What follows belongs to an exercise in optimizing a design on an open flow for small area and a short achievable clock period; a production flow would make more cautious choices. At most, simulation tests tie the RTL to the original design; equivalence was not proved. The series may have gaps, and a smaller design here may also do less where the tests do not look. For runs 1 to 15 and 17, only the layout was checked, not whether the RTL still works.

==> design/flow/design.v <==
module plastic_neuron (
    input wire clk,
    input wire rst,
    input wire [15:0] input_signal,
    input wire [15:0] feedback_error,
    input wire enable_learning,
    output wire [31:0] output_signal
);
  reg [15:0] weight;
  wire learn = enable_learning & (|input_signal) & (|feedback_error);
  always @(posedge clk or posedge rst) begin
    if (rst) weight <= 16'd1000;
    else if (learn) weight <= weight + 16'd10;
  end
  wire one0 = weight[0] ^ 1'b0;
  wire two0 = (weight[1] & ~weight[0] & ~1'b0) | (~weight[1] & weight[0] & 1'b0);
  wire neg0 = weight[1];
  wire one1 = weight[2] ^ weight[1];
  wire two1 = (weight[3] & ~weight[2] & ~weight[1]) | (~weight[3] & weight[2] & weight[1]);
  wire neg1 = weight[3];
  wire one2 = weight[4] ^ weight[3];
  wire two2 = (weight[5] & ~weight[4] & ~weight[3]) | (~weight[5] & weight[4] & weight[3]);
  wire neg2 = weight[5];
  wire one3 = weight[6] ^ weight[5];
  wire two3 = (weight[7] & ~weight[6] & ~weight[5]) | (~weight[7] & weight[6] & weight[5]);
  wire neg3 = weight[7];
  wire one4 = weight[8] ^ weight[7];
  wire two4 = (weight[9] & ~weight[8] & ~weight[7]) | (~weight[9] & weight[8] & weight[7]);
  wire neg4 = weight[9];
  wire one5 = weight[10] ^ weight[9];
  wire two5 = (weight[11] & ~weight[10] & ~weight[9]) | (~weight[11] & weight[10] & weight[9]);
  wire neg5 = weight[11];
  wire one6 = weight[12] ^ weight[11];
  wire two6 = (weight[13] & ~weight[12] & ~weight[11]) | (~weight[13] & weight[12] & weight[11]);
  wire neg6 = weight[13];
  wire one7 = weight[14] ^ weight[13];
  wire two7 = (weight[15] & ~weight[14] & ~weight[13]) | (~weight[15] & weight[14] & weight[13]);
  wire neg7 = weight[15];
  wire pp1;
  wire pp2;
  wire pp3;
  wire pp4;
  wire pp5;
  wire pp6;
  wire pp7;
  wire pp8;
  wire pp9;
  wire pp10;
  wire pp11;
  wire pp12;
  wire pp13;
  wire pp14;
  wire pp15;
  wire pp16;
  wire pp17;
  wire pp18;
  wire pp19;
  wire pp20;
  wire pp21;
  wire pp22;
  wire pp23;
  wire pp24;
  wire pp25;
  wire pp26;
  wire pp27;
  wire pp28;
  wire pp29;
  wire pp30;
  wire pp31;
  wire pp32;
  wire pp33;
  wire pp34;
  wire pp35;
  wire pp36;
  wire pp37;
  wire pp38;
  wire pp39;
  wire pp40;
  wire pp41;
  wire pp42;
  wire pp43;
  wire pp44;
  wire pp45;
  wire pp46;
  wire pp47;
  wire pp48;
  wire pp49;
  wire pp50;
  wire pp51;
  wire pp52;
  wire pp53;
  wire pp54;
  wire pp55;
  wire pp56;
  wire pp57;
  wire pp58;
  wire pp59;
  wire pp60;
  wire pp61;
  wire pp62;
  wire pp63;
  wire pp64;
  wire pp65;
  wire pp66;
  wire pp67;
  wire pp68;
  wire pp69;
  wire pp70;
  wire pp71;
  wire pp72;
  wire pp73;
  wire pp74;
  wire pp75;
  wire pp76;
  wire pp77;
  wire pp78;
  wire pp79;
  wire pp80;
  wire pp81;
  wire pp82;
  wire pp83;
  wire pp84;
  wire pp85;
  wire pp86;
  wire pp87;
  wire pp88;
  wire pp89;
  wire pp90;
  wire pp91;
  wire pp92;
  wire pp93;
  wire pp94;
  wire pp95;
  wire pp96;
  wire pp97;
  wire pp98;
  wire pp99;
  wire pp100;
  wire pp101;
  wire pp102;
  wire pp103;
  wire pp104;
  wire pp105;
  wire pp106;
  wire pp107;
  wire pp108;
  wire pp109;
  wire pp110;
  wire pp111;
  wire pp112;
  wire pp113;
  wire pp114;
  wire pp115;
  wire pp116;
  wire pp117;
  wire pp118;
  wire pp119;
  wire pp120;
  wire pp121;
  wire pp122;
  wire pp123;
  wire pp124;
  wire pp125;
  wire pp126;
  wire pp127;
  wire pp128;
  wire pp129;
  wire pp130;
  wire pp131;
  wire pp132;
  wire pp133;
  wire pp134;
  wire pp135;
  wire pp136;
  wire nb137;
  wire nb138;
  wire nb139;
  wire nb140;
  wire nb141;
  wire nb142;
  wire nb143;
  wire nb144;
  wire s145;
  wire c146;
  wire s147;
  wire c148;
  wire s149;
  wire c150;
  wire s151;
  wire c152;
  wire s153;
  wire c154;
  wire s155;
  wire c156;
  wire s157;
  wire c158;
  wire s159;
  wire c160;
  wire s161;
  wire c162;
  wire s163;
  wire c164;
  wire s165;
  wire c166;
  wire s167;
  wire c168;
  wire s169;
  wire c170;
  wire s171;
  wire c172;
  wire s173;
  wire c174;
  wire s175;
  wire c176;
  wire s177;
  wire c178;
  wire s179;
  wire c180;
  wire s181;
  wire c182;
  wire s183;
  wire c184;
  wire s185;
  wire c186;
  wire s187;
  wire c188;
  wire s189;
  wire c190;
  wire s191;
  wire c192;
  wire s193;
  wire c194;
  wire s195;
  wire c196;
  wire s197;
  wire c198;
  wire s199;
  wire c200;
  wire s201;
  wire c202;
  wire s203;
  wire c204;
  wire s205;
  wire c206;
  wire s207;
  wire c208;
  wire s209;
  wire c210;
  wire s211;
  wire c212;
  wire s213;
  wire c214;
  wire s215;
  wire c216;
  wire s217;
  wire c218;
  wire s219;
  wire c220;
  wire s221;
  wire c222;
  wire s223;
  wire c224;
  wire s225;
  wire c226;
  wire s227;
  wire c228;
  wire s229;
  wire c230;
  wire s231;
  wire c232;
  wire s233;
  wire c234;
  wire s235;
  wire c236;
  wire s237;
  wire c238;
  wire s239;
  wire c240;
  wire s241;
  wire c242;
  wire s243;
  wire c244;
  wire s245;
  wire c246;
  wire s247;
  wire c248;
  wire s249;
  wire c250;
  wire s251;
  wire c252;
  wire s253;
  wire c254;
  wire s255;
  wire c256;
  wire s257;
  wire c258;
  wire s259;
  wire c260;
  wire s261;
  wire c262;
  wire s263;
  wire c264;
  wire s265;
  wire c266;
  wire s267;
  wire c268;
  wire s269;
  wire c270;
  wire s271;
  wire c272;
  wire s273;
  wire c274;
  wire s275;
  wire c276;
  wire s277;
  wire c278;
  wire s279;
  wire c280;
  wire s281;
  wire c282;
  wire s283;
  wire c284;
  wire s285;
  wire c286;
  wire s287;
  wire c288;
  wire s289;
  wire c290;
  wire s291;
  wire c292;
  wire s293;
  wire c294;
  wire s295;
  wire c296;
  wire s297;
  wire c298;
  wire s299;
  wire c300;
  wire s301;
  wire c302;
  wire s303;
  wire c304;
  wire s305;
  wire c306;
  wire s307;
  wire c308;
  wire s309;
  wire c310;
  wire s311;
  wire c312;
  wire s313;
  wire c314;
  wire s315;
  wire c316;
  wire s317;
  wire c318;
  wire s319;
  wire c320;
  wire s321;
  wire c322;
  wire s323;
  wire c324;
  wire s325;
  wire c326;
  wire s327;
  wire c328;
  wire s329;
  wire c330;
  wire s331;
  wire c332;
  wire s333;
  wire c334;
  wire s335;
  wire c336;
  wire s337;
  wire c338;
  wire s339;
  wire c340;
  wire s341;
  wire c342;
  wire s343;
  wire c344;
  wire s345;
  wire c346;
  wire s347;
  wire c348;
  wire s349;
  wire c350;
  wire s351;
  wire c352;
  wire s353;
  wire c354;
  wire s355;
  wire c356;
  wire s357;
  wire c358;
  wire s359;
  wire c360;
  wire s361;
  wire c362;
  wire s363;
  wire c364;
  wire s365;
  wire c366;
  wire s367;
  wire c368;
  wire s369;
  wire c370;
  wire s371;
  wire c372;
  wire s373;
  wire c374;
  wire s375;
  wire c376;
  wire s377;
  wire c378;
  wire s379;
  wire c380;
  wire s381;
  wire c382;
  wire [1:0] losum383;
  wire ap384;
  wire ap385;
  wire ap386;
  wire ap387;
  wire ap388;
  wire ap389;
  wire ap390;
  wire ap391;
  wire ap392;
  wire ap393;
  wire ap394;
  wire ap395;
  wire ap396;
  wire ap397;
  wire ap398;
  wire ap399;
  wire ap400;
  wire ap401;
  wire ap402;
  wire ap403;
  wire ap404;
  wire ap405;
  wire ap406;
  wire ap407;
  wire ap408;
  wire ap409;
  wire ap410;
  wire ap411;
  wire ap412;
  wire ap413;
  wire ap414;
  wire ag415;
  wire ag416;
  wire ag417;
  wire ag418;
  wire ag419;
  wire ag420;
  wire ag421;
  wire ag422;
  wire ag423;
  wire ag424;
  wire ag425;
  wire ag426;
  wire ag427;
  wire ag428;
  wire ag429;
  wire ag430;
  wire ag431;
  wire ag432;
  wire ag433;
  wire ag434;
  wire ag435;
  wire ag436;
  wire ag437;
  wire ag438;
  wire ag439;
  wire ag440;
  wire ag441;
  wire ag442;
  wire ag443;
  wire ag444;
  wire at445;
  wire at446;
  wire at447;
  wire at448;
  wire at449;
  wire at450;
  wire at451;
  wire at452;
  wire at453;
  wire at454;
  wire at455;
  wire at456;
  wire at457;
  wire at458;
  wire at459;
  wire at460;
  wire at461;
  wire at462;
  wire at463;
  wire at464;
  wire at465;
  wire at466;
  wire at467;
  wire at468;
  wire at469;
  wire at470;
  wire at471;
  wire at472;
  wire at473;
  wire pg474;
  wire pg475;
  wire pt476;
  wire pg477;
  wire pt478;
  wire pg479;
  wire pt480;
  wire pg481;
  wire pt482;
  wire pg483;
  wire pt484;
  wire pg485;
  wire pt486;
  wire pg487;
  wire pt488;
  wire pg489;
  wire pt490;
  wire pg491;
  wire pt492;
  wire pg493;
  wire pt494;
  wire pg495;
  wire pt496;
  wire pg497;
  wire pt498;
  wire pg499;
  wire pt500;
  wire pg501;
  wire pt502;
  wire pg503;
  wire pg504;
  wire pt505;
  wire pg506;
  wire pt507;
  wire pg508;
  wire pt509;
  wire pg510;
  wire pt511;
  wire pg512;
  wire pt513;
  wire pg514;
  wire pt515;
  wire pg516;
  wire pg517;
  wire pt518;
  wire pg519;
  wire pt520;
  wire pg521;
  wire iv522;
  wire pg523;
  wire iv524;
  wire pg525;
  wire pg526;
  wire pg527;
  wire iv528;
  wire pg529;
  wire pg530;
  wire pg531;
  wire pg532;
  wire pg533;
  wire iv534;
  wire pg535;
  wire pg536;
  wire iv537;
  wire pg538;
  wire pg539;
  wire pg540;
  wire pg541;
  wire pg542;
  wire iv543;
  wire pg544;
  wire pg545;
  wire pg546;
  wire pg547;
  wire iv548;
  wire pg549;
  wire pg550;
  wire pg551;
  wire pg552;
  wire iv553;
  wire pg554;
  wire as555;
  wire as556;
  wire as557;
  wire as558;
  wire as559;
  wire as560;
  wire as561;
  wire as562;
  wire as563;
  wire as564;
  wire as565;
  wire as566;
  wire as567;
  wire as568;
  wire as569;
  wire as570;
  wire as571;
  wire as572;
  wire as573;
  wire as574;
  wire as575;
  wire as576;
  wire as577;
  wire as578;
  wire as579;
  wire as580;
  wire as581;
  wire as582;
  wire as583;
  wire as584;
  reg [62:0] cut_q;
  assign pp1 = ((input_signal[0] & one0) ^ neg0);
  assign pp2 = (((input_signal[1] & one0) | (input_signal[0] & two0)) ^ neg0);
  assign pp3 = (((input_signal[2] & one0) | (input_signal[1] & two0)) ^ neg0);
  assign pp4 = (((input_signal[3] & one0) | (input_signal[2] & two0)) ^ neg0);
  assign pp5 = (((input_signal[4] & one0) | (input_signal[3] & two0)) ^ neg0);
  assign pp6 = (((input_signal[5] & one0) | (input_signal[4] & two0)) ^ neg0);
  assign pp7 = (((input_signal[6] & one0) | (input_signal[5] & two0)) ^ neg0);
  assign pp8 = (((input_signal[7] & one0) | (input_signal[6] & two0)) ^ neg0);
  assign pp9 = (((input_signal[8] & one0) | (input_signal[7] & two0)) ^ neg0);
  assign pp10 = (((input_signal[9] & one0) | (input_signal[8] & two0)) ^ neg0);
  assign pp11 = (((input_signal[10] & one0) | (input_signal[9] & two0)) ^ neg0);
  assign pp12 = (((input_signal[11] & one0) | (input_signal[10] & two0)) ^ neg0);
  assign pp13 = (((input_signal[12] & one0) | (input_signal[11] & two0)) ^ neg0);
  assign pp14 = (((input_signal[13] & one0) | (input_signal[12] & two0)) ^ neg0);
  assign pp15 = (((input_signal[14] & one0) | (input_signal[13] & two0)) ^ neg0);
  assign pp16 = (((input_signal[15] & one0) | (input_signal[14] & two0)) ^ neg0);
  assign pp17 = ~((input_signal[15] & (one0 | two0)) ^ neg0);
  assign pp18 = ((input_signal[0] & one1) ^ neg1);
  assign pp19 = (((input_signal[1] & one1) | (input_signal[0] & two1)) ^ neg1);
  assign pp20 = (((input_signal[2] & one1) | (input_signal[1] & two1)) ^ neg1);
  assign pp21 = (((input_signal[3] & one1) | (input_signal[2] & two1)) ^ neg1);
  assign pp22 = (((input_signal[4] & one1) | (input_signal[3] & two1)) ^ neg1);
  assign pp23 = (((input_signal[5] & one1) | (input_signal[4] & two1)) ^ neg1);
  assign pp24 = (((input_signal[6] & one1) | (input_signal[5] & two1)) ^ neg1);
  assign pp25 = (((input_signal[7] & one1) | (input_signal[6] & two1)) ^ neg1);
  assign pp26 = (((input_signal[8] & one1) | (input_signal[7] & two1)) ^ neg1);
  assign pp27 = (((input_signal[9] & one1) | (input_signal[8] & two1)) ^ neg1);
  assign pp28 = (((input_signal[10] & one1) | (input_signal[9] & two1)) ^ neg1);
  assign pp29 = (((input_signal[11] & one1) | (input_signal[10] & two1)) ^ neg1);
  assign pp30 = (((input_signal[12] & one1) | (input_signal[11] & two1)) ^ neg1);
  assign pp31 = (((input_signal[13] & one1) | (input_signal[12] & two1)) ^ neg1);
  assign pp32 = (((input_signal[14] & one1) | (input_signal[13] & two1)) ^ neg1);
  assign pp33 = (((input_signal[15] & one1) | (input_signal[14] & two1)) ^ neg1);
  assign pp34 = ~((input_signal[15] & (one1 | two1)) ^ neg1);
  assign pp35 = ((input_signal[0] & one2) ^ neg2);
  assign pp36 = (((input_signal[1] & one2) | (input_signal[0] & two2)) ^ neg2);
  assign pp37 = (((input_signal[2] & one2) | (input_signal[1] & two2)) ^ neg2);
  assign pp38 = (((input_signal[3] & one2) | (input_signal[2] & two2)) ^ neg2);
  assign pp39 = (((input_signal[4] & one2) | (input_signal[3] & two2)) ^ neg2);
  assign pp40 = (((input_signal[5] & one2) | (input_signal[4] & two2)) ^ neg2);
  assign pp41 = (((input_signal[6] & one2) | (input_signal[5] & two2)) ^ neg2);
  assign pp42 = (((input_signal[7] & one2) | (input_signal[6] & two2)) ^ neg2);
  assign pp43 = (((input_signal[8] & one2) | (input_signal[7] & two2)) ^ neg2);
  assign pp44 = (((input_signal[9] & one2) | (input_signal[8] & two2)) ^ neg2);
  assign pp45 = (((input_signal[10] & one2) | (input_signal[9] & two2)) ^ neg2);
  assign pp46 = (((input_signal[11] & one2) | (input_signal[10] & two2)) ^ neg2);
  assign pp47 = (((input_signal[12] & one2) | (input_signal[11] & two2)) ^ neg2);
  assign pp48 = (((input_signal[13] & one2) | (input_signal[12] & two2)) ^ neg2);
  assign pp49 = (((input_signal[14] & one2) | (input_signal[13] & two2)) ^ neg2);
  assign pp50 = (((input_signal[15] & one2) | (input_signal[14] & two2)) ^ neg2);
  assign pp51 = ~((input_signal[15] & (one2 | two2)) ^ neg2);
  assign pp52 = ((input_signal[0] & one3) ^ neg3);
  assign pp53 = (((input_signal[1] & one3) | (input_signal[0] & two3)) ^ neg3);
  assign pp54 = (((input_signal[2] & one3) | (input_signal[1] & two3)) ^ neg3);
  assign pp55 = (((input_signal[3] & one3) | (input_signal[2] & two3)) ^ neg3);
  assign pp56 = (((input_signal[4] & one3) | (input_signal[3] & two3)) ^ neg3);
  assign pp57 = (((input_signal[5] & one3) | (input_signal[4] & two3)) ^ neg3);
  assign pp58 = (((input_signal[6] & one3) | (input_signal[5] & two3)) ^ neg3);
  assign pp59 = (((input_signal[7] & one3) | (input_signal[6] & two3)) ^ neg3);
  assign pp60 = (((input_signal[8] & one3) | (input_signal[7] & two3)) ^ neg3);
  assign pp61 = (((input_signal[9] & one3) | (input_signal[8] & two3)) ^ neg3);
  assign pp62 = (((input_signal[10] & one3) | (input_signal[9] & two3)) ^ neg3);
  assign pp63 = (((input_signal[11] & one3) | (input_signal[10] & two3)) ^ neg3);
  assign pp64 = (((input_signal[12] & one3) | (input_signal[11] & two3)) ^ neg3);
  assign pp65 = (((input_signal[13] & one3) | (input_signal[12] & two3)) ^ neg3);
  assign pp66 = (((input_signal[14] & one3) | (input_signal[13] & two3)) ^ neg3);
  assign pp67 = (((input_signal[15] & one3) | (input_signal[14] & two3)) ^ neg3);
  assign pp68 = ~((input_signal[15] & (one3 | two3)) ^ neg3);
  assign pp69 = ((input_signal[0] & one4) ^ neg4);
  assign pp70 = (((input_signal[1] & one4) | (input_signal[0] & two4)) ^ neg4);
  assign pp71 = (((input_signal[2] & one4) | (input_signal[1] & two4)) ^ neg4);
  assign pp72 = (((input_signal[3] & one4) | (input_signal[2] & two4)) ^ neg4);
  assign pp73 = (((input_signal[4] & one4) | (input_signal[3] & two4)) ^ neg4);
  assign pp74 = (((input_signal[5] & one4) | (input_signal[4] & two4)) ^ neg4);
  assign pp75 = (((input_signal[6] & one4) | (input_signal[5] & two4)) ^ neg4);
  assign pp76 = (((input_signal[7] & one4) | (input_signal[6] & two4)) ^ neg4);
  assign pp77 = (((input_signal[8] & one4) | (input_signal[7] & two4)) ^ neg4);
  assign pp78 = (((input_signal[9] & one4) | (input_signal[8] & two4)) ^ neg4);
  assign pp79 = (((input_signal[10] & one4) | (input_signal[9] & two4)) ^ neg4);
  assign pp80 = (((input_signal[11] & one4) | (input_signal[10] & two4)) ^ neg4);
  assign pp81 = (((input_signal[12] & one4) | (input_signal[11] & two4)) ^ neg4);
  assign pp82 = (((input_signal[13] & one4) | (input_signal[12] & two4)) ^ neg4);
  assign pp83 = (((input_signal[14] & one4) | (input_signal[13] & two4)) ^ neg4);
  assign pp84 = (((input_signal[15] & one4) | (input_signal[14] & two4)) ^ neg4);
  assign pp85 = ~((input_signal[15] & (one4 | two4)) ^ neg4);
  assign pp86 = ((input_signal[0] & one5) ^ neg5);
  assign pp87 = (((input_signal[1] & one5) | (input_signal[0] & two5)) ^ neg5);
  assign pp88 = (((input_signal[2] & one5) | (input_signal[1] & two5)) ^ neg5);
  assign pp89 = (((input_signal[3] & one5) | (input_signal[2] & two5)) ^ neg5);
  assign pp90 = (((input_signal[4] & one5) | (input_signal[3] & two5)) ^ neg5);
  assign pp91 = (((input_signal[5] & one5) | (input_signal[4] & two5)) ^ neg5);
  assign pp92 = (((input_signal[6] & one5) | (input_signal[5] & two5)) ^ neg5);
  assign pp93 = (((input_signal[7] & one5) | (input_signal[6] & two5)) ^ neg5);
  assign pp94 = (((input_signal[8] & one5) | (input_signal[7] & two5)) ^ neg5);
  assign pp95 = (((input_signal[9] & one5) | (input_signal[8] & two5)) ^ neg5);
  assign pp96 = (((input_signal[10] & one5) | (input_signal[9] & two5)) ^ neg5);
  assign pp97 = (((input_signal[11] & one5) | (input_signal[10] & two5)) ^ neg5);
  assign pp98 = (((input_signal[12] & one5) | (input_signal[11] & two5)) ^ neg5);
  assign pp99 = (((input_signal[13] & one5) | (input_signal[12] & two5)) ^ neg5);
  assign pp100 = (((input_signal[14] & one5) | (input_signal[13] & two5)) ^ neg5);
  assign pp101 = (((input_signal[15] & one5) | (input_signal[14] & two5)) ^ neg5);
  assign pp102 = ~((input_signal[15] & (one5 | two5)) ^ neg5);
  assign pp103 = ((input_signal[0] & one6) ^ neg6);
  assign pp104 = (((input_signal[1] & one6) | (input_signal[0] & two6)) ^ neg6);
  assign pp105 = (((input_signal[2] & one6) | (input_signal[1] & two6)) ^ neg6);
  assign pp106 = (((input_signal[3] & one6) | (input_signal[2] & two6)) ^ neg6);
  assign pp107 = (((input_signal[4] & one6) | (input_signal[3] & two6)) ^ neg6);
  assign pp108 = (((input_signal[5] & one6) | (input_signal[4] & two6)) ^ neg6);
  assign pp109 = (((input_signal[6] & one6) | (input_signal[5] & two6)) ^ neg6);
  assign pp110 = (((input_signal[7] & one6) | (input_signal[6] & two6)) ^ neg6);
  assign pp111 = (((input_signal[8] & one6) | (input_signal[7] & two6)) ^ neg6);
  assign pp112 = (((input_signal[9] & one6) | (input_signal[8] & two6)) ^ neg6);
  assign pp113 = (((input_signal[10] & one6) | (input_signal[9] & two6)) ^ neg6);
  assign pp114 = (((input_signal[11] & one6) | (input_signal[10] & two6)) ^ neg6);
  assign pp115 = (((input_signal[12] & one6) | (input_signal[11] & two6)) ^ neg6);
  assign pp116 = (((input_signal[13] & one6) | (input_signal[12] & two6)) ^ neg6);
  assign pp117 = (((input_signal[14] & one6) | (input_signal[13] & two6)) ^ neg6);
  assign pp118 = (((input_signal[15] & one6) | (input_signal[14] & two6)) ^ neg6);
  assign pp119 = ~((input_signal[15] & (one6 | two6)) ^ neg6);
  assign pp120 = ((input_signal[0] & one7) ^ neg7);
  assign pp121 = (((input_signal[1] & one7) | (input_signal[0] & two7)) ^ neg7);
  assign pp122 = (((input_signal[2] & one7) | (input_signal[1] & two7)) ^ neg7);
  assign pp123 = (((input_signal[3] & one7) | (input_signal[2] & two7)) ^ neg7);
  assign pp124 = (((input_signal[4] & one7) | (input_signal[3] & two7)) ^ neg7);
  assign pp125 = (((input_signal[5] & one7) | (input_signal[4] & two7)) ^ neg7);
  assign pp126 = (((input_signal[6] & one7) | (input_signal[5] & two7)) ^ neg7);
  assign pp127 = (((input_signal[7] & one7) | (input_signal[6] & two7)) ^ neg7);
  assign pp128 = (((input_signal[8] & one7) | (input_signal[7] & two7)) ^ neg7);
  assign pp129 = (((input_signal[9] & one7) | (input_signal[8] & two7)) ^ neg7);
  assign pp130 = (((input_signal[10] & one7) | (input_signal[9] & two7)) ^ neg7);
  assign pp131 = (((input_signal[11] & one7) | (input_signal[10] & two7)) ^ neg7);
  assign pp132 = (((input_signal[12] & one7) | (input_signal[11] & two7)) ^ neg7);
  assign pp133 = (((input_signal[13] & one7) | (input_signal[12] & two7)) ^ neg7);
  assign pp134 = (((input_signal[14] & one7) | (input_signal[13] & two7)) ^ neg7);
  assign pp135 = (((input_signal[15] & one7) | (input_signal[14] & two7)) ^ neg7);
  assign pp136 = ~((input_signal[15] & (one7 | two7)) ^ neg7);
  assign nb137 = ~pp17;
  assign nb138 = ~pp33;
  assign nb139 = ~pp50;
  assign nb140 = ~pp67;
  assign nb141 = ~pp84;
  assign nb142 = ~pp101;
  assign nb143 = ~pp118;
  assign nb144 = ~pp135;
  pn_ha u_s145 (.a(neg5), .b(pp11), .s(s145), .co(c146));
  pn_ha u_s147 (.a(pp12), .b(pp27), .s(s147), .co(c148));
  pn_fa u_s149 (.a(neg6), .b(pp13), .c(pp28), .s(s149), .co(c150));
  pn_ha u_s151 (.a(pp43), .b(pp58), .s(s151), .co(c152));
  pn_fa u_s153 (.a(pp14), .b(pp29), .c(pp44), .s(s153), .co(c154));
  pn_ha u_s155 (.a(pp59), .b(pp74), .s(s155), .co(c156));
  pn_fa u_s157 (.a(neg7), .b(pp15), .c(pp30), .s(s157), .co(c158));
  pn_fa u_s159 (.a(pp45), .b(pp60), .c(pp75), .s(s159), .co(c160));
  pn_ha u_s161 (.a(pp90), .b(pp105), .s(s161), .co(c162));
  pn_fa u_s163 (.a(pp16), .b(pp31), .c(pp46), .s(s163), .co(c164));
  pn_fa u_s165 (.a(pp61), .b(pp76), .c(pp91), .s(s165), .co(c166));
  pn_ha u_s167 (.a(pp106), .b(pp121), .s(s167), .co(c168));
  pn_fa u_s169 (.a(pp32), .b(pp47), .c(pp62), .s(s169), .co(c170));
  pn_fa u_s171 (.a(pp77), .b(pp92), .c(pp107), .s(s171), .co(c172));
  pn_ha u_s173 (.a(pp122), .b(nb137), .s(s173), .co(c174));
  pn_fa u_s175 (.a(pp48), .b(pp63), .c(pp78), .s(s175), .co(c176));
  pn_fa u_s177 (.a(pp93), .b(pp108), .c(pp123), .s(s177), .co(c178));
  pn_ha u_s179 (.a(pp17), .b(nb138), .s(s179), .co(c180));
  pn_fa u_s181 (.a(pp34), .b(pp49), .c(pp64), .s(s181), .co(c182));
  pn_fa u_s183 (.a(pp79), .b(pp94), .c(pp109), .s(s183), .co(c184));
  pn_ha u_s185 (.a(pp124), .b(pp33), .s(s185), .co(c186));
  pn_fa u_s187 (.a(pp65), .b(pp80), .c(pp95), .s(s187), .co(c188));
  pn_ha u_s189 (.a(pp110), .b(pp125), .s(s189), .co(c190));
  pn_fa u_s191 (.a(pp51), .b(pp66), .c(pp81), .s(s191), .co(c192));
  pn_ha u_s193 (.a(pp96), .b(pp111), .s(s193), .co(c194));
  pn_ha u_s195 (.a(pp82), .b(pp97), .s(s195), .co(c196));
  pn_ha u_s197 (.a(pp68), .b(pp83), .s(s197), .co(c198));
  pn_ha u_s199 (.a(neg3), .b(pp7), .s(s199), .co(c200));
  pn_ha u_s201 (.a(pp8), .b(pp23), .s(s201), .co(c202));
  pn_fa u_s203 (.a(neg4), .b(pp9), .c(pp24), .s(s203), .co(c204));
  pn_ha u_s205 (.a(pp39), .b(pp54), .s(s205), .co(c206));
  pn_fa u_s207 (.a(pp10), .b(pp25), .c(pp40), .s(s207), .co(c208));
  pn_ha u_s209 (.a(pp55), .b(pp70), .s(s209), .co(c210));
  pn_fa u_s211 (.a(pp26), .b(pp41), .c(pp56), .s(s211), .co(c212));
  pn_fa u_s213 (.a(pp71), .b(pp86), .c(s145), .s(s213), .co(c214));
  pn_fa u_s215 (.a(pp42), .b(pp57), .c(pp72), .s(s215), .co(c216));
  pn_fa u_s217 (.a(pp87), .b(c146), .c(s147), .s(s217), .co(c218));
  pn_fa u_s219 (.a(pp73), .b(pp88), .c(pp103), .s(s219), .co(c220));
  pn_fa u_s221 (.a(c148), .b(s151), .c(s149), .s(s221), .co(c222));
  pn_fa u_s223 (.a(pp89), .b(pp104), .c(c152), .s(s223), .co(c224));
  pn_fa u_s225 (.a(s155), .b(c150), .c(s153), .s(s225), .co(c226));
  pn_fa u_s227 (.a(pp120), .b(c156), .c(s161), .s(s227), .co(c228));
  pn_fa u_s229 (.a(c154), .b(s157), .c(s159), .s(s229), .co(c230));
  pn_fa u_s231 (.a(c162), .b(s167), .c(c158), .s(s231), .co(c232));
  pn_fa u_s233 (.a(c160), .b(s163), .c(s165), .s(s233), .co(c234));
  pn_fa u_s235 (.a(c168), .b(s173), .c(c164), .s(s235), .co(c236));
  pn_fa u_s237 (.a(c166), .b(s169), .c(s171), .s(s237), .co(c238));
  pn_fa u_s239 (.a(c174), .b(s179), .c(c170), .s(s239), .co(c240));
  pn_fa u_s241 (.a(c172), .b(s175), .c(s177), .s(s241), .co(c242));
  pn_fa u_s243 (.a(c180), .b(s185), .c(c176), .s(s243), .co(c244));
  pn_fa u_s245 (.a(c178), .b(s181), .c(s183), .s(s245), .co(c246));
  pn_fa u_s247 (.a(nb139), .b(c186), .c(s189), .s(s247), .co(c248));
  pn_fa u_s249 (.a(c182), .b(c184), .c(s187), .s(s249), .co(c250));
  pn_fa u_s251 (.a(pp126), .b(pp50), .c(c190), .s(s251), .co(c252));
  pn_fa u_s253 (.a(s193), .b(c188), .c(s191), .s(s253), .co(c254));
  pn_fa u_s255 (.a(pp112), .b(pp127), .c(nb140), .s(s255), .co(c256));
  pn_fa u_s257 (.a(c194), .b(s195), .c(c192), .s(s257), .co(c258));
  pn_fa u_s259 (.a(pp98), .b(pp113), .c(pp128), .s(s259), .co(c260));
  pn_fa u_s261 (.a(pp67), .b(c196), .c(s197), .s(s261), .co(c262));
  pn_fa u_s263 (.a(pp99), .b(pp114), .c(pp129), .s(s263), .co(c264));
  pn_ha u_s265 (.a(nb141), .b(c198), .s(s265), .co(c266));
  pn_fa u_s267 (.a(pp85), .b(pp100), .c(pp115), .s(s267), .co(c268));
  pn_ha u_s269 (.a(pp130), .b(pp84), .s(s269), .co(c270));
  pn_ha u_s271 (.a(pp116), .b(pp131), .s(s271), .co(c272));
  pn_ha u_s273 (.a(pp102), .b(pp117), .s(s273), .co(c274));
  pn_ha u_s275 (.a(neg2), .b(pp5), .s(s275), .co(c276));
  pn_ha u_s277 (.a(pp6), .b(pp21), .s(s277), .co(c278));
  pn_fa u_s279 (.a(pp22), .b(pp37), .c(pp52), .s(s279), .co(c280));
  pn_fa u_s281 (.a(pp38), .b(pp53), .c(c200), .s(s281), .co(c282));
  pn_fa u_s283 (.a(pp69), .b(c202), .c(s205), .s(s283), .co(c284));
  pn_fa u_s285 (.a(c206), .b(s209), .c(c204), .s(s285), .co(c286));
  pn_fa u_s287 (.a(c210), .b(c208), .c(s211), .s(s287), .co(c288));
  pn_fa u_s289 (.a(c212), .b(s215), .c(c214), .s(s289), .co(c290));
  pn_fa u_s291 (.a(c216), .b(s219), .c(c218), .s(s291), .co(c292));
  pn_fa u_s293 (.a(c220), .b(s223), .c(c222), .s(s293), .co(c294));
  pn_fa u_s295 (.a(c224), .b(s227), .c(c226), .s(s295), .co(c296));
  pn_fa u_s297 (.a(c228), .b(c230), .c(s231), .s(s297), .co(c298));
  pn_fa u_s299 (.a(c232), .b(c234), .c(s235), .s(s299), .co(c300));
  pn_fa u_s301 (.a(c236), .b(c238), .c(s239), .s(s301), .co(c302));
  pn_fa u_s303 (.a(c240), .b(c242), .c(s243), .s(s303), .co(c304));
  pn_fa u_s305 (.a(c244), .b(s247), .c(c246), .s(s305), .co(c306));
  pn_fa u_s307 (.a(s251), .b(c248), .c(c250), .s(s307), .co(c308));
  pn_fa u_s309 (.a(s255), .b(c252), .c(c254), .s(s309), .co(c310));
  pn_fa u_s311 (.a(c256), .b(s259), .c(c258), .s(s311), .co(c312));
  pn_fa u_s313 (.a(c260), .b(s263), .c(s265), .s(s313), .co(c314));
  pn_fa u_s315 (.a(s269), .b(c264), .c(c266), .s(s315), .co(c316));
  pn_fa u_s317 (.a(nb142), .b(c270), .c(s271), .s(s317), .co(c318));
  pn_fa u_s319 (.a(pp132), .b(pp101), .c(c272), .s(s319), .co(c320));
  pn_ha u_s321 (.a(pp133), .b(nb143), .s(s321), .co(c322));
  pn_ha u_s323 (.a(pp119), .b(pp134), .s(s323), .co(c324));
  pn_ha u_s325 (.a(neg1), .b(pp3), .s(s325), .co(c326));
  pn_ha u_s327 (.a(pp4), .b(pp19), .s(s327), .co(c328));
  pn_fa u_s329 (.a(pp20), .b(pp35), .c(s275), .s(s329), .co(c330));
  pn_fa u_s331 (.a(pp36), .b(c276), .c(s277), .s(s331), .co(c332));
  pn_fa u_s333 (.a(c278), .b(s199), .c(s279), .s(s333), .co(c334));
  pn_fa u_s335 (.a(s201), .b(c280), .c(s281), .s(s335), .co(c336));
  pn_fa u_s337 (.a(s203), .b(c282), .c(s283), .s(s337), .co(c338));
  pn_fa u_s339 (.a(s207), .b(c284), .c(s285), .s(s339), .co(c340));
  pn_fa u_s341 (.a(c286), .b(s213), .c(s287), .s(s341), .co(c342));
  pn_fa u_s343 (.a(s217), .b(c288), .c(s289), .s(s343), .co(c344));
  pn_fa u_s345 (.a(s221), .b(c290), .c(s291), .s(s345), .co(c346));
  pn_fa u_s347 (.a(s225), .b(c292), .c(s293), .s(s347), .co(c348));
  pn_fa u_s349 (.a(s229), .b(c294), .c(s295), .s(s349), .co(c350));
  pn_fa u_s351 (.a(s233), .b(c296), .c(s297), .s(s351), .co(c352));
  pn_fa u_s353 (.a(s237), .b(c298), .c(s299), .s(s353), .co(c354));
  pn_fa u_s355 (.a(s241), .b(c300), .c(s301), .s(s355), .co(c356));
  pn_fa u_s357 (.a(s245), .b(c302), .c(s303), .s(s357), .co(c358));
  pn_fa u_s359 (.a(s249), .b(c304), .c(s305), .s(s359), .co(c360));
  pn_fa u_s361 (.a(s253), .b(c306), .c(s307), .s(s361), .co(c362));
  pn_fa u_s363 (.a(s257), .b(c308), .c(s309), .s(s363), .co(c364));
  pn_fa u_s365 (.a(s261), .b(c310), .c(s311), .s(s365), .co(c366));
  pn_fa u_s367 (.a(c262), .b(s313), .c(c312), .s(s367), .co(c368));
  pn_fa u_s369 (.a(s267), .b(s315), .c(c314), .s(s369), .co(c370));
  pn_fa u_s371 (.a(c268), .b(s317), .c(c316), .s(s371), .co(c372));
  pn_fa u_s373 (.a(s273), .b(s319), .c(c318), .s(s373), .co(c374));
  pn_fa u_s375 (.a(c274), .b(s321), .c(c320), .s(s375), .co(c376));
  pn_fa u_s377 (.a(pp118), .b(c322), .c(s323), .s(s377), .co(c378));
  pn_ha u_s379 (.a(nb144), .b(c324), .s(s379), .co(c380));
  pn_ha u_s381 (.a(pp136), .b(pp135), .s(s381), .co(c382));
  assign losum383 = {neg0} + {pp1};
  pn_xor2 u_ap384 (.a(cut_q[1]), .b(cut_q[32]), .y(ap384));
  pn_xor2 u_ap385 (.a(cut_q[2]), .b(cut_q[33]), .y(ap385));
  pn_xor2 u_ap386 (.a(cut_q[3]), .b(cut_q[34]), .y(ap386));
  pn_xor2 u_ap387 (.a(cut_q[4]), .b(cut_q[35]), .y(ap387));
  pn_xor2 u_ap388 (.a(cut_q[5]), .b(cut_q[36]), .y(ap388));
  pn_xor2 u_ap389 (.a(cut_q[6]), .b(cut_q[37]), .y(ap389));
  pn_xor2 u_ap390 (.a(cut_q[7]), .b(cut_q[38]), .y(ap390));
  pn_xor2 u_ap391 (.a(cut_q[8]), .b(cut_q[39]), .y(ap391));
  pn_xor2 u_ap392 (.a(cut_q[9]), .b(cut_q[40]), .y(ap392));
  pn_xor2 u_ap393 (.a(cut_q[10]), .b(cut_q[41]), .y(ap393));
  pn_xor2 u_ap394 (.a(cut_q[11]), .b(cut_q[42]), .y(ap394));
  pn_xor2 u_ap395 (.a(cut_q[12]), .b(cut_q[43]), .y(ap395));
  pn_xor2 u_ap396 (.a(cut_q[13]), .b(cut_q[44]), .y(ap396));
  pn_xor2 u_ap397 (.a(cut_q[14]), .b(cut_q[45]), .y(ap397));
  pn_xor2 u_ap398 (.a(cut_q[15]), .b(cut_q[46]), .y(ap398));
  pn_xor2 u_ap399 (.a(cut_q[16]), .b(cut_q[47]), .y(ap399));
  pn_xor2 u_ap400 (.a(cut_q[17]), .b(cut_q[48]), .y(ap400));
  pn_xor2 u_ap401 (.a(cut_q[18]), .b(cut_q[49]), .y(ap401));
  pn_xor2 u_ap402 (.a(cut_q[19]), .b(cut_q[50]), .y(ap402));
  pn_xor2 u_ap403 (.a(cut_q[20]), .b(cut_q[51]), .y(ap403));
  pn_xor2 u_ap404 (.a(cut_q[21]), .b(cut_q[52]), .y(ap404));
  pn_xor2 u_ap405 (.a(cut_q[22]), .b(cut_q[53]), .y(ap405));
  pn_xor2 u_ap406 (.a(cut_q[23]), .b(cut_q[54]), .y(ap406));
  pn_xor2 u_ap407 (.a(cut_q[24]), .b(cut_q[55]), .y(ap407));
  pn_xor2 u_ap408 (.a(cut_q[25]), .b(cut_q[56]), .y(ap408));
  pn_xor2 u_ap409 (.a(cut_q[26]), .b(cut_q[57]), .y(ap409));
  pn_xor2 u_ap410 (.a(cut_q[27]), .b(cut_q[58]), .y(ap410));
  pn_xor2 u_ap411 (.a(cut_q[28]), .b(cut_q[59]), .y(ap411));
  pn_xor2 u_ap412 (.a(cut_q[29]), .b(cut_q[60]), .y(ap412));
  pn_xor2 u_ap413 (.a(cut_q[30]), .b(cut_q[61]), .y(ap413));
  pn_xor2 u_ap414 (.a(cut_q[31]), .b(cut_q[62]), .y(ap414));
  pn_nand2 u_ag415 (.a(cut_q[1]), .b(cut_q[32]), .y(ag415));
  pn_nand2 u_ag416 (.a(cut_q[2]), .b(cut_q[33]), .y(ag416));
  pn_nand2 u_ag417 (.a(cut_q[3]), .b(cut_q[34]), .y(ag417));
  pn_nand2 u_ag418 (.a(cut_q[4]), .b(cut_q[35]), .y(ag418));
  pn_nand2 u_ag419 (.a(cut_q[5]), .b(cut_q[36]), .y(ag419));
  pn_nand2 u_ag420 (.a(cut_q[6]), .b(cut_q[37]), .y(ag420));
  pn_nand2 u_ag421 (.a(cut_q[7]), .b(cut_q[38]), .y(ag421));
  pn_nand2 u_ag422 (.a(cut_q[8]), .b(cut_q[39]), .y(ag422));
  pn_nand2 u_ag423 (.a(cut_q[9]), .b(cut_q[40]), .y(ag423));
  pn_nand2 u_ag424 (.a(cut_q[10]), .b(cut_q[41]), .y(ag424));
  pn_nand2 u_ag425 (.a(cut_q[11]), .b(cut_q[42]), .y(ag425));
  pn_nand2 u_ag426 (.a(cut_q[12]), .b(cut_q[43]), .y(ag426));
  pn_nand2 u_ag427 (.a(cut_q[13]), .b(cut_q[44]), .y(ag427));
  pn_nand2 u_ag428 (.a(cut_q[14]), .b(cut_q[45]), .y(ag428));
  pn_nand2 u_ag429 (.a(cut_q[15]), .b(cut_q[46]), .y(ag429));
  pn_nand2 u_ag430 (.a(cut_q[16]), .b(cut_q[47]), .y(ag430));
  pn_nand2 u_ag431 (.a(cut_q[17]), .b(cut_q[48]), .y(ag431));
  pn_nand2 u_ag432 (.a(cut_q[18]), .b(cut_q[49]), .y(ag432));
  pn_nand2 u_ag433 (.a(cut_q[19]), .b(cut_q[50]), .y(ag433));
  pn_nand2 u_ag434 (.a(cut_q[20]), .b(cut_q[51]), .y(ag434));
  pn_nand2 u_ag435 (.a(cut_q[21]), .b(cut_q[52]), .y(ag435));
  pn_nand2 u_ag436 (.a(cut_q[22]), .b(cut_q[53]), .y(ag436));
  pn_nand2 u_ag437 (.a(cut_q[23]), .b(cut_q[54]), .y(ag437));
  pn_nand2 u_ag438 (.a(cut_q[24]), .b(cut_q[55]), .y(ag438));
  pn_nand2 u_ag439 (.a(cut_q[25]), .b(cut_q[56]), .y(ag439));
  pn_nand2 u_ag440 (.a(cut_q[26]), .b(cut_q[57]), .y(ag440));
  pn_nand2 u_ag441 (.a(cut_q[27]), .b(cut_q[58]), .y(ag441));
  pn_nand2 u_ag442 (.a(cut_q[28]), .b(cut_q[59]), .y(ag442));
  pn_nand2 u_ag443 (.a(cut_q[29]), .b(cut_q[60]), .y(ag443));
  pn_nand2 u_ag444 (.a(cut_q[30]), .b(cut_q[61]), .y(ag444));
  pn_nor2 u_at445 (.a(cut_q[2]), .b(cut_q[33]), .y(at445));
  pn_nor2 u_at446 (.a(cut_q[3]), .b(cut_q[34]), .y(at446));
  pn_nor2 u_at447 (.a(cut_q[4]), .b(cut_q[35]), .y(at447));
  pn_nor2 u_at448 (.a(cut_q[5]), .b(cut_q[36]), .y(at448));
  pn_nor2 u_at449 (.a(cut_q[6]), .b(cut_q[37]), .y(at449));
  pn_nor2 u_at450 (.a(cut_q[7]), .b(cut_q[38]), .y(at450));
  pn_nor2 u_at451 (.a(cut_q[8]), .b(cut_q[39]), .y(at451));
  pn_nor2 u_at452 (.a(cut_q[9]), .b(cut_q[40]), .y(at452));
  pn_nor2 u_at453 (.a(cut_q[10]), .b(cut_q[41]), .y(at453));
  pn_nor2 u_at454 (.a(cut_q[11]), .b(cut_q[42]), .y(at454));
  pn_nor2 u_at455 (.a(cut_q[12]), .b(cut_q[43]), .y(at455));
  pn_nor2 u_at456 (.a(cut_q[13]), .b(cut_q[44]), .y(at456));
  pn_nor2 u_at457 (.a(cut_q[14]), .b(cut_q[45]), .y(at457));
  pn_nor2 u_at458 (.a(cut_q[15]), .b(cut_q[46]), .y(at458));
  pn_nor2 u_at459 (.a(cut_q[16]), .b(cut_q[47]), .y(at459));
  pn_nor2 u_at460 (.a(cut_q[17]), .b(cut_q[48]), .y(at460));
  pn_nor2 u_at461 (.a(cut_q[18]), .b(cut_q[49]), .y(at461));
  pn_nor2 u_at462 (.a(cut_q[19]), .b(cut_q[50]), .y(at462));
  pn_nor2 u_at463 (.a(cut_q[20]), .b(cut_q[51]), .y(at463));
  pn_nor2 u_at464 (.a(cut_q[21]), .b(cut_q[52]), .y(at464));
  pn_nor2 u_at465 (.a(cut_q[22]), .b(cut_q[53]), .y(at465));
  pn_nor2 u_at466 (.a(cut_q[23]), .b(cut_q[54]), .y(at466));
  pn_nor2 u_at467 (.a(cut_q[24]), .b(cut_q[55]), .y(at467));
  pn_nor2 u_at468 (.a(cut_q[25]), .b(cut_q[56]), .y(at468));
  pn_nor2 u_at469 (.a(cut_q[26]), .b(cut_q[57]), .y(at469));
  pn_nor2 u_at470 (.a(cut_q[27]), .b(cut_q[58]), .y(at470));
  pn_nor2 u_at471 (.a(cut_q[28]), .b(cut_q[59]), .y(at471));
  pn_nor2 u_at472 (.a(cut_q[29]), .b(cut_q[60]), .y(at472));
  pn_nor2 u_at473 (.a(cut_q[30]), .b(cut_q[61]), .y(at473));
  pn_oai21 u_pg474 (.g1(ag416), .t1(at445), .g0(ag415), .y(pg474));
  pn_oai21 u_pg475 (.g1(ag418), .t1(at447), .g0(ag417), .y(pg475));
  pn_nor2 u_pt476 (.a(at447), .b(at446), .y(pt476));
  pn_oai21 u_pg477 (.g1(ag420), .t1(at449), .g0(ag419), .y(pg477));
  pn_nor2 u_pt478 (.a(at449), .b(at448), .y(pt478));
  pn_oai21 u_pg479 (.g1(ag422), .t1(at451), .g0(ag421), .y(pg479));
  pn_nor2 u_pt480 (.a(at451), .b(at450), .y(pt480));
  pn_oai21 u_pg481 (.g1(ag424), .t1(at453), .g0(ag423), .y(pg481));
  pn_nor2 u_pt482 (.a(at453), .b(at452), .y(pt482));
  pn_oai21 u_pg483 (.g1(ag426), .t1(at455), .g0(ag425), .y(pg483));
  pn_nor2 u_pt484 (.a(at455), .b(at454), .y(pt484));
  pn_oai21 u_pg485 (.g1(ag428), .t1(at457), .g0(ag427), .y(pg485));
  pn_nor2 u_pt486 (.a(at457), .b(at456), .y(pt486));
  pn_oai21 u_pg487 (.g1(ag430), .t1(at459), .g0(ag429), .y(pg487));
  pn_nor2 u_pt488 (.a(at459), .b(at458), .y(pt488));
  pn_oai21 u_pg489 (.g1(ag432), .t1(at461), .g0(ag431), .y(pg489));
  pn_nor2 u_pt490 (.a(at461), .b(at460), .y(pt490));
  pn_oai21 u_pg491 (.g1(ag434), .t1(at463), .g0(ag433), .y(pg491));
  pn_nor2 u_pt492 (.a(at463), .b(at462), .y(pt492));
  pn_oai21 u_pg493 (.g1(ag436), .t1(at465), .g0(ag435), .y(pg493));
  pn_nor2 u_pt494 (.a(at465), .b(at464), .y(pt494));
  pn_oai21 u_pg495 (.g1(ag438), .t1(at467), .g0(ag437), .y(pg495));
  pn_nor2 u_pt496 (.a(at467), .b(at466), .y(pt496));
  pn_oai21 u_pg497 (.g1(ag440), .t1(at469), .g0(ag439), .y(pg497));
  pn_nor2 u_pt498 (.a(at469), .b(at468), .y(pt498));
  pn_oai21 u_pg499 (.g1(ag442), .t1(at471), .g0(ag441), .y(pg499));
  pn_nor2 u_pt500 (.a(at471), .b(at470), .y(pt500));
  pn_oai21 u_pg501 (.g1(ag444), .t1(at473), .g0(ag443), .y(pg501));
  pn_nor2 u_pt502 (.a(at473), .b(at472), .y(pt502));
  pn_aoi21 u_pg503 (.g1(pg475), .t1(pt476), .g0(pg474), .y(pg503));
  pn_aoi21 u_pg504 (.g1(pg479), .t1(pt480), .g0(pg477), .y(pg504));
  pn_nand2 u_pt505 (.a(pt480), .b(pt478), .y(pt505));
  pn_aoi21 u_pg506 (.g1(pg483), .t1(pt484), .g0(pg481), .y(pg506));
  pn_nand2 u_pt507 (.a(pt484), .b(pt482), .y(pt507));
  pn_aoi21 u_pg508 (.g1(pg487), .t1(pt488), .g0(pg485), .y(pg508));
  pn_nand2 u_pt509 (.a(pt488), .b(pt486), .y(pt509));
  pn_aoi21 u_pg510 (.g1(pg491), .t1(pt492), .g0(pg489), .y(pg510));
  pn_nand2 u_pt511 (.a(pt492), .b(pt490), .y(pt511));
  pn_aoi21 u_pg512 (.g1(pg495), .t1(pt496), .g0(pg493), .y(pg512));
  pn_nand2 u_pt513 (.a(pt496), .b(pt494), .y(pt513));
  pn_aoi21 u_pg514 (.g1(pg499), .t1(pt500), .g0(pg497), .y(pg514));
  pn_nand2 u_pt515 (.a(pt500), .b(pt498), .y(pt515));
  pn_oai21 u_pg516 (.g1(pg504), .t1(pt505), .g0(pg503), .y(pg516));
  pn_oai21 u_pg517 (.g1(pg508), .t1(pt509), .g0(pg506), .y(pg517));
  pn_nor2 u_pt518 (.a(pt509), .b(pt507), .y(pt518));
  pn_oai21 u_pg519 (.g1(pg512), .t1(pt513), .g0(pg510), .y(pg519));
  pn_nor2 u_pt520 (.a(pt513), .b(pt511), .y(pt520));
  pn_aoi21 u_pg521 (.g1(pg517), .t1(pt518), .g0(pg516), .y(pg521));
  pn_inv u_iv522 (.a(pg521), .y(iv522));
  pn_aoi21 u_pg523 (.g1(pg519), .t1(pt520), .g0(iv522), .y(pg523));
  pn_inv u_iv524 (.a(pg516), .y(iv524));
  pn_oai21 u_pg525 (.g1(pg506), .t1(pt507), .g0(iv524), .y(pg525));
  pn_oai21 u_pg526 (.g1(pg510), .t1(pt511), .g0(pg521), .y(pg526));
  pn_oai21 u_pg527 (.g1(pg514), .t1(pt515), .g0(pg523), .y(pg527));
  pn_inv u_iv528 (.a(pg503), .y(iv528));
  pn_aoi21 u_pg529 (.g1(pg477), .t1(pt478), .g0(iv528), .y(pg529));
  pn_aoi21 u_pg530 (.g1(pg481), .t1(pt482), .g0(pg516), .y(pg530));
  pn_aoi21 u_pg531 (.g1(pg485), .t1(pt486), .g0(pg525), .y(pg531));
  pn_aoi21 u_pg532 (.g1(pg489), .t1(pt490), .g0(iv522), .y(pg532));
  pn_aoi21 u_pg533 (.g1(pg493), .t1(pt494), .g0(pg526), .y(pg533));
  pn_inv u_iv534 (.a(pg523), .y(iv534));
  pn_aoi21 u_pg535 (.g1(pg497), .t1(pt498), .g0(iv534), .y(pg535));
  pn_aoi21 u_pg536 (.g1(pg501), .t1(pt502), .g0(pg527), .y(pg536));
  pn_inv u_iv537 (.a(pg474), .y(iv537));
  pn_oai21 u_pg538 (.g1(ag417), .t1(at446), .g0(iv537), .y(pg538));
  pn_oai21 u_pg539 (.g1(ag419), .t1(at448), .g0(pg503), .y(pg539));
  pn_oai21 u_pg540 (.g1(ag421), .t1(at450), .g0(pg529), .y(pg540));
  pn_oai21 u_pg541 (.g1(ag423), .t1(at452), .g0(iv524), .y(pg541));
  pn_oai21 u_pg542 (.g1(ag425), .t1(at454), .g0(pg530), .y(pg542));
  pn_inv u_iv543 (.a(pg525), .y(iv543));
  pn_oai21 u_pg544 (.g1(ag427), .t1(at456), .g0(iv543), .y(pg544));
  pn_oai21 u_pg545 (.g1(ag429), .t1(at458), .g0(pg531), .y(pg545));
  pn_oai21 u_pg546 (.g1(ag431), .t1(at460), .g0(pg521), .y(pg546));
  pn_oai21 u_pg547 (.g1(ag433), .t1(at462), .g0(pg532), .y(pg547));
  pn_inv u_iv548 (.a(pg526), .y(iv548));
  pn_oai21 u_pg549 (.g1(ag435), .t1(at464), .g0(iv548), .y(pg549));
  pn_oai21 u_pg550 (.g1(ag437), .t1(at466), .g0(pg533), .y(pg550));
  pn_oai21 u_pg551 (.g1(ag439), .t1(at468), .g0(pg523), .y(pg551));
  pn_oai21 u_pg552 (.g1(ag441), .t1(at470), .g0(pg535), .y(pg552));
  pn_inv u_iv553 (.a(pg527), .y(iv553));
  pn_oai21 u_pg554 (.g1(ag443), .t1(at472), .g0(iv553), .y(pg554));
  pn_xnor2 u_as555 (.a(ap385), .b(ag415), .y(as555));
  pn_xor2 u_as556 (.a(ap386), .b(pg474), .y(as556));
  pn_xor2 u_as557 (.a(ap387), .b(pg538), .y(as557));
  pn_xnor2 u_as558 (.a(ap388), .b(pg503), .y(as558));
  pn_xor2 u_as559 (.a(ap389), .b(pg539), .y(as559));
  pn_xnor2 u_as560 (.a(ap390), .b(pg529), .y(as560));
  pn_xor2 u_as561 (.a(ap391), .b(pg540), .y(as561));
  pn_xor2 u_as562 (.a(ap392), .b(pg516), .y(as562));
  pn_xor2 u_as563 (.a(ap393), .b(pg541), .y(as563));
  pn_xnor2 u_as564 (.a(ap394), .b(pg530), .y(as564));
  pn_xor2 u_as565 (.a(ap395), .b(pg542), .y(as565));
  pn_xor2 u_as566 (.a(ap396), .b(pg525), .y(as566));
  pn_xor2 u_as567 (.a(ap397), .b(pg544), .y(as567));
  pn_xnor2 u_as568 (.a(ap398), .b(pg531), .y(as568));
  pn_xor2 u_as569 (.a(ap399), .b(pg545), .y(as569));
  pn_xnor2 u_as570 (.a(ap400), .b(pg521), .y(as570));
  pn_xor2 u_as571 (.a(ap401), .b(pg546), .y(as571));
  pn_xnor2 u_as572 (.a(ap402), .b(pg532), .y(as572));
  pn_xor2 u_as573 (.a(ap403), .b(pg547), .y(as573));
  pn_xor2 u_as574 (.a(ap404), .b(pg526), .y(as574));
  pn_xor2 u_as575 (.a(ap405), .b(pg549), .y(as575));
  pn_xnor2 u_as576 (.a(ap406), .b(pg533), .y(as576));
  pn_xor2 u_as577 (.a(ap407), .b(pg550), .y(as577));
  pn_xnor2 u_as578 (.a(ap408), .b(pg523), .y(as578));
  pn_xor2 u_as579 (.a(ap409), .b(pg551), .y(as579));
  pn_xnor2 u_as580 (.a(ap410), .b(pg535), .y(as580));
  pn_xor2 u_as581 (.a(ap411), .b(pg552), .y(as581));
  pn_xor2 u_as582 (.a(ap412), .b(pg527), .y(as582));
  pn_xor2 u_as583 (.a(ap413), .b(pg554), .y(as583));
  pn_xnor2 u_as584 (.a(ap414), .b(pg536), .y(as584));
  always @(posedge clk or posedge rst) begin
    if (rst) begin
      cut_q <= 63'd0;
    end else begin
      cut_q <= {1'b1, s381, s379, s377, s375, s373, s371, s369, s367, s365, s363, s361, s359, s357, s355, s353, s351, s349, s347, s345, s343, s341, s339, s337, s335, s333, s331, s329, s327, pp18, losum383[1], c382, c380, c378, c376, c374, c372, c370, c368, c366, c364, c362, c360, c358, c356, c354, c352, c350, c348, c346, c344, c342, c340, c338, c336, c334, c332, c330, c328, c326, s325, pp2, losum383[0]};
    end
  end
  assign output_signal = {{as584, as583, as582, as581, as580, as579, as578, as577, as576, as575, as574, as573, as572, as571, as570, as569, as568, as567, as566, as565, as564, as563, as562, as561, as560, as559, as558, as557, as556, as555, ap384}, {cut_q[0]}};
endmodule
module pn_inv (input wire a, output wire y);
  assign y = ~a;
endmodule
module pn_nand2 (input wire a, input wire b, output wire y);
  assign y = ~(a & b);
endmodule
module pn_nor2 (input wire a, input wire b, output wire y);
  assign y = ~(a | b);
endmodule
module pn_nand3 (input wire a, input wire b, input wire c, output wire y);
  assign y = ~(a & b & c);
endmodule
module pn_xor2e (input wire a, input wire b, input wire e, output wire y);
  assign y = (a ^ b) & e;
endmodule
module pn_xor2 (input wire a, input wire b, output wire y);
  assign y = a ^ b;
endmodule
module pn_xnor2 (input wire a, input wire b, output wire y);
  assign y = ~(a ^ b);
endmodule
module pn_aoi21 (input wire g1, input wire t1, input wire g0, output wire y);
  assign y = ~(g1 | (t1 & g0));
endmodule
module pn_oai21 (input wire g1, input wire t1, input wire g0, output wire y);
  assign y = ~(g1 & (t1 | g0));
endmodule
module pn_fa (input wire a, input wire b, input wire c, output wire s, output wire co);
  assign s = a ^ b ^ c;
  assign co = (a & b) | (a & c) | (b & c);
endmodule
module pn_ha (input wire a, input wire b, output wire s, output wire co);
  assign s = a ^ b;
  assign co = a & b;
endmodule
==> design/flow/flow/run.sh <==
#!/bin/bash
# Layout flow: the standard flow (standard.sh), with the standard
# synthesis unchanged, and the I/O port buffers made from the plain buffer
# family (buf_N) instead of the delay-buffer cells buffer_ports picks on its
# own, so that repair_timing can size them. Each step's output goes to its
# own log in this folder.
set -euo pipefail
bash standard.sh synth > synth.log 2>&1
bash standard.sh BUFFER_PORTS_ARGS="-buffer_cell sky130_fd_sc_hd__buf_2" finish > layout.log 2>&1
==> design/flow/standard.sh <==
#!/bin/bash
# synth_recipe.tcl (not shown) runs the flow's synth.tcl, then flattens the netlist and writes it again
# the make line also repeats each setting of config.mk as NAME=value (left out here)
make -C /OpenROAD-flow-scripts/flow DESIGN_CONFIG=/design/flow/config.mk WORK_HOME=/design/flow/orfs CLKGATE_MAP_FILE= SYNTH_SCRIPT=/design/flow/synth_recipe.tcl "${@:-finish}"
==> design/flow/config.mk <==
export PLATFORM = sky130hd
export DESIGN_NAME = plastic_neuron
export DESIGN_NICKNAME = plastic_neuron
export VERILOG_FILES = /design/flow/design.v
export SDC_FILE = /design/flow/constraint.sdc
export NUM_CORES = 4
export LEC_CHECK = 0
export CAP_MARGIN = 20
export CORE_MARGIN = 2
export CORE_UTILIZATION = 40
export SETUP_SLACK_MARGIN = 3.0
export SLEW_MARGIN = 20
export SYNTH_HIERARCHICAL = 1
==> design/flow/constraint.sdc <==
create_clock -name core_clock -period 7.0 [get_ports {clk}]
set_input_delay 1.4000 -clock core_clock [delete_from_list [all_inputs] [get_ports {clk}]]
set_output_delay 1.4000 -clock core_clock [all_outputs]
set_load 0.01 [all_outputs]
Fig. 1: run 1, wires at chosen ports, followed through buffers
Drawn at 4 px/um.
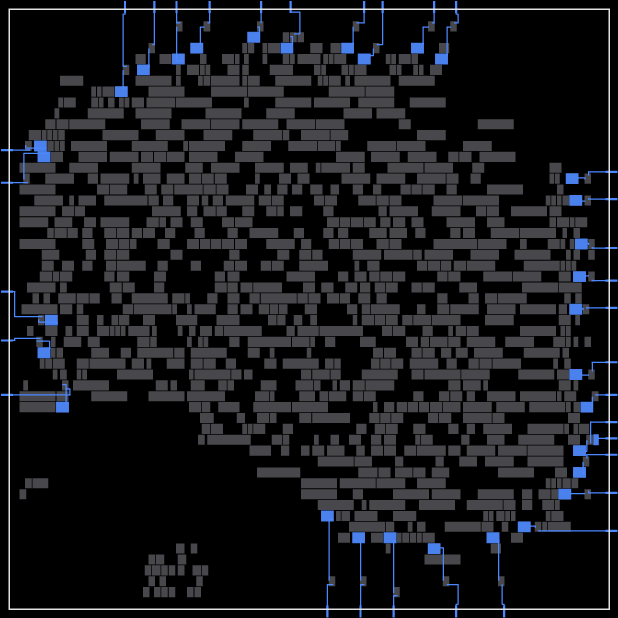
legend:
  `output_signal`:
    colour: blue
    direction: output
    edge: 12 east, 10 north, 5 south, 5 west
    end_cells: 32
    buffers: 31
    wire: 388 um
number of placed I/O pins: 67
count of port buffers added during placement: 65

Fig. 2: run 1, placed cells, one colour a class
Drawn at 4 px/um. Fill, decap, tap and diode cells in grey.
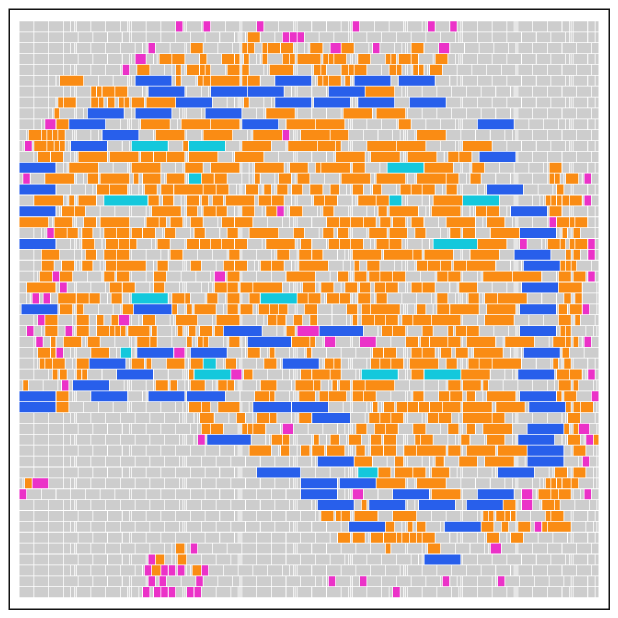
legend:
  other buffers and delay cells:
    colour: magenta
    cells: 83
    share_of_their_area: 5.4%
  all other logic:
    colour: orange
    cells: 670
    share_of_their_area: 69%
  flops:
    colour: blue
    cells: 77
    share_of_their_area: 22%
  clock drivers and dummy loads:
    colour: cyan
    cells: 16
    share_of_their_area: 3.7%

Fig. 3: run 1, the clock tree on the layout
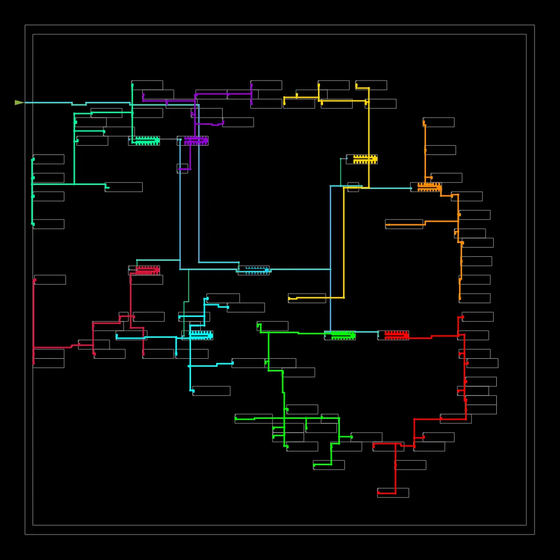
clock buffers created by TritonCTS: 9
clock net sink count: 77
cell at the root of the clock tree: clkbuf_16
sequential cells: 77

Fig. 4: run 1, floorplan with the power grid
Drawn at 3 px/um. Pins as bars on the die edge. Tap cells in grey.
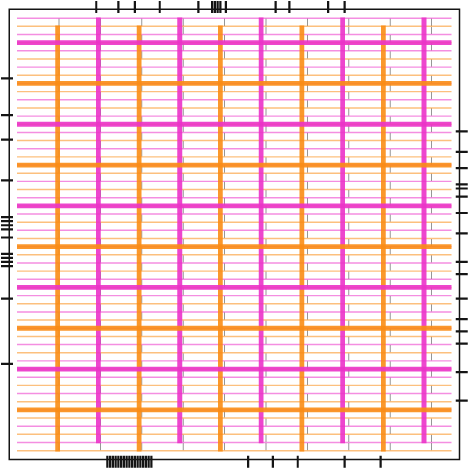
legend:
  VSS:
    colour: orange
  VDD:
    colour: magenta
met4 straps: 10
rows: 53
tap cells: 275
met5 straps: 10
area of the core: 20900 um2
die height: 150 um

==> reports/results.env, run 1 <==
ROUTABILITY_DRIVEN_PLACEMENT_CONGESTION_RATIO=0.879
SYNTH-SIMPLE-AREA-SHARE_PCT=8.50
HPWLAFTERDP_UM=13400
NON_CLOCK_BUFFER_SHARE_OF_CELL_AREA_PCT=5.16
R2R_SETUP_SLACK_NS=3.17
WORST-PATH-MAX-FANOUT=16
COMPLEX_GATE_FRACTION_OF_THE_SYNTHESIZED_AREA_PCT=14.1
POST_SYNTH_INSTANCE_AREA_UM2=8480
DIE_W_UM=150
MAXSLEWVIOLCOUNT=0
DETAIL_ROUTE.FIRST_PASS.ITERATIONS=5
SYNTH_LARGEST_TYPE_AREA_FRACTION_PCT=21.2
INITIAL_UTILIZATION_PCT=40.6
GRT_FIRST_PASS_WIRELENGTH_UM=32300
YOSYS.AREA.TOP_TYPE='fa_1'
ROUTE.TOP_LAYER_USED='met4'
GROUTE.USAGE.OVERALL_PCT=18.5
MET1_LENGTH_UM=8730
SYNTH-WARNING-COUNT=7
DETAIL_ROUTE.WL_PER_CELL_UM=17.6
CRITPATHMAXSTAGEDELAY_NS=0.53
LEADING_CELL_TYPE_BY_NUMBER_OF_INSTANCES_AFTER_SYNTHESIS='xnor2_1'
SYNTH_XOR_AREA_SHARE_PCT=20.2
SYNTH_TOP_CELLS_BY_AREA='fa_1 (21%), dfrtp_1 (21%), xnor2_1 (13%)'
VIA_COUNT=5943
FINISH.NET_COUNT=1003
WORSTREGTOREGCELLS=8
POST_SYNTH_MUX_AREA_SHARE_PCT=0.133
DOMINANT-CELL-CLASS='multi-input gates'
MAX_CLOCK_FREQ_MHz=259
TIMING.FINAL.HOLD_VIOLATIONS=0
DEPTH_OF_THE_WORST_HOLD_TIMING_PATH=1
INSERTEDDIODECOUNT=0
GRT_PASS1_VIAS=6183
DRT-INITIAL-DRC-COUNT=426
POST-ROUTE-MIN-PERIOD_NS=3.86
YOSYSUNIQUECELLTYPES=37
TIMING.CLOCK.SKEW_NS=0.00840
CRITPATHCAPTURETYPE='flip-flop'
SYN_TO_FINAL_GROWTH_PCT=8.75
CLOCK_TREE.BUFFER_DEPTH=2
STATUS='finished clean'
CLK_TRANSITION_REPORTED_PATHS_NS=0.06
ROUTE.DETAILED.DRC=0
MULTI_INPUT_AREA_UM2=6050
TRITONCTS='yes'
SYNTH_SEQ_CELLS=77
DIEAREA_UM2=22400
SLEW_HEADROOM_PCT=52.2
SEQ_SHARE_PCT=21.2
USE_MET1_PCT=24.8
PRE_CTS_WS_NS=2.57
FINAL_LAYOUT_SIZE_SUFFIX_GT1_SHARE_PCT=18.2
PLACED_AREA_UM2=8660
POST_SYNTHESIS_INSTANCE_TOTAL=848
SYNTH_TOP_FAMILY_BY_AREA='adder cells'
ENDPOINT_OF_THE_MOST_CRITICAL_REGISTER_TO_REGISTER_PATH='cut_q[50]$_DFF_PP0_'
TAP_CELLS=275
WORST_SETUP_PATH_STARTPOINT='input_signal[13]'
GLOBALROUTEOVERFLOWTOTAL=0
MIN_DELAY_WORST_ENDPOINT='weight[8]$_DFFE_PP1P_'
SETUP_REPAIR_AFTER_GLOBAL_ROUTING_MISSED_ITS_MARGIN='yes'
TOP_USAGE_LAYER='met2'
TIMING.FINAL.SETUP_VIOLATIONS=0
NUMBER_OF_SYNTHESIZED_FLOPS_WITH_AN_ENABLE_PIN=0
SYNTHESIS.NETS=1010
WORST_PATH_MAX_DELAY_CELL='fa_1'
WORSTSKEWPAIRLATENCY_NS=0.35
ANT_NETS=0
GRT_ANTENNA_BEFORE_REPAIR=0
MIN-DELAY-PATH-CLASS='reg -> reg'
[run 1: state kept, by name, indices dropped and copies added, names as in the netlist]
name,count
cut_q,62
weight,15
[run 1: per-stage QoR]
step                cells  hold WS (ns)
floorplan             848         0.385
global placement     1094         0.509
detailed placement   1094         0.517
CTS                  1116         0.527
global route         1121         0.541
finish               1121         0.529
[run 1: modules after synthesis (local to each module, per instance), a selection]
module	flops+latches	area, um2	cells
pn_ha	0	12.5	1
pn_xor2	0	8.76	1
pn_nor2	0	3.75	1
pn_nand2	0	3.75	1
pn_inv	0	3.75	1
pn_xnor2	0	8.76	1
plastic_neuron	77	5130	528
[run 1: critical path, delay by kind of cell]
family	cells	cell delay, ns
AOI/OAI and AO/OA	1	0.17
xor gates and xnor gates	1	0.30
adders and majority gates	4	1.88
buffers and inverters	1	0.33
[run 1: what timing repair did]
item / 4_1_cts / 5_1_grt
hold endpoints to repair: 0 / 0
pin swaps: 6 / 6
resized for setup: 17 / 19
endpoints found under the setup margin: 38 / 24
buffers inserted: 6 / 5
Fig. 5: run 1, ports around the boundary
Drawn at 2 px/um. Pins as bars across the die edge, other pins in grey.
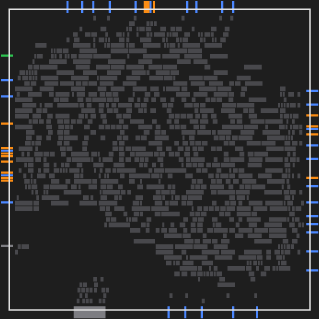

==> run 1 -> run 2 <==
--- a/design/flow/config.mk
+++ b/design/flow/config.mk
@@ -8,6 +8,7 @@
 export CAP_MARGIN = 20
 export CORE_MARGIN = 2
 export CORE_UTILIZATION = 40
+export PLACE_DENSITY = 0.75
 export SETUP_SLACK_MARGIN = 3.0
 export SLEW_MARGIN = 20
 export SYNTH_HIERARCHICAL = 1
Fig. 6: run 2, ports around the boundary
Drawn at 2 px/um. Pins as bars across the die edge, other pins in grey.
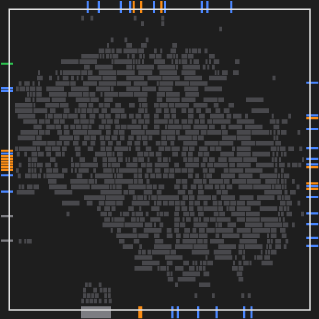
legend:
  `clk`:
    colour: green
    pins: 1
    direction: input
    edge: west
  `input_signal`:
    colour: orange
    pins: 16
    direction: input
    edge: 7 west, 4 east, 3 north, 2 south
  `output_signal`:
    colour: blue
    pins: 32
    direction: output
    edge: 12 east, 9 north, 6 south, 5 west

Fig. 7: run 2, placed cells, one colour a class
Drawn at 4 px/um. Fill, decap, tap and diode cells in grey.
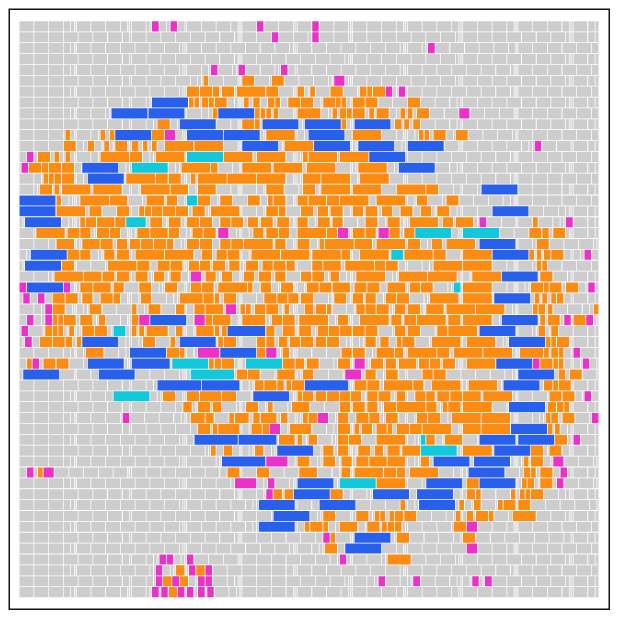
legend:
  clock drivers and dummy loads:
    colour: cyan
    cells: 16
    share_of_their_area: 3.4%
  all other logic:
    colour: orange
    cells: 670
    share_of_their_area: 69%
  flops:
    colour: blue
    cells: 77
    share_of_their_area: 22%
  other buffers and delay cells:
    colour: magenta
    cells: 87
    share_of_their_area: 5.8%

Fig. 8: run 2, floorplan with the power grid
Drawn at 3 px/um. Pins as bars on the die edge. Tap cells in grey.
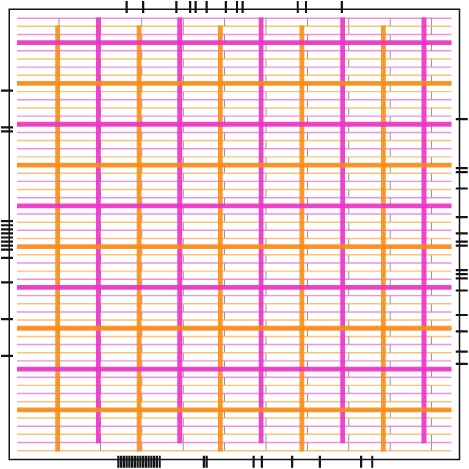
die boundary width: 150 um

==> run 2 against run 1 <==
  * Still clean
  * Fmax about the same
  * Die area unchanged
  * Clock-buffer cell count up 1
  * Utilization down 0.10 points
  * First-iteration DRC count up 17%
  * Critical path type unchanged
==> reports/results.env, run 2 <==
GRT_FIRST_PASS_WIRELENGTH_UM=31400  # was 32300 um
WORST_SETUP_PATH_STARTPOINT='input_signal[12]'  # was input_signal[13]
PLACED_AREA_UM2=8650  # was 8660 um2
GRT_ANTENNA_BEFORE_REPAIR=0  # unchanged
TIMING.FINAL.SETUP_VIOLATIONS=0  # unchanged
CRITPATHCAPTURETYPE='flip-flop'  # unchanged
CLOCK_TREE.BUFFER_DEPTH=2  # unchanged
WORSTSKEWPAIRLATENCY_NS=0.35  # about the same
CLK_TRANSITION_REPORTED_PATHS_NS=0.06  # about the same
POST_LAYOUT_INSTANCE_COUNT_EXCLUDING_FILLER_CELLS=1125  # was 1121
GRT_START_MAX_NET_PINS=78  # unchanged
SYNTH_TOP_FAMILY_BY_AREA='adder cells'  # unchanged
ENDPOINT_OF_THE_MOST_CRITICAL_REGISTER_TO_REGISTER_PATH='cut_q[48]$_DFF_PP0_'  # was cut_q[50]$_DFF_PP0_
COMPLEX_GATE_FRACTION_OF_THE_SYNTHESIZED_AREA_PCT=14.1  # unchanged
PLACE.PORT_BUFFERS=65  # unchanged
WORST-PATH-BUF-INV=1  # unchanged
VIA_COUNT=6119  # was 5943
DETAIL_ROUTE.FIRST_PASS.ITERATIONS=6  # was 5
NUMBER_OF_SYNTHESIZED_FLOPS_WITH_AN_ENABLE_PIN=0  # unchanged
TIMING.HOLD.WS_NS=0.530  # was 0.529 ns
GLOBALROUTEOVERFLOWTOTAL=0  # unchanged
POST-CTS-SETUP-BUFFER-COUNT=4  # was 6
SLEW_HEADROOM_PCT=36.2  # was 52.2%
STATUS='finished clean'  # unchanged
CRIT_PATH_START_KIND='input pin'  # unchanged
USE_MET1_PCT=22.8  # was 24.8%
FINISH.NET_COUNT=1007  # was 1003
LARGESTREGISTERS='cut_q x62, weight x15'  # unchanged
NUM_IO_PINS=67  # unchanged
SYNTH_LARGEST_TYPE_AREA_FRACTION_PCT=21.2  # unchanged
PRE_CTS_WS_NS=2.57  # about the same
LARGEST_REGISTER_FFS=62  # unchanged
SYN_TO_FINAL_GROWTH_PCT=8.50  # was 8.75%
CORE_REGION_AREA_UM2=20900  # unchanged
NFILLCELLS=1990  # was 1984
GRT_PASS1_VIAS=6363  # was 6183
CRITICAL_PATH.TOP_DELAY_FAMILY='adder cells'  # unchanged
GROUTE.USAGE.OVERALL_PCT=17.8  # was 18.5%
MET1_LENGTH_UM=7730  # was 8730 um
MAX-CAP-VIOLATIONS=0  # unchanged
ANT_NETS=0  # unchanged
ROUTED_VIA_DENSITY=5.44  # was 5.30
SYNTH_TOP_CELLS_BY_AREA='fa_1 (21%), dfrtp_1 (21%), xnor2_1 (13%)'  # unchanged
CLOCK_NET_SINK_COUNT=77  # unchanged
TRITONCTS='yes'  # unchanged
SYNTHTOPCELLSBYCOUNT='xnor2_1 (128), a22oi_1 (98), fa_1 (90)'  # unchanged
MAX_CLOCK_FREQ_MHz=259  # about the same
SYNTH_XOR_AREA_SHARE_PCT=20.2  # unchanged
DETAIL_ROUTE.WL_PER_CELL_UM=16.9  # was 17.6 um
TIMING.CLOCK.SKEW_NS=0.00864  # was 0.00840 ns
INSERTEDDIODECOUNT=0  # unchanged
MIN-DELAY-PATH-CLASS='reg -> reg'  # unchanged
STDCELL_AREA_UM2=9200  # was 9220 um2
ROUTABILITY_DRIVEN_PLACEMENT_CONGESTION_RATIO=0.913  # was 0.879
GR-USAGE-MET3_PCT=4.57  # was 2.96%
MIN_DELAY_WORST_ENDPOINT='weight[8]$_DFFE_PP1P_'  # unchanged
CTS-ROOT-BUF='clkbuf_16'  # unchanged
INITIAL_UTILIZATION_PCT=40.6  # unchanged
DEPTH_OF_THE_WORST_HOLD_TIMING_PATH=1  # unchanged
TNS_NS=0  # unchanged
ROUTE.DETAILED.DRC=0  # unchanged
POST_SYNTH_INSTANCE_AREA_UM2=8480  # unchanged
WORSTREGTOREGCELLS=9  # was 8
CRITICAL-PATH-TOP-CELL-BY-COUNT='fa_1'  # unchanged
FINAL_LAYOUT_SIZE_SUFFIX_GT1_SHARE_PCT=17.8  # was 18.2%
YOSYS.AREA.TOP_TYPE='fa_1'  # unchanged
POST_SYNTH_MUX_AREA_SHARE_PCT=0.133  # unchanged
POST_SYNTHESIS_AVERAGE_CELL_AREA_UM2=10.0  # unchanged
DIEAREA_UM2=22400  # unchanged
WORST-PATH-MAX-FANOUT=16  # unchanged
MAXSLEWVIOLCOUNT=0  # unchanged
ROUTED_WIRELENGTH_UM=19000  # was 19700 um
CTS_BUFFERS=9  # unchanged
DR_WL_MET3_UM=1650  # was 971 um
CRITPATHMAXSTAGEDELAY_NS=0.53  # about the same
POST_SYNTHESIS_INSTANCE_TOTAL=848  # unchanged
ROUTE.TOP_LAYER_USED='met4'  # unchanged
CRITICAL_PATH_DEPTH=7  # unchanged
TIMING.FINAL.HOLD_VIOLATIONS=0  # unchanged
R2R_SETUP_SLACK_NS=3.18  # was 3.17 ns
SYNTHESIS.NETS=1010  # unchanged
SYNTH-SIMPLE-AREA-SHARE_PCT=8.50  # unchanged
HPWLAFTERDP_UM=13400  # about the same
DRT-INITIAL-DRC-COUNT=497  # was 426
SETUP_REPAIR_AFTER_GLOBAL_ROUTING_MISSED_ITS_MARGIN='yes'  # unchanged
LEADING_CELL_TYPE_BY_NUMBER_OF_INSTANCES_AFTER_SYNTHESIS='xnor2_1'  # unchanged
SYNTH-WARNING-COUNT=7  # unchanged
POST-ROUTE-MIN-PERIOD_NS=3.86  # about the same
MAX_FLOP_REGISTER='cut_q'  # unchanged
MIN_PERIOD_OVER_PERIOD_PCT=55.1  # about the same
WORST_PATH_MAX_DELAY_CELL='fa_1'  # unchanged
PLACEDCELLCOUNT=1095  # was 1094
YOSYSUNIQUECELLTYPES=37  # unchanged
MULTI_INPUT_AREA_UM2=6020  # was 6050 um2
WORST-ENDPOINT-REQUIRED_NS=7.22  # was 7.21 ns
TOP_USAGE_LAYER='met2'  # unchanged
SYNTH_SEQ_CELLS=77  # unchanged
FINALCOREUTILIZATION_PCT=44.0  # was 44.2%
CTS_RESIZED=18  # was 17
## run 2: cell counts after synthesis
No cell type changed its count.
## run 2: Yosys stat by module, one instance, submodules excluded, a selection
module / copies in the design / flops+latches
plastic_neuron: 1 / 77
pn_fa: 90 / 0
pn_ha: 29 / 0
pn_aoi21: 16 / 0
pn_xor2: 50 / 0
pn_oai21: 35 / 0
pn_inv: 8 / 0
pn_nor2: 45 / 0
## run 2: cells by family after synthesis
kind of cell / after synthesis
xor+xnor: 196
compound gates: 172
simple gates: 154
fa+ha+maj: 127
buf+inv: 119
flops: 77
other cells: 2
mux: 1
## run 2: layout make-up
class / instances / share of cell area (%)
multi-input cells: 652 / 65.4
well taps: 275 / 3.74
inverters: 18 / 0.748
repair buffers: 87 / 5.62
clock buffers: 11 / 2.64
flip-flops and latches: 77 / 21.2
clock inverters: 5 / 0.653
==> run 2 -> run 3 <==
--- a/design/flow/config.mk
+++ b/design/flow/config.mk
@@ -8,7 +8,7 @@
 export CAP_MARGIN = 20
 export CORE_MARGIN = 2
 export CORE_UTILIZATION = 40
-export PLACE_DENSITY = 0.75
+export GPL_TIMING_DRIVEN = 1
 export SETUP_SLACK_MARGIN = 3.0
 export SLEW_MARGIN = 20
 export SYNTH_HIERARCHICAL = 1
==> run 3 against run 2 <==
  * Clock-buffer cell count decreased by 1
  * Sequential share of layout area hardly changed
  * Fmax barely moved
  * Flip-flop and latch count did not move
  * Synthesized area did not move
  * Non-clock buffer count down 4
  * Cell count is 0.36% lower
  * Clock skew hardly changed
==> reports/results.env, run 3 <==
POST-ROUTE-MIN-PERIOD_NS=3.86  # about the same
GRT_FIRST_PASS_WIRELENGTH_UM=32300  # was 31400 um
ENDPOINT_OF_THE_MOST_CRITICAL_REGISTER_TO_REGISTER_PATH='cut_q[50]$_DFF_PP0_'  # was cut_q[48]$_DFF_PP0_
YOSYSUNIQUECELLTYPES=37  # unchanged
DEPTH_OF_THE_WORST_HOLD_TIMING_PATH=1  # unchanged
SYNTH_LARGEST_TYPE_AREA_FRACTION_PCT=21.2  # unchanged
FINAL_LAYOUT_SIZE_SUFFIX_GT1_SHARE_PCT=18.2  # was 17.8%
CRITPATHCAPTURETYPE='flip-flop'  # unchanged
TIMING.CLOCK.SKEW_NS=0.00840  # was 0.00864 ns
ROUTABILITY_DRIVEN_PLACEMENT_CONGESTION_RATIO=0.879  # was 0.913
CRIT_ARRIVAL_NS=4.07  # was 4.08 ns
PLACED_AREA_UM2=8660  # was 8650 um2
VIA_COUNT=5943  # was 6119
SETUP_REPAIR_AFTER_GLOBAL_ROUTING_MISSED_ITS_MARGIN='yes'  # unchanged
FINISH.NET_COUNT=1003  # was 1007
DETAIL_ROUTE.FIRST_PASS.ITERATIONS=5  # was 6
MAX-CAP-VIOLATIONS=0  # unchanged
WORST-ENDPOINT-REQUIRED_NS=7.21  # was 7.22 ns
INSERTEDDIODECOUNT=0  # unchanged
CTSHTREEMAXLEVEL=3  # unchanged
HOLD_PATH.STARTPOINT='weight[8]$_DFFE_PP1P_'  # unchanged
LARGEST_REGISTER_FFS=62  # unchanged
WORST-SETUP-PATH-TYPE='in -> reg'  # unchanged
TIMING.HOLD.WS_NS=0.529  # was 0.530 ns
POSTLAYOUTSETUPSLACKWORST_NS=3.14  # about the same
SYNTH_TOP_CELLS_BY_AREA='fa_1 (21%), dfrtp_1 (21%), xnor2_1 (13%)'  # unchanged
CRIT_PATH_START_KIND='input pin'  # unchanged
CORE_REGION_AREA_UM2=20900  # unchanged
SYNTH-SIMPLE-AREA-SHARE_PCT=8.50  # unchanged
CTS-ROOT-BUF='clkbuf_16'  # unchanged
WORST-PATH-MAX-FANOUT=16  # unchanged
POST-CTS-SETUP-BUFFER-COUNT=6  # was 4
DIEAREA_UM2=22400  # unchanged
GRT_START_MAX_NET_PINS=78  # unchanged
WORST-SLEW-PIN-TRANSITION_NS=0.717  # was 0.957 ns
NUMBER_OF_SYNTHESIZED_FLOPS_WITH_AN_ENABLE_PIN=0  # unchanged
GRT_PASS1_VIAS=6183  # was 6363
HPWLAFTERDP_UM=13400  # about the same
MAX_FLOP_REGISTER='cut_q'  # unchanged
STDCELL_AREA_UM2=9220  # was 9200 um2
LEADING_CELL_TYPE_BY_NUMBER_OF_INSTANCES_AFTER_SYNTHESIS='xnor2_1'  # unchanged
MAX_CLOCK_FREQ_MHz=259  # about the same
MIN_PERIOD_OVER_PERIOD_PCT=55.1  # about the same
ROUTED_WIRELENGTH_UM=19700  # was 19000 um
CTS_RESIZED=17  # was 18
MAXSLEWVIOLCOUNT=0  # unchanged
SYNTH_TOP_FAMILY_BY_AREA='adder cells'  # unchanged
GR-USAGE-MET3_PCT=2.96  # was 4.57%
TIMING.FINAL.HOLD_VIOLATIONS=0  # unchanged
GLOBALROUTEMET2UTIL_PCT=31.0  # was 29.4%
SYNTHESIS.NETS=1010  # unchanged
TIMING.FINAL.SETUP_VIOLATIONS=0  # unchanged
MIN_DELAY_WORST_ENDPOINT='weight[8]$_DFFE_PP1P_'  # unchanged
TRITONCTS='yes'  # unchanged
WORSTREGTOREGCELLS=8  # was 9
WORSTSKEWPAIRLATENCY_NS=0.35  # about the same
CLOCK_NET_SINK_COUNT=77  # unchanged
CLOCK_TREE.BUFFER_DEPTH=2  # unchanged
MET1_LENGTH_UM=8730  # was 7730 um
POST_SYNTHESIS_INSTANCE_TOTAL=848  # unchanged
NUM_IO_PINS=67  # unchanged
SYNTH-SEQ-AREA-SHARE_PCT=22.8  # unchanged
R2R_SETUP_SLACK_NS=3.17  # was 3.18 ns
SYNTH-WARNING-COUNT=7  # unchanged
DR_WL_MET2_UM=9620  # was 9100 um
ROUTE.TOP_LAYER_USED='met4'  # unchanged
SYNTHADDERAREAFRAC_PCT=26.7  # unchanged
DETAIL_ROUTE.WL_PER_CELL_UM=17.6  # was 16.9 um
CTS_BUFFERS=9  # unchanged
ANT_NETS=0  # unchanged
DRT-INITIAL-DRC-COUNT=426  # was 497
POSTSYNTH.TOPFLOPCELL='dfrtp_1'  # unchanged
FINALCOREUTILIZATION_PCT=44.2  # was 44.0%
FINAL_COMMON_CELL='xnor2_1'  # unchanged
POST_LAYOUT_INSTANCE_COUNT_EXCLUDING_FILLER_CELLS=1121  # was 1125
TNS_NS=0  # unchanged
MIN-DELAY-PATH-CLASS='reg -> reg'  # unchanged
SYN_TO_FINAL_GROWTH_PCT=8.75  # was 8.50%
GRT_ANTENNA_BEFORE_REPAIR=0  # unchanged
SYNTHARSTFLOPSHARE_PCT=100  # unchanged
GROUTE.USAGE.OVERALL_PCT=18.5  # was 17.8%
CTS_HOLD_REPAIR.BUFFERS=0  # unchanged
TOP_USAGE_LAYER='met2'  # unchanged
LARGESTREGISTERS='cut_q x62, weight x15'  # unchanged
ROUTE.DETAILED.DRC=0  # unchanged
PLACEMENT_ROWS=53  # unchanged
POST_SYNTH_INSTANCE_AREA_UM2=8480  # unchanged
NFILLCELLS=1984  # was 1990
SYNTH_SEQ_CELLS=77  # unchanged
INITIAL_UTILIZATION_PCT=40.6  # unchanged
DR_WL_MET3_UM=971  # was 1650 um
SYNTHTOPCELLSBYCOUNT='xnor2_1 (128), a22oi_1 (98), fa_1 (90)'  # unchanged
YOSYS.AREA.TOP_TYPE='fa_1'  # unchanged
PLACEDCELLCOUNT=1094  # was 1095
ROUTED_VIA_DENSITY=5.30  # was 5.44
DIE_W_UM=150  # unchanged
POST_SYNTH_MUX_AREA_SHARE_PCT=0.133  # unchanged
POST_SYNTHESIS_AVERAGE_CELL_AREA_UM2=10.0  # unchanged
GLOBALROUTEOVERFLOWTOTAL=0  # unchanged
SYNTH_XOR_AREA_SHARE_PCT=20.2  # unchanged
RR_STARTPOINT='weight[3]$_DFFE_PP1P_'  # was weight[11]$_DFFE_PP0P_
CLK_TRANSITION_REPORTED_PATHS_NS=0.06  # about the same
PLACE.PORT_BUFFERS=65  # unchanged
STATUS='finished clean'  # unchanged
COMPLEX_GATE_FRACTION_OF_THE_SYNTHESIZED_AREA_PCT=14.1  # unchanged
USE_MET1_PCT=24.8  # was 22.8%
LAYOUT.CELLS.MOST_COMMON_LIST='xnor2_1 (128), a22oi_1 (97), fa_1 (90), xor2_1 (68), dfrtp_1 (68)'  # was xnor2_1 (128), a22oi_1 (97), fa_1 (90), dfrtp_1 (69), xor2_1 (68)
PRE_CTS_WS_NS=2.57  # about the same
DIE_HEIGHT_UM=150  # unchanged
SLEW_HEADROOM_PCT=52.2  # was 36.2%
run 3: cell counts after synthesis:
No cell type changed its count.
run 3: cell type report:
| class | count | area, um2 | area share (%) |
|---|---|---|---|
| clock buffer | 10 | 239 | 2.59 |
| timing repair buffer | 83 | 475 | 5.16 |
| multi-input combinational | 652 | 6050 | 65.6 |
| sequential | 77 | 1950 | 21.2 |
| clock inverter | 6 | 93.8 | 1.02 |
| inverter | 18 | 71.3 | 0.773 |
| tap | 275 | 344 | 3.73 |
run 3: worst max-delay path by stage:
stage	endpoint	cells past startpoint	slack [ns]	from
floorplan	cut_q[49]$_DFF_PP0_	8	3.00	input_signal[2]
global placement	cut_q[49]$_DFF_PP0_	7	2.55	weight[13]$_DFFE_PP0P_
detailed placement	cut_q[50]$_DFF_PP0_	8	2.57	weight[3]$_DFFE_PP1P_
CTS	output_signal[28]	12	3.01	cut_q[2]$_DFF_PP0_
global route	output_signal[28]	12	2.98	cut_q[41]$_DFF_PP0_
finish	cut_q[47]$_DFF_PP0_	7	3.14	input_signal[13]
run 3: worst max-delay path, cell delays in order:
cell and delay, ns:
buf_2 0.33, a22oi_1 0.17, xnor2_1 0.30, fa_1 0.50
fa_1 0.43, fa_1 0.53, fa_1 0.42
==> run 3 -> run 4 <==
--- a/design/flow/config.mk
+++ b/design/flow/config.mk
@@ -8,7 +8,8 @@
 export CAP_MARGIN = 20
 export CORE_MARGIN = 2
 export CORE_UTILIZATION = 40
-export GPL_TIMING_DRIVEN = 1
+export CTS_CLUSTER_DIAMETER = 200
+export CTS_CLUSTER_SIZE = 30
 export SETUP_SLACK_MARGIN = 3.0
 export SLEW_MARGIN = 20
 export SYNTH_HIERARCHICAL = 1
==> run 4 against run 3 <==
  * Worst setup slack is the same
  * Critical path depth is the same
  * Clock-buffer cell count is the same
  * Flip-flop and latch count is the same
  * Routed wire length is the same
  * Sequential share of layout area is the same
  * Worst hold slack is the same
  * Clock skew is the same
  * Global-route usage is the same
  * Utilization is the same
  * Non-clock buffer count is the same
==> reports/results.env, run 4 <==
DIE_W_UM=150  # unchanged
DIEAREA_UM2=22400  # unchanged
NFILLCELLS=1984  # unchanged
ROUTED_VIA_DENSITY=5.30  # unchanged
CRITICAL_PATH.TOP_DELAY_FAMILY='adder cells'  # unchanged
DESIGN.SEQ.COUNT=77  # unchanged
LARGEST_REGISTER_FFS=62  # unchanged
LAYOUT.NON_CLOCK_INVERTERS=18  # unchanged
POST-ROUTE-MIN-PERIOD_NS=3.86  # unchanged
SYNTH-WARNING-COUNT=7  # unchanged
FINISH.NET_COUNT=1003  # unchanged
SEQUENTIAL_CELL_AREA_UM2=1950  # unchanged
WORSTSKEWPAIRLATENCY_NS=0.35  # about the same
SYNTH_LARGEST_TYPE_AREA_FRACTION_PCT=21.2  # unchanged
MAXSLEWVIOLCOUNT=0  # unchanged
GRT_PASS1_VIAS=6183  # unchanged
DIE_HEIGHT_UM=150  # unchanged
CORE_REGION_AREA_UM2=20900  # unchanged
RR_STARTPOINT='weight[3]$_DFFE_PP1P_'  # unchanged
CTS-ROOT-BUF='clkbuf_16'  # unchanged
YOSYSUNIQUECELLTYPES=37  # unchanged
FINAL_LAYOUT_SIZE_SUFFIX_GT1_SHARE_PCT=18.2  # unchanged
CLOCK_TREE.BUFFER_DEPTH=2  # unchanged
DEPTH_OF_THE_WORST_HOLD_TIMING_PATH=1  # unchanged
DRT-INITIAL-DRC-COUNT=426  # unchanged
POST_LAYOUT_INSTANCE_COUNT_EXCLUDING_FILLER_CELLS=1121  # unchanged
CTS_HOLD_REPAIR.BUFFERS=0  # unchanged
WORST-SLEW-PIN-TRANSITION_NS=0.717  # unchanged
MIN-DELAY-PATH-CLASS='reg -> reg'  # unchanged
ROUTABILITY_DRIVEN_PLACEMENT_CONGESTION_RATIO=0.879  # unchanged
TIMING.CRITICAL_PATH.CELLS='buf_2, a22oi_1, xnor2_1, fa_1, fa_1, fa_1, fa_1'  # unchanged
NUMBER_OF_NON_CLOCK_BUFFERS_IN_THE_LAYOUT=83  # unchanged
NUM_IO_PINS=67  # unchanged
ENDPOINT_OF_THE_MOST_CRITICAL_REGISTER_TO_REGISTER_PATH='cut_q[50]$_DFF_PP0_'  # unchanged
GRT_ANTENNA_BEFORE_REPAIR=0  # unchanged
STATUS='finished clean'  # unchanged
PLACEMENT_ROWS=53  # unchanged
DETAIL_ROUTE.WL_PER_CELL_UM=17.6  # unchanged
SLEW_HEADROOM_PCT=52.2  # unchanged
ROUTED_WIRELENGTH_UM=19700  # unchanged
DOMINANT-CELL-CLASS='multi-input gates'  # unchanged
MAX-CAP-VIOLATIONS=0  # unchanged
CRITICAL-PATH-TOP-CELL-BY-COUNT='fa_1'  # unchanged
MULTI_INPUT_AREA_UM2=6050  # unchanged
WORST_PATH_MAX_DELAY_CELL='fa_1'  # unchanged
NUM-CLOCK-BUFFERS=10  # unchanged
WORST-ENDPOINT-REQUIRED_NS=7.21  # about the same
VIA_COUNT=5943  # unchanged
SEQ_SHARE_PCT=21.2  # unchanged
TIMING.FINAL.SETUP_VIOLATIONS=0  # unchanged
YOSYS.AREA.TOP_TYPE='fa_1'  # unchanged
WORST-SETUP-PATH-TYPE='in -> reg'  # unchanged
LAYOUT.COMB_GATES.MULTI_INPUT=652  # unchanged
CRIT_ARRIVAL_NS=4.07  # about the same
==> run 4: cell counts after synthesis <==
No cell type changed its count.
==> run 4: cell families after synthesis <==
kind of cell	Yosys count	share of synthesized area [%]
buf+inv	119	7.42
compound gates	172	14.1
mux	1	0.133
xor+xnor	196	20.2
simple gates	154	8.50
other cells	2	0.0886
fa+ha+maj	127	26.7
flops	77	22.8
==> run 4: metrics by stage <==
stage / utilization, % / setup slack (ns) / hold WS (ns)
after floorplan: - / 3.00 / 0.385
after global placement: 41.4 / 2.55 / 0.509
after detailed placement: 41.4 / 2.57 / 0.517
after CTS: 43.5 / 3.01 / 0.527
after global routing: 44.2 / 2.98 / 0.541
final: 44.2 / 3.14 / 0.529
==> run 4: layer usage <==
metal	up-vias	share of wire [%]	wire length, um	GRT usage [%]
li1	2784	-	-	-
met1	2961	44	8730	24.8
met2	172	49	9620	31.0
met3	26	4.9	971	2.96
met4	0	1.9	384	5.24
met5	-	0	0	0
==> run 4: repair_timing <==
action                                  CTS  global route
setup buffers                             6             5
gates resized for setup                  17            19
endpoints found under the setup margin   38            24
pin swaps                                 6             6
hold endpoints to repair                  0             0
gates cloned                              0             0
==> run 4 -> run 5 <==
--- a/design/flow/config.mk
+++ b/design/flow/config.mk
@@ -8,8 +8,6 @@
 export CAP_MARGIN = 20
 export CORE_MARGIN = 2
 export CORE_UTILIZATION = 40
-export CTS_CLUSTER_DIAMETER = 200
-export CTS_CLUSTER_SIZE = 30
-export SETUP_SLACK_MARGIN = 3.0
+export SETUP_SLACK_MARGIN = 2.6
 export SLEW_MARGIN = 20
 export SYNTH_HIERARCHICAL = 1
Fig. 9: run 5, placed cells, one colour a class
Drawn at 4 px/um. Fill, decap, tap and diode cells in grey.
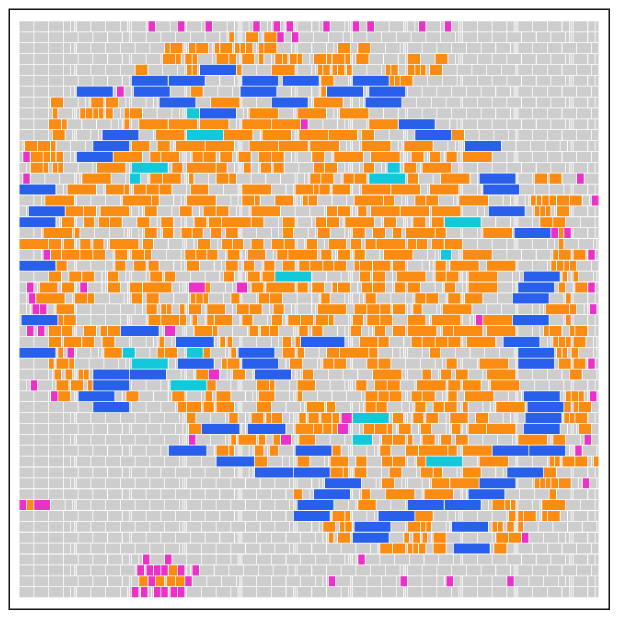
legend:
  clock drivers and dummy loads:
    colour: cyan
    cells: 16
    share_of_their_area: 3.4%
  flops:
    colour: blue
    cells: 77
    share_of_their_area: 22%
  all other logic:
    colour: orange
    cells: 670
    share_of_their_area: 70%
  other buffers and delay cells:
    colour: magenta
    cells: 73
    share_of_their_area: 4.5%
share of cell area taken by flip-flops and latches: 21.6%
total number of placement rows: 53
post-route cell area: 8990 um2
Final Core Density: 43.0%

Fig. 10: run 5, wires at chosen ports, followed through buffers
Drawn at 4 px/um.
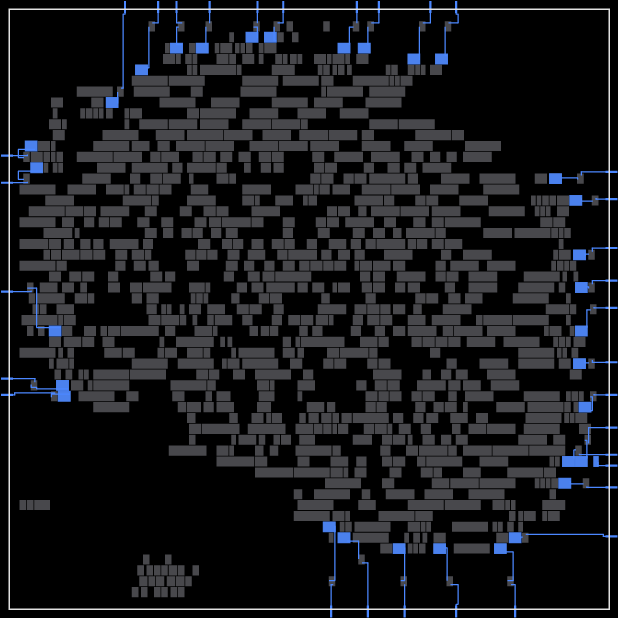
legend:
  `output_signal`:
    colour: blue
    direction: output
    edge: 12 east, 10 north, 5 south, 5 west
    end_cells: 32
    buffers: 31
    wire: 392 um

Fig. 11: run 5, the clock tree on the layout
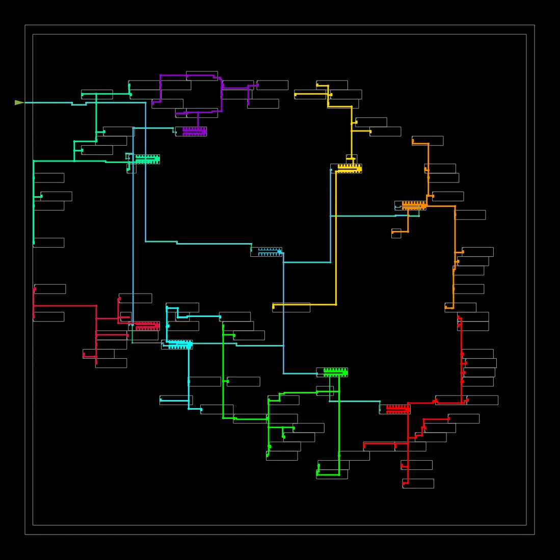
maximum level of the CTS H-tree: 3

==> run 5 against run 4 <==
  * Still clean on timing, DRC and antenna
  * Die area stayed put
  * Final area shrank 2.5%
  * Clock-buffer cell count stayed put
  * Sequential share of layout area rose by 0.40 points
  * Global-route usage decreased by 0.25 points
  * Via count fell by 0.20%
  * Cell count is 0.89% lower
  * Synthesized area did not move
==> reports/results.env, run 5 <==
TIMING.FINAL.HOLD_VIOLATIONS=0  # unchanged
WORST-SETUP-PATH-TYPE='reg -> reg'  # was in -> reg
NUM_IO_PINS=67  # unchanged
CTS_HOLD_REPAIR.BUFFERS=0  # unchanged
MAXSLEWVIOLCOUNT=0  # unchanged
MAX_CLOCK_FREQ_MHz=237  # was 259 MHz
DESIGN.SEQ.COUNT=77  # unchanged
LEADING_CELL_TYPE_BY_NUMBER_OF_INSTANCES_AFTER_SYNTHESIS='xnor2_1'  # unchanged
CRITICAL_PATH.TOP_DELAY_FAMILY='adder cells'  # unchanged
SYNTHARSTFLOPSHARE_PCT=100  # unchanged
WORST-PATH-MAX-FANOUT=25  # was 16
CRITPATHMAXSTAGEDELAY_NS=1.02  # was 0.53 ns
LARGEST_REGISTER_FFS=62  # unchanged
WORSTREGTOREGCELLS=7  # was 8
SYNTHTOPCELLSBYCOUNT='xnor2_1 (128), a22oi_1 (98), fa_1 (90)'  # unchanged
SYNTH-SEQ-AREA-SHARE_PCT=22.8  # unchanged
ROUTED_VIA_DENSITY=5.34  # was 5.30
FINISH.NET_COUNT=993  # was 1003
DRT-INITIAL-DRC-COUNT=446  # was 426
LAYOUT.NON_CLOCK_INVERTERS=18  # unchanged
HOLD_PATH.STARTPOINT='weight[8]$_DFFE_PP1P_'  # unchanged
SYNTH_LARGEST_TYPE_AREA_FRACTION_PCT=21.2  # unchanged
YOSYSUNIQUECELLTYPES=37  # unchanged
TIMING.CLOCK.SKEW_NS=0.00761  # was 0.00840 ns
LAYOUT.CELLS.MOST_COMMON_LIST='xnor2_1 (128), a22oi_1 (98), fa_1 (90), dfrtp_1 (69), xor2_1 (68)'  # was xnor2_1 (128), a22oi_1 (97), fa_1 (90), xor2_1 (68), dfrtp_1 (68)
CLK_TRANSITION_REPORTED_PATHS_NS=0.06  # about the same
CLOCK_TREE.BUFFER_DEPTH=2  # unchanged
GRT_FIRST_PASS_WIRELENGTH_UM=31800  # was 32300 um
YOSYS.AREA.TOP_TYPE='fa_1'  # unchanged
POSTLAYOUTSETUPSLACKWORST_NS=2.78  # was 3.14 ns
WORST-PATH-BUF-INV=0  # was 1
TRITONCTS='yes'  # unchanged
FINAL_LAYOUT_SIZE_SUFFIX_GT1_SHARE_PCT=14.7  # was 18.2%
HPWLAFTERDP_UM=13600  # was 13400 um
POST_SYNTH_INSTANCE_AREA_UM2=8480  # unchanged
POST_LAYOUT_INSTANCE_COUNT_EXCLUDING_FILLER_CELLS=1111  # was 1121
PLACEDCELLCOUNT=1095  # was 1094
PLACED_AREA_UM2=8650  # was 8660 um2
R2R_SETUP_SLACK_NS=2.78  # was 3.17 ns
CRITICAL_PATH_DEPTH=7  # unchanged
CRITPATHCAPTURETYPE='flip-flop'  # unchanged
MAX-CAP-VIOLATIONS=0  # unchanged
VIA_COUNT=5931  # was 5943
ROUTED_WIRELENGTH_UM=19400  # was 19700 um
MIN_PERIOD_OVER_PERIOD_PCT=60.3  # was 55.1%
NON_CLOCK_BUFFER_SHARE_OF_CELL_AREA_PCT=4.37  # was 5.16%
FINAL_COMMON_CELL='xnor2_1'  # unchanged
WORSTSKEWPAIRLATENCY_NS=0.36  # was 0.35 ns
SYN_TO_FINAL_GROWTH_PCT=6.03  # was 8.75%
SYNTH_TOP_CELLS_BY_AREA='fa_1 (21%), dfrtp_1 (21%), xnor2_1 (13%)'  # unchanged
GRT_START_MAX_NET_PINS=78  # unchanged
ROUTABILITY_DRIVEN_PLACEMENT_CONGESTION_RATIO=0.862  # was 0.879
DIE_W_UM=150  # unchanged
POST-ROUTE-MIN-PERIOD_NS=4.22  # was 3.86 ns
GROUTE.USAGE.OVERALL_PCT=18.3  # was 18.5%
POST-CTS-SETUP-BUFFER-COUNT=0  # was 6
SEQUENTIAL_CELL_AREA_UM2=1940  # was 1950 um2
LARGESTREGISTERS='cut_q x62, weight x15'  # unchanged
CRIT_ARRIVAL_NS=4.45  # was 4.07 ns
TAP_CELLS=275  # unchanged
WORST_SETUP_PATH_STARTPOINT='weight[7]$_DFFE_PP1P_'  # was input_signal[13]
DIE_HEIGHT_UM=150  # unchanged
POST_SYNTHESIS_AVERAGE_CELL_AREA_UM2=10.0  # unchanged
CTS-ROOT-BUF='clkbuf_16'  # unchanged
MULTI_INPUT_AREA_SHARE_PCT=66.2  # was 65.6%
WORST_PATH_MAX_DELAY_CELL='dfstp_2'  # was fa_1
STATUS='finished clean'  # unchanged
TIMING.HOLD.WS_NS=0.533  # was 0.529 ns
SYNTH-WARNING-COUNT=7  # unchanged
TIMING.CRITICAL_PATH.CELLS='ha_1, a22oi_1, xnor2_1, fa_1, fa_1, fa_1, fa_1'  # was buf_2, a22oi_1, xnor2_1, fa_1, fa_1, fa_1, fa_1
POSTSYNTH.TOPFLOPCELL='dfrtp_1'  # unchanged
SYNTH_SEQ_CELLS=77  # unchanged
CLOCK_NET_SINK_COUNT=77  # unchanged
DOMINANT-CELL-CLASS='multi-input gates'  # unchanged
NUMBER_OF_NON_CLOCK_BUFFERS_IN_THE_LAYOUT=73  # was 83
DETAIL_ROUTE.WL_PER_CELL_UM=17.4  # was 17.6 um
DIEAREA_UM2=22400  # unchanged
INITIAL_UTILIZATION_PCT=40.6  # unchanged
MAX_FLOP_REGISTER='cut_q'  # unchanged
CRIT_PATH_START_KIND='flip-flop'  # was input pin
POST_SYNTHESIS_INSTANCE_TOTAL=848  # unchanged
CTS_BUFFERS=9  # unchanged
ROUTE.DETAILED.DRC=0  # unchanged
WORST-SLEW-PIN-TRANSITION_NS=0.797  # was 0.717 ns
GRT_ANTENNA_BEFORE_REPAIR=0  # unchanged
CRITICAL-PATH-TOP-CELL-BY-COUNT='fa_1'  # unchanged
GLOBALROUTEOVERFLOWTOTAL=0  # unchanged
MIN_DELAY_WORST_ENDPOINT='weight[8]$_DFFE_PP1P_'  # unchanged
PLACE.PORT_BUFFERS=65  # unchanged
SYNTHESIS.NETS=1010  # unchanged
GRT_PASS1_VIAS=6116  # was 6183
PRE_CTS_WS_NS=2.53  # was 2.57 ns
ENDPOINT='cut_q[49]$_DFF_PP0_'  # was cut_q[47]$_DFF_PP0_
NUM-CLOCK-BUFFERS=10  # unchanged
TNS_NS=0  # unchanged
SETUP_REPAIR_AFTER_GLOBAL_ROUTING_MISSED_ITS_MARGIN='no'  # was yes
LAYOUT.COMB_GATES.MULTI_INPUT=652  # unchanged
NUMBER_OF_SYNTHESIZED_FLOPS_WITH_AN_ENABLE_PIN=0  # unchanged
ANT_NETS=0  # unchanged
MIN-DELAY-PATH-CLASS='reg -> reg'  # unchanged
SLEW_HEADROOM_PCT=46.8  # was 52.2%
INSERTEDDIODECOUNT=0  # unchanged
DETAIL_ROUTE.FIRST_PASS.ITERATIONS=6  # was 5
CLKCELLAREAFRAC_PCT=3.24  # was 3.61%
CORE_REGION_AREA_UM2=20900  # unchanged
RR_STARTPOINT='weight[7]$_DFFE_PP1P_'  # was weight[3]$_DFFE_PP1P_
TIMING.FINAL.SETUP_VIOLATIONS=0  # unchanged
ENDPOINT_OF_THE_MOST_CRITICAL_REGISTER_TO_REGISTER_PATH='cut_q[49]$_DFF_PP0_'  # was cut_q[50]$_DFF_PP0_
DEPTH_OF_THE_WORST_HOLD_TIMING_PATH=1  # unchanged
MULTI_INPUT_AREA_UM2=5950  # was 6050 um2
WORST-ENDPOINT-REQUIRED_NS=7.23  # was 7.21 ns
NFILLCELLS=2018  # was 1984
==> run 5: cell counts after synthesis <==
No cell type changed its count.
==> run 5: what timing repair did <==
item | CTS | global route
gates resized for setup | 3 | 5
pin swaps | 0 | 0
endpoints found under the hold margin | 0 | 0
setup endpoints to repair | 8 | 23
==> run 5: metal layers <==
| metal | up-vias | wire [um] | track usage, % | share of wire (%) |
|---|---|---|---|---|
| li1 | 2764 | - | - | - |
| met4 | 0 | 327 | 5.19 | 1.7 |
| met1 | 2964 | 8400 | 24.4 | 43 |
| met2 | 179 | 9580 | 30.7 | 49 |
| met5 | - | 0 | 0 | 0 |
| met3 | 24 | 1070 | 3.02 | 5.5 |
==> run 5: kinds of logic (layout without fill, tap and decap cells) <==
logic type      Yosys count  in the layout  synth area share, %
simple gates            154            154                 8.50
buf+inv                 119            107                 7.42
other cells               2              2               0.0886
flops                    77             77                 22.8
fa+ha+maj               127            127                 26.7
compound gates          172            172                 14.1
mux                       1              1                0.133
xor+xnor                196            196                 20.2
Fig. 12: run 5, floorplan with the power grid
Drawn at 3 px/um. Pins as bars on the die edge. Tap cells in grey.
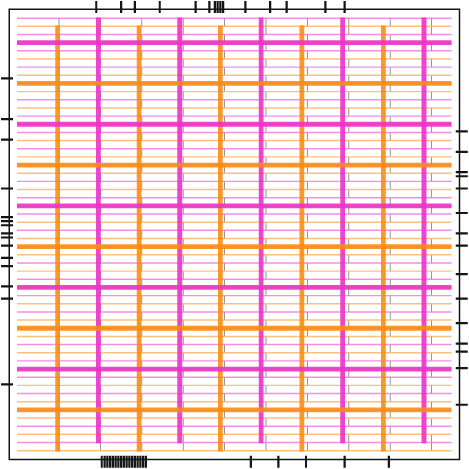

==> run 5 -> run 6 <==
--- a/design/flow/config.mk
+++ b/design/flow/config.mk
@@ -8,6 +8,6 @@
 export CAP_MARGIN = 20
 export CORE_MARGIN = 2
 export CORE_UTILIZATION = 40
-export SETUP_SLACK_MARGIN = 2.6
+export SETUP_SLACK_MARGIN = 3.4
 export SLEW_MARGIN = 20
 export SYNTH_HIERARCHICAL = 1
Fig. 13: run 6, floorplan with the power grid
Drawn at 3 px/um. Pins as bars on the die edge. Tap cells in grey.
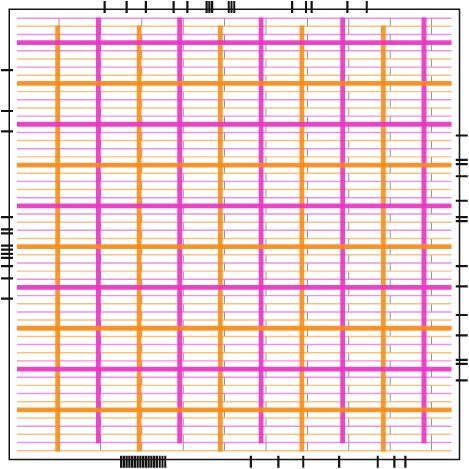
legend:
  VSS:
    colour: orange
  VDD:
    colour: magenta
met1 rails: 54
tap cells: 275
rows: 53

Fig. 14: run 6, placed cells, one colour a class
Drawn at 4 px/um. Fill, decap, tap and diode cells in grey.
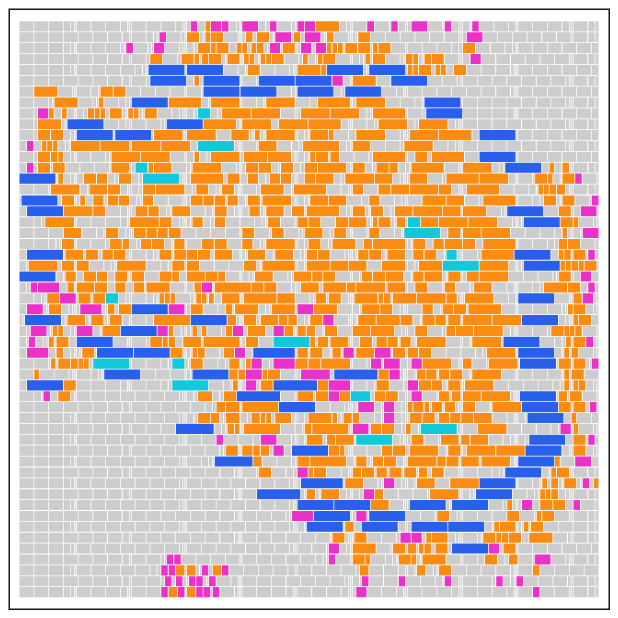
legend:
  all other logic:
    colour: orange
    cells: 671
    share_of_their_area: 68%
  flops:
    colour: blue
    cells: 77
    share_of_their_area: 20%
  clock drivers and dummy loads:
    colour: cyan
    cells: 16
    share_of_their_area: 3.0%
  other buffers and delay cells:
    colour: magenta
    cells: 117
    share_of_their_area: 9.1%
share of cell area taken by flip-flops and latches: 19.3%
post-route cell area: 10100 um2
Final Core Density: 48.4%

==> run 6 against run 5 <==
  * Largest cell class unchanged
  * Clock skew rose by 0.0033 ns
  * Fmax grew 11%
  * Routed wire length rose by 4.2%
  * Cell count increased by 4.1%
  * Register-to-register slack better by 0.63 ns
==> reports/results.env, run 6 <==
DIE_HEIGHT_UM=150  # unchanged
CLOCK_TREE.BUFFER_DEPTH=2  # unchanged
CRITICAL-PATH-TOP-CELL-BY-COUNT='a21oi_4'  # was fa_1
GRT_FIRST_PASS_WIRELENGTH_UM=32600  # was 31800 um
WORST-PATH-BUF-INV=4  # was 0
TIMING.FINAL.HOLD_VIOLATIONS=0  # unchanged
SYN_TO_FINAL_GROWTH_PCT=19.3  # was 6.03%
GRT_START_MAX_NET_PINS=78  # unchanged
MULTI_INPUT_AREA_UM2=6550  # was 5950 um2
WORST_SETUP_PATH_STARTPOINT='cut_q[3]$_DFF_PP0_'  # was weight[7]$_DFFE_PP1P_
NUMBER_OF_SYNTHESIZED_FLOPS_WITH_AN_ENABLE_PIN=0  # unchanged
POST_SYNTH_INSTANCE_AREA_UM2=8480  # unchanged
MIN_PERIOD_OVER_PERIOD_PCT=54.3  # was 60.3%
MET1_LENGTH_UM=8610  # was 8400 um
GLOBALROUTEOVERFLOWTOTAL=0  # unchanged
MIN-DELAY-PATH-CLASS='reg -> reg'  # unchanged
PLACE.PORT_BUFFERS=65  # unchanged
CRITICAL_PATH.TOP_DELAY_FAMILY='compound AO/OA/AOI/OAI gates'  # was adder cells
SYNTHADDERAREAFRAC_PCT=26.7  # unchanged
COMPLEX_GATE_FRACTION_OF_THE_SYNTHESIZED_AREA_PCT=14.1  # unchanged
POST_SYNTH_MUX_AREA_SHARE_PCT=0.133  # unchanged
FINAL_COMMON_CELL='xnor2_1'  # unchanged
USE_MET1_PCT=24.6  # was 24.4%
MAX-CAP-VIOLATIONS=0  # unchanged
STATUS='finished clean'  # unchanged
WORSTSKEWPAIRLATENCY_NS=0.36  # about the same
CLOCK_NET_SINK_COUNT=77  # unchanged
CRITPATHCAPTURETYPE='output port'  # was flip-flop
DIE_W_UM=150  # unchanged
SLEW_HEADROOM_PCT=53.8  # was 46.8%
LAYOUT.COMB_GATES.MULTI_INPUT=652  # unchanged
TIMING.HOLD.WS_NS=0.555  # was 0.533 ns
SYNTH-WARNING-COUNT=7  # unchanged
SYNTHARSTFLOPSHARE_PCT=100  # unchanged
HOLD_PATH.STARTPOINT='weight[8]$_DFFE_PP1P_'  # unchanged
TIMING.CRITICAL_PATH.CELLS='nor2_2, nor2_2, a21oi_4, o21ai_4, a21oi_4, inv_2, a21oi_4, inv_2, a21oi_4, buf_4, xnor2_2, buf_2'  # was ha_1, a22oi_1, xnor2_1, fa_1, fa_1, fa_1, fa_1
FINISH.NET_COUNT=1038  # was 993
CTSHTREEMAXLEVEL=3  # unchanged
NFILLCELLS=1916  # was 2018
YOSYSUNIQUECELLTYPES=37  # unchanged
CTS-ROOT-BUF='clkbuf_16'  # unchanged
GRT_ANTENNA_BEFORE_REPAIR=0  # unchanged
LEADING_CELL_TYPE_BY_NUMBER_OF_INSTANCES_AFTER_SYNTHESIS='xnor2_1'  # unchanged
GR-USAGE-MET3_PCT=3.66  # was 3.02%
VIA_COUNT=6144  # was 5931
ROUTABILITY_DRIVEN_PLACEMENT_CONGESTION_RATIO=0.834  # was 0.862
GLOBALROUTEMET2UTIL_PCT=31.2  # was 30.7%
SETUP_REPAIR_AFTER_GLOBAL_ROUTING_MISSED_ITS_MARGIN='yes'  # was no
CTS_BUFFERS=9  # unchanged
INITIAL_UTILIZATION_PCT=40.6  # unchanged
WORST-PATH-MAX-FANOUT=3  # was 25
DETAIL_ROUTE.FIRST_PASS.ITERATIONS=5  # was 6
SYNTH_LARGEST_TYPE_AREA_FRACTION_PCT=21.2  # unchanged
ROUTED_WIRELENGTH_UM=20200  # was 19400 um
CLK_TRANSITION_REPORTED_PATHS_NS=0.07  # was 0.06 ns
ANT_NETS=0  # unchanged
MAXSLEWVIOLCOUNT=0  # unchanged
POST_SYNTHESIS_INSTANCE_TOTAL=848  # unchanged
TOP_USAGE_LAYER='met2'  # unchanged
CRIT_PATH_START_KIND='flip-flop'  # unchanged
TIMING.CLOCK.SKEW_NS=0.0109  # was 0.00761 ns
DR_WL_MET3_UM=1010  # was 1070 um
MAX_CLOCK_FREQ_MHz=263  # was 237 MHz
YOSYS.AREA.TOP_TYPE='fa_1'  # unchanged
Fig. 15: run 6, wires at chosen ports, followed through buffers
Drawn at 4 px/um.
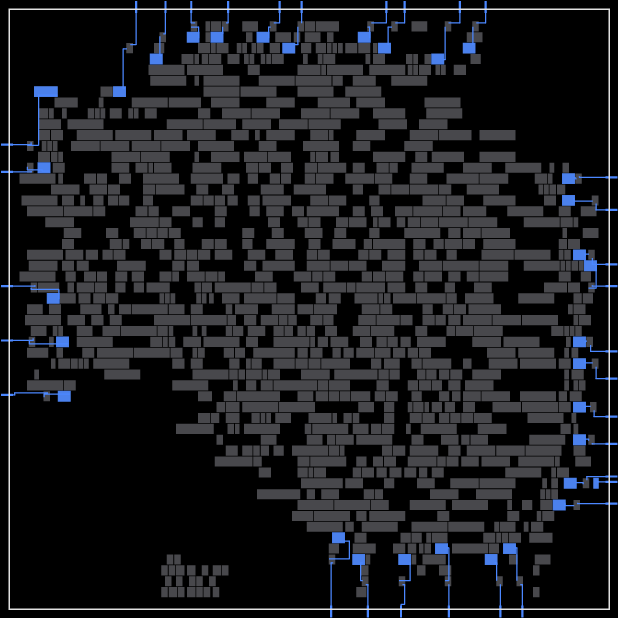

## run 6: cell types whose count changed in the layout (fill, tap and decap cells not counted), sizes merged
| cell | change |
|---|---|
| clkinv | +2 |
| clkinvlp | -1 |
| buf | +42 |
| clkbuf | +2 |
## run 6: worst paths after layout
check / slack [ns] / cells after the start / end
worst max register to register: 3.41 / 10 / cut_q[48]$_DFF_PP0_
min in group asynchronous: 1.23 / 3 / cut_q[38]$_DFF_PP0_
worst max-delay path: 3.20 / 12 / output_signal[27]
worst min-delay path: 0.55 / 1 / weight[8]$_DFFE_PP1P_
max in group asynchronous: 5.25 / 3 / weight[11]$_DFFE_PP0P_
worst min register to register: 0.55 / 1 / weight[8]$_DFFE_PP1P_
## run 6: per-stage QoR
step                utilization, %  instance area, um2  instances  worst slack (ns)
floorplan                        -                8890        848              3.09
global placement              42.3                8840       1096              2.51
detailed placement            42.3                8850       1096              2.48
CTS                           46.0                9620       1132              3.11
global route                  48.4               10100       1156              3.07
finish                        48.4               10100       1156              3.20
Fig. 16: run 6, ports around the boundary
Drawn at 2 px/um. Pins as bars across the die edge, other pins in grey.
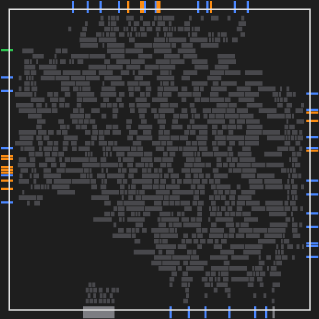

==> run 6 -> run 7 <==
==> design/flow/config.mk (replaced) <==
export PLATFORM = sky130hd
export DESIGN_NAME = plastic_neuron
export DESIGN_NICKNAME = plastic_neuron
export VERILOG_FILES = /design/flow/design.v
export SDC_FILE = /design/flow/constraint.sdc
export NUM_CORES = 4
export LEC_CHECK = 0
export CAP_MARGIN = 5
export CORE_MARGIN = 2
export CORE_UTILIZATION = 40
export SETUP_SLACK_MARGIN = 3.0
export SLEW_MARGIN = 5
export SYNTH_HIERARCHICAL = 1
Fig. 17: run 7, ports around the boundary
Drawn at 2 px/um. Pins as bars across the die edge, other pins in grey.
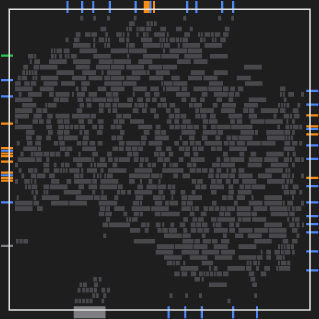
legend:
  `input_signal`:
    colour: orange
    pins: 16
    direction: input
    edge: 8 west, 4 east, 4 north
  `output_signal`:
    colour: blue
    pins: 32
    direction: output
    edge: 12 east, 10 north, 5 south, 5 west
  `clk`:
    colour: green
    pins: 1
    direction: input
    edge: west

Fig. 18: run 7, the clock tree on the layout
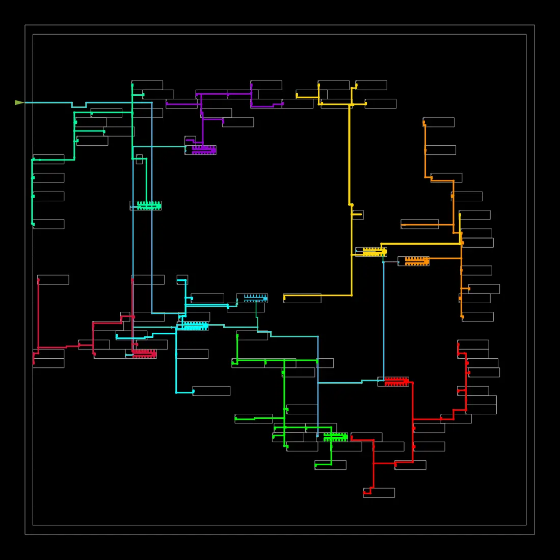

==> run 7 against run 6 <==
  * Flip-flop and latch count is the same
  * Fmax is 1.4% lower
  * Still clean
  * Critical endpoint is now output_signal[28]
  * First-iteration DRC count grew 39%
==> reports/results.env, run 7 <==
STATUS='finished clean'  # unchanged
CRITPATHMAXSTAGEDELAY_NS=0.41  # about the same
TAP_CELLS=275  # unchanged
ROUTE.TOP_LAYER_USED='met4'  # unchanged
MIN-DELAY-PATH-CLASS='reg -> reg'  # unchanged
TOP_USAGE_LAYER='met2'  # unchanged
FINAL_COMMON_CELL='xnor2_1'  # unchanged
WORSTSKEWPAIRLATENCY_NS=0.36  # about the same
TIMING.CLOCK.SKEW_NS=0.0127  # was 0.0109 ns
TIMING.FINAL.SETUP_VIOLATIONS=0  # unchanged
POST_SYNTH_MUX_AREA_SHARE_PCT=0.133  # unchanged
MAX_CLOCK_FREQ_MHz=259  # was 263 MHz
GRT_START_MAX_NET_PINS=78  # unchanged
MIN_DELAY_WORST_ENDPOINT='weight[8]$_DFFE_PP1P_'  # unchanged
SLEW_HEADROOM_PCT=35.3  # was 53.8%
MULTI_INPUT_AREA_UM2=6040  # was 6550 um2
LARGEST_REGISTER_FFS=62  # unchanged
INSERTEDDIODECOUNT=0  # unchanged
DETAIL_ROUTE.FIRST_PASS.ITERATIONS=5  # unchanged
CTSHTREEMAXLEVEL=3  # unchanged
SYNTH_TOP_FAMILY_BY_AREA='adder cells'  # unchanged
SEQUENTIAL_CELL_AREA_UM2=1950  # was 1960 um2
CRITICAL-PATH-TOP-CELL-BY-COUNT='a21oi_4'  # unchanged
ROUTE.DETAILED.DRC=0  # unchanged
SYNTHADDERAREAFRAC_PCT=26.7  # unchanged
WORST_PATH_MAX_DELAY_CELL='dfrtp_1'  # unchanged
LAYOUT.NON_CLOCK_INVERTERS=18  # was 19
YOSYSUNIQUECELLTYPES=37  # unchanged
GLOBALROUTEOVERFLOWTOTAL=0  # unchanged
DR_WL_MET2_UM=9540  # was 10100 um
SYNTH_LARGEST_TYPE_AREA_FRACTION_PCT=21.2  # unchanged
CRITICAL_PATH.TOP_DELAY_FAMILY='compound AO/OA/AOI/OAI gates'  # unchanged
GRT_FIRST_PASS_WIRELENGTH_UM=32000  # was 32600 um
LAYOUT.CELLS.MOST_COMMON_LIST='xnor2_1 (128), a22oi_1 (97), fa_1 (90), xor2_1 (68), dfrtp_1 (68)'  # was xnor2_1 (111), fa_1 (69), dfrtp_1 (69), xor2_1 (67), a22oi_1 (66)
DEPTH_OF_THE_WORST_HOLD_TIMING_PATH=1  # unchanged
WORST-ENDPOINT-REQUIRED_NS=5.60  # about the same
CRIT_ARRIVAL_NS=2.46  # was 2.40 ns
NUMBER_OF_NON_CLOCK_BUFFERS_IN_THE_LAYOUT=82  # was 117
SYNTHTOPCELLSBYCOUNT='xnor2_1 (128), a22oi_1 (98), fa_1 (90)'  # unchanged
DIEAREA_UM2=22400  # unchanged
WORST-SETUP-PATH-TYPE='reg -> out'  # unchanged
ROUTED_WIRELENGTH_UM=19700  # was 20200 um
VIA_COUNT=5988  # was 6144
TNS_NS=0  # unchanged
WORSTREGTOREGCELLS=8  # was 10
MET1_LENGTH_UM=8490  # was 8610 um
DIE_W_UM=150  # unchanged
CLOCK_TREE.BUFFER_DEPTH=2  # unchanged
GRT_ANTENNA_BEFORE_REPAIR=0  # unchanged
LAYOUT.COMB_GATES.MULTI_INPUT=652  # unchanged
NUM_IO_PINS=67  # unchanged
SYNTHESIS.NETS=1010  # unchanged
TIMING.FINAL.HOLD_VIOLATIONS=0  # unchanged
CLKCELLAREAFRAC_PCT=3.35  # was 2.87%
POST_SYNTHESIS_AVERAGE_CELL_AREA_UM2=10.0  # unchanged
POSTSYNTH.TOPFLOPCELL='dfrtp_1'  # unchanged
PLACE.PORT_BUFFERS=65  # unchanged
NUMBER_OF_SYNTHESIZED_FLOPS_WITH_AN_ENABLE_PIN=0  # unchanged
SYN_TO_FINAL_GROWTH_PCT=8.26  # was 19.3%
CLK_TRANSITION_REPORTED_PATHS_NS=0.06  # was 0.07 ns
CTS_HOLD_REPAIR.BUFFERS=0  # unchanged
DESIGN.SEQ.COUNT=77  # unchanged
HPWLAFTERDP_UM=13400  # was 13500 um
DRT-INITIAL-DRC-COUNT=502  # was 361
SYNTH_SEQ_CELLS=77  # unchanged
POST_SYNTH_INSTANCE_AREA_UM2=8480  # unchanged
SYNTH-SEQ-AREA-SHARE_PCT=22.8  # unchanged
ANT_NETS=0  # unchanged
GR-USAGE-MET3_PCT=2.74  # was 3.66%
SYNTH-WARNING-COUNT=7  # unchanged
LEADING_CELL_TYPE_BY_NUMBER_OF_INSTANCES_AFTER_SYNTHESIS='xnor2_1'  # unchanged
CTS-ROOT-BUF='clkbuf_16'  # unchanged
MAXSLEWVIOLCOUNT=0  # unchanged
MULTI_INPUT_AREA_SHARE_PCT=65.8  # was 64.7%
WORST-PATH-MAX-FANOUT=3  # unchanged
COMPLEX_GATE_FRACTION_OF_THE_SYNTHESIZED_AREA_PCT=14.1  # unchanged
FINISH.NET_COUNT=1002  # was 1038
ENDPOINT='output_signal[28]'  # was output_signal[27]
GLOBALROUTEMET2UTIL_PCT=30.2  # was 31.2%
DIE_HEIGHT_UM=150  # unchanged
INITIAL_UTILIZATION_PCT=40.6  # unchanged
RR_STARTPOINT='weight[3]$_DFFE_PP1P_'  # unchanged
ROUTABILITY_DRIVEN_PLACEMENT_CONGESTION_RATIO=0.879  # was 0.834
SYNTH_TOP_CELLS_BY_AREA='fa_1 (21%), dfrtp_1 (21%), xnor2_1 (13%)'  # unchanged
SYNTH_XOR_AREA_SHARE_PCT=20.2  # unchanged
USE_MET1_PCT=25.0  # was 24.6%
SETUP_REPAIR_AFTER_GLOBAL_ROUTING_MISSED_ITS_MARGIN='yes'  # unchanged
DETAIL_ROUTE.WL_PER_CELL_UM=17.6  # was 17.5 um
POST-ROUTE-MIN-PERIOD_NS=3.86  # was 3.80 ns
TRITONCTS='yes'  # unchanged
NUM-CLOCK-BUFFERS=10  # unchanged
NON_CLOCK_BUFFER_SHARE_OF_CELL_AREA_PCT=5.06  # was 8.82%
SYNTH-SIMPLE-AREA-SHARE_PCT=8.50  # unchanged
R2R_SETUP_SLACK_NS=3.16  # was 3.41 ns
ROUTED_VIA_DENSITY=5.35  # was 5.31
CTS_BUFFERS=9  # unchanged
CORE_REGION_AREA_UM2=20900  # unchanged
GRT_PASS1_VIAS=6115  # was 6277
YOSYS.AREA.TOP_TYPE='fa_1'  # unchanged
DR_WL_MET3_UM=1200  # was 1010 um
NFILLCELLS=2015  # was 1916
CRIT_PATH_START_KIND='flip-flop'  # unchanged
DOMINANT-CELL-CLASS='multi-input gates'  # unchanged
LARGESTREGISTERS='cut_q x62, weight x15'  # unchanged
CLOCK_NET_SINK_COUNT=77  # unchanged
MAX-CAP-VIOLATIONS=0  # unchanged
MAX_FLOP_REGISTER='cut_q'  # unchanged
SYNTHARSTFLOPSHARE_PCT=100  # unchanged
FINAL_LAYOUT_SIZE_SUFFIX_GT1_SHARE_PCT=18.1  # was 31.2%
TIMING.CRITICAL_PATH.CELLS='nor2_2, o21ai_4, a21oi_4, o21ai_4, a21oi_4, inv_2, a21oi_4, inv_1, a21oi_2, o21ai_1, xor2_1, buf_2'  # was nor2_2, nor2_2, a21oi_4, o21ai_4, a21oi_4, inv_2, a21oi_4, inv_2, a21oi_4, buf_4, xnor2_2, buf_2
ENDPOINT_OF_THE_MOST_CRITICAL_REGISTER_TO_REGISTER_PATH='cut_q[50]$_DFF_PP0_'  # was cut_q[48]$_DFF_PP0_
MIN_PERIOD_OVER_PERIOD_PCT=55.1  # was 54.3%
CRITPATHCAPTURETYPE='output port'  # unchanged
WORST-PATH-BUF-INV=3  # was 4
CRITICAL_PATH_DEPTH=12  # unchanged
POST_SYNTHESIS_INSTANCE_TOTAL=848  # unchanged
WORST_SETUP_PATH_STARTPOINT='cut_q[33]$_DFF_PP0_'  # was cut_q[3]$_DFF_PP0_
WORST-SLEW-PIN-TRANSITION_NS=0.971  # was 0.693 ns
HOLD_PATH.STARTPOINT='weight[8]$_DFFE_PP1P_'  # unchanged
GROUTE.USAGE.OVERALL_PCT=18.4  # was 18.8%
PLACEMENT_ROWS=53  # unchanged
Fig. 19: run 7, placed cells, one colour a class
Drawn at 4 px/um. Fill, decap, tap and diode cells in grey.
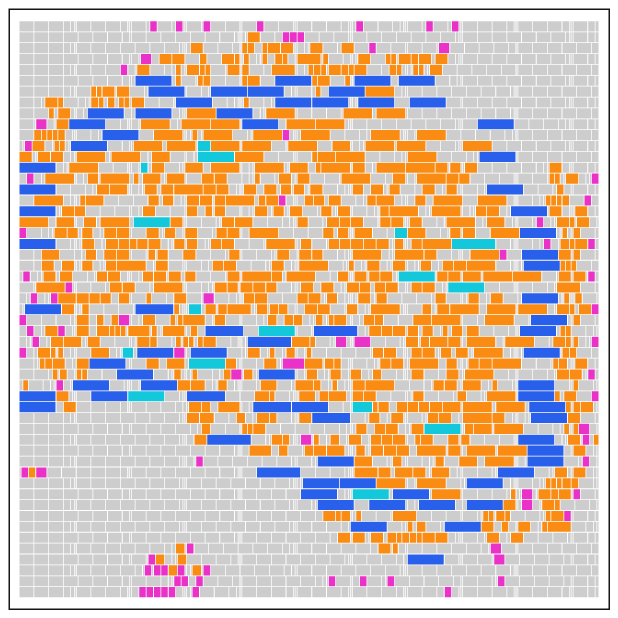
post-route cell area: 9180 um2
share of cell area taken by flip-flops and latches: 21.3%
Final Core Density: 44.0%

## run 7: cell types whose count changed in the layout (fill, tap and decap cells not counted), moves of 16 or more
cell     before  now
a22oi_1      66   97
a22oi_2      32    1
buf_4        38   15
fa_1         69   90
fa_2         21    0
buf_6        21    1
xnor2_1     111  128
xnor2_2      17    0
buf_2        49   65
## run 7: stage by stage
step	instances	setup WS, ns	hold WS, ns	cell area [um2]
after detailed placement	1094	2.54	0.517	8650
after global routing	1120	2.97	0.539	9180
final	1120	3.14	0.526	9180
after floorplan	848	3.00	0.385	8500
after CTS	1115	3.00	0.527	9070
after global placement	1094	2.55	0.509	8650
## run 7: timing repair
| action | in CTS | in global routing |
|---|---|---|
| endpoints found under the hold margin | 0 | 0 |
| setup buffers | 5 | 5 |
| pin swaps | 5 | 6 |
| endpoints found under the setup margin | 39 | 25 |
| gates resized for setup | 20 | 18 |
## run 7: cells by family after synthesis
logic type,count (synthesis)
AOI/OAI and AO/OA,172
xor gates and xnor gates,196
buffers and inverters,119
muxes,1
adders and majority gates,127
other,2
and+or+nand+nor,154
DFF,77
Fig. 20: run 7, wires at chosen ports, followed through buffers
Drawn at 4 px/um.
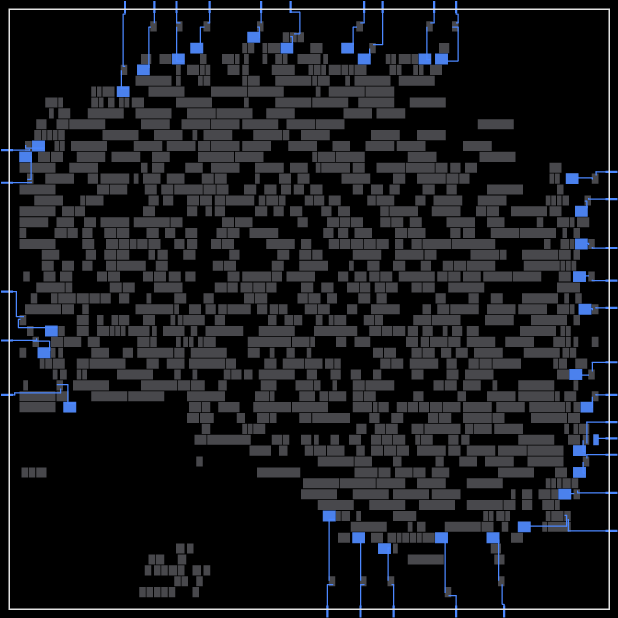

==> run 7 -> run 8 <==
--- a/design/flow/config.mk
+++ b/design/flow/config.mk
@@ -8,6 +8,6 @@
 export CAP_MARGIN = 5
 export CORE_MARGIN = 2
 export CORE_UTILIZATION = 40
-export SETUP_SLACK_MARGIN = 3.0
+export SETUP_SLACK_MARGIN = 3.1
 export SLEW_MARGIN = 5
 export SYNTH_HIERARCHICAL = 1
Fig. 21: run 8, wires at chosen ports, followed through buffers
Drawn at 4 px/um.
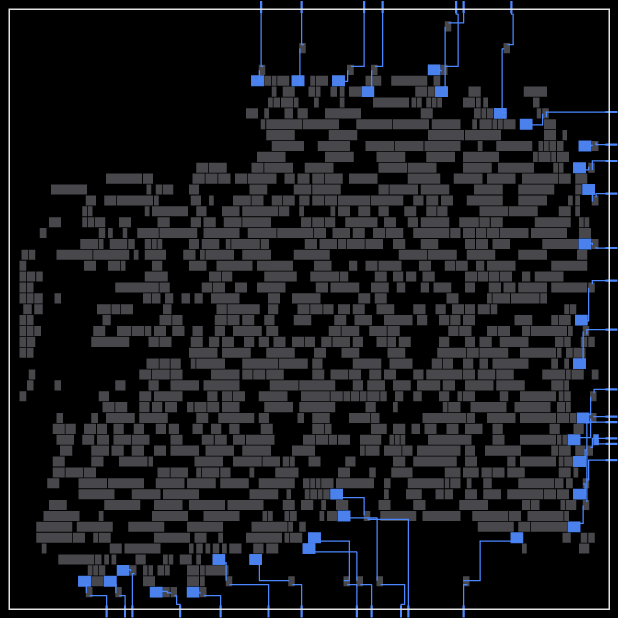
legend:
  `output_signal`:
    colour: blue
    direction: output
    edge: 13 east, 12 south, 7 north
    end_cells: 32
    buffers: 31
    wire: 530 um

Fig. 22: run 8, floorplan with the power grid
Drawn at 3 px/um. Pins as bars on the die edge. Tap cells in grey.
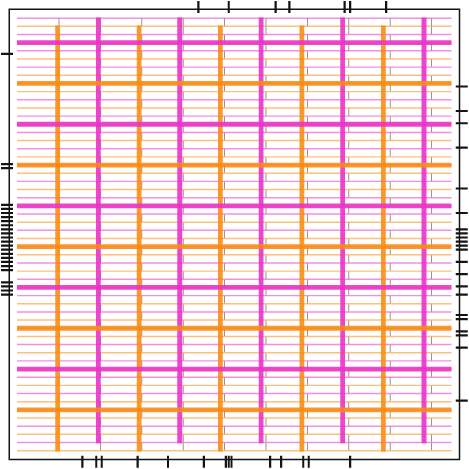
legend:
  VDD:
    colour: magenta
  VSS:
    colour: orange
signal pins: 67
rows: 53
met5 straps: 10
tap cells: 275
met4 straps: 10

==> run 8 against run 7 <==
  * Worst setup slack better by 0.025 ns
  * Flip-flop and latch count did not move
  * Routed wire length up 2.6%
  * Critical endpoint unchanged
  * Worst hold slack gained 0.0050 ns
  * Global-route usage increased by 0.58 points
  * Utilization rose by 0.82 points
  * Non-clock buffer count rose by 5
==> reports/results.env, run 8 <==
STATUS='finished clean'  # unchanged
SYNTH-SIMPLE-AREA-SHARE_PCT=8.50  # unchanged
CRITICAL_PATH_DEPTH=12  # unchanged
PLACED_AREA_UM2=8770  # was 8650 um2
SYNTH_SEQ_CELLS=77  # unchanged
PLACE.PORT_BUFFERS=65  # unchanged
ROUTED_VIA_DENSITY=5.38  # was 5.35
CRITICAL_PATH.TOP_DELAY_FAMILY='compound AO/OA/AOI/OAI gates'  # unchanged
PLACEMENT_ROWS=53  # unchanged
DETAIL_ROUTE.WL_PER_CELL_UM=17.9  # was 17.6 um
POST_SYNTHESIS_AVERAGE_CELL_AREA_UM2=10.0  # unchanged
GROUTE.USAGE.OVERALL_PCT=19.0  # was 18.4%
SYNTHESIS.NETS=1010  # unchanged
GRT_PASS1_VIAS=6034  # was 6115
TIMING.CLOCK.SKEW_NS=0.00434  # was 0.0127 ns
ROUTABILITY_DRIVEN_PLACEMENT_CONGESTION_RATIO=0.837  # was 0.879
TIMING.HOLD.WS_NS=0.531  # was 0.526 ns
DIEAREA_UM2=22400  # unchanged
ENDPOINT_OF_THE_MOST_CRITICAL_REGISTER_TO_REGISTER_PATH='cut_q[47]$_DFF_PP0_'  # was cut_q[50]$_DFF_PP0_
CTS_HOLD_REPAIR.BUFFERS=0  # unchanged
STDCELL_AREA_UM2=9350  # was 9180 um2
CRIT_ARRIVAL_NS=2.43  # was 2.46 ns
WORST-SETUP-PATH-TYPE='reg -> out'  # unchanged
ROUTED_WIRELENGTH_UM=20200  # was 19700 um
POSTSYNTH.TOPFLOPCELL='dfrtp_1'  # unchanged
NUM_IO_PINS=67  # unchanged
DRT-INITIAL-DRC-COUNT=406  # was 502
DEPTH_OF_THE_WORST_HOLD_TIMING_PATH=1  # unchanged
WORSTREGTOREGCELLS=9  # was 8
FINAL_COMMON_CELL='xnor2_1'  # unchanged
WORST_PATH_MAX_DELAY_CELL='dfrtp_1'  # unchanged
MIN_DELAY_WORST_ENDPOINT='weight[14]$_DFFE_PP0P_'  # was weight[8]$_DFFE_PP1P_
WORST-PATH-MAX-FANOUT=3  # unchanged
CLOCK_NET_SINK_COUNT=77  # unchanged
CORE_REGION_AREA_UM2=20900  # unchanged
POST_SYNTH_INSTANCE_AREA_UM2=8480  # unchanged
SYNTHADDERAREAFRAC_PCT=26.7  # unchanged
LAYOUT.CELLS.MOST_COMMON_LIST='xnor2_1 (126), fa_1 (82), a22oi_1 (78), dfrtp_1 (69), xor2_1 (68)'  # was xnor2_1 (128), a22oi_1 (97), fa_1 (90), xor2_1 (68), dfrtp_1 (68)
VIA_COUNT=6054  # was 5988
SYNTH_TOP_FAMILY_BY_AREA='adder cells'  # unchanged
LARGESTREGISTERS='cut_q x62, weight x15'  # unchanged
SETUP_REPAIR_AFTER_GLOBAL_ROUTING_MISSED_ITS_MARGIN='yes'  # unchanged
ANT_NETS=0  # unchanged
YOSYSUNIQUECELLTYPES=37  # unchanged
CRITPATHMAXSTAGEDELAY_NS=0.41  # about the same
DIE_W_UM=150  # unchanged
SYNTHARSTFLOPSHARE_PCT=100  # unchanged
SYNTH_LARGEST_TYPE_AREA_FRACTION_PCT=21.2  # unchanged
POST_LAYOUT_INSTANCE_COUNT_EXCLUDING_FILLER_CELLS=1125  # was 1120
MAXSLEWVIOLCOUNT=0  # unchanged
WORST-ENDPOINT-REQUIRED_NS=5.60  # about the same
MIN-DELAY-PATH-CLASS='reg -> reg'  # unchanged
WORST-SLEW-PIN-TRANSITION_NS=0.992  # was 0.971 ns
MIN_PERIOD_OVER_PERIOD_PCT=54.7  # was 55.1%
MAX_CLOCK_FREQ_MHz=261  # was 259 MHz
TIMING.FINAL.HOLD_VIOLATIONS=0  # unchanged
GRT_ANTENNA_BEFORE_REPAIR=1  # was 0
SYNTH_TOP_CELLS_BY_AREA='fa_1 (21%), dfrtp_1 (21%), xnor2_1 (13%)'  # unchanged
INITIAL_UTILIZATION_PCT=40.6  # unchanged
CTSHTREEMAXLEVEL=3  # unchanged
POST_SYNTHESIS_INSTANCE_TOTAL=848  # unchanged
LEADING_CELL_TYPE_BY_NUMBER_OF_INSTANCES_AFTER_SYNTHESIS='xnor2_1'  # unchanged
TIMING.CRITICAL_PATH.CELLS='nor2_2, o21ai_2, a21oi_2, o21ai_4, a21oi_4, inv_4, a21oi_4, inv_2, a21oi_2, o21ai_1, xor2_1, buf_2'  # was nor2_2, o21ai_4, a21oi_4, o21ai_4, a21oi_4, inv_2, a21oi_4, inv_1, a21oi_2, o21ai_1, xor2_1, buf_2
NUMBER_OF_SYNTHESIZED_FLOPS_WITH_AN_ENABLE_PIN=0  # unchanged
DIE_HEIGHT_UM=150  # unchanged
CRITPATHCAPTURETYPE='output port'  # unchanged
PLACEDCELLCOUNT=1095  # was 1094
LARGEST_REGISTER_FFS=62  # unchanged
YOSYS.AREA.TOP_TYPE='fa_1'  # unchanged
FINISH.NET_COUNT=1007  # was 1002
SYN_TO_FINAL_GROWTH_PCT=10.3  # was 8.26%
Fig. 23: run 8, placed cells, one colour a class
Drawn at 4 px/um. Fill, decap, tap and diode cells in grey.
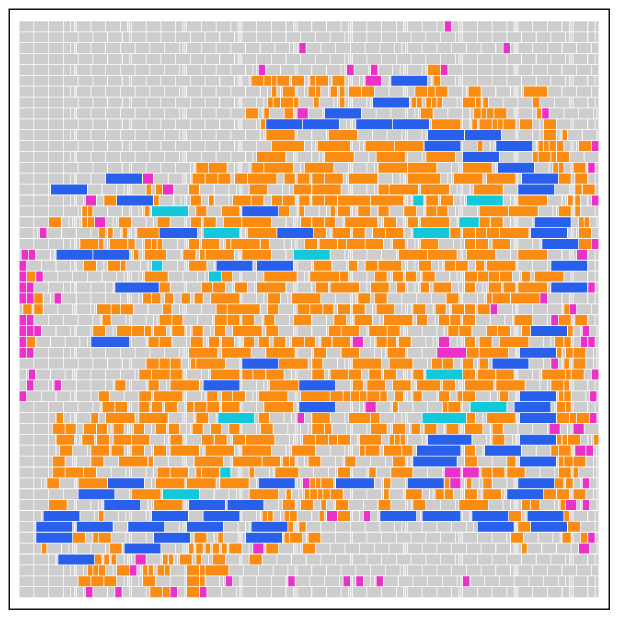
legend:
  all other logic:
    colour: orange
    cells: 670
    share_of_their_area: 69%
  flops:
    colour: blue
    cells: 77
    share_of_their_area: 22%
  clock drivers and dummy loads:
    colour: cyan
    cells: 15
    share_of_their_area: 3.3%
  other buffers and delay cells:
    colour: magenta
    cells: 87
    share_of_their_area: 5.7%

[run 8: layout make-up]
class,count,area [um2]
flip-flops and latches,77,1950
repair buffers,87,514
clock inverters,5,61.3
clock buffers,10,239
fillers,2013,11500
inverters,18,73.8
multi-input cells,652,6170
diodes,1,2.50
well taps,275,344
[run 8: routing by layer]
metal  global-route usage [%]  vias to the layer above  part of all wire [%]
met5                        0                        -                     0
met4                     5.76                        0                   2.1
met3                     3.38                       28                   6.2
met2                     32.6                      221                    50
met1                     24.4                     3012                    42
li1                         -                     2793                     -
[run 8: what timing repair did]
action                                  in CTS  in global routing
buffers inserted                             7                  7
pin swaps                                    8                 13
endpoints found under the setup margin      50                 28
resized for setup                           23                 19
[run 8: worst reg2reg max path: stages (launching register included)]
cell and delay, ns:
dfstp_4 0.84, nand3b_1 0.15, o21ai_2 0.16, buf_4 0.27, a22oi_2 0.08, xnor2_1 0.28, fa_1 0.46, fa_2 0.38
fa_1 0.54, fa_1 0.41
Fig. 24: run 8, ports around the boundary
Drawn at 2 px/um. Pins as bars across the die edge, other pins in grey.
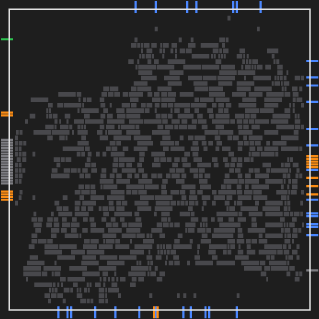

==> run 8 -> run 9 <==
==> design/flow/flow/run.sh (replaced) <==
#!/bin/bash
# Layout flow: the standard flow (standard.sh) with the standard
# synthesis unchanged, and two changes to how the layout is made:
#  - the I/O port buffers are plain buf_2 cells (which repair_timing can
#    size) instead of the delay buffers buffer_ports picks on its own;
#  - clock tree synthesis builds from clkbuf_8 cells and adds no dummy loads.
# Each step logs to its own file in this folder.
set -euo pipefail
bash standard.sh synth > synth.log 2>&1
bash standard.sh BUFFER_PORTS_ARGS="-buffer_cell sky130_fd_sc_hd__buf_2" \
  CTS_ARGS="-sink_clustering_enable -repair_clock_nets -dont_use_dummy_load -buf_list sky130_fd_sc_hd__clkbuf_8" \
  finish > layout.log 2>&1
--- a/design/flow/config.mk
+++ b/design/flow/config.mk
@@ -8,6 +8,6 @@
 export CAP_MARGIN = 5
 export CORE_MARGIN = 2
 export CORE_UTILIZATION = 40
-export SETUP_SLACK_MARGIN = 3.1
+export SETUP_SLACK_MARGIN = 3.0
 export SLEW_MARGIN = 5
 export SYNTH_HIERARCHICAL = 1
Fig. 25: run 9, ports around the boundary
Drawn at 2 px/um. Pins as bars across the die edge, other pins in grey.
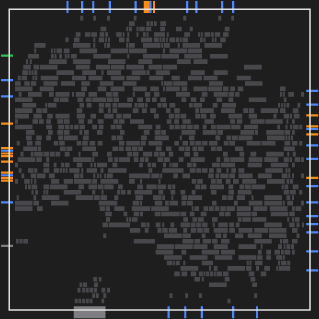
legend:
  `input_signal`:
    colour: orange
    pins: 16
    direction: input
    edge: 8 west, 4 east, 4 north
  `clk`:
    colour: green
    pins: 1
    direction: input
    edge: west
  `output_signal`:
    colour: blue
    pins: 32
    direction: output
    edge: 12 east, 10 north, 5 south, 5 west

Fig. 26: run 9, placed cells, one colour a class
Drawn at 4 px/um. Fill, decap, tap and diode cells in grey.
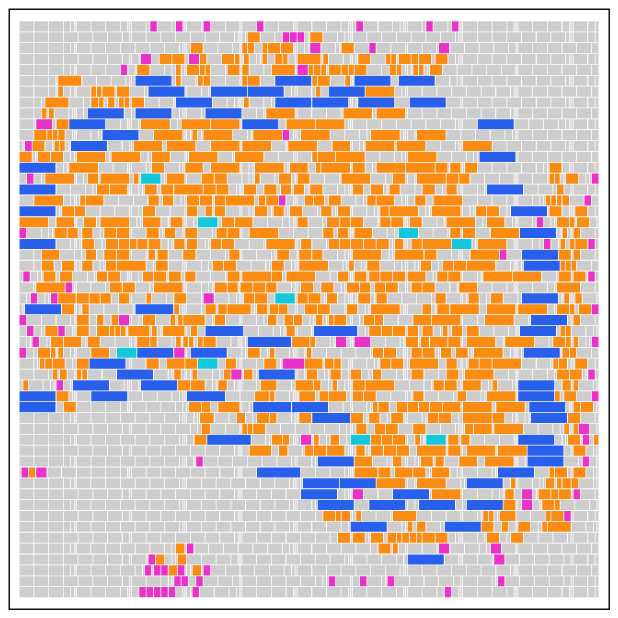
legend:
  cells driving clock nets:
    colour: cyan
    cells: 9
    share_of_their_area: 1.4%
  flops:
    colour: blue
    cells: 77
    share_of_their_area: 22%
  other buffers and delay cells:
    colour: magenta
    cells: 87
    share_of_their_area: 5.8%
  all other logic:
    colour: orange
    cells: 670
    share_of_their_area: 70%
Final Core Density: 43.4%
post-route cell area: 9070 um2
share of cell area taken by flip-flops and latches: 21.5%

Fig. 27: run 9, wires at chosen ports, followed through buffers
Drawn at 4 px/um.
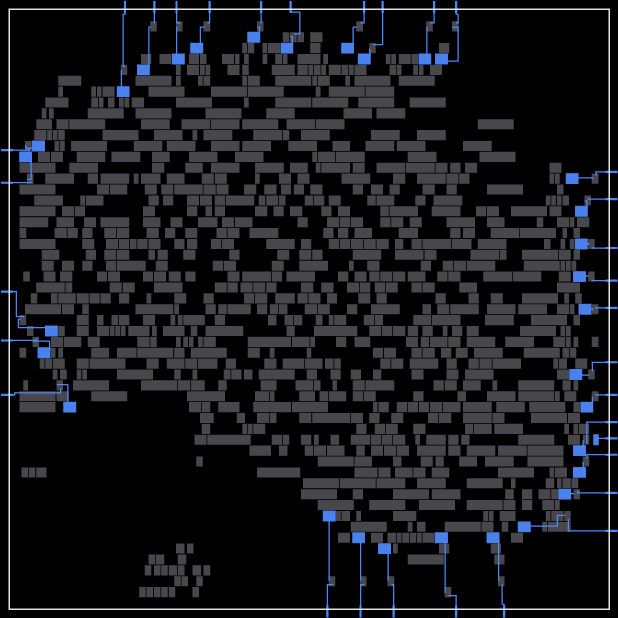
legend:
  `output_signal`:
    colour: blue
    direction: output
    edge: 12 east, 10 north, 5 south, 5 west
    end_cells: 32
    buffers: 31
    wire: 395 um

==> run 9 against run 8 <==
  * Cell count is 0.62% lower
  * Flip-flop and latch count did not move
  * Via count shrank 1.1%
==> reports/results.env, run 9 <==
STATUS='finished clean'  # unchanged
NFILLCELLS=2041  # was 2013
NUMBER_OF_SYNTHESIZED_FLOPS_WITH_AN_ENABLE_PIN=0  # unchanged
CRIT_ARRIVAL_NS=2.46  # was 2.43 ns
INITIAL_UTILIZATION_PCT=40.6  # unchanged
LAYOUT.COMB_GATES.MULTI_INPUT=652  # unchanged
SYNTH-SEQ-AREA-SHARE_PCT=22.8  # unchanged
CLK_TRANSITION_REPORTED_PATHS_NS=0.08  # was 0.06 ns
GLOBALROUTEOVERFLOWTOTAL=0  # unchanged
WORSTREGTOREGCELLS=8  # was 9
ENDPOINT_OF_THE_MOST_CRITICAL_REGISTER_TO_REGISTER_PATH='cut_q[50]$_DFF_PP0_'  # was cut_q[47]$_DFF_PP0_
MULTI_INPUT_AREA_UM2=6070  # was 6170 um2
R2R_SETUP_SLACK_NS=3.18  # was 3.28 ns
DIE_HEIGHT_UM=150  # unchanged
WORST-PATH-MAX-FANOUT=3  # unchanged
MAXSLEWVIOLCOUNT=0  # unchanged
FINAL_COMMON_CELL='xnor2_1'  # unchanged
MULTI_INPUT_AREA_SHARE_PCT=66.9  # was 65.9%
SYNTH_LARGEST_TYPE_AREA_FRACTION_PCT=21.2  # unchanged
LEADING_CELL_TYPE_BY_NUMBER_OF_INSTANCES_AFTER_SYNTHESIS='xnor2_1'  # unchanged
RR_STARTPOINT='weight[3]$_DFFE_PP1P_'  # was weight[5]$_DFFE_PP1P_
SYNTHTOPCELLSBYCOUNT='xnor2_1 (128), a22oi_1 (98), fa_1 (90)'  # unchanged
WORST-SETUP-PATH-TYPE='reg -> out'  # unchanged
GROUTE.USAGE.OVERALL_PCT=18.3  # was 19.0%
CLOCK_NET_SINK_COUNT=77  # unchanged
POSTSYNTH.TOPFLOPCELL='dfrtp_1'  # unchanged
LARGEST_REGISTER_FFS=62  # unchanged
CTS-ROOT-BUF='clkbuf_8'  # was clkbuf_16
TIMING.HOLD.WS_NS=0.524  # was 0.531 ns
YOSYS.AREA.TOP_TYPE='fa_1'  # unchanged
SYNTHESIS.NETS=1010  # unchanged
SYN_TO_FINAL_GROWTH_PCT=6.92  # was 10.3%
MAX_FLOP_REGISTER='cut_q'  # unchanged
MAX-CAP-VIOLATIONS=0  # unchanged
LAYOUT.CELLS.MOST_COMMON_LIST='xnor2_1 (128), a22oi_1 (97), fa_1 (90), xor2_1 (68), dfrtp_1 (68)'  # was xnor2_1 (126), fa_1 (82), a22oi_1 (78), dfrtp_1 (69), xor2_1 (68)
ROUTE.DETAILED.DRC=0  # unchanged
POST-CTS-SETUP-BUFFER-COUNT=7  # unchanged
TIMING.FINAL.SETUP_VIOLATIONS=0  # unchanged
ANT_NETS=0  # unchanged
POST_SYNTHESIS_AVERAGE_CELL_AREA_UM2=10.0  # unchanged
CTS_HOLD_REPAIR.BUFFERS=0  # unchanged
NON_CLOCK_BUFFER_SHARE_OF_CELL_AREA_PCT=5.57  # was 5.50%
WORST_SETUP_PATH_STARTPOINT='cut_q[2]$_DFF_PP0_'  # was cut_q[33]$_DFF_PP0_
CTS_BUFFERS=9  # unchanged
DETAIL_ROUTE.FIRST_PASS.ITERATIONS=6  # was 5
MAX_CLOCK_FREQ_MHz=259  # was 261 MHz
SYNTH_TOP_CELLS_BY_AREA='fa_1 (21%), dfrtp_1 (21%), xnor2_1 (13%)'  # unchanged
CRITPATHCAPTURETYPE='output port'  # unchanged
CORE_REGION_AREA_UM2=20900  # unchanged
GRT_START_MAX_NET_PINS=78  # unchanged
CTSHTREEMAXLEVEL=3  # unchanged
POST_SYNTHESIS_INSTANCE_TOTAL=848  # unchanged
CRITPATHMAXSTAGEDELAY_NS=0.41  # about the same
CLKCELLAREAFRAC_PCT=1.37  # was 3.21%
ROUTED_WIRELENGTH_UM=19600  # was 20200 um
DIEAREA_UM2=22400  # unchanged
CRITICAL_PATH_DEPTH=12  # unchanged
DESIGN.SEQ.COUNT=77  # unchanged
POST_SYNTH_INSTANCE_AREA_UM2=8480  # unchanged
INSERTEDDIODECOUNT=0  # was 1
DRT-INITIAL-DRC-COUNT=534  # was 406
NUM_IO_PINS=67  # unchanged
YOSYSUNIQUECELLTYPES=37  # unchanged
MIN_PERIOD_OVER_PERIOD_PCT=55.1  # was 54.7%
CRIT_PATH_START_KIND='flip-flop'  # unchanged
LARGESTREGISTERS='cut_q x62, weight x15'  # unchanged
TAP_CELLS=275  # unchanged
FINAL_LAYOUT_SIZE_SUFFIX_GT1_SHARE_PCT=18.4  # was 21.8%
MIN_DELAY_WORST_ENDPOINT='weight[8]$_DFFE_PP1P_'  # was weight[14]$_DFFE_PP0P_
HOLD_PATH.STARTPOINT='weight[8]$_DFFE_PP1P_'  # was weight[14]$_DFFE_PP0P_
WORST-ENDPOINT-REQUIRED_NS=5.60  # about the same
VIA_COUNT=5989  # was 6054
MIN-DELAY-PATH-CLASS='reg -> reg'  # unchanged
NUMBER_OF_NON_CLOCK_BUFFERS_IN_THE_LAYOUT=87  # unchanged
TIMING.CLOCK.SKEW_NS=0.0239  # was 0.00434 ns
GRT_FIRST_PASS_WIRELENGTH_UM=31900  # was 32700 um
LAYOUT.NON_CLOCK_INVERTERS=18  # unchanged
CRITICAL_PATH.TOP_DELAY_FAMILY='compound AO/OA/AOI/OAI gates'  # unchanged
ROUTABILITY_DRIVEN_PLACEMENT_CONGESTION_RATIO=0.879  # was 0.837
TNS_NS=0  # unchanged
SYNTHARSTFLOPSHARE_PCT=100  # unchanged
CLOCK_TREE.BUFFER_DEPTH=2  # unchanged
SETUP_REPAIR_AFTER_GLOBAL_ROUTING_MISSED_ITS_MARGIN='yes'  # unchanged
WORSTSKEWPAIRLATENCY_NS=0.38  # was 0.35 ns
DETAIL_ROUTE.WL_PER_CELL_UM=17.5  # was 17.9 um
WORST-SLEW-PIN-TRANSITION_NS=0.972  # was 0.992 ns
TIMING.FINAL.HOLD_VIOLATIONS=0  # unchanged
WORST-PATH-BUF-INV=4  # was 3
GRT_PASS1_VIAS=6116  # was 6034
DOMINANT-CELL-CLASS='multi-input gates'  # unchanged
SLEW_HEADROOM_PCT=35.2  # was 33.9%
DIE_W_UM=150  # unchanged
HPWLAFTERDP_UM=13400  # was 14700 um
PLACEMENT_ROWS=53  # unchanged
SYNTH_SEQ_CELLS=77  # unchanged
SEQUENTIAL_CELL_AREA_UM2=1950  # about the same
PLACE.PORT_BUFFERS=65  # unchanged
ROUTED_VIA_DENSITY=5.36  # was 5.38
SYNTH-WARNING-COUNT=7  # unchanged
ENDPOINT='output_signal[20]'  # was output_signal[28]
DEPTH_OF_THE_WORST_HOLD_TIMING_PATH=1  # unchanged
WORST_PATH_MAX_DELAY_CELL='dfrtp_1'  # unchanged
FINISH.NET_COUNT=1007  # unchanged
TRITONCTS='yes'  # unchanged
CTS_RESIZED=21  # was 23
POST-ROUTE-MIN-PERIOD_NS=3.86  # was 3.83 ns
GRT_ANTENNA_BEFORE_REPAIR=0  # was 1
NUM-CLOCK-BUFFERS=9  # was 10
TIMING.CRITICAL_PATH.CELLS='nor2_2, o21ai_4, a21oi_4, o21ai_4, a21oi_4, inv_2, buf_4, buf_4, a21oi_2, o21ai_1, xor2_1, buf_2'  # was nor2_2, o21ai_2, a21oi_2, o21ai_4, a21oi_4, inv_4, a21oi_4, inv_2, a21oi_2, o21ai_1, xor2_1, buf_2
==> run 9: cell counts after synthesis <==
No cell type changed its count.
==> run 9: per-stage QoR <==
step,cell area [um2],std cells,worst slack (ns),util [%]
2_1_floorplan,8500,848,3.00,-
3_3_place_gp,8650,1094,2.55,41.4
3_5_place_dp,8650,1094,2.54,41.4
4_1_cts,8900,1110,3.01,42.6
5_1_grt,9070,1118,2.99,43.4
6_report,9070,1118,3.14,43.4
==> run 9: kinds of logic (layout without fill, tap and decap cells) <==
kind of cell	count (synthesis)	in the layout	share of synthesized area, %
mux	1	1	0.133
compound gates	172	172	14.1
simple gates	154	154	8.50
flops	77	77	22.8
fa+ha+maj	127	127	26.7
xor+xnor	196	196	20.2
buf+inv	119	114	7.42
other cells	2	2	0.0886
==> run 9: metal layers <==
layer | global-route usage [%] | wire (um) | vias to the layer above
met5 | 0 | 0 | -
met4 | 4.90 | 350 | 0
met3 | 3.02 | 1300 | 23
met2 | 30.4 | 9570 | 202
met1 | 24.8 | 8400 | 2985
li1 | - | - | 2779
Fig. 28: run 9, the clock tree on the layout
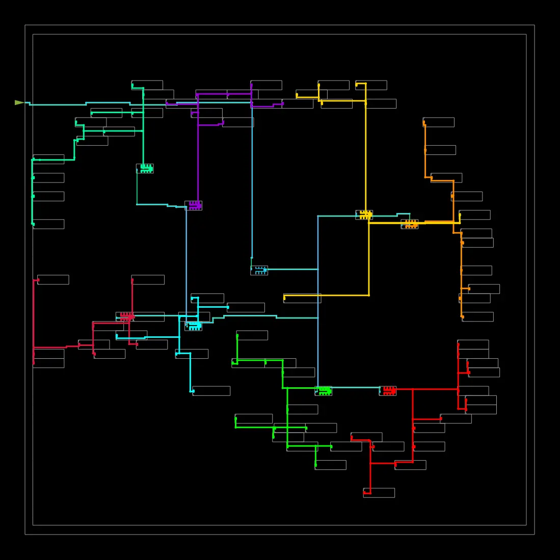

==> run 9 -> run 10 <==
--- a/design/flow/config.mk
+++ b/design/flow/config.mk
@@ -11,3 +11,4 @@
 export SETUP_SLACK_MARGIN = 3.0
 export SLEW_MARGIN = 5
 export SYNTH_HIERARCHICAL = 1
+export TNS_END_PERCENT = 10
Fig. 29: run 10, the clock tree on the layout
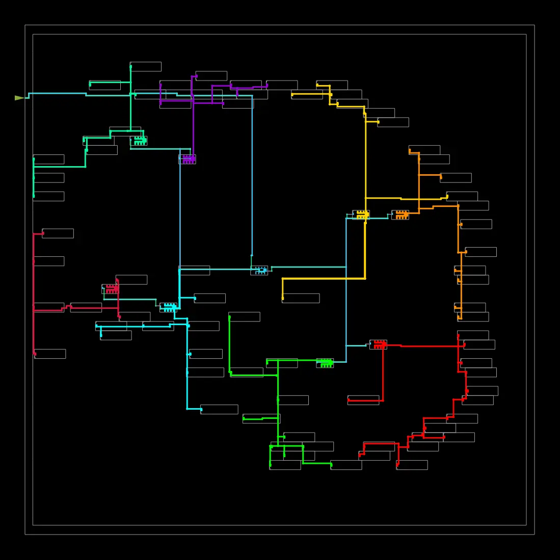
cell at the root of the clock tree: clkbuf_8

Fig. 30: run 10, floorplan with the power grid
Drawn at 3 px/um. Pins as bars on the die edge. Tap cells in grey.
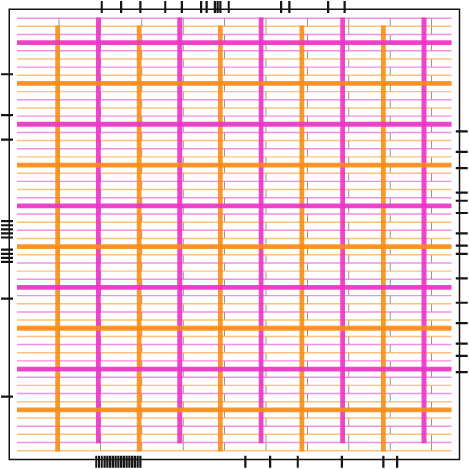
legend:
  VDD:
    colour: magenta
  VSS:
    colour: orange
met5 straps: 10
rows: 53
met4 straps: 10
tap cells: 275

Fig. 31: run 10, ports around the boundary
Drawn at 2 px/um. Pins as bars across the die edge, other pins in grey.
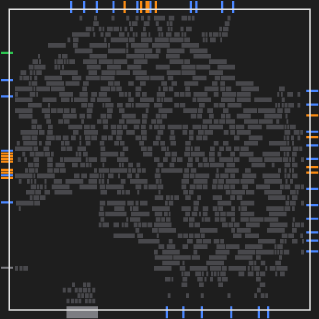
legend:
  `input_signal`:
    colour: orange
    pins: 16
    direction: input
    edge: 7 west, 5 north, 4 east
  `output_signal`:
    colour: blue
    pins: 32
    direction: output
    edge: 11 east, 10 north, 6 south, 5 west
  `clk`:
    colour: green
    pins: 1
    direction: input
    edge: west
all pins by edge: 23 south, 15 east, 15 north, 14 west

==> run 10 against run 9 <==
  * Critical endpoint is now output_signal[28]
  * Sequential share of layout area about the same
  * Critical path depth unchanged
  * Cell count increased by 0.54%
  * Die area unchanged
  * Global-route usage increased by 0.28 points
  * Critical path type unchanged
  * Clock-buffer cell count unchanged
  * Non-clock buffer count increased by 6
  * Worst hold slack improved by 0.0045 ns
==> reports/results.env, run 10 <==
GLOBALROUTEMET2UTIL_PCT=31.5  # was 30.4%
CTSHTREEMAXLEVEL=3  # unchanged
MAX-CAP-VIOLATIONS=0  # unchanged
TRITONCTS='yes'  # unchanged
SYNTH-SEQ-AREA-SHARE_PCT=22.8  # unchanged
ROUTE.DETAILED.DRC=0  # unchanged
FINAL_LAYOUT_SIZE_SUFFIX_GT1_SHARE_PCT=17.9  # was 18.4%
SEQ_SHARE_PCT=21.5  # about the same
DOMINANT-CELL-CLASS='multi-input gates'  # unchanged
DIE_W_UM=150  # unchanged
SYNTHESIS.NETS=1010  # unchanged
POSTSYNTH.TOPFLOPCELL='dfrtp_1'  # unchanged
DR_WL_MET2_UM=9760  # was 9570 um
WORST-SETUP-PATH-TYPE='reg -> out'  # unchanged
SYNTH_LARGEST_TYPE_AREA_FRACTION_PCT=21.2  # unchanged
CRITPATHCAPTURETYPE='output port'  # unchanged
WORSTSKEWPAIRLATENCY_NS=0.38  # about the same
PLACED_AREA_UM2=8660  # was 8650 um2
MIN-DELAY-PATH-CLASS='reg -> reg'  # unchanged
SYNTHADDERAREAFRAC_PCT=26.7  # unchanged
NON_CLOCK_BUFFER_SHARE_OF_CELL_AREA_PCT=5.95  # was 5.57%
NUMBER_OF_SYNTHESIZED_FLOPS_WITH_AN_ENABLE_PIN=0  # unchanged
DESIGN.SEQ.COUNT=77  # unchanged
NUM_IO_PINS=67  # unchanged
CRITICAL_PATH.TOP_DELAY_FAMILY='compound AO/OA/AOI/OAI gates'  # unchanged
PLACEMENT_ROWS=53  # unchanged
CLOCK_TREE.BUFFER_DEPTH=2  # unchanged
HPWLAFTERDP_UM=13600  # was 13400 um
DETAIL_ROUTE.FIRST_PASS.ITERATIONS=8  # was 6
WORST-SLEW-PIN-TRANSITION_NS=0.978  # was 0.972 ns
LAYOUT.NON_CLOCK_INVERTERS=18  # unchanged
USE_MET1_PCT=24.8  # about the same
ANT_NETS=0  # unchanged
MET1_LENGTH_UM=8290  # was 8400 um
SYNTH_XOR_AREA_SHARE_PCT=20.2  # unchanged
LARGEST_REGISTER_FFS=62  # unchanged
SYNTHARSTFLOPSHARE_PCT=100  # unchanged
FINISH.NET_COUNT=1013  # was 1007
MULTI_INPUT_AREA_UM2=6030  # was 6070 um2
LARGESTREGISTERS='cut_q x62, weight x15'  # unchanged
LEADING_CELL_TYPE_BY_NUMBER_OF_INSTANCES_AFTER_SYNTHESIS='xnor2_1'  # unchanged
CTS_BUFFERS=9  # unchanged
POST_SYNTH_MUX_AREA_SHARE_PCT=0.133  # unchanged
POST-ROUTE-MIN-PERIOD_NS=3.85  # was 3.86 ns
TIMING.FINAL.SETUP_VIOLATIONS=0  # unchanged
LAYOUT.CELLS.MOST_COMMON_LIST='xnor2_1 (128), a22oi_1 (98), fa_1 (90), dfrtp_1 (71), xor2_1 (68)'  # was xnor2_1 (128), a22oi_1 (97), fa_1 (90), xor2_1 (68), dfrtp_1 (68)
PLACEDCELLCOUNT=1097  # was 1094
YOSYSUNIQUECELLTYPES=37  # unchanged
CRITPATHMAXSTAGEDELAY_NS=0.41  # about the same
WORST-ENDPOINT-REQUIRED_NS=5.60  # about the same
MIN_PERIOD_OVER_PERIOD_PCT=55.0  # was 55.1%
TIMING.HOLD.WS_NS=0.529  # was 0.524 ns
CORE_REGION_AREA_UM2=20900  # unchanged
TAP_CELLS=275  # unchanged
WORST-PATH-BUF-INV=3  # was 4
SLEW_HEADROOM_PCT=34.8  # was 35.2%
SYNTHTOPCELLSBYCOUNT='xnor2_1 (128), a22oi_1 (98), fa_1 (90)'  # unchanged
SYN_TO_FINAL_GROWTH_PCT=6.86  # was 6.92%
MAX_FLOP_REGISTER='cut_q'  # unchanged
CTS_HOLD_REPAIR.BUFFERS=0  # unchanged
COMPLEX_GATE_FRACTION_OF_THE_SYNTHESIZED_AREA_PCT=14.1  # unchanged
POST_SYNTHESIS_AVERAGE_CELL_AREA_UM2=10.0  # unchanged
CRIT_ARRIVAL_NS=2.45  # was 2.46 ns
STATUS='finished clean'  # unchanged
FINAL_COMMON_CELL='xnor2_1'  # unchanged
GRT_FIRST_PASS_WIRELENGTH_UM=32500  # was 31900 um
MULTI_INPUT_AREA_SHARE_PCT=66.6  # was 66.9%
SYNTH_SEQ_CELLS=77  # unchanged
SYNTH-WARNING-COUNT=7  # unchanged
MAXSLEWVIOLCOUNT=0  # unchanged
PRE_CTS_WS_NS=2.56  # was 2.54 ns
DR_WL_MET3_UM=1170  # was 1300 um
POST_SYNTHESIS_INSTANCE_TOTAL=848  # unchanged
WORST-PATH-MAX-FANOUT=4  # was 3
TIMING.CRITICAL_PATH.CELLS='nor2_2, o21ai_2, a21oi_2, o21ai_4, a21oi_4, inv_2, a21oi_4, inv_2, a21oi_2, o21ai_1, xor2_1, buf_2'  # was nor2_2, o21ai_4, a21oi_4, o21ai_4, a21oi_4, inv_2, buf_4, buf_4, a21oi_2, o21ai_1, xor2_1, buf_2
CLKCELLAREAFRAC_PCT=1.37  # about the same
DETAIL_ROUTE.WL_PER_CELL_UM=17.3  # was 17.5 um
GRT_PASS1_VIAS=6249  # was 6116
GLOBALROUTEOVERFLOWTOTAL=0  # unchanged
GRT_ANTENNA_BEFORE_REPAIR=0  # unchanged
TIMING.CLOCK.SKEW_NS=0.0231  # was 0.0239 ns
CLOCK_NET_SINK_COUNT=77  # unchanged
DIEAREA_UM2=22400  # unchanged
DRT-INITIAL-DRC-COUNT=491  # was 534
SYNTH_TOP_CELLS_BY_AREA='fa_1 (21%), dfrtp_1 (21%), xnor2_1 (13%)'  # unchanged
-- run 10: cell count changes in the layout (fill, tap and decap cells not counted), sizes merged --
cell  change
buf       +6
-- run 10: timing repair --
action,in CTS,in global routing
buffers inserted,13,5
endpoints found under the setup margin,39,25
pin swaps,9,9
gates resized for setup,23,12
-- run 10: final timing paths --
path	from	to	slack (ns)	depth (start not counted)
max	cut_q[37]$_DFF_PP0_	output_signal[28]	3.15	12
min	weight[8]$_DFFE_PP1P_	weight[8]$_DFFE_PP1P_	0.53	1
max reg2reg	weight[1]$_DFFE_PP0P_	cut_q[50]$_DFF_PP0_	3.18	9
min reg2reg	weight[8]$_DFFE_PP1P_	weight[8]$_DFFE_PP1P_	0.53	1
max in group asynchronous	rst	cut_q[47]$_DFF_PP0_	5.03	3
min in group asynchronous	rst	cut_q[35]$_DFF_PP0_	1.34	3
Fig. 32: run 10, placed cells, one colour a class
Drawn at 4 px/um. Fill, decap, tap and diode cells in grey.
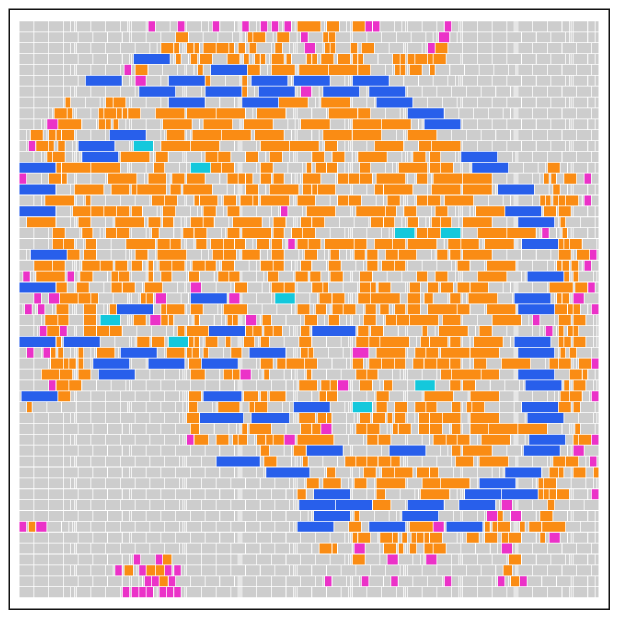

==> run 10 -> run 11 <==
--- a/design/flow/config.mk
+++ b/design/flow/config.mk
@@ -11,4 +11,4 @@
 export SETUP_SLACK_MARGIN = 3.0
 export SLEW_MARGIN = 5
 export SYNTH_HIERARCHICAL = 1
-export TNS_END_PERCENT = 10
+export TNS_END_PERCENT = 50
Fig. 33: run 11, placed cells, one colour a class
Drawn at 4 px/um. Fill, decap, tap and diode cells in grey.
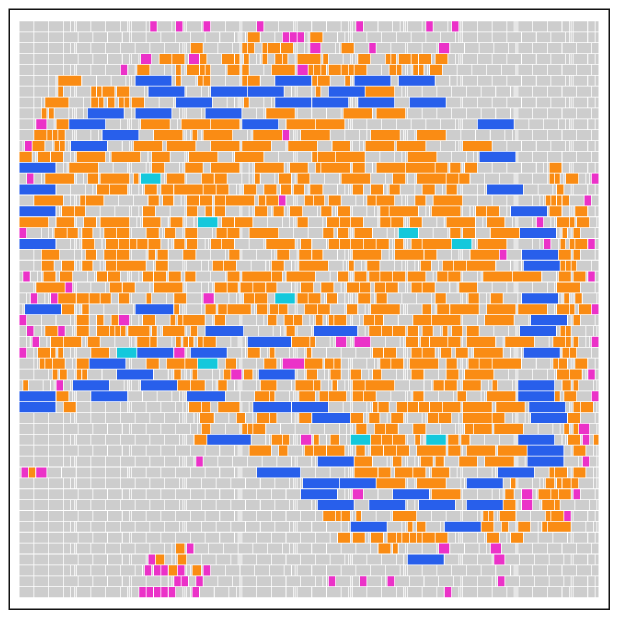
share of cell area taken by flip-flops and latches: 21.5%
Final Core Density: 43.4%
post-route cell area: 9060 um2

Fig. 34: run 11, the clock tree on the layout
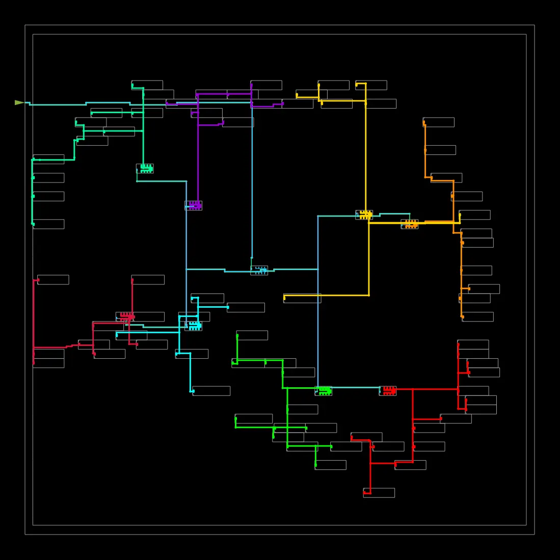

==> run 11 against run 10 <==
  * Still clean on timing, DRC and antenna
  * First-iteration DRC count rose by 8.8%
  * Final area hardly changed
  * Non-clock buffer count fell by 6
  * Clock skew barely moved
  * Die area unchanged
  * Flip-flop and latch count unchanged
  * Global-route usage fell by 0.28 points
  * Register-to-register slack about the same
  * Via count fell by 0.68%
  * Fmax is essentially flat
==> reports/results.env, run 11 <==
STATUS='finished clean'  # unchanged
SYNTH-SIMPLE-AREA-SHARE_PCT=8.50  # unchanged
ROUTED_VIA_DENSITY=5.36  # was 5.37
GRT_FIRST_PASS_WIRELENGTH_UM=31900  # was 32500 um
POST_LAYOUT_INSTANCE_COUNT_EXCLUDING_FILLER_CELLS=1118  # was 1124
CRITICAL_PATH.TOP_DELAY_FAMILY='compound AO/OA/AOI/OAI gates'  # unchanged
CRIT_ARRIVAL_NS=2.46  # was 2.45 ns
DRT-INITIAL-DRC-COUNT=534  # was 491
SYNTH-WARNING-COUNT=7  # unchanged
SYNTH-SEQ-AREA-SHARE_PCT=22.8  # unchanged
SLEW_HEADROOM_PCT=35.3  # was 34.8%
WORST-SETUP-PATH-TYPE='reg -> out'  # unchanged
CORE_REGION_AREA_UM2=20900  # unchanged
GROUTE.USAGE.OVERALL_PCT=18.3  # was 18.6%
GLOBALROUTEMET2UTIL_PCT=30.4  # was 31.5%
ROUTE.DETAILED.DRC=0  # unchanged
GR-USAGE-MET3_PCT=3.02  # was 3.11%
WORST_SETUP_PATH_STARTPOINT='cut_q[2]$_DFF_PP0_'  # was cut_q[37]$_DFF_PP0_
GRT_START_MAX_NET_PINS=78  # unchanged
LAYOUT.CELLS.MOST_COMMON_LIST='xnor2_1 (128), a22oi_1 (97), fa_1 (90), xor2_1 (68), dfrtp_1 (68)'  # was xnor2_1 (128), a22oi_1 (98), fa_1 (90), dfrtp_1 (71), xor2_1 (68)
SYNTHTOPCELLSBYCOUNT='xnor2_1 (128), a22oi_1 (98), fa_1 (90)'  # unchanged
WORST-SLEW-PIN-TRANSITION_NS=0.971  # was 0.978 ns
HOLD_PATH.STARTPOINT='weight[8]$_DFFE_PP1P_'  # unchanged
TIMING.FINAL.HOLD_VIOLATIONS=0  # unchanged
TIMING.CRITICAL_PATH.CELLS='nor2_2, o21ai_4, a21oi_4, o21ai_4, a21oi_4, inv_2, buf_4, buf_4, a21oi_2, o21ai_1, xor2_1, buf_2'  # was nor2_2, o21ai_2, a21oi_2, o21ai_4, a21oi_4, inv_2, a21oi_4, inv_2, a21oi_2, o21ai_1, xor2_1, buf_2
NUM_IO_PINS=67  # unchanged
MULTI_INPUT_AREA_UM2=6070  # was 6030 um2
CTS_HOLD_REPAIR.BUFFERS=0  # unchanged
FINAL_COMMON_CELL='xnor2_1'  # unchanged
WORST-ENDPOINT-REQUIRED_NS=5.60  # about the same
ROUTED_WIRELENGTH_UM=19600  # was 19500 um
FINAL_LAYOUT_SIZE_SUFFIX_GT1_SHARE_PCT=18.4  # was 17.9%
DETAIL_ROUTE.WL_PER_CELL_UM=17.5  # was 17.3 um
WORST-PATH-BUF-INV=4  # was 3
ROUTABILITY_DRIVEN_PLACEMENT_CONGESTION_RATIO=0.879  # was 0.845
CTS_RESIZED=21  # was 23
SYNTHARSTFLOPSHARE_PCT=100  # unchanged
DR_WL_MET3_UM=1100  # was 1170 um
TIMING.FINAL.SETUP_VIOLATIONS=0  # unchanged
CRITPATHMAXSTAGEDELAY_NS=0.41  # about the same
LARGESTREGISTERS='cut_q x62, weight x15'  # unchanged
USE_MET1_PCT=24.8  # about the same
MAX-CAP-VIOLATIONS=0  # unchanged
TIMING.HOLD.WS_NS=0.524  # was 0.529 ns
SYNTH_LARGEST_TYPE_AREA_FRACTION_PCT=21.2  # unchanged
MAX_FLOP_REGISTER='cut_q'  # unchanged
PLACEMENT_ROWS=53  # unchanged
MET1_LENGTH_UM=8590  # was 8290 um
POST_SYNTHESIS_INSTANCE_TOTAL=848  # unchanged
POST_SYNTH_INSTANCE_AREA_UM2=8480  # unchanged
CTS-ROOT-BUF='clkbuf_8'  # unchanged
PLACED_AREA_UM2=8650  # was 8660 um2
SETUP_REPAIR_AFTER_GLOBAL_ROUTING_MISSED_ITS_MARGIN='yes'  # unchanged
LARGEST_REGISTER_FFS=62  # unchanged
PRE_CTS_WS_NS=2.54  # was 2.56 ns
CRIT_PATH_START_KIND='flip-flop'  # unchanged
CLK_TRANSITION_REPORTED_PATHS_NS=0.08  # was 0.09 ns
POSTLAYOUTSETUPSLACKWORST_NS=3.14  # was 3.15 ns
YOSYSUNIQUECELLTYPES=37  # unchanged
NFILLCELLS=2042  # was 2012
SYNTH_XOR_AREA_SHARE_PCT=20.2  # unchanged
SEQUENTIAL_CELL_AREA_UM2=1950  # about the same
NUMBER_OF_SYNTHESIZED_FLOPS_WITH_AN_ENABLE_PIN=0  # unchanged
MIN_PERIOD_OVER_PERIOD_PCT=55.1  # was 55.0%
COMPLEX_GATE_FRACTION_OF_THE_SYNTHESIZED_AREA_PCT=14.1  # unchanged
CTS_BUFFERS=9  # unchanged
LEADING_CELL_TYPE_BY_NUMBER_OF_INSTANCES_AFTER_SYNTHESIS='xnor2_1'  # unchanged
PLACEDCELLCOUNT=1094  # was 1097
SYNTH_SEQ_CELLS=77  # unchanged
DETAIL_ROUTE.FIRST_PASS.ITERATIONS=5  # was 8
SYNTH_TOP_FAMILY_BY_AREA='adder cells'  # unchanged
DIE_HEIGHT_UM=150  # unchanged
TNS_NS=0  # unchanged
POST-CTS-SETUP-BUFFER-COUNT=7  # was 13
WORST_PATH_MAX_DELAY_CELL='dfrtp_1'  # unchanged
TIMING.CLOCK.SKEW_NS=0.0235  # was 0.0231 ns
CLOCK_NET_SINK_COUNT=77  # unchanged
MIN-DELAY-PATH-CLASS='reg -> reg'  # unchanged
YOSYS.AREA.TOP_TYPE='fa_1'  # unchanged
DR_WL_MET2_UM=9540  # was 9760 um
MAXSLEWVIOLCOUNT=0  # unchanged
GLOBALROUTEOVERFLOWTOTAL=0  # unchanged
SYN_TO_FINAL_GROWTH_PCT=6.88  # was 6.86%
ANT_NETS=0  # unchanged
INITIAL_UTILIZATION_PCT=40.6  # unchanged
CLOCK_TREE.BUFFER_DEPTH=2  # unchanged
GRT_ANTENNA_BEFORE_REPAIR=0  # unchanged
MAX_CLOCK_FREQ_MHz=259  # was 260 MHz
HPWLAFTERDP_UM=13400  # was 13600 um
SYNTHESIS.NETS=1010  # unchanged
SYNTH_TOP_CELLS_BY_AREA='fa_1 (21%), dfrtp_1 (21%), xnor2_1 (13%)'  # unchanged
POSTSYNTH.TOPFLOPCELL='dfrtp_1'  # unchanged
GRT_PASS1_VIAS=6116  # was 6249
PLACE.PORT_BUFFERS=65  # unchanged
INSERTEDDIODECOUNT=0  # unchanged
TOP_USAGE_LAYER='met2'  # unchanged
POST_SYNTHESIS_AVERAGE_CELL_AREA_UM2=10.0  # unchanged
ROUTE.TOP_LAYER_USED='met4'  # unchanged
POST_SYNTH_MUX_AREA_SHARE_PCT=0.133  # unchanged
RR_STARTPOINT='weight[3]$_DFFE_PP1P_'  # was weight[1]$_DFFE_PP0P_
WORST-PATH-MAX-FANOUT=3  # was 4
FINISH.NET_COUNT=1007  # was 1013
CTSHTREEMAXLEVEL=3  # unchanged
POST-ROUTE-MIN-PERIOD_NS=3.86  # was 3.85 ns
WORSTSKEWPAIRLATENCY_NS=0.37  # was 0.38 ns
DIE_W_UM=150  # unchanged
VIA_COUNT=5992  # was 6033
CRITPATHCAPTURETYPE='output port'  # unchanged
TRITONCTS='yes'  # unchanged
SYNTHADDERAREAFRAC_PCT=26.7  # unchanged
DIEAREA_UM2=22400  # unchanged
Fig. 35: run 11, ports around the boundary
Drawn at 2 px/um. Pins as bars across the die edge, other pins in grey.
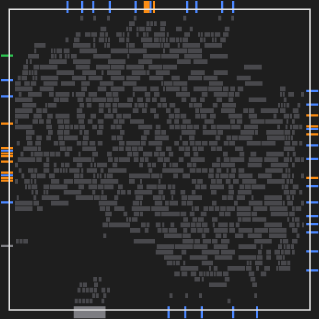
legend:
  `input_signal`:
    colour: orange
    pins: 16
    direction: input
    edge: 8 west, 4 east, 4 north
  `clk`:
    colour: green
    pins: 1
    direction: input
    edge: west
  `output_signal`:
    colour: blue
    pins: 32
    direction: output
    edge: 12 east, 10 north, 5 south, 5 west

==> run 11: changes by cell type in the layout (fill, tap and decap cells not counted), moves of 2 or more <==
cell / previous run / this run
buf_4: 27 / 20
nor2_1: 47 / 44
dfrtp_2: 0 / 3
dfrtp_1: 71 / 68
nor2_2: 6 / 8
ha_2: 3 / 5
==> run 11: worst paths after layout <==
path / endpoint / slack (ns) / cells past startpoint
worst max-delay path: output_signal[20] / 3.14 / 12
max in group asynchronous: weight[11]$_DFFE_PP0P_ / 4.99 / 3
worst min-delay path: weight[8]$_DFFE_PP1P_ / 0.52 / 1
min in group asynchronous: cut_q[59]$_DFF_PP0_ / 1.32 / 3
worst min register to register: weight[8]$_DFFE_PP1P_ / 0.52 / 1
worst max register to register: cut_q[50]$_DFF_PP0_ / 3.18 / 8
==> run 11: cell type report <==
class	instances	share of cell area, %
clock buffer	9	1.37
inverter	18	0.787
multi-input combinational	652	67.0
sequential	77	21.5
tap	275	3.80
timing repair buffer	87	5.54
Fig. 36: run 11, wires at chosen ports, followed through buffers
Drawn at 4 px/um.
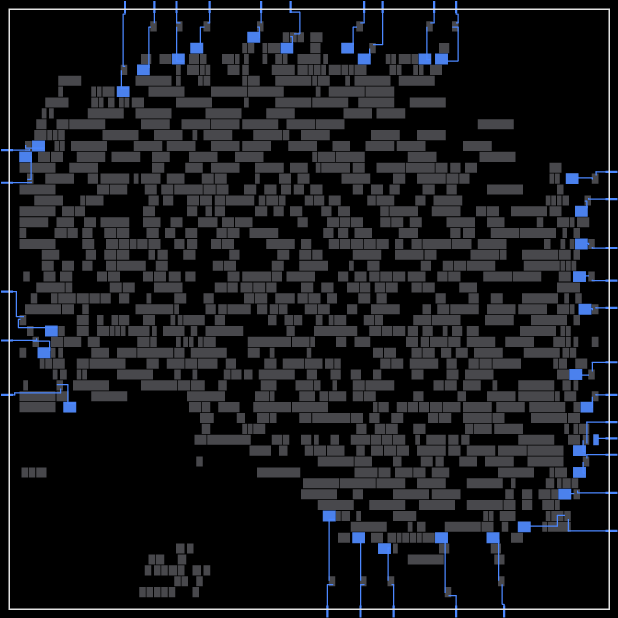

==> run 11 -> run 12 <==
--- a/design/flow/config.mk
+++ b/design/flow/config.mk
@@ -7,8 +7,7 @@
 export LEC_CHECK = 0
 export CAP_MARGIN = 5
 export CORE_MARGIN = 2
-export CORE_UTILIZATION = 40
+export CORE_UTILIZATION = 50
 export SETUP_SLACK_MARGIN = 3.0
 export SLEW_MARGIN = 5
 export SYNTH_HIERARCHICAL = 1
-export TNS_END_PERCENT = 50
Fig. 37: run 12, wires at chosen ports, followed through buffers
Drawn at 4 px/um.
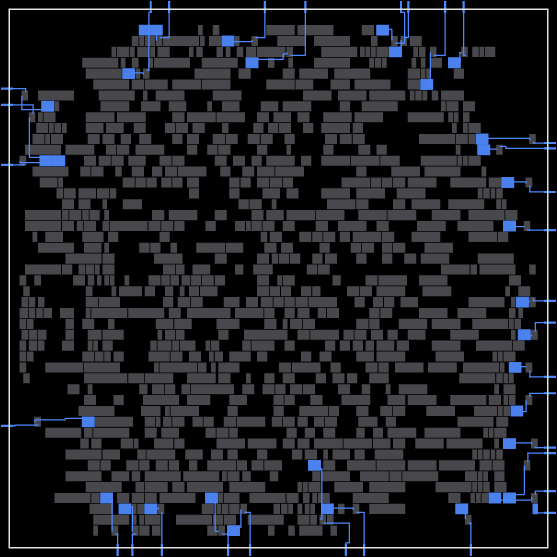

Fig. 38: run 12, ports around the boundary
Drawn at 3 px/um. Pins as bars across the die edge, other pins in grey.
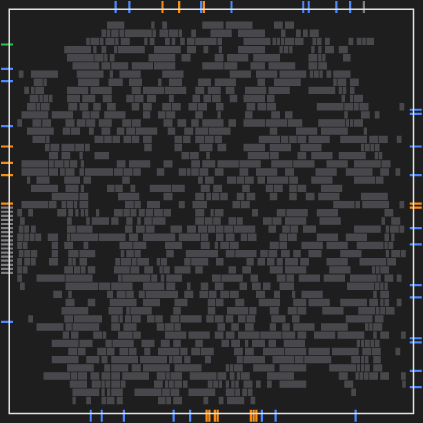
legend:
  `clk`:
    colour: green
    pins: 1
    direction: input
    edge: west
  `output_signal`:
    colour: blue
    pins: 32
    direction: output
    edge: 12 east, 8 north, 8 south, 4 west
  `input_signal`:
    colour: orange
    pins: 16
    direction: input
    edge: 7 south, 4 west, 3 north, 2 east
die height: 134 um
die boundary width: 134 um

Fig. 39: run 12, the clock tree on the layout
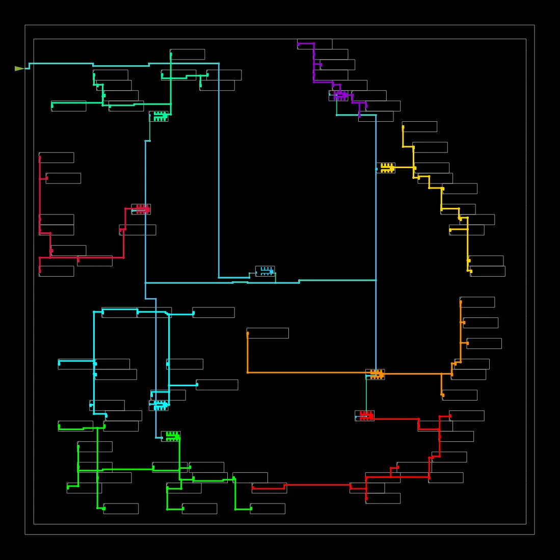

==> run 12 against run 11 <==
  * Clock-buffer cell count is the same
  * Synthesized area is the same
  * Largest cell class unchanged
  * Highest routed layer is now met5
==> reports/results.env, run 12 <==
FINISH.NET_COUNT=1013  # was 1007
WORST-PATH-MAX-FANOUT=16  # was 3
GROUTE.USAGE.OVERALL_PCT=23.9  # was 18.3%
LAYOUT.CELLS.MOST_COMMON_LIST='xnor2_1 (127), a22oi_1 (97), fa_1 (90), dfrtp_1 (69), xor2_1 (68)'  # was xnor2_1 (128), a22oi_1 (97), fa_1 (90), xor2_1 (68), dfrtp_1 (68)
USE_MET1_PCT=33.4  # was 24.8%
GR-USAGE-MET3_PCT=3.21  # was 3.02%
MIN_PERIOD_OVER_PERIOD_PCT=56.1  # was 55.1%
NUM_IO_PINS=67  # unchanged
MAX-CAP-VIOLATIONS=0  # unchanged
TIMING.CLOCK.SKEW_NS=0.0253  # was 0.0235 ns
PLACEMENT_ROWS=47  # was 53
SYNTH-WARNING-COUNT=7  # unchanged
DR_WL_MET3_UM=1130  # was 1100 um
WORSTREGTOREGCELLS=7  # was 8
WORST_PATH_MAX_DELAY_CELL='fa_1'  # was dfrtp_1
CLK_TRANSITION_REPORTED_PATHS_NS=0.06  # was 0.08 ns
GRT_FIRST_PASS_WIRELENGTH_UM=33400  # was 31900 um
CTS_HOLD_REPAIR.BUFFERS=0  # unchanged
SYNTH_LARGEST_TYPE_AREA_FRACTION_PCT=21.2  # unchanged
WORST-SLEW-PIN-TRANSITION_NS=0.989  # was 0.971 ns
GRT_PASS1_VIAS=6352  # was 6116
LARGESTREGISTERS='cut_q x62, weight x15'  # unchanged
POSTSYNTH.TOPFLOPCELL='dfrtp_1'  # unchanged
CRITPATHMAXSTAGEDELAY_NS=0.52  # was 0.41 ns
WORST-ENDPOINT-REQUIRED_NS=7.24  # was 5.60 ns
FINALCOREUTILIZATION_PCT=54.8  # was 43.4%
CRIT_PATH_START_KIND='input pin'  # was flip-flop
ROUTABILITY_DRIVEN_PLACEMENT_CONGESTION_RATIO=0.853  # was 0.879
TIMING.FINAL.SETUP_VIOLATIONS=0  # unchanged
PRE_CTS_WS_NS=2.29  # was 2.54 ns
DETAIL_ROUTE.FIRST_PASS.ITERATIONS=5  # unchanged
R2R_SETUP_SLACK_NS=3.10  # was 3.18 ns
PLACED_AREA_UM2=8580  # was 8650 um2
POST_SYNTH_INSTANCE_AREA_UM2=8480  # unchanged
LARGEST_REGISTER_FFS=62  # unchanged
HOLD_PATH.STARTPOINT='weight[14]$_DFFE_PP0P_'  # was weight[8]$_DFFE_PP1P_
SYN_TO_FINAL_GROWTH_PCT=7.20  # was 6.88%
GRT_ANTENNA_BEFORE_REPAIR=0  # unchanged
POST_LAYOUT_INSTANCE_COUNT_EXCLUDING_FILLER_CELLS=1069  # was 1118
SLEW_HEADROOM_PCT=34.1  # was 35.3%
PLACEDCELLCOUNT=1038  # was 1094
ROUTE.DETAILED.DRC=0  # unchanged
TIMING.HOLD.WS_NS=0.536  # was 0.524 ns
MAX_CLOCK_FREQ_MHz=255  # was 259 MHz
INSERTEDDIODECOUNT=0  # unchanged
SYNTH_SEQ_CELLS=77  # unchanged
CTS_RESIZED=36  # was 21
TIMING.FINAL.HOLD_VIOLATIONS=0  # unchanged
STATUS='finished clean'  # unchanged
TRITONCTS='yes'  # unchanged
ENDPOINT_OF_THE_MOST_CRITICAL_REGISTER_TO_REGISTER_PATH='cut_q[49]$_DFF_PP0_'  # was cut_q[50]$_DFF_PP0_
DR_WL_MET2_UM=9660  # was 9540 um
NFILLCELLS=1502  # was 2042
CRITICAL_PATH.TOP_DELAY_FAMILY='adder cells'  # was compound AO/OA/AOI/OAI gates
CTS-ROOT-BUF='clkbuf_8'  # unchanged
ROUTED_WIRELENGTH_UM=20400  # was 19600 um
ROUTE.TOP_LAYER_USED='met5'  # was met4
YOSYSUNIQUECELLTYPES=37  # unchanged
CLOCK_TREE.BUFFER_DEPTH=2  # unchanged
CRITICAL-PATH-TOP-CELL-BY-COUNT='fa_1'
GLOBALROUTEOVERFLOWTOTAL=0  # unchanged
VIA_COUNT=6107  # was 5992
POST_SYNTHESIS_AVERAGE_CELL_AREA_UM2=10.0  # unchanged
FINAL_LAYOUT_SIZE_SUFFIX_GT1_SHARE_PCT=19.3  # was 18.4%
WORST-PATH-BUF-INV=1  # was 4
SYNTHARSTFLOPSHARE_PCT=100  # unchanged
CTSHTREEMAXLEVEL=3  # unchanged
SETUP_REPAIR_AFTER_GLOBAL_ROUTING_MISSED_ITS_MARGIN='yes'  # unchanged
LEADING_CELL_TYPE_BY_NUMBER_OF_INSTANCES_AFTER_SYNTHESIS='xnor2_1'  # unchanged
MIN_DELAY_WORST_ENDPOINT='weight[14]$_DFFE_PP0P_'  # was weight[8]$_DFFE_PP1P_
STDCELL_AREA_UM2=9090  # was 9060 um2
POST_SYNTHESIS_INSTANCE_TOTAL=848  # unchanged
SYNTHESIS.NETS=1010  # unchanged
POST-ROUTE-MIN-PERIOD_NS=3.93  # was 3.86 ns
POST-CTS-SETUP-BUFFER-COUNT=11  # was 7
TOP_USAGE_LAYER='met2'  # unchanged
HPWLAFTERDP_UM=14200  # was 13400 um
DIEAREA_UM2=18000  # was 22400 um2
MAXSLEWVIOLCOUNT=0  # unchanged
GRT_START_MAX_NET_PINS=78  # unchanged
TNS_NS=0  # unchanged
SYNTHTOPCELLSBYCOUNT='xnor2_1 (128), a22oi_1 (98), fa_1 (90)'  # unchanged
GLOBALROUTEMET2UTIL_PCT=38.7  # was 30.4%
SYNTH-SEQ-AREA-SHARE_PCT=22.8  # unchanged
DEPTH_OF_THE_WORST_HOLD_TIMING_PATH=1  # unchanged
RR_STARTPOINT='weight[9]$_DFFE_PP1P_'  # was weight[3]$_DFFE_PP1P_
ROUTED_VIA_DENSITY=5.71  # was 5.36
INITIAL_UTILIZATION_PCT=51.1  # was 40.6%
CLOCK_NET_SINK_COUNT=77  # unchanged
CTS_BUFFERS=9  # unchanged
MIN-DELAY-PATH-CLASS='reg -> reg'  # unchanged
CRIT_ARRIVAL_NS=4.17  # was 2.46 ns
DETAIL_ROUTE.WL_PER_CELL_UM=19.0  # was 17.5 um
TIMING.CRITICAL_PATH.CELLS='buf_2, o21ai_0, xnor2_1, fa_1, fa_1, fa_1, fa_1'  # was nor2_2, o21ai_4, a21oi_4, o21ai_4, a21oi_4, inv_2, buf_4, buf_4, a21oi_2, o21ai_1, xor2_1, buf_2
CRITPATHCAPTURETYPE='flip-flop'  # was output port
WORSTSKEWPAIRLATENCY_NS=0.38  # was 0.37 ns
WORST-SETUP-PATH-TYPE='in -> reg'  # was reg -> out
MET1_LENGTH_UM=9240  # was 8590 um
ANT_NETS=0  # unchanged
CORE_REGION_AREA_UM2=16600  # was 20900 um2
SYNTH_TOP_CELLS_BY_AREA='fa_1 (21%), dfrtp_1 (21%), xnor2_1 (13%)'  # unchanged
MAX_FLOP_REGISTER='cut_q'  # unchanged
FINAL_COMMON_CELL='xnor2_1'  # unchanged
PLACE.PORT_BUFFERS=65  # unchanged
POSTLAYOUTSETUPSLACKWORST_NS=3.07  # was 3.14 ns
DRT-INITIAL-DRC-COUNT=437  # was 534
YOSYS.AREA.TOP_TYPE='fa_1'  # unchanged
NUMBER_OF_SYNTHESIZED_FLOPS_WITH_AN_ENABLE_PIN=0  # unchanged
## run 12: cell counts after synthesis
No cell type changed its count.
## run 12: cell type report
cell class	count	area [um2]	area share (%)
tap	220	275	3.03
inverter	18	70.1	0.771
multi-input combinational	652	6110	67.2
clock buffer	9	124	1.36
sequential	77	1950	21.5
timing repair buffer	93	564	6.21
## run 12: worst max-delay path by stage
stage                                startpoint             endpoint  slack, ns  depth (start not counted)
final                          input_signal[15]  cut_q[50]$_DFF_PP0_       3.07                          7
after global routing        cut_q[34]$_DFF_PP0_    output_signal[28]       2.94                         12
after CTS                    cut_q[2]$_DFF_PP0_    output_signal[28]       3.00                         12
after detailed placement  weight[3]$_DFFE_PP1P_  cut_q[50]$_DFF_PP0_       2.29                          8
after global placement    weight[3]$_DFFE_PP1P_  cut_q[50]$_DFF_PP0_       2.40                          8
after floorplan                 input_signal[2]  cut_q[49]$_DFF_PP0_       3.00                          8
## run 12: logic make-up after synthesis
kind of cell	share of synthesized area [%]
XOR/XNOR	20.2
AO/OA/AOI/OAI	14.1
AND/OR/NAND/NOR	8.50
adder cells (fa/ha/maj)	26.7
buffers and inverters	7.42
flip-flops	22.8
other	0.0886
multiplexers	0.133
Fig. 40: run 12, floorplan with the power grid
Drawn at 4 px/um. Pins as bars on the die edge. Tap cells in grey.
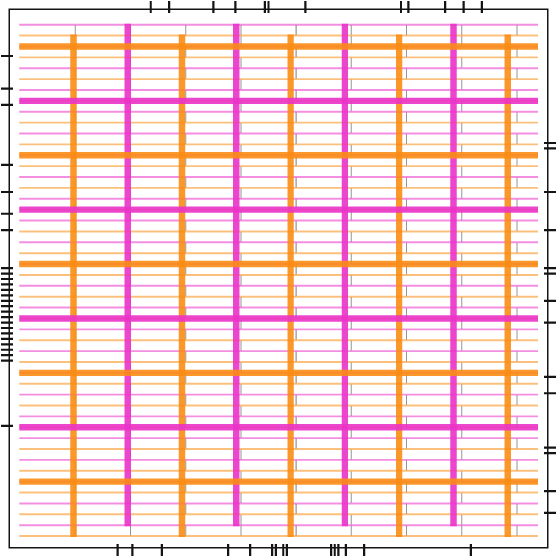

==> run 12 -> run 13 <==
--- a/design/flow/config.mk
+++ b/design/flow/config.mk
@@ -7,7 +7,7 @@
 export LEC_CHECK = 0
 export CAP_MARGIN = 5
 export CORE_MARGIN = 2
-export CORE_UTILIZATION = 50
+export CORE_UTILIZATION = 35
 export SETUP_SLACK_MARGIN = 3.0
 export SLEW_MARGIN = 5
 export SYNTH_HIERARCHICAL = 1
Fig. 41: run 13, floorplan with the power grid
Drawn at 3 px/um. Pins as bars on the die edge. Tap cells in grey.
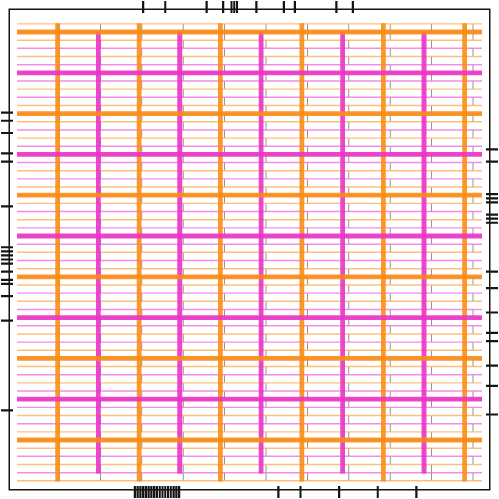
legend:
  VSS:
    colour: orange
  VDD:
    colour: magenta
rows: 56
met1 rails: 57
met4 straps: 11
die boundary width: 160 um
area of the core: 23600 um2

Fig. 42: run 13, ports around the boundary
Drawn at 2 px/um. Pins as bars across the die edge, other pins in grey.
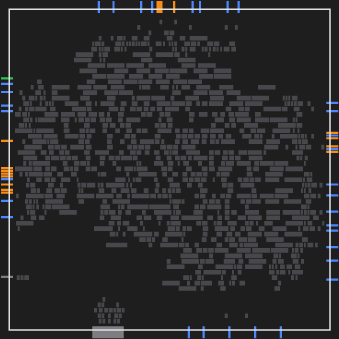
legend:
  `input_signal`:
    colour: orange
    pins: 16
    direction: input
    edge: 8 west, 4 east, 4 north
  `clk`:
    colour: green
    pins: 1
    direction: input
    edge: west
  `output_signal`:
    colour: blue
    pins: 32
    direction: output
    edge: 12 east, 8 north, 7 west, 5 south
all pins by edge: 22 south, 17 west, 16 east, 12 north

Fig. 43: run 13, placed cells, one colour a class
Drawn at 4 px/um. Fill, decap, tap and diode cells in grey.
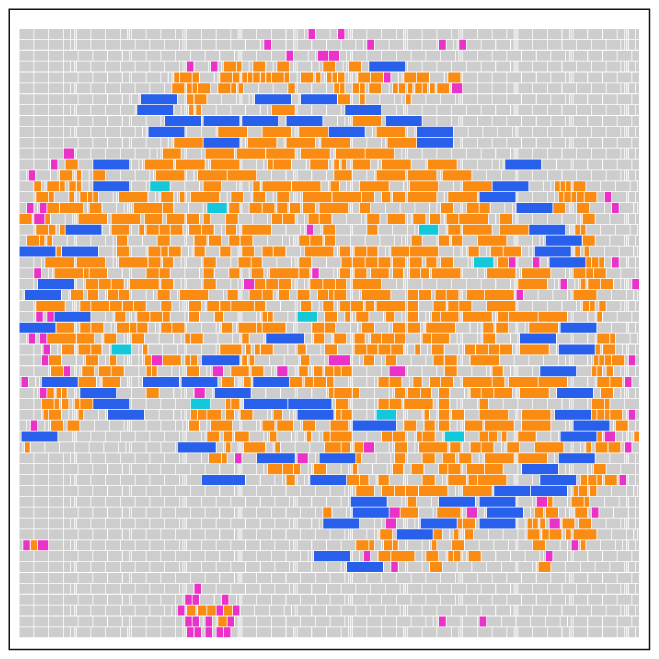
legend:
  other buffers and delay cells:
    colour: magenta
    cells: 86
    share_of_their_area: 5.7%
  flops:
    colour: blue
    cells: 77
    share_of_their_area: 22%
  cells driving clock nets:
    colour: cyan
    cells: 9
    share_of_their_area: 1.4%
  all other logic:
    colour: orange
    cells: 670
    share_of_their_area: 70%

==> run 13 against run 12 <==
  * Non-clock buffer count down 7
  * Synthesized area unchanged
  * Sequential share of layout area about the same
  * Worst hold slack worse by 0.0032 ns
  * Worst setup slack better by 0.038 ns
  * Critical path depth unchanged
  * Final area down 0.12%
  * Utilization down 16 points
==> reports/results.env, run 13 <==
MAX_CLOCK_FREQ_MHz=257  # was 255 MHz
GRT_PASS1_VIAS=5921  # was 6352
NUMBER_OF_SYNTHESIZED_FLOPS_WITH_AN_ENABLE_PIN=0  # unchanged
POST-CTS-SETUP-BUFFER-COUNT=8  # was 11
CLK_TRANSITION_REPORTED_PATHS_NS=0.07  # was 0.06 ns
TIMING.CLOCK.SKEW_NS=0.0257  # was 0.0253 ns
PRE_CTS_WS_NS=2.56  # was 2.29 ns
ROUTE.TOP_LAYER_USED='met4'  # was met5
INSERTEDDIODECOUNT=0  # unchanged
STATUS='finished clean'  # unchanged
MAX-CAP-VIOLATIONS=0  # unchanged
LAYOUT.CELLS.MOST_COMMON_LIST='xnor2_1 (128), a22oi_1 (97), fa_1 (90), dfrtp_1 (69), xor2_1 (68)'  # was xnor2_1 (127), a22oi_1 (97), fa_1 (90), dfrtp_1 (69), xor2_1 (68)
YOSYSUNIQUECELLTYPES=37  # unchanged
SYNTHESIS.NETS=1010  # unchanged
SYNTHTOPCELLSBYCOUNT='xnor2_1 (128), a22oi_1 (98), fa_1 (90)'  # unchanged
ANT_NETS=0  # unchanged
GROUTE.USAGE.OVERALL_PCT=15.3  # was 23.9%
MET1_LENGTH_UM=8800  # was 9240 um
CRITPATHCAPTURETYPE='flip-flop'  # unchanged
WORST_SETUP_PATH_STARTPOINT='weight[13]$_DFFE_PP0P_'  # was input_signal[15]
TOP_USAGE_LAYER='met2'  # unchanged
GRT_START_MAX_NET_PINS=78  # unchanged
CTSHTREEMAXLEVEL=3  # unchanged
MIN_DELAY_WORST_ENDPOINT='weight[8]$_DFFE_PP1P_'  # was weight[14]$_DFFE_PP0P_
RR_STARTPOINT='weight[13]$_DFFE_PP0P_'  # was weight[9]$_DFFE_PP1P_
ROUTED_WIRELENGTH_UM=19200  # was 20400 um
FINAL_LAYOUT_SIZE_SUFFIX_GT1_SHARE_PCT=17.6  # was 19.3%
WORST-ENDPOINT-REQUIRED_NS=7.24  # about the same
MIN_PERIOD_OVER_PERIOD_PCT=55.6  # was 56.1%
VIA_COUNT=5871  # was 6107
TIMING.FINAL.SETUP_VIOLATIONS=0  # unchanged
ENDPOINT_OF_THE_MOST_CRITICAL_REGISTER_TO_REGISTER_PATH='cut_q[49]$_DFF_PP0_'  # unchanged
LEADING_CELL_TYPE_BY_NUMBER_OF_INSTANCES_AFTER_SYNTHESIS='xnor2_1'  # unchanged
NUM_IO_PINS=67  # unchanged
NFILLCELLS=2381  # was 1502
MAXSLEWVIOLCOUNT=0  # unchanged
SYNTH_SEQ_CELLS=77  # unchanged
DEPTH_OF_THE_WORST_HOLD_TIMING_PATH=1  # unchanged
CRITPATHMAXSTAGEDELAY_NS=0.78  # was 0.52 ns
POSTLAYOUTSETUPSLACKWORST_NS=3.11  # was 3.07 ns
COMPLEX_GATE_FRACTION_OF_THE_SYNTHESIZED_AREA_PCT=14.1  # unchanged
CTS_HOLD_REPAIR.BUFFERS=0  # unchanged
WORSTSKEWPAIRLATENCY_NS=0.37  # was 0.38 ns
DIEAREA_UM2=25500  # was 18000 um2
GRT_FIRST_PASS_WIRELENGTH_UM=31400  # was 33400 um
WORST-SETUP-PATH-TYPE='reg -> reg'  # was in -> reg
DETAIL_ROUTE.WL_PER_CELL_UM=16.5  # was 19.0 um
PLACE.PORT_BUFFERS=65  # unchanged
MIN-DELAY-PATH-CLASS='reg -> reg'  # unchanged
PLACEMENT_ROWS=56  # was 47
TRITONCTS='yes'  # unchanged
LARGESTREGISTERS='cut_q x62, weight x15'  # unchanged
GR-USAGE-MET3_PCT=2.39  # was 3.21%
CTS-ROOT-BUF='clkbuf_8'  # unchanged
INITIAL_UTILIZATION_PCT=35.9  # was 51.1%
WORST-PATH-MAX-FANOUT=26  # was 16
GLOBALROUTEOVERFLOWTOTAL=0  # unchanged
R2R_SETUP_SLACK_NS=3.11  # was 3.10 ns
CTS_RESIZED=22  # was 36
YOSYS.AREA.TOP_TYPE='fa_1'  # unchanged
HOLD_PATH.STARTPOINT='weight[8]$_DFFE_PP1P_'  # was weight[14]$_DFFE_PP0P_
SETUP_REPAIR_AFTER_GLOBAL_ROUTING_MISSED_ITS_MARGIN='yes'  # unchanged
SYNTHARSTFLOPSHARE_PCT=100  # unchanged
POST_SYNTH_MUX_AREA_SHARE_PCT=0.133  # unchanged
ROUTABILITY_DRIVEN_PLACEMENT_CONGESTION_RATIO=0.840  # was 0.853
LARGEST_REGISTER_FFS=62  # unchanged
SYNTH_TOP_CELLS_BY_AREA='fa_1 (21%), dfrtp_1 (21%), xnor2_1 (13%)'  # unchanged
DR_WL_MET3_UM=964  # was 1130 um
SYNTHADDERAREAFRAC_PCT=26.7  # unchanged
WORST_PATH_MAX_DELAY_CELL='ha_1'  # was fa_1
USE_MET1_PCT=21.1  # was 33.4%
WORSTREGTOREGCELLS=7  # unchanged
SYN_TO_FINAL_GROWTH_PCT=7.07  # was 7.20%
SYNTH_LARGEST_TYPE_AREA_FRACTION_PCT=21.2  # unchanged
GLOBALROUTEMET2UTIL_PCT=25.5  # was 38.7%
SLEW_HEADROOM_PCT=34.6  # was 34.1%
ENDPOINT='cut_q[49]$_DFF_PP0_'  # was cut_q[50]$_DFF_PP0_
ROUTE.DETAILED.DRC=0  # unchanged
MAX_FLOP_REGISTER='cut_q'  # unchanged
WORST-SLEW-PIN-TRANSITION_NS=0.981  # was 0.989 ns
SYNTH_TOP_FAMILY_BY_AREA='adder cells'  # unchanged
SYNTH-SEQ-AREA-SHARE_PCT=22.8  # unchanged
CRIT_PATH_START_KIND='flip-flop'  # was input pin
TIMING.FINAL.HOLD_VIOLATIONS=0  # unchanged
POST_SYNTH_INSTANCE_AREA_UM2=8480  # unchanged
DR_WL_MET2_UM=9190  # was 9660 um
DETAIL_ROUTE.FIRST_PASS.ITERATIONS=5  # unchanged
GRT_ANTENNA_BEFORE_REPAIR=0  # unchanged
CRIT_ARRIVAL_NS=4.13  # was 4.17 ns
SYNTH-WARNING-COUNT=7  # unchanged
TNS_NS=0  # unchanged
CTS_BUFFERS=9  # unchanged
POSTSYNTH.TOPFLOPCELL='dfrtp_1'  # unchanged
POST_SYNTHESIS_INSTANCE_TOTAL=848  # unchanged
POST-ROUTE-MIN-PERIOD_NS=3.89  # was 3.93 ns
ROUTED_VIA_DENSITY=5.06  # was 5.71
CLOCK_NET_SINK_COUNT=77  # unchanged
CRITICAL-PATH-TOP-CELL-BY-COUNT='fa_1'  # unchanged
DRT-INITIAL-DRC-COUNT=353  # was 437
FINISH.NET_COUNT=1006  # was 1013
TIMING.CRITICAL_PATH.CELLS='ha_1, a22oi_1, xnor2_1, fa_1, fa_1, fa_1, fa_1'  # was buf_2, o21ai_0, xnor2_1, fa_1, fa_1, fa_1, fa_1
HPWLAFTERDP_UM=13600  # was 14200 um
SYNTH-SIMPLE-AREA-SHARE_PCT=8.50  # unchanged
POST_SYNTHESIS_AVERAGE_CELL_AREA_UM2=10.0  # unchanged
CLOCK_TREE.BUFFER_DEPTH=2  # unchanged
SYNTH_XOR_AREA_SHARE_PCT=20.2  # unchanged
FINAL_COMMON_CELL='xnor2_1'  # unchanged
run 13: cell counts after synthesis:
No cell type changed its count.
run 13: final cells by class:
| type | instances | area (um2) | area share (%) |
|---|---|---|---|
| well taps | 319 | 399 | 4.40 |
| repair buffers | 86 | 494 | 5.44 |
| clock buffers | 9 | 124 | 1.36 |
| multi-input cells | 652 | 6040 | 66.5 |
| inverters | 18 | 70.1 | 0.772 |
| flip-flops and latches | 77 | 1950 | 21.5 |
run 13: worst max-delay path, delay by kind of cell (launching register included):
kind	cells	cell delay [ns]
AO/OA/AOI/OAI	1	0.20
XOR/XNOR	1	0.25
adder cells (fa/ha/maj)	5	2.61
flip-flops	1	0.68
run 13: stage by stage:
stage / util [%] / hold slack (ns) / cells / instance area (um2)
after global routing: 38.5 / 0.541 / 1161 / 9080
after detailed placement: 36.9 / 0.514 / 1139 / 8710
final: 38.5 / 0.533 / 1161 / 9080
after CTS: 38.0 / 0.535 / 1156 / 8980
after global placement: 36.9 / 0.511 / 1139 / 8710
after floorplan: - / 0.385 / 848 / 8500
Fig. 44: run 13, wires at chosen ports, followed through buffers
Drawn at 4 px/um.
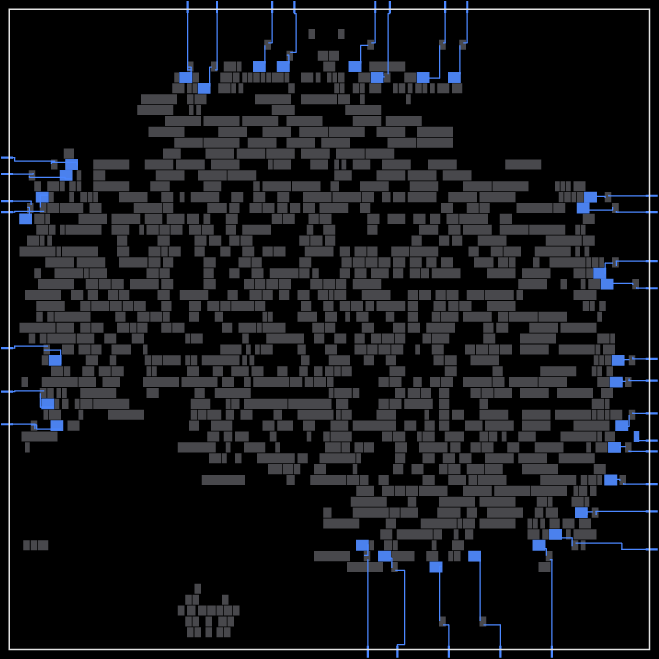

==> run 13 -> run 14 <==
--- a/design/flow/config.mk
+++ b/design/flow/config.mk
@@ -7,7 +7,7 @@
 export LEC_CHECK = 0
 export CAP_MARGIN = 5
 export CORE_MARGIN = 2
-export CORE_UTILIZATION = 35
-export SETUP_SLACK_MARGIN = 3.0
+export CORE_UTILIZATION = 40
+export SETUP_SLACK_MARGIN = 2.9
 export SLEW_MARGIN = 5
 export SYNTH_HIERARCHICAL = 1
Fig. 45: run 14, wires at chosen ports, followed through buffers
Drawn at 4 px/um.
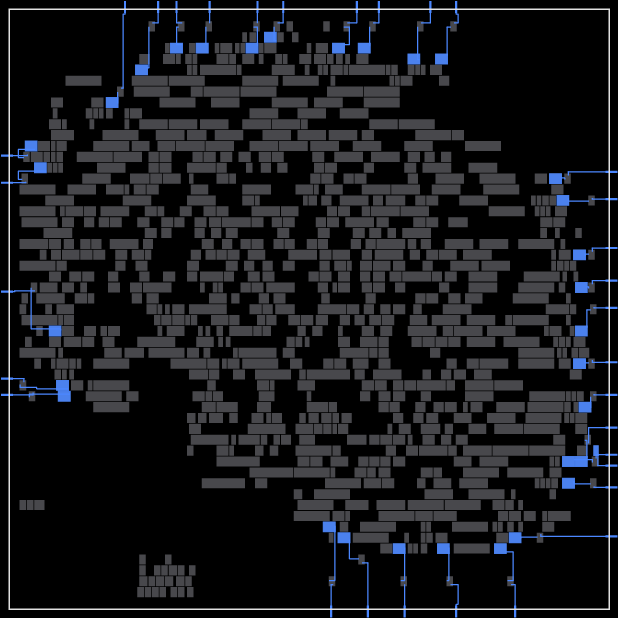
legend:
  `output_signal`:
    colour: blue
    direction: output
    edge: 12 east, 10 north, 5 south, 5 west
    end_cells: 32
    buffers: 31
    wire: 400 um

Fig. 46: run 14, placed cells, one colour a class
Drawn at 4 px/um. Fill, decap, tap and diode cells in grey.
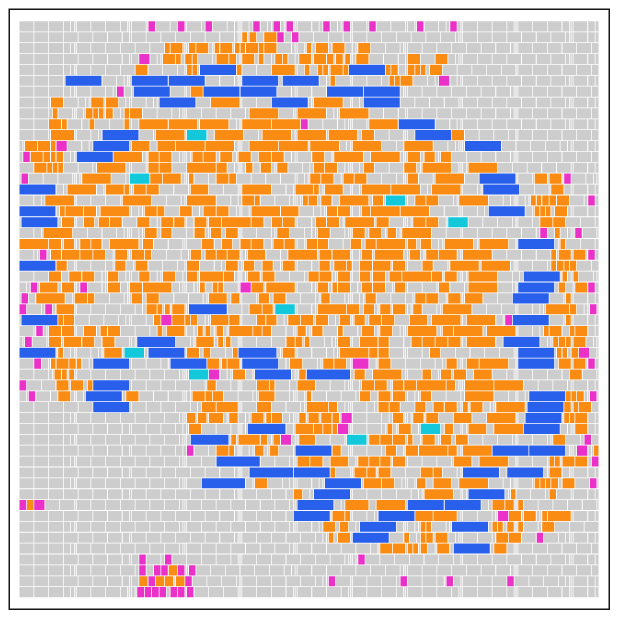
legend:
  other buffers and delay cells:
    colour: magenta
    cells: 79
    share_of_their_area: 5.1%
  flops:
    colour: blue
    cells: 77
    share_of_their_area: 23%
  cells driving clock nets:
    colour: cyan
    cells: 9
    share_of_their_area: 1.4%
  all other logic:
    colour: orange
    cells: 670
    share_of_their_area: 71%

Fig. 47: run 14, ports around the boundary
Drawn at 2 px/um. Pins as bars across the die edge, other pins in grey.
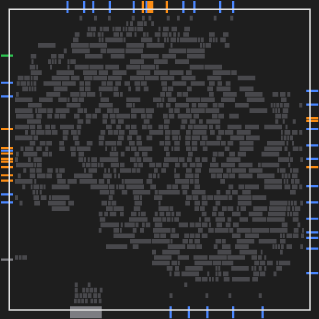
legend:
  `input_signal`:
    colour: orange
    pins: 16
    direction: input
    edge: 8 west, 5 north, 3 east
  `output_signal`:
    colour: blue
    pins: 32
    direction: output
    edge: 12 east, 10 north, 5 south, 5 west
  `clk`:
    colour: green
    pins: 1
    direction: input
    edge: west
die height: 150 um
die boundary width: 150 um

==> run 14 against run 13 <==
  * Still clean
  * Non-clock buffer count shrank 7
  * Flip-flop and latch count is the same
  * Largest cell class unchanged
  * Highest routed layer unchanged
==> reports/results.env, run 14 <==
STATUS='finished clean'  # unchanged
CLK_TRANSITION_REPORTED_PATHS_NS=0.06  # was 0.07 ns
WORSTSKEWPAIRLATENCY_NS=0.38  # was 0.37 ns
SYNTH_LARGEST_TYPE_AREA_FRACTION_PCT=21.2  # unchanged
CRIT_ARRIVAL_NS=4.19  # was 4.13 ns
FINAL_COMMON_CELL='xnor2_1'  # unchanged
SYNTH_TOP_CELLS_BY_AREA='fa_1 (21%), dfrtp_1 (21%), xnor2_1 (13%)'  # unchanged
SYNTH-SIMPLE-AREA-SHARE_PCT=8.50  # unchanged
SYN_TO_FINAL_GROWTH_PCT=5.43  # was 7.07%
CLOCK_TREE.BUFFER_DEPTH=2  # unchanged
CRITPATHCAPTURETYPE='flip-flop'  # unchanged
LEADING_CELL_TYPE_BY_NUMBER_OF_INSTANCES_AFTER_SYNTHESIS='xnor2_1'  # unchanged
DETAIL_ROUTE.WL_PER_CELL_UM=17.3  # was 16.5 um
NFILLCELLS=2018  # was 2381
MIN_PERIOD_OVER_PERIOD_PCT=56.4  # was 55.6%
YOSYS.AREA.TOP_TYPE='fa_1'  # unchanged
YOSYSUNIQUECELLTYPES=37  # unchanged
FINISH.NET_COUNT=999  # was 1006
SYNTH_SEQ_CELLS=77  # unchanged
CTS_RESIZED=20  # was 22
CTS-ROOT-BUF='clkbuf_8'  # unchanged
POST_SYNTHESIS_INSTANCE_TOTAL=848  # unchanged
INITIAL_UTILIZATION_PCT=40.6  # was 35.9%
WORST-ENDPOINT-REQUIRED_NS=7.24  # about the same
CTSHTREEMAXLEVEL=3  # unchanged
GLOBALROUTEMET2UTIL_PCT=30.5  # was 25.5%
GR-USAGE-MET3_PCT=2.74  # was 2.39%
WORST-PATH-MAX-FANOUT=25  # was 26
WORST-SETUP-PATH-TYPE='reg -> reg'  # unchanged
PRE_CTS_WS_NS=2.54  # was 2.56 ns
GRT_FIRST_PASS_WIRELENGTH_UM=31600  # was 31400 um
ROUTED_WIRELENGTH_UM=19200  # about the same
TOP_USAGE_LAYER='met2'  # unchanged
SYNTHARSTFLOPSHARE_PCT=100  # unchanged
GRT_PASS1_VIAS=6091  # was 5921
TIMING.FINAL.HOLD_VIOLATIONS=0  # unchanged
CTS_HOLD_REPAIR.BUFFERS=0  # unchanged
NUM_IO_PINS=67  # unchanged
GLOBALROUTEOVERFLOWTOTAL=0  # unchanged
SYNTH-SEQ-AREA-SHARE_PCT=22.8  # unchanged
POST-CTS-SETUP-BUFFER-COUNT=3  # was 8
WORST-PATH-BUF-INV=0  # unchanged
SETUP_REPAIR_AFTER_GLOBAL_ROUTING_MISSED_ITS_MARGIN='yes'  # unchanged
POST_SYNTH_MUX_AREA_SHARE_PCT=0.133  # unchanged
USE_MET1_PCT=24.5  # was 21.1%
CRITICAL_PATH.TOP_DELAY_FAMILY='adder cells'  # unchanged
MAXSLEWVIOLCOUNT=0  # unchanged
GROUTE.USAGE.OVERALL_PCT=18.2  # was 15.3%
VIA_COUNT=5911  # was 5871
TIMING.CRITICAL_PATH.CELLS='ha_1, a22oi_1, xnor2_1, fa_1, fa_1, fa_1, fa_1'  # unchanged
SYNTHESIS.NETS=1010  # unchanged
PLACED_AREA_UM2=8640  # was 8710 um2
WORST_PATH_MAX_DELAY_CELL='dfstp_4'  # was ha_1
TIMING.CLOCK.SKEW_NS=0.0249  # was 0.0257 ns
ROUTE.DETAILED.DRC=0  # unchanged
SYNTHADDERAREAFRAC_PCT=26.7  # unchanged
CTS_BUFFERS=9  # unchanged
SYNTHTOPCELLSBYCOUNT='xnor2_1 (128), a22oi_1 (98), fa_1 (90)'  # unchanged
LARGESTREGISTERS='cut_q x62, weight x15'  # unchanged
CORE_REGION_AREA_UM2=20900  # was 23600 um2
PLACEDCELLCOUNT=1094  # was 1139
ROUTABILITY_DRIVEN_PLACEMENT_CONGESTION_RATIO=0.862  # was 0.840
WORST-SLEW-PIN-TRANSITION_NS=0.974  # was 0.981 ns
FINAL_LAYOUT_SIZE_SUFFIX_GT1_SHARE_PCT=15.9  # was 17.6%
GRT_START_MAX_NET_PINS=78  # unchanged
MAX-CAP-VIOLATIONS=0  # unchanged
LAYOUT.CELLS.MOST_COMMON_LIST='xnor2_1 (128), a22oi_1 (98), fa_1 (90), xor2_1 (68), dfrtp_1 (68)'  # was xnor2_1 (128), a22oi_1 (97), fa_1 (90), dfrtp_1 (69), xor2_1 (68)
SYNTH-WARNING-COUNT=7  # unchanged
POSTSYNTH.TOPFLOPCELL='dfrtp_1'  # unchanged
TRITONCTS='yes'  # unchanged
MAX_FLOP_REGISTER='cut_q'  # unchanged
CRITICAL-PATH-TOP-CELL-BY-COUNT='fa_1'  # unchanged
CLOCK_NET_SINK_COUNT=77  # unchanged
LARGEST_REGISTER_FFS=62  # unchanged
STDCELL_AREA_UM2=8940  # was 9080 um2
POST_SYNTHESIS_AVERAGE_CELL_AREA_UM2=10.0  # unchanged
TIMING.FINAL.SETUP_VIOLATIONS=0  # unchanged
SYNTH_XOR_AREA_SHARE_PCT=20.2  # unchanged
CRIT_PATH_START_KIND='flip-flop'  # unchanged
PLACE.PORT_BUFFERS=65  # unchanged
POSTLAYOUTSETUPSLACKWORST_NS=3.05  # was 3.11 ns
POST_LAYOUT_INSTANCE_COUNT_EXCLUDING_FILLER_CELLS=1110  # was 1161
SYNTH_TOP_FAMILY_BY_AREA='adder cells'  # unchanged
[run 14: cell counts after synthesis]
Identical to the previous run, type by type.
[run 14: layer usage]
metal | share of wire, % | wire (um) | vias up
met5 | 0 | 0 | -
met4 | 2.0 | 378 | 0
met3 | 5.5 | 1060 | 25
met2 | 49 | 9350 | 170
met1 | 44 | 8410 | 2955
li1 | - | - | 2761
[run 14: final cells by class]
class,count,area [um2],share of cell area (%)
inverters,18,70.1,0.784
multi-input cells,652,6020,67.3
flip-flops and latches,77,1950,21.8
clock buffers,9,124,1.39
repair buffers,79,434,4.86
well taps,275,344,3.85
[run 14: final timing paths]
check	start	to	slack (ns)	cells past startpoint
worst min register to register	weight[8]$_DFFE_PP1P_	weight[8]$_DFFE_PP1P_	0.53	1
worst min-delay path	weight[8]$_DFFE_PP1P_	weight[8]$_DFFE_PP1P_	0.53	1
worst max-delay path	weight[9]$_DFFE_PP1P_	cut_q[47]$_DFF_PP0_	3.05	7
worst max register to register	weight[9]$_DFFE_PP1P_	cut_q[47]$_DFF_PP0_	3.05	7
max in group asynchronous	rst	weight[11]$_DFFE_PP0P_	5.01	3
min in group asynchronous	rst	weight[10]$_DFFE_PP0P_	1.31	3
Fig. 48: run 14, the clock tree on the layout
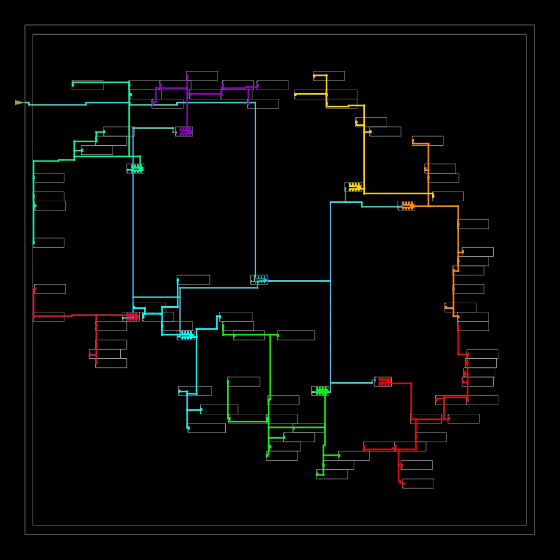

==> run 14 -> run 15 <==
==> design/flow/config.mk (replaced) <==
export PLATFORM = sky130hd
export DESIGN_NAME = plastic_neuron
export DESIGN_NICKNAME = plastic_neuron
export VERILOG_FILES = /design/flow/design.v
export SDC_FILE = /design/flow/constraint.sdc
export NUM_CORES = 4
export LEC_CHECK = 0
export CAP_MARGIN = 20
export CORE_MARGIN = 2
export CORE_UTILIZATION = 40
export SETUP_SLACK_MARGIN = 3.0
export SLEW_MARGIN = 20
export SYNTH_HIERARCHICAL = 1
Fig. 49: run 15, the clock tree on the layout
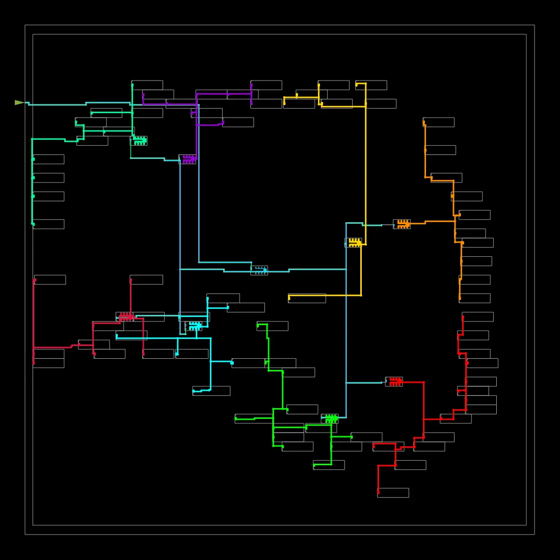

Fig. 50: run 15, wires at chosen ports, followed through buffers
Drawn at 4 px/um.
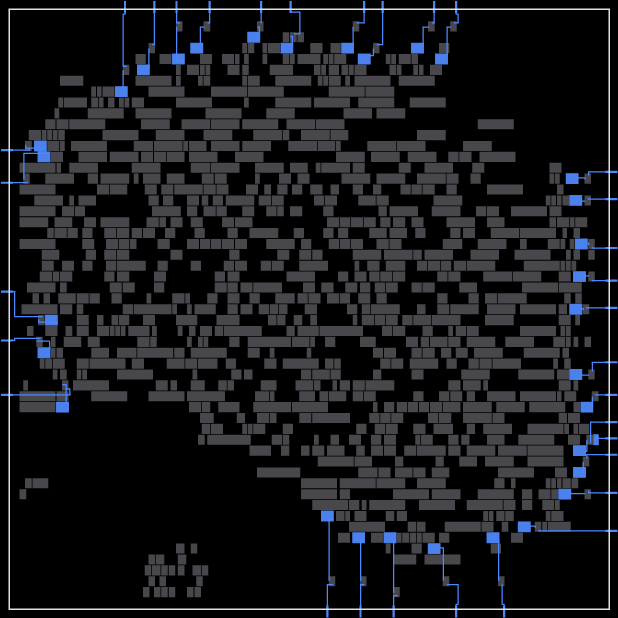
legend:
  `output_signal`:
    colour: blue
    direction: output
    edge: 12 east, 10 north, 5 south, 5 west
    end_cells: 32
    buffers: 31
    wire: 388 um

Fig. 51: run 15, placed cells, one colour a class
Drawn at 4 px/um. Fill, decap, tap and diode cells in grey.
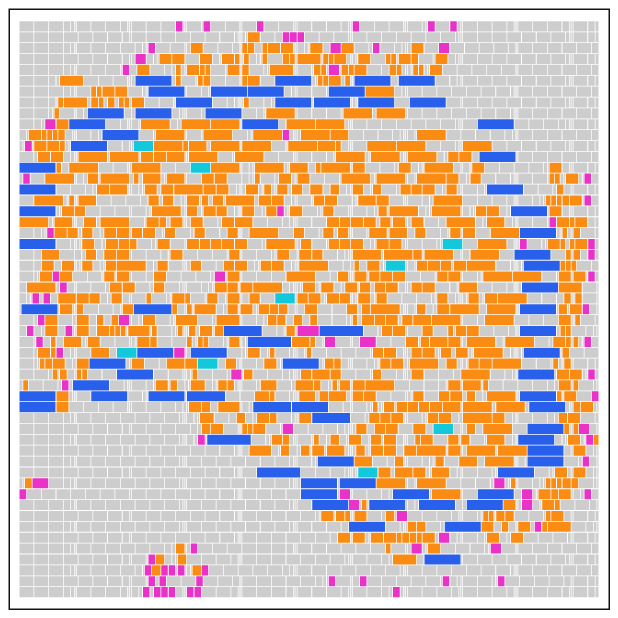
legend:
  flops:
    colour: blue
    cells: 77
    share_of_their_area: 22%
  all other logic:
    colour: orange
    cells: 670
    share_of_their_area: 70%
  cells driving clock nets:
    colour: cyan
    cells: 9
    share_of_their_area: 1.4%
  other buffers and delay cells:
    colour: magenta
    cells: 89
    share_of_their_area: 6.0%
post-route cell area: 9070 um2
share of cell area taken by flip-flops and latches: 21.5%
Final Core Density: 43.4%
area of the core: 20900 um2

==> run 15 against run 14 <==
  * Still clean on timing, DRC and antenna
  * Register-to-register slack improved by 0.12 ns
  * Die area did not move
  * Critical endpoint is now output_signal[28]
  * Largest cell class unchanged
==> reports/results.env, run 15 <==
LAYOUT.CELLS.MOST_COMMON_LIST='xnor2_1 (128), a22oi_1 (97), fa_1 (90), xor2_1 (68), dfrtp_1 (68)'  # was xnor2_1 (128), a22oi_1 (98), fa_1 (90), xor2_1 (68), dfrtp_1 (68)
ROUTE.DETAILED.DRC=0  # unchanged
USE_MET1_PCT=24.7  # was 24.5%
SYNTH_SEQ_CELLS=77  # unchanged
DETAIL_ROUTE.FIRST_PASS.ITERATIONS=5  # was 6
PRE_CTS_WS_NS=2.57  # was 2.54 ns
WORST-SETUP-PATH-TYPE='reg -> out'  # was reg -> reg
NUMBER_OF_SYNTHESIZED_FLOPS_WITH_AN_ENABLE_PIN=0  # unchanged
ROUTE.TOP_LAYER_USED='met4'  # unchanged
SYNTH_LARGEST_TYPE_AREA_FRACTION_PCT=21.2  # unchanged
ROUTABILITY_DRIVEN_PLACEMENT_CONGESTION_RATIO=0.879  # was 0.862
VIA_COUNT=5960  # was 5911
WORST-SLEW-PIN-TRANSITION_NS=0.734  # was 0.974 ns
DIEAREA_UM2=22400  # unchanged
CTS_RESIZED=20  # unchanged
ROUTED_WIRELENGTH_UM=19600  # was 19200 um
SYNTH-SEQ-AREA-SHARE_PCT=22.8  # unchanged
MIN_PERIOD_OVER_PERIOD_PCT=55.2  # was 56.4%
ENDPOINT='output_signal[28]'  # was cut_q[47]$_DFF_PP0_
DRT-INITIAL-DRC-COUNT=427  # was 398
PLACEDCELLCOUNT=1094  # unchanged
DIE_W_UM=150  # unchanged
GLOBALROUTEMET2UTIL_PCT=30.6  # was 30.5%
DIE_HEIGHT_UM=150  # unchanged
MIN-DELAY-PATH-CLASS='reg -> reg'  # unchanged
CRIT_PATH_START_KIND='flip-flop'  # unchanged
YOSYSUNIQUECELLTYPES=37  # unchanged
TIMING.FINAL.SETUP_VIOLATIONS=0  # unchanged
INITIAL_UTILIZATION_PCT=40.6  # unchanged
GRT_FIRST_PASS_WIRELENGTH_UM=32100  # was 31600 um
CTS_BUFFERS=9  # unchanged
TOP_USAGE_LAYER='met2'  # unchanged
CLOCK_NET_SINK_COUNT=77  # unchanged
SYNTHESIS.NETS=1010  # unchanged
POST-ROUTE-MIN-PERIOD_NS=3.86  # was 3.95 ns
LARGESTREGISTERS='cut_q x62, weight x15'  # unchanged
RR_STARTPOINT='weight[3]$_DFFE_PP1P_'  # was weight[9]$_DFFE_PP1P_
ROUTED_VIA_DENSITY=5.32  # was 5.33
HPWLAFTERDP_UM=13400  # was 13500 um
FINISH.NET_COUNT=1009  # was 999
POST_SYNTH_INSTANCE_AREA_UM2=8480  # unchanged
CTSHTREEMAXLEVEL=3  # unchanged
TIMING.HOLD.WS_NS=0.529  # was 0.532 ns
CLK_TRANSITION_REPORTED_PATHS_NS=0.08  # was 0.06 ns
TRITONCTS='yes'  # unchanged
WORSTREGTOREGCELLS=8  # was 7
POSTSYNTH.TOPFLOPCELL='dfrtp_1'  # unchanged
STATUS='finished clean'  # unchanged
SYNTHTOPCELLSBYCOUNT='xnor2_1 (128), a22oi_1 (98), fa_1 (90)'  # unchanged
GRT_ANTENNA_BEFORE_REPAIR=0  # unchanged
POST_SYNTHESIS_INSTANCE_TOTAL=848  # unchanged
PLACEMENT_ROWS=53  # unchanged
SYN_TO_FINAL_GROWTH_PCT=6.99  # was 5.43%
PLACED_AREA_UM2=8660  # was 8640 um2
POST_LAYOUT_INSTANCE_COUNT_EXCLUDING_FILLER_CELLS=1120  # was 1110
TNS_NS=0  # unchanged
LARGEST_REGISTER_FFS=62  # unchanged
MET1_LENGTH_UM=8420  # was 8410 um
DEPTH_OF_THE_WORST_HOLD_TIMING_PATH=1  # unchanged
MAXSLEWVIOLCOUNT=0  # unchanged
DR_WL_MET3_UM=1110  # was 1060 um
POST_SYNTHESIS_AVERAGE_CELL_AREA_UM2=10.0  # unchanged
CTS-ROOT-BUF='clkbuf_8'  # unchanged
GLOBALROUTEOVERFLOWTOTAL=0  # unchanged
SYNTH_TOP_CELLS_BY_AREA='fa_1 (21%), dfrtp_1 (21%), xnor2_1 (13%)'  # unchanged
DR_WL_MET2_UM=9650  # was 9350 um
MAX_FLOP_REGISTER='cut_q'  # unchanged
GRT_PASS1_VIAS=6182  # was 6091
NUM_IO_PINS=67  # unchanged
TIMING.CLOCK.SKEW_NS=0.0169  # was 0.0249 ns
GRT_START_MAX_NET_PINS=78  # unchanged
MIN_DELAY_WORST_ENDPOINT='weight[8]$_DFFE_PP1P_'  # unchanged
CLOCK_TREE.BUFFER_DEPTH=2  # unchanged
LEADING_CELL_TYPE_BY_NUMBER_OF_INSTANCES_AFTER_SYNTHESIS='xnor2_1'  # unchanged
CRITPATHCAPTURETYPE='output port'  # was flip-flop
WORST-ENDPOINT-REQUIRED_NS=5.60  # was 7.24 ns
MAX-CAP-VIOLATIONS=0  # unchanged
==> run 15: cell counts after synthesis <==
No cell type changed its count.
==> run 15: worst max-delay path: stages (launching register included) <==
cell     delay, ns
dfrtp_1       0.41
nor2_2        0.14
o21ai_1       0.10
a21oi_4       0.18
o21ai_4       0.10
a21oi_4       0.22
inv_2         0.08
a21oi_4       0.25
inv_2         0.07
a21oi_4       0.14
o21ai_2       0.07
xor2_1        0.16
buf_2         0.15
==> run 15: cells by family (layout without fill, tap and decap cells) <==
| kind of cell | Yosys count | count (layout) | synth area share, % |
|---|---|---|---|
| adder cells (fa/ha/maj) | 127 | 127 | 26.7 |
| buffers and inverters | 119 | 116 | 7.42 |
| flip-flops | 77 | 77 | 22.8 |
| multiplexers | 1 | 1 | 0.133 |
| AO/OA/AOI/OAI | 172 | 172 | 14.1 |
| XOR/XNOR | 196 | 196 | 20.2 |
| other | 2 | 2 | 0.0886 |
| AND/OR/NAND/NOR | 154 | 154 | 8.50 |
==> run 15: layout make-up <==
class | count | area, um2
fill | 2007 | 11800
inverter | 18 | 71.3
multi-input combinational | 652 | 6060
tap | 275 | 344
clock buffer | 9 | 124
sequential | 77 | 1950
timing repair buffer | 89 | 520
==> run 15 -> run 16 <==
--- a/design/flow/design.v
+++ b/design/flow/design.v
@@ -1104,12 +1104,6 @@
 module pn_nor2 (input wire a, input wire b, output wire y);
   assign y = ~(a | b);
 endmodule
-module pn_nand3 (input wire a, input wire b, input wire c, output wire y);
-  assign y = ~(a & b & c);
-endmodule
-module pn_xor2e (input wire a, input wire b, input wire e, output wire y);
-  assign y = (a ^ b) & e;
-endmodule
 module pn_xor2 (input wire a, input wire b, output wire y);
   assign y = a ^ b;
 endmodule
--- a/design/flow/config.mk
+++ b/design/flow/config.mk
@@ -5,9 +5,9 @@
 export SDC_FILE = /design/flow/constraint.sdc
 export NUM_CORES = 4
 export LEC_CHECK = 0
-export CAP_MARGIN = 20
+export CAP_MARGIN = 5
 export CORE_MARGIN = 2
 export CORE_UTILIZATION = 40
 export SETUP_SLACK_MARGIN = 3.0
-export SLEW_MARGIN = 20
+export SLEW_MARGIN = 5
 export SYNTH_HIERARCHICAL = 1
==> run 16 against run 15 <==
  * Still clean on timing, DRC and antenna
  * Synthesized cell count is the same
  * Die area is the same
  * Fmax grew 0.21%
  * Sequential share of layout area is essentially flat
  * Register-to-register slack is essentially flat
  * Worst hold slack lost 0.0045 ns
  * Flip-flop and latch count is the same
  * Clock skew grew 0.0070 ns
  * Final area is essentially flat
  * Critical path type unchanged
  * Critical endpoint is now output_signal[20]
  * Largest cell class unchanged
==> reports/results.env, run 16 <==
FINAL_LAYOUT_SIZE_SUFFIX_GT1_SHARE_PCT=18.4  # was 18.7%
ROUTE.DETAILED.DRC=0  # unchanged
SYNTH_TOP_CELLS_BY_AREA='fa_1 (21%), dfrtp_1 (21%), xnor2_1 (13%)'  # unchanged
HPWLAFTERDP_UM=13400  # about the same
R2R_SETUP_SLACK_NS=3.18  # was 3.17 ns
MIN_DELAY_WORST_ENDPOINT='weight[8]$_DFFE_PP1P_'  # unchanged
ROUTED_VIA_DENSITY=5.36  # was 5.32
STATUS='finished clean'  # unchanged
PLACEDCELLCOUNT=1094  # unchanged
STDCELL_AREA_UM2=9070  # about the same
GRT_START_MAX_NET_PINS=78  # unchanged
SYNTHARSTFLOPSHARE_PCT=100  # unchanged
INSERTEDDIODECOUNT=0  # unchanged
PLACE.PORT_BUFFERS=65  # unchanged
GRT_FIRST_PASS_WIRELENGTH_UM=31900  # was 32100 um
PLACED_AREA_UM2=8650  # was 8660 um2
ENDPOINT_OF_THE_MOST_CRITICAL_REGISTER_TO_REGISTER_PATH='cut_q[50]$_DFF_PP0_'  # unchanged
WORST-PATH-MAX-FANOUT=3  # was 4
FINAL_COMMON_CELL='xnor2_1'  # unchanged
MIN_PERIOD_OVER_PERIOD_PCT=55.1  # was 55.2%
CRITPATHMAXSTAGEDELAY_NS=0.41  # about the same
SYNTH_LARGEST_TYPE_AREA_FRACTION_PCT=21.2  # unchanged
WORST-PATH-BUF-INV=4  # was 3
GRT_PASS1_VIAS=6116  # was 6182
FINALCOREUTILIZATION_PCT=43.4  # about the same
DRT-INITIAL-DRC-COUNT=534  # was 427
DR_WL_MET2_UM=9570  # was 9650 um
DEPTH_OF_THE_WORST_HOLD_TIMING_PATH=1  # unchanged
GROUTE.USAGE.OVERALL_PCT=18.3  # was 18.4%
CTS-ROOT-BUF='clkbuf_8'  # unchanged
GLOBALROUTEMET2UTIL_PCT=30.4  # was 30.6%
SYNTHTOPCELLSBYCOUNT='xnor2_1 (128), a22oi_1 (98), fa_1 (90)'  # unchanged
CLOCK_TREE.BUFFER_DEPTH=2  # unchanged
SYNTH-SEQ-AREA-SHARE_PCT=22.8  # unchanged
GLOBALROUTEOVERFLOWTOTAL=0  # unchanged
MAX_FLOP_REGISTER='cut_q'  # unchanged
CTS_HOLD_REPAIR.BUFFERS=0  # unchanged
CRITPATHCAPTURETYPE='output port'  # unchanged
SYNTHESIS.NETS=1010  # unchanged
PRE_CTS_WS_NS=2.54  # was 2.57 ns
WORST-ENDPOINT-REQUIRED_NS=5.60  # about the same
MIN-DELAY-PATH-CLASS='reg -> reg'  # unchanged
CORE_REGION_AREA_UM2=20900  # unchanged
ENDPOINT='output_signal[20]'  # was output_signal[28]
CRITICAL_PATH_DEPTH=12  # unchanged
MAXSLEWVIOLCOUNT=0  # unchanged
CLK_TRANSITION_REPORTED_PATHS_NS=0.08  # about the same
YOSYS.AREA.TOP_TYPE='fa_1'  # unchanged
WORST_SETUP_PATH_STARTPOINT='cut_q[2]$_DFF_PP0_'  # was cut_q[4]$_DFF_PP0_
NUM_IO_PINS=67  # unchanged
INITIAL_UTILIZATION_PCT=40.6  # unchanged
NUMBER_OF_SYNTHESIZED_FLOPS_WITH_AN_ENABLE_PIN=0  # unchanged
TIMING.CRITICAL_PATH.CELLS='nor2_2, o21ai_4, a21oi_4, o21ai_4, a21oi_4, inv_2, buf_4, buf_4, a21oi_2, o21ai_1, xor2_1, buf_2'  # was nor2_2, o21ai_1, a21oi_4, o21ai_4, a21oi_4, inv_2, a21oi_4, inv_2, a21oi_4, o21ai_2, xor2_1, buf_2
USE_MET1_PCT=24.8  # was 24.7%
LARGEST_REGISTER_FFS=62  # unchanged
MAX-CAP-VIOLATIONS=0  # unchanged
LAYOUT.CELLS.MOST_COMMON_LIST='xnor2_1 (128), a22oi_1 (97), fa_1 (90), xor2_1 (68), dfrtp_1 (68)'  # unchanged
WORST-SLEW-PIN-TRANSITION_NS=0.972  # was 0.734 ns
DETAIL_ROUTE.FIRST_PASS.ITERATIONS=6  # was 5
ROUTABILITY_DRIVEN_PLACEMENT_CONGESTION_RATIO=0.879  # unchanged
WORST-SETUP-PATH-TYPE='reg -> out'  # unchanged
ANT_NETS=0  # unchanged
PLACEMENT_ROWS=53  # unchanged
ROUTE.TOP_LAYER_USED='met4'  # unchanged
TOP_USAGE_LAYER='met2'  # unchanged
FINISH.NET_COUNT=1007  # was 1009
run 16: cell counts after synthesis:
Identical to the previous run, type by type.
run 16: cell families after synthesis:
family | synth area share (%)
AOI/OAI and AO/OA | 14.1
xor gates and xnor gates | 20.2
adders and majority gates | 26.7
buffers and inverters | 7.42
DFF | 22.8
muxes | 0.133
other | 0.0886
and+or+nand+nor | 8.50
run 16: repair_timing:
item                       4_1_cts  5_1_grt
pin swaps                        8        9
buffers inserted                 7        8
setup endpoints to repair       40       28
gates resized for setup         21       25
run 16: worst register-to-register path: stages, from the launching register on:
cell and delay [ns]:
dfstp_4 0.73, nand2b_1 0.09, o22ai_2 0.50, o21ai_0 0.21, xnor2_1 0.29, fa_1 0.47, fa_1 0.48, fa_1 0.52
fa_1 0.41
run 16: layout make-up:
| class | instances | area [um2] | area share [%] |
|---|---|---|---|
| tap | 275 | 344 | 3.79 |
| timing repair buffer | 87 | 505 | 5.57 |
| inverter | 18 | 71.3 | 0.787 |
| sequential | 77 | 1950 | 21.5 |
| clock buffer | 9 | 124 | 1.37 |
| multi-input combinational | 652 | 6070 | 66.9 |
==> run 16 -> run 17 <==
--- a/design/flow/design.v
+++ b/design/flow/design.v
@@ -1104,6 +1104,12 @@
 module pn_nor2 (input wire a, input wire b, output wire y);
   assign y = ~(a | b);
 endmodule
+module pn_nand3 (input wire a, input wire b, input wire c, output wire y);
+  assign y = ~(a & b & c);
+endmodule
+module pn_xor2e (input wire a, input wire b, input wire e, output wire y);
+  assign y = (a ^ b) & e;
+endmodule
 module pn_xor2 (input wire a, input wire b, output wire y);
   assign y = a ^ b;
 endmodule
==> design/flow/flow/run.sh (replaced) <==
#!/bin/bash
# Layout flow: the standard flow (standard.sh) with the standard
# synthesis unchanged; the I/O port buffers are plain buf_2 cells (sizeable
# by repair_timing) instead of the delay buffers buffer_ports picks, and an
# area-recovery pass runs after global routing. Each step logs to its own
# file in this folder.
set -euo pipefail
bash standard.sh synth > synth.log 2>&1
bash standard.sh BUFFER_PORTS_ARGS="-buffer_cell sky130_fd_sc_hd__buf_2" \
  POST_GLOBAL_ROUTE_TCL="$PWD/flow/post_grt.tcl" finish > layout.log 2>&1
==> design/flow/flow/post_grt.tcl (new file) <==
# Area recovery after global routing, keeping the setup margin the flow
# repaired to.
report_tns
report_wns
repair_timing -recover_power 100 -setup_margin 3.0 -verbose
report_tns
report_wns
--- a/design/flow/config.mk
+++ b/design/flow/config.mk
@@ -5,9 +5,9 @@
 export SDC_FILE = /design/flow/constraint.sdc
 export NUM_CORES = 4
 export LEC_CHECK = 0
-export CAP_MARGIN = 5
+export CAP_MARGIN = 20
 export CORE_MARGIN = 2
 export CORE_UTILIZATION = 40
 export SETUP_SLACK_MARGIN = 3.0
-export SLEW_MARGIN = 5
+export SLEW_MARGIN = 20
 export SYNTH_HIERARCHICAL = 1
Fig. 52: run 17, placed cells, one colour a class
Drawn at 4 px/um. Fill, decap, tap and diode cells in grey.
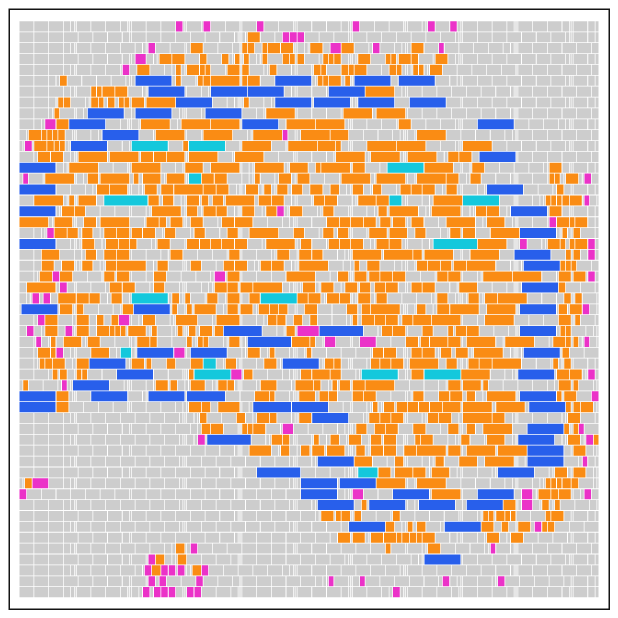
legend:
  all other logic:
    colour: orange
    cells: 670
    share_of_their_area: 69%
  flops:
    colour: blue
    cells: 77
    share_of_their_area: 22%
  clock drivers and dummy loads:
    colour: cyan
    cells: 16
    share_of_their_area: 3.8%
  other buffers and delay cells:
    colour: magenta
    cells: 83
    share_of_their_area: 5.2%
share of cell area taken by flip-flops and latches: 21.5%
post-route cell area: 9080 um2
Final Core Density: 43.5%

Fig. 53: run 17, wires at chosen ports, followed through buffers
Drawn at 4 px/um.
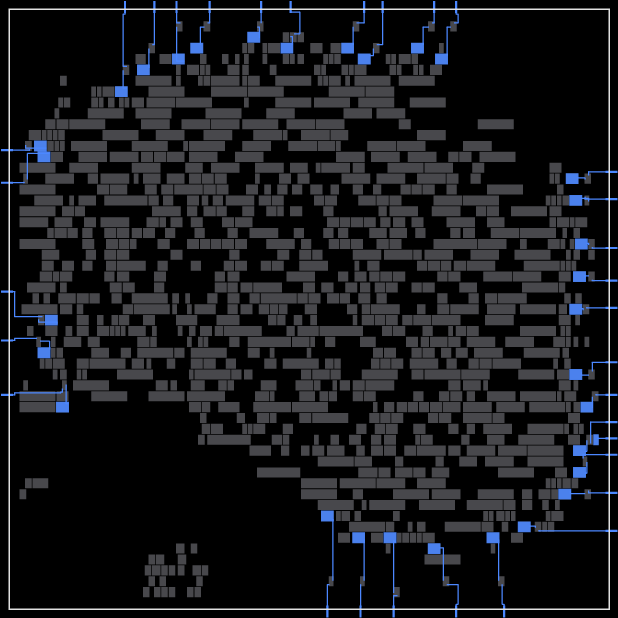
legend:
  `output_signal`:
    colour: blue
    direction: output
    edge: 12 east, 10 north, 5 south, 5 west
    end_cells: 32
    buffers: 31
    wire: 380 um

==> run 17 against run 16 <==
  * Now fails the layout checks on max-capacitance violations, max-slew violations
  * Via count is 1.3% lower
  * Worst setup slack worse by 1.2 ns
  * Register-to-register slack worse by 1.2 ns
  * Clock-buffer cell count up 1
  * Sequential share of layout area down 0.057 points
  * Critical endpoint is now cut_q[49]$_DFF_PP0_
  * Critical path depth down 5
  * Clock skew down 0.016 ns
  * Worst hold slack gained 0.0035 ns
  * Routed wire length grew 0.44%
  * First-iteration DRC count decreased by 16%
  * Largest cell class unchanged
==> reports/results.env, run 17 <==
CORE_REGION_AREA_UM2=20900  # unchanged
MET1_LENGTH_UM=8730  # was 8400 um
DR_WL_MET2_UM=9730  # was 9570 um
VIA_COUNT=5909  # was 5989
PLACEDCELLCOUNT=1094  # unchanged
WORST-SLEW-PIN-TRANSITION_NS=1.89  # was 0.972 ns
USE_MET1_PCT=24.8  # about the same
POST_SYNTH_INSTANCE_AREA_UM2=8480  # unchanged
SYNTH_TOP_CELLS_BY_AREA='fa_1 (21%), dfrtp_1 (21%), xnor2_1 (13%)'  # unchanged
ROUTE.DETAILED.DRC=0  # unchanged
CTS_HOLD_REPAIR.BUFFERS=0  # unchanged
POST_SYNTH_MUX_AREA_SHARE_PCT=0.133  # unchanged
WORST-ENDPOINT-REQUIRED_NS=7.23  # was 5.60 ns
SYN_TO_FINAL_GROWTH_PCT=7.07  # was 6.92%
SYNTH_LARGEST_TYPE_AREA_FRACTION_PCT=21.2  # unchanged
SYNTHTOPCELLSBYCOUNT='xnor2_1 (128), a22oi_1 (98), fa_1 (90)'  # unchanged
SYNTHARSTFLOPSHARE_PCT=100  # unchanged
GLOBALROUTEOVERFLOWTOTAL=0  # unchanged
LARGEST_REGISTER_FFS=62  # unchanged
STATUS='finished with violations'  # was finished clean
DR_WL_MET3_UM=919  # was 1300 um
WORST-SETUP-PATH-TYPE='reg -> reg'  # was reg -> out
CRITPATHMAXSTAGEDELAY_NS=1.67  # was 0.41 ns
MIN_PERIOD_OVER_PERIOD_PCT=71.9  # was 55.1%
SYNTH_XOR_AREA_SHARE_PCT=20.2  # unchanged
CRITICAL-PATH-TOP-CELL-BY-COUNT='fa_1'
INITIAL_UTILIZATION_PCT=40.6  # unchanged
DIE_HEIGHT_UM=150  # unchanged
SYNTH_TOP_FAMILY_BY_AREA='adder cells'  # unchanged
CTS_BUFFERS=9  # unchanged
NFILLCELLS=2009  # was 2041
LARGESTREGISTERS='cut_q x62, weight x15'  # unchanged
SYNTH-WARNING-COUNT=7  # unchanged
POSTLAYOUTSETUPSLACKWORST_NS=1.97  # was 3.14 ns
SYNTHADDERAREAFRAC_PCT=26.7  # unchanged
TIMING.FINAL.SETUP_VIOLATIONS=0  # unchanged
DRT-INITIAL-DRC-COUNT=450  # was 534
ROUTED_VIA_DENSITY=5.27  # was 5.36
GLOBALROUTEMET2UTIL_PCT=31.0  # was 30.4%
PLACEMENT_ROWS=53  # unchanged
WORST_SETUP_PATH_STARTPOINT='weight[13]$_DFFE_PP0P_'  # was cut_q[2]$_DFF_PP0_
GR-USAGE-MET3_PCT=2.96  # was 3.02%
LAYOUT.FAILED_CHECKS='max-capacitance violations, max-slew violations'
DIEAREA_UM2=22400  # unchanged
CRIT_PATH_START_KIND='flip-flop'  # unchanged
SYNTHESIS.NETS=1010  # unchanged
PLACE.PORT_BUFFERS=65  # unchanged
MAX_FLOP_REGISTER='cut_q'  # unchanged
WORST-PATH-MAX-FANOUT=26  # was 3
FINAL_COMMON_CELL='xnor2_1'  # unchanged
FINAL_LAYOUT_SIZE_SUFFIX_GT1_SHARE_PCT=14.5  # was 18.4%
TIMING.FINAL.HOLD_VIOLATIONS=0  # unchanged
TRITONCTS='yes'  # unchanged
ROUTABILITY_DRIVEN_PLACEMENT_CONGESTION_RATIO=0.879  # unchanged
DETAIL_ROUTE.WL_PER_CELL_UM=17.6  # was 17.5 um
HPWLAFTERDP_UM=13400  # about the same
ROUTED_WIRELENGTH_UM=19700  # was 19600 um
HOLD_PATH.STARTPOINT='weight[8]$_DFFE_PP1P_'  # unchanged
ROUTE.TOP_LAYER_USED='met4'  # unchanged
SEQUENTIAL_CELL_AREA_UM2=1950  # about the same
POST-ROUTE-MIN-PERIOD_NS=5.03  # was 3.86 ns
GRT_START_MAX_NET_PINS=78  # unchanged
MAX-CAP-VIOLATIONS=1  # was 0
SYNTH-SIMPLE-AREA-SHARE_PCT=8.50  # unchanged
ANT_NETS=0  # unchanged
GRT_FIRST_PASS_WIRELENGTH_UM=32300  # was 31900 um
DIE_W_UM=150  # unchanged
LAYOUT.CELLS.MOST_COMMON_LIST='xnor2_1 (128), a22oi_1 (97), fa_1 (90), dfrtp_1 (70), xor2_1 (68)'  # was xnor2_1 (128), a22oi_1 (97), fa_1 (90), xor2_1 (68), dfrtp_1 (68)
PLACED_AREA_UM2=8660  # was 8650 um2
RR_STARTPOINT='weight[13]$_DFFE_PP0P_'  # was weight[3]$_DFFE_PP1P_
MAXSLEWVIOLCOUNT=17  # was 0
TNS_NS=0  # unchanged
COMPLEX_GATE_FRACTION_OF_THE_SYNTHESIZED_AREA_PCT=14.1  # unchanged
SLEW_HEADROOM_PCT=-27.0  # was 35.2%
YOSYSUNIQUECELLTYPES=37  # unchanged
SYNTH_SEQ_CELLS=77  # unchanged
PRE_CTS_WS_NS=2.57  # was 2.54 ns
MIN-DELAY-PATH-CLASS='reg -> reg'  # unchanged
POSTSYNTH.TOPFLOPCELL='dfrtp_1'  # unchanged
DETAIL_ROUTE.FIRST_PASS.ITERATIONS=5  # was 6
CRITICAL_PATH.TOP_DELAY_FAMILY='compound AO/OA/AOI/OAI gates'  # unchanged
CTSHTREEMAXLEVEL=3  # unchanged
WORST-PATH-BUF-INV=0  # was 4
LEADING_CELL_TYPE_BY_NUMBER_OF_INSTANCES_AFTER_SYNTHESIS='xnor2_1'  # unchanged
YOSYS.AREA.TOP_TYPE='fa_1'  # unchanged
TOP_USAGE_LAYER='met2'  # unchanged
GRT_ANTENNA_BEFORE_REPAIR=0  # unchanged
CLOCK_NET_SINK_COUNT=77  # unchanged
POST-CTS-SETUP-BUFFER-COUNT=6  # was 7
POST_SYNTHESIS_INSTANCE_TOTAL=848  # unchanged
Fig. 54: run 17, the clock tree on the layout
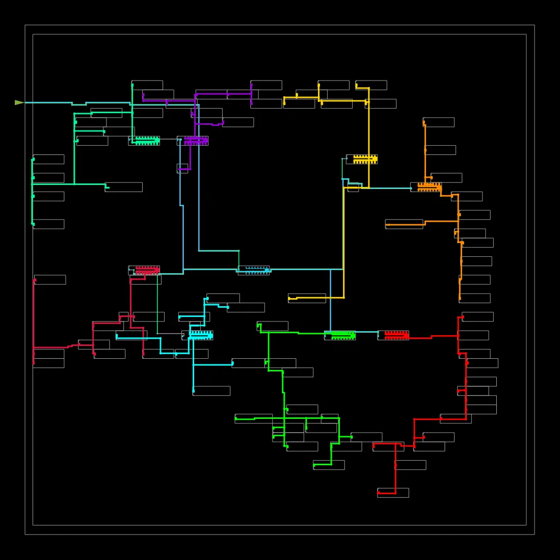
cell at the root of the clock tree: clkbuf_16

==> run 17: cell count changes in the layout (fill, tap and decap cells not counted), moves of 3 or more <==
cell       delta
o21ai_1       -8
a21oi_1       +7
nor2_1        +3
a21oi_2       -3
o21ai_0      +14
clkbuf_1     +12
buf_2         -9
clkbuf_16     +9
a21oi_4       -4
buf_4         -7
clkbuf_8      -8
o21ai_4       -4
==> run 17: cell type report <==
type / count / share of cell area (%)
multi-input combinational: 652 / 65.3
sequential: 77 / 21.5
timing repair buffer: 83 / 4.99
tap: 275 / 3.79
clock buffer: 10 / 2.63
clock inverter: 6 / 1.03
inverter: 18 / 0.785
==> run 17: worst paths after layout <==
kind | cells past startpoint | end | slack, ns
worst max-delay path | 7 | cut_q[49]$_DFF_PP0_ | 1.97
worst min-delay path | 1 | weight[8]$_DFFE_PP1P_ | 0.53
worst max register to register | 7 | cut_q[49]$_DFF_PP0_ | 1.97
worst min register to register | 1 | weight[8]$_DFFE_PP1P_ | 0.53
max in group asynchronous | 3 | weight[11]$_DFFE_PP0P_ | 5.25
min in group asynchronous | 3 | cut_q[60]$_DFF_PP0_ | 1.26
Fig. 55: run 17, ports around the boundary
Drawn at 2 px/um. Pins as bars across the die edge, other pins in grey.
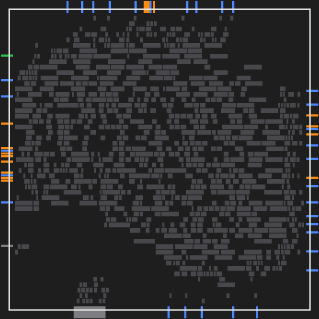

==> run 18: too many edits to list; what changed since run 17 <==
design/flow/design.v: 1132 -> 1132 lines; modules unchanged: 11
  plastic_neuron: edited, 1097 -> 1097 lines
==> design/flow/flow/run.sh (replaced) <==
#!/bin/bash
# Layout flow: the standard flow (standard.sh), with the standard
# synthesis unchanged, and the I/O port buffers made from the plain buffer
# family (buf_N) instead of the delay-buffer cells buffer_ports picks on its
# own, so that repair_timing can size them. Each step's output goes to its
# own log in this folder.
set -euo pipefail
bash standard.sh synth > synth.log 2>&1
bash standard.sh BUFFER_PORTS_ARGS="-buffer_cell sky130_fd_sc_hd__buf_2" finish > layout.log 2>&1
removed: design/flow/flow/post_grt.tcl
Fig. 56: run 18, ports around the boundary
Drawn at 2 px/um. Pins as bars across the die edge, other pins in grey.
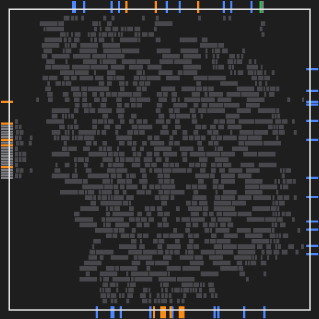
legend:
  `input_signal`:
    colour: orange
    pins: 16
    direction: input
    edge: 8 south, 5 west, 3 north
  `output_signal`:
    colour: blue
    pins: 32
    direction: output
    edge: 12 east, 10 south, 10 north
  `clk`:
    colour: green
    pins: 1
    direction: input
    edge: north
all pins by edge: 22 west, 18 south, 15 north, 12 east

Fig. 57: run 18, the clock tree on the layout
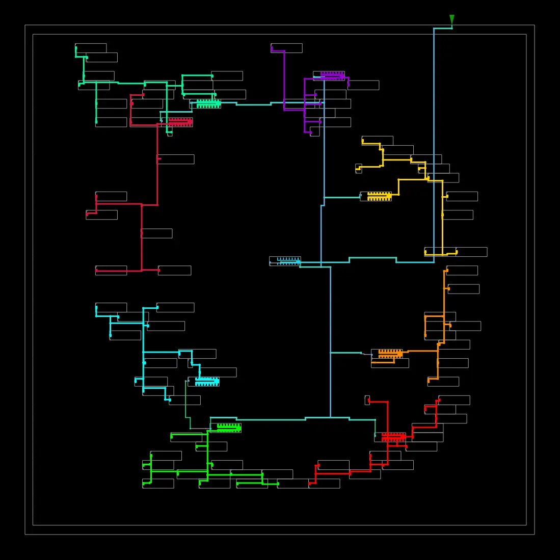

==> run 18 against run 17 <==
  * Now clean on timing, DRC and antenna
  * Sequential share of layout area down 0.47 points
  * Flip-flop and latch count unchanged
  * Critical path depth up 5
  * Critical path type is now reg -> out
==> reports/results.env, run 18 <==
WORST_PATH_MAX_DELAY_CELL='dfrtp_1'  # was o21ai_0
CLK_TRANSITION_REPORTED_PATHS_NS=0.06  # about the same
GRT_START_MAX_NET_PINS=78  # unchanged
PLACEMENT_ROWS=53  # unchanged
SYNTHESIS.NETS=1010  # unchanged
SLEW_HEADROOM_PCT=35.6  # was -27.0%
POSTSYNTH.TOPFLOPCELL='dfrtp_1'  # unchanged
CTS_RESIZED=20  # was 17
TRITONCTS='yes'  # unchanged
CTSHTREEMAXLEVEL=3  # unchanged
DIE_W_UM=150  # unchanged
INITIAL_UTILIZATION_PCT=40.6  # unchanged
SYNTH-WARNING-COUNT=7  # unchanged
TNS_NS=0  # unchanged
ROUTABILITY_DRIVEN_PLACEMENT_CONGESTION_RATIO=0.789  # was 0.879
SYNTH_XOR_AREA_SHARE_PCT=20.2  # unchanged
STDCELL_AREA_UM2=9280  # was 9080 um2
NUMBER_OF_SYNTHESIZED_FLOPS_WITH_AN_ENABLE_PIN=0  # unchanged
CTS-ROOT-BUF='clkbuf_16'  # unchanged
POST_SYNTHESIS_AVERAGE_CELL_AREA_UM2=10.0  # unchanged
YOSYSUNIQUECELLTYPES=37  # unchanged
SYNTH-SIMPLE-AREA-SHARE_PCT=8.50  # unchanged
CLOCK_NET_SINK_COUNT=77  # unchanged
ROUTED_WIRELENGTH_UM=18100  # was 19700 um
TIMING.CRITICAL_PATH.CELLS='nor2_1, o21ai_2, a21oi_2, o21ai_4, a21oi_4, inv_2, a21oi_4, inv_1, a21oi_2, o21ai_1, xor2_1, buf_2'  # was o21ai_0, a22oi_1, xnor2_1, fa_1, fa_1, fa_1, fa_1
PLACE.PORT_BUFFERS=65  # unchanged
SYNTHTOPCELLSBYCOUNT='xnor2_1 (128), a22oi_1 (98), fa_1 (90)'  # unchanged
WORST-PATH-BUF-INV=3  # was 0
WORST-PATH-MAX-FANOUT=4  # was 26
WORST-ENDPOINT-REQUIRED_NS=5.60  # was 7.23 ns
MIN_DELAY_WORST_ENDPOINT='weight[14]$_DFFE_PP0P_'  # was weight[8]$_DFFE_PP1P_
STATUS='finished clean'  # was finished with violations
MIN-DELAY-PATH-CLASS='reg -> reg'  # unchanged
MAXSLEWVIOLCOUNT=0  # was 17
FINAL_LAYOUT_SIZE_SUFFIX_GT1_SHARE_PCT=19.3  # was 14.5%
SYNTH_TOP_CELLS_BY_AREA='fa_1 (21%), dfrtp_1 (21%), xnor2_1 (13%)'  # unchanged
SETUP_REPAIR_AFTER_GLOBAL_ROUTING_MISSED_ITS_MARGIN='yes'
HPWLAFTERDP_UM=13400  # about the same
NUM_IO_PINS=67  # unchanged
MAX_FLOP_REGISTER='cut_q'  # unchanged
DETAIL_ROUTE.FIRST_PASS.ITERATIONS=6  # was 5
CRIT_ARRIVAL_NS=2.48  # was 5.26 ns
POST_SYNTH_MUX_AREA_SHARE_PCT=0.133  # unchanged
PRE_CTS_WS_NS=2.38  # was 2.57 ns
CRITICAL_PATH_DEPTH=12  # was 7
ROUTED_VIA_DENSITY=5.23  # was 5.27
ENDPOINT='output_signal[28]'  # was cut_q[49]$_DFF_PP0_
GRT_ANTENNA_BEFORE_REPAIR=1  # was 0
GRT_FIRST_PASS_WIRELENGTH_UM=30600  # was 32300 um
COMPLEX_GATE_FRACTION_OF_THE_SYNTHESIZED_AREA_PCT=14.1  # unchanged
DIEAREA_UM2=22400  # unchanged
R2R_SETUP_SLACK_NS=3.18  # was 1.97 ns
Fig. 58: run 18, placed cells, one colour a class
Drawn at 4 px/um. Fill, decap, tap and diode cells in grey.
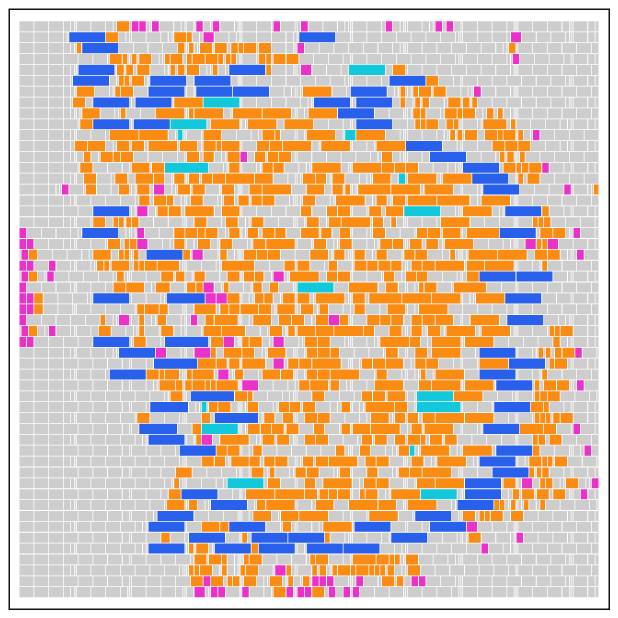
legend:
  flops:
    colour: blue
    cells: 77
    share_of_their_area: 22%
  other buffers and delay cells:
    colour: magenta
    cells: 92
    share_of_their_area: 6.0%
  all other logic:
    colour: orange
    cells: 670
    share_of_their_area: 69%
  clock drivers and dummy loads:
    colour: cyan
    cells: 16
    share_of_their_area: 3.5%

## run 18: final cells by class
| cell class | instances | area [um2] |
|---|---|---|
| inverters | 18 | 73.8 |
| repair buffers | 92 | 536 |
| diodes | 1 | 2.50 |
| clock buffers | 12 | 236 |
| clock inverters | 4 | 72.6 |
| well taps | 275 | 344 |
| fillers | 1958 | 11600 |
| flip-flops and latches | 77 | 1950 |
| multi-input cells | 652 | 6070 |
## run 18: worst register-to-register path, delay by kind of cell (launching register included)
| kind | cells | cell delay [ns] |
|---|---|---|
| adder cells (fa/ha/maj) | 4 | 1.90 |
| flip-flops | 1 | 0.84 |
| AO/OA/AOI/OAI | 2 | 0.36 |
| XOR/XNOR | 1 | 0.25 |
| buffers and inverters | 1 | 0.19 |
| AND/OR/NAND/NOR | 1 | 0.16 |
## run 18: per-layer routing
layer  part of all wire, %  GRT usage [%]
met5                     0              0
met4                   1.6           4.52
met3                   4.7           3.81
met2                    49           29.0
met1                    45           22.7
## run 18: through the flow
step	std cells	utilization, %
floorplan	848	-
global placement	1097	41.9
detailed placement	1097	41.9
CTS	1119	43.9
global route	1130	44.4
finish	1131	44.4

==> re-timing with driven ports <==
No port has a modelled driver above. Below, the same layouts with a new extraction and two added sets of constraints. Step 1, drivers: a clkbuf_16 drives clk and a buf_2 each remaining input, both assumed. Step 2 also shifts input and output timing later by t, the mid clock arrival at the registers, as if the neighbouring blocks saw the same clock. Slacks: ideal ports / drivers / drivers and shift; pairs: ideal ports / drivers.
run	shift t [ns]	setup WS [ns]	clock arrival spread, ns
run 1	0.389	3.142 / 3.108 / 2.765	0.009 / 0.009
run 2	0.390	3.140 / 3.102 / 2.772	0.009 / 0.009
run 3	0.389	3.142 / 3.108 / 2.765	0.009 / 0.009
run 4	0.389	3.142 / 3.108 / 2.765	0.009 / 0.009
run 5	0.395	2.782 / 2.743 / 2.756	0.008 / 0.007
run 6	0.394	3.198 / 3.155 / 3.027	0.011 / 0.011
run 7	0.397	3.145 / 3.099 / 2.800	0.014 / 0.013
run 8	0.385	3.170 / 3.129 / 2.828	0.005 / 0.005
run 9	0.402	3.144 / 3.106 / 2.803	0.024 / 0.024
run 10	0.399	3.148 / 3.110 / 2.769	0.032 / 0.032
run 11	0.401	3.144 / 3.106 / 2.805	0.024 / 0.024
run 12	0.412	3.073 / 3.069 / 2.671	0.034 / 0.033
run 13	0.398	3.110 / 3.110 / 2.735	0.026 / 0.027
run 14	0.402	3.049 / 3.012 / 2.766	0.033 / 0.033
run 15	0.400	3.136 / 3.097 / 2.748	0.021 / 0.021
run 16	0.402	3.144 / 3.106 / 2.803	0.024 / 0.024
run 17	0.389	1.965 / 1.966 / 1.966	0.009 / 0.008
run 18	0.389	3.122 / 3.079 / 2.777	0.006 / 0.007
The setup slack of run 12, which loses most, moves by -0.004 ns with the drivers and by -0.402 ns with both steps.
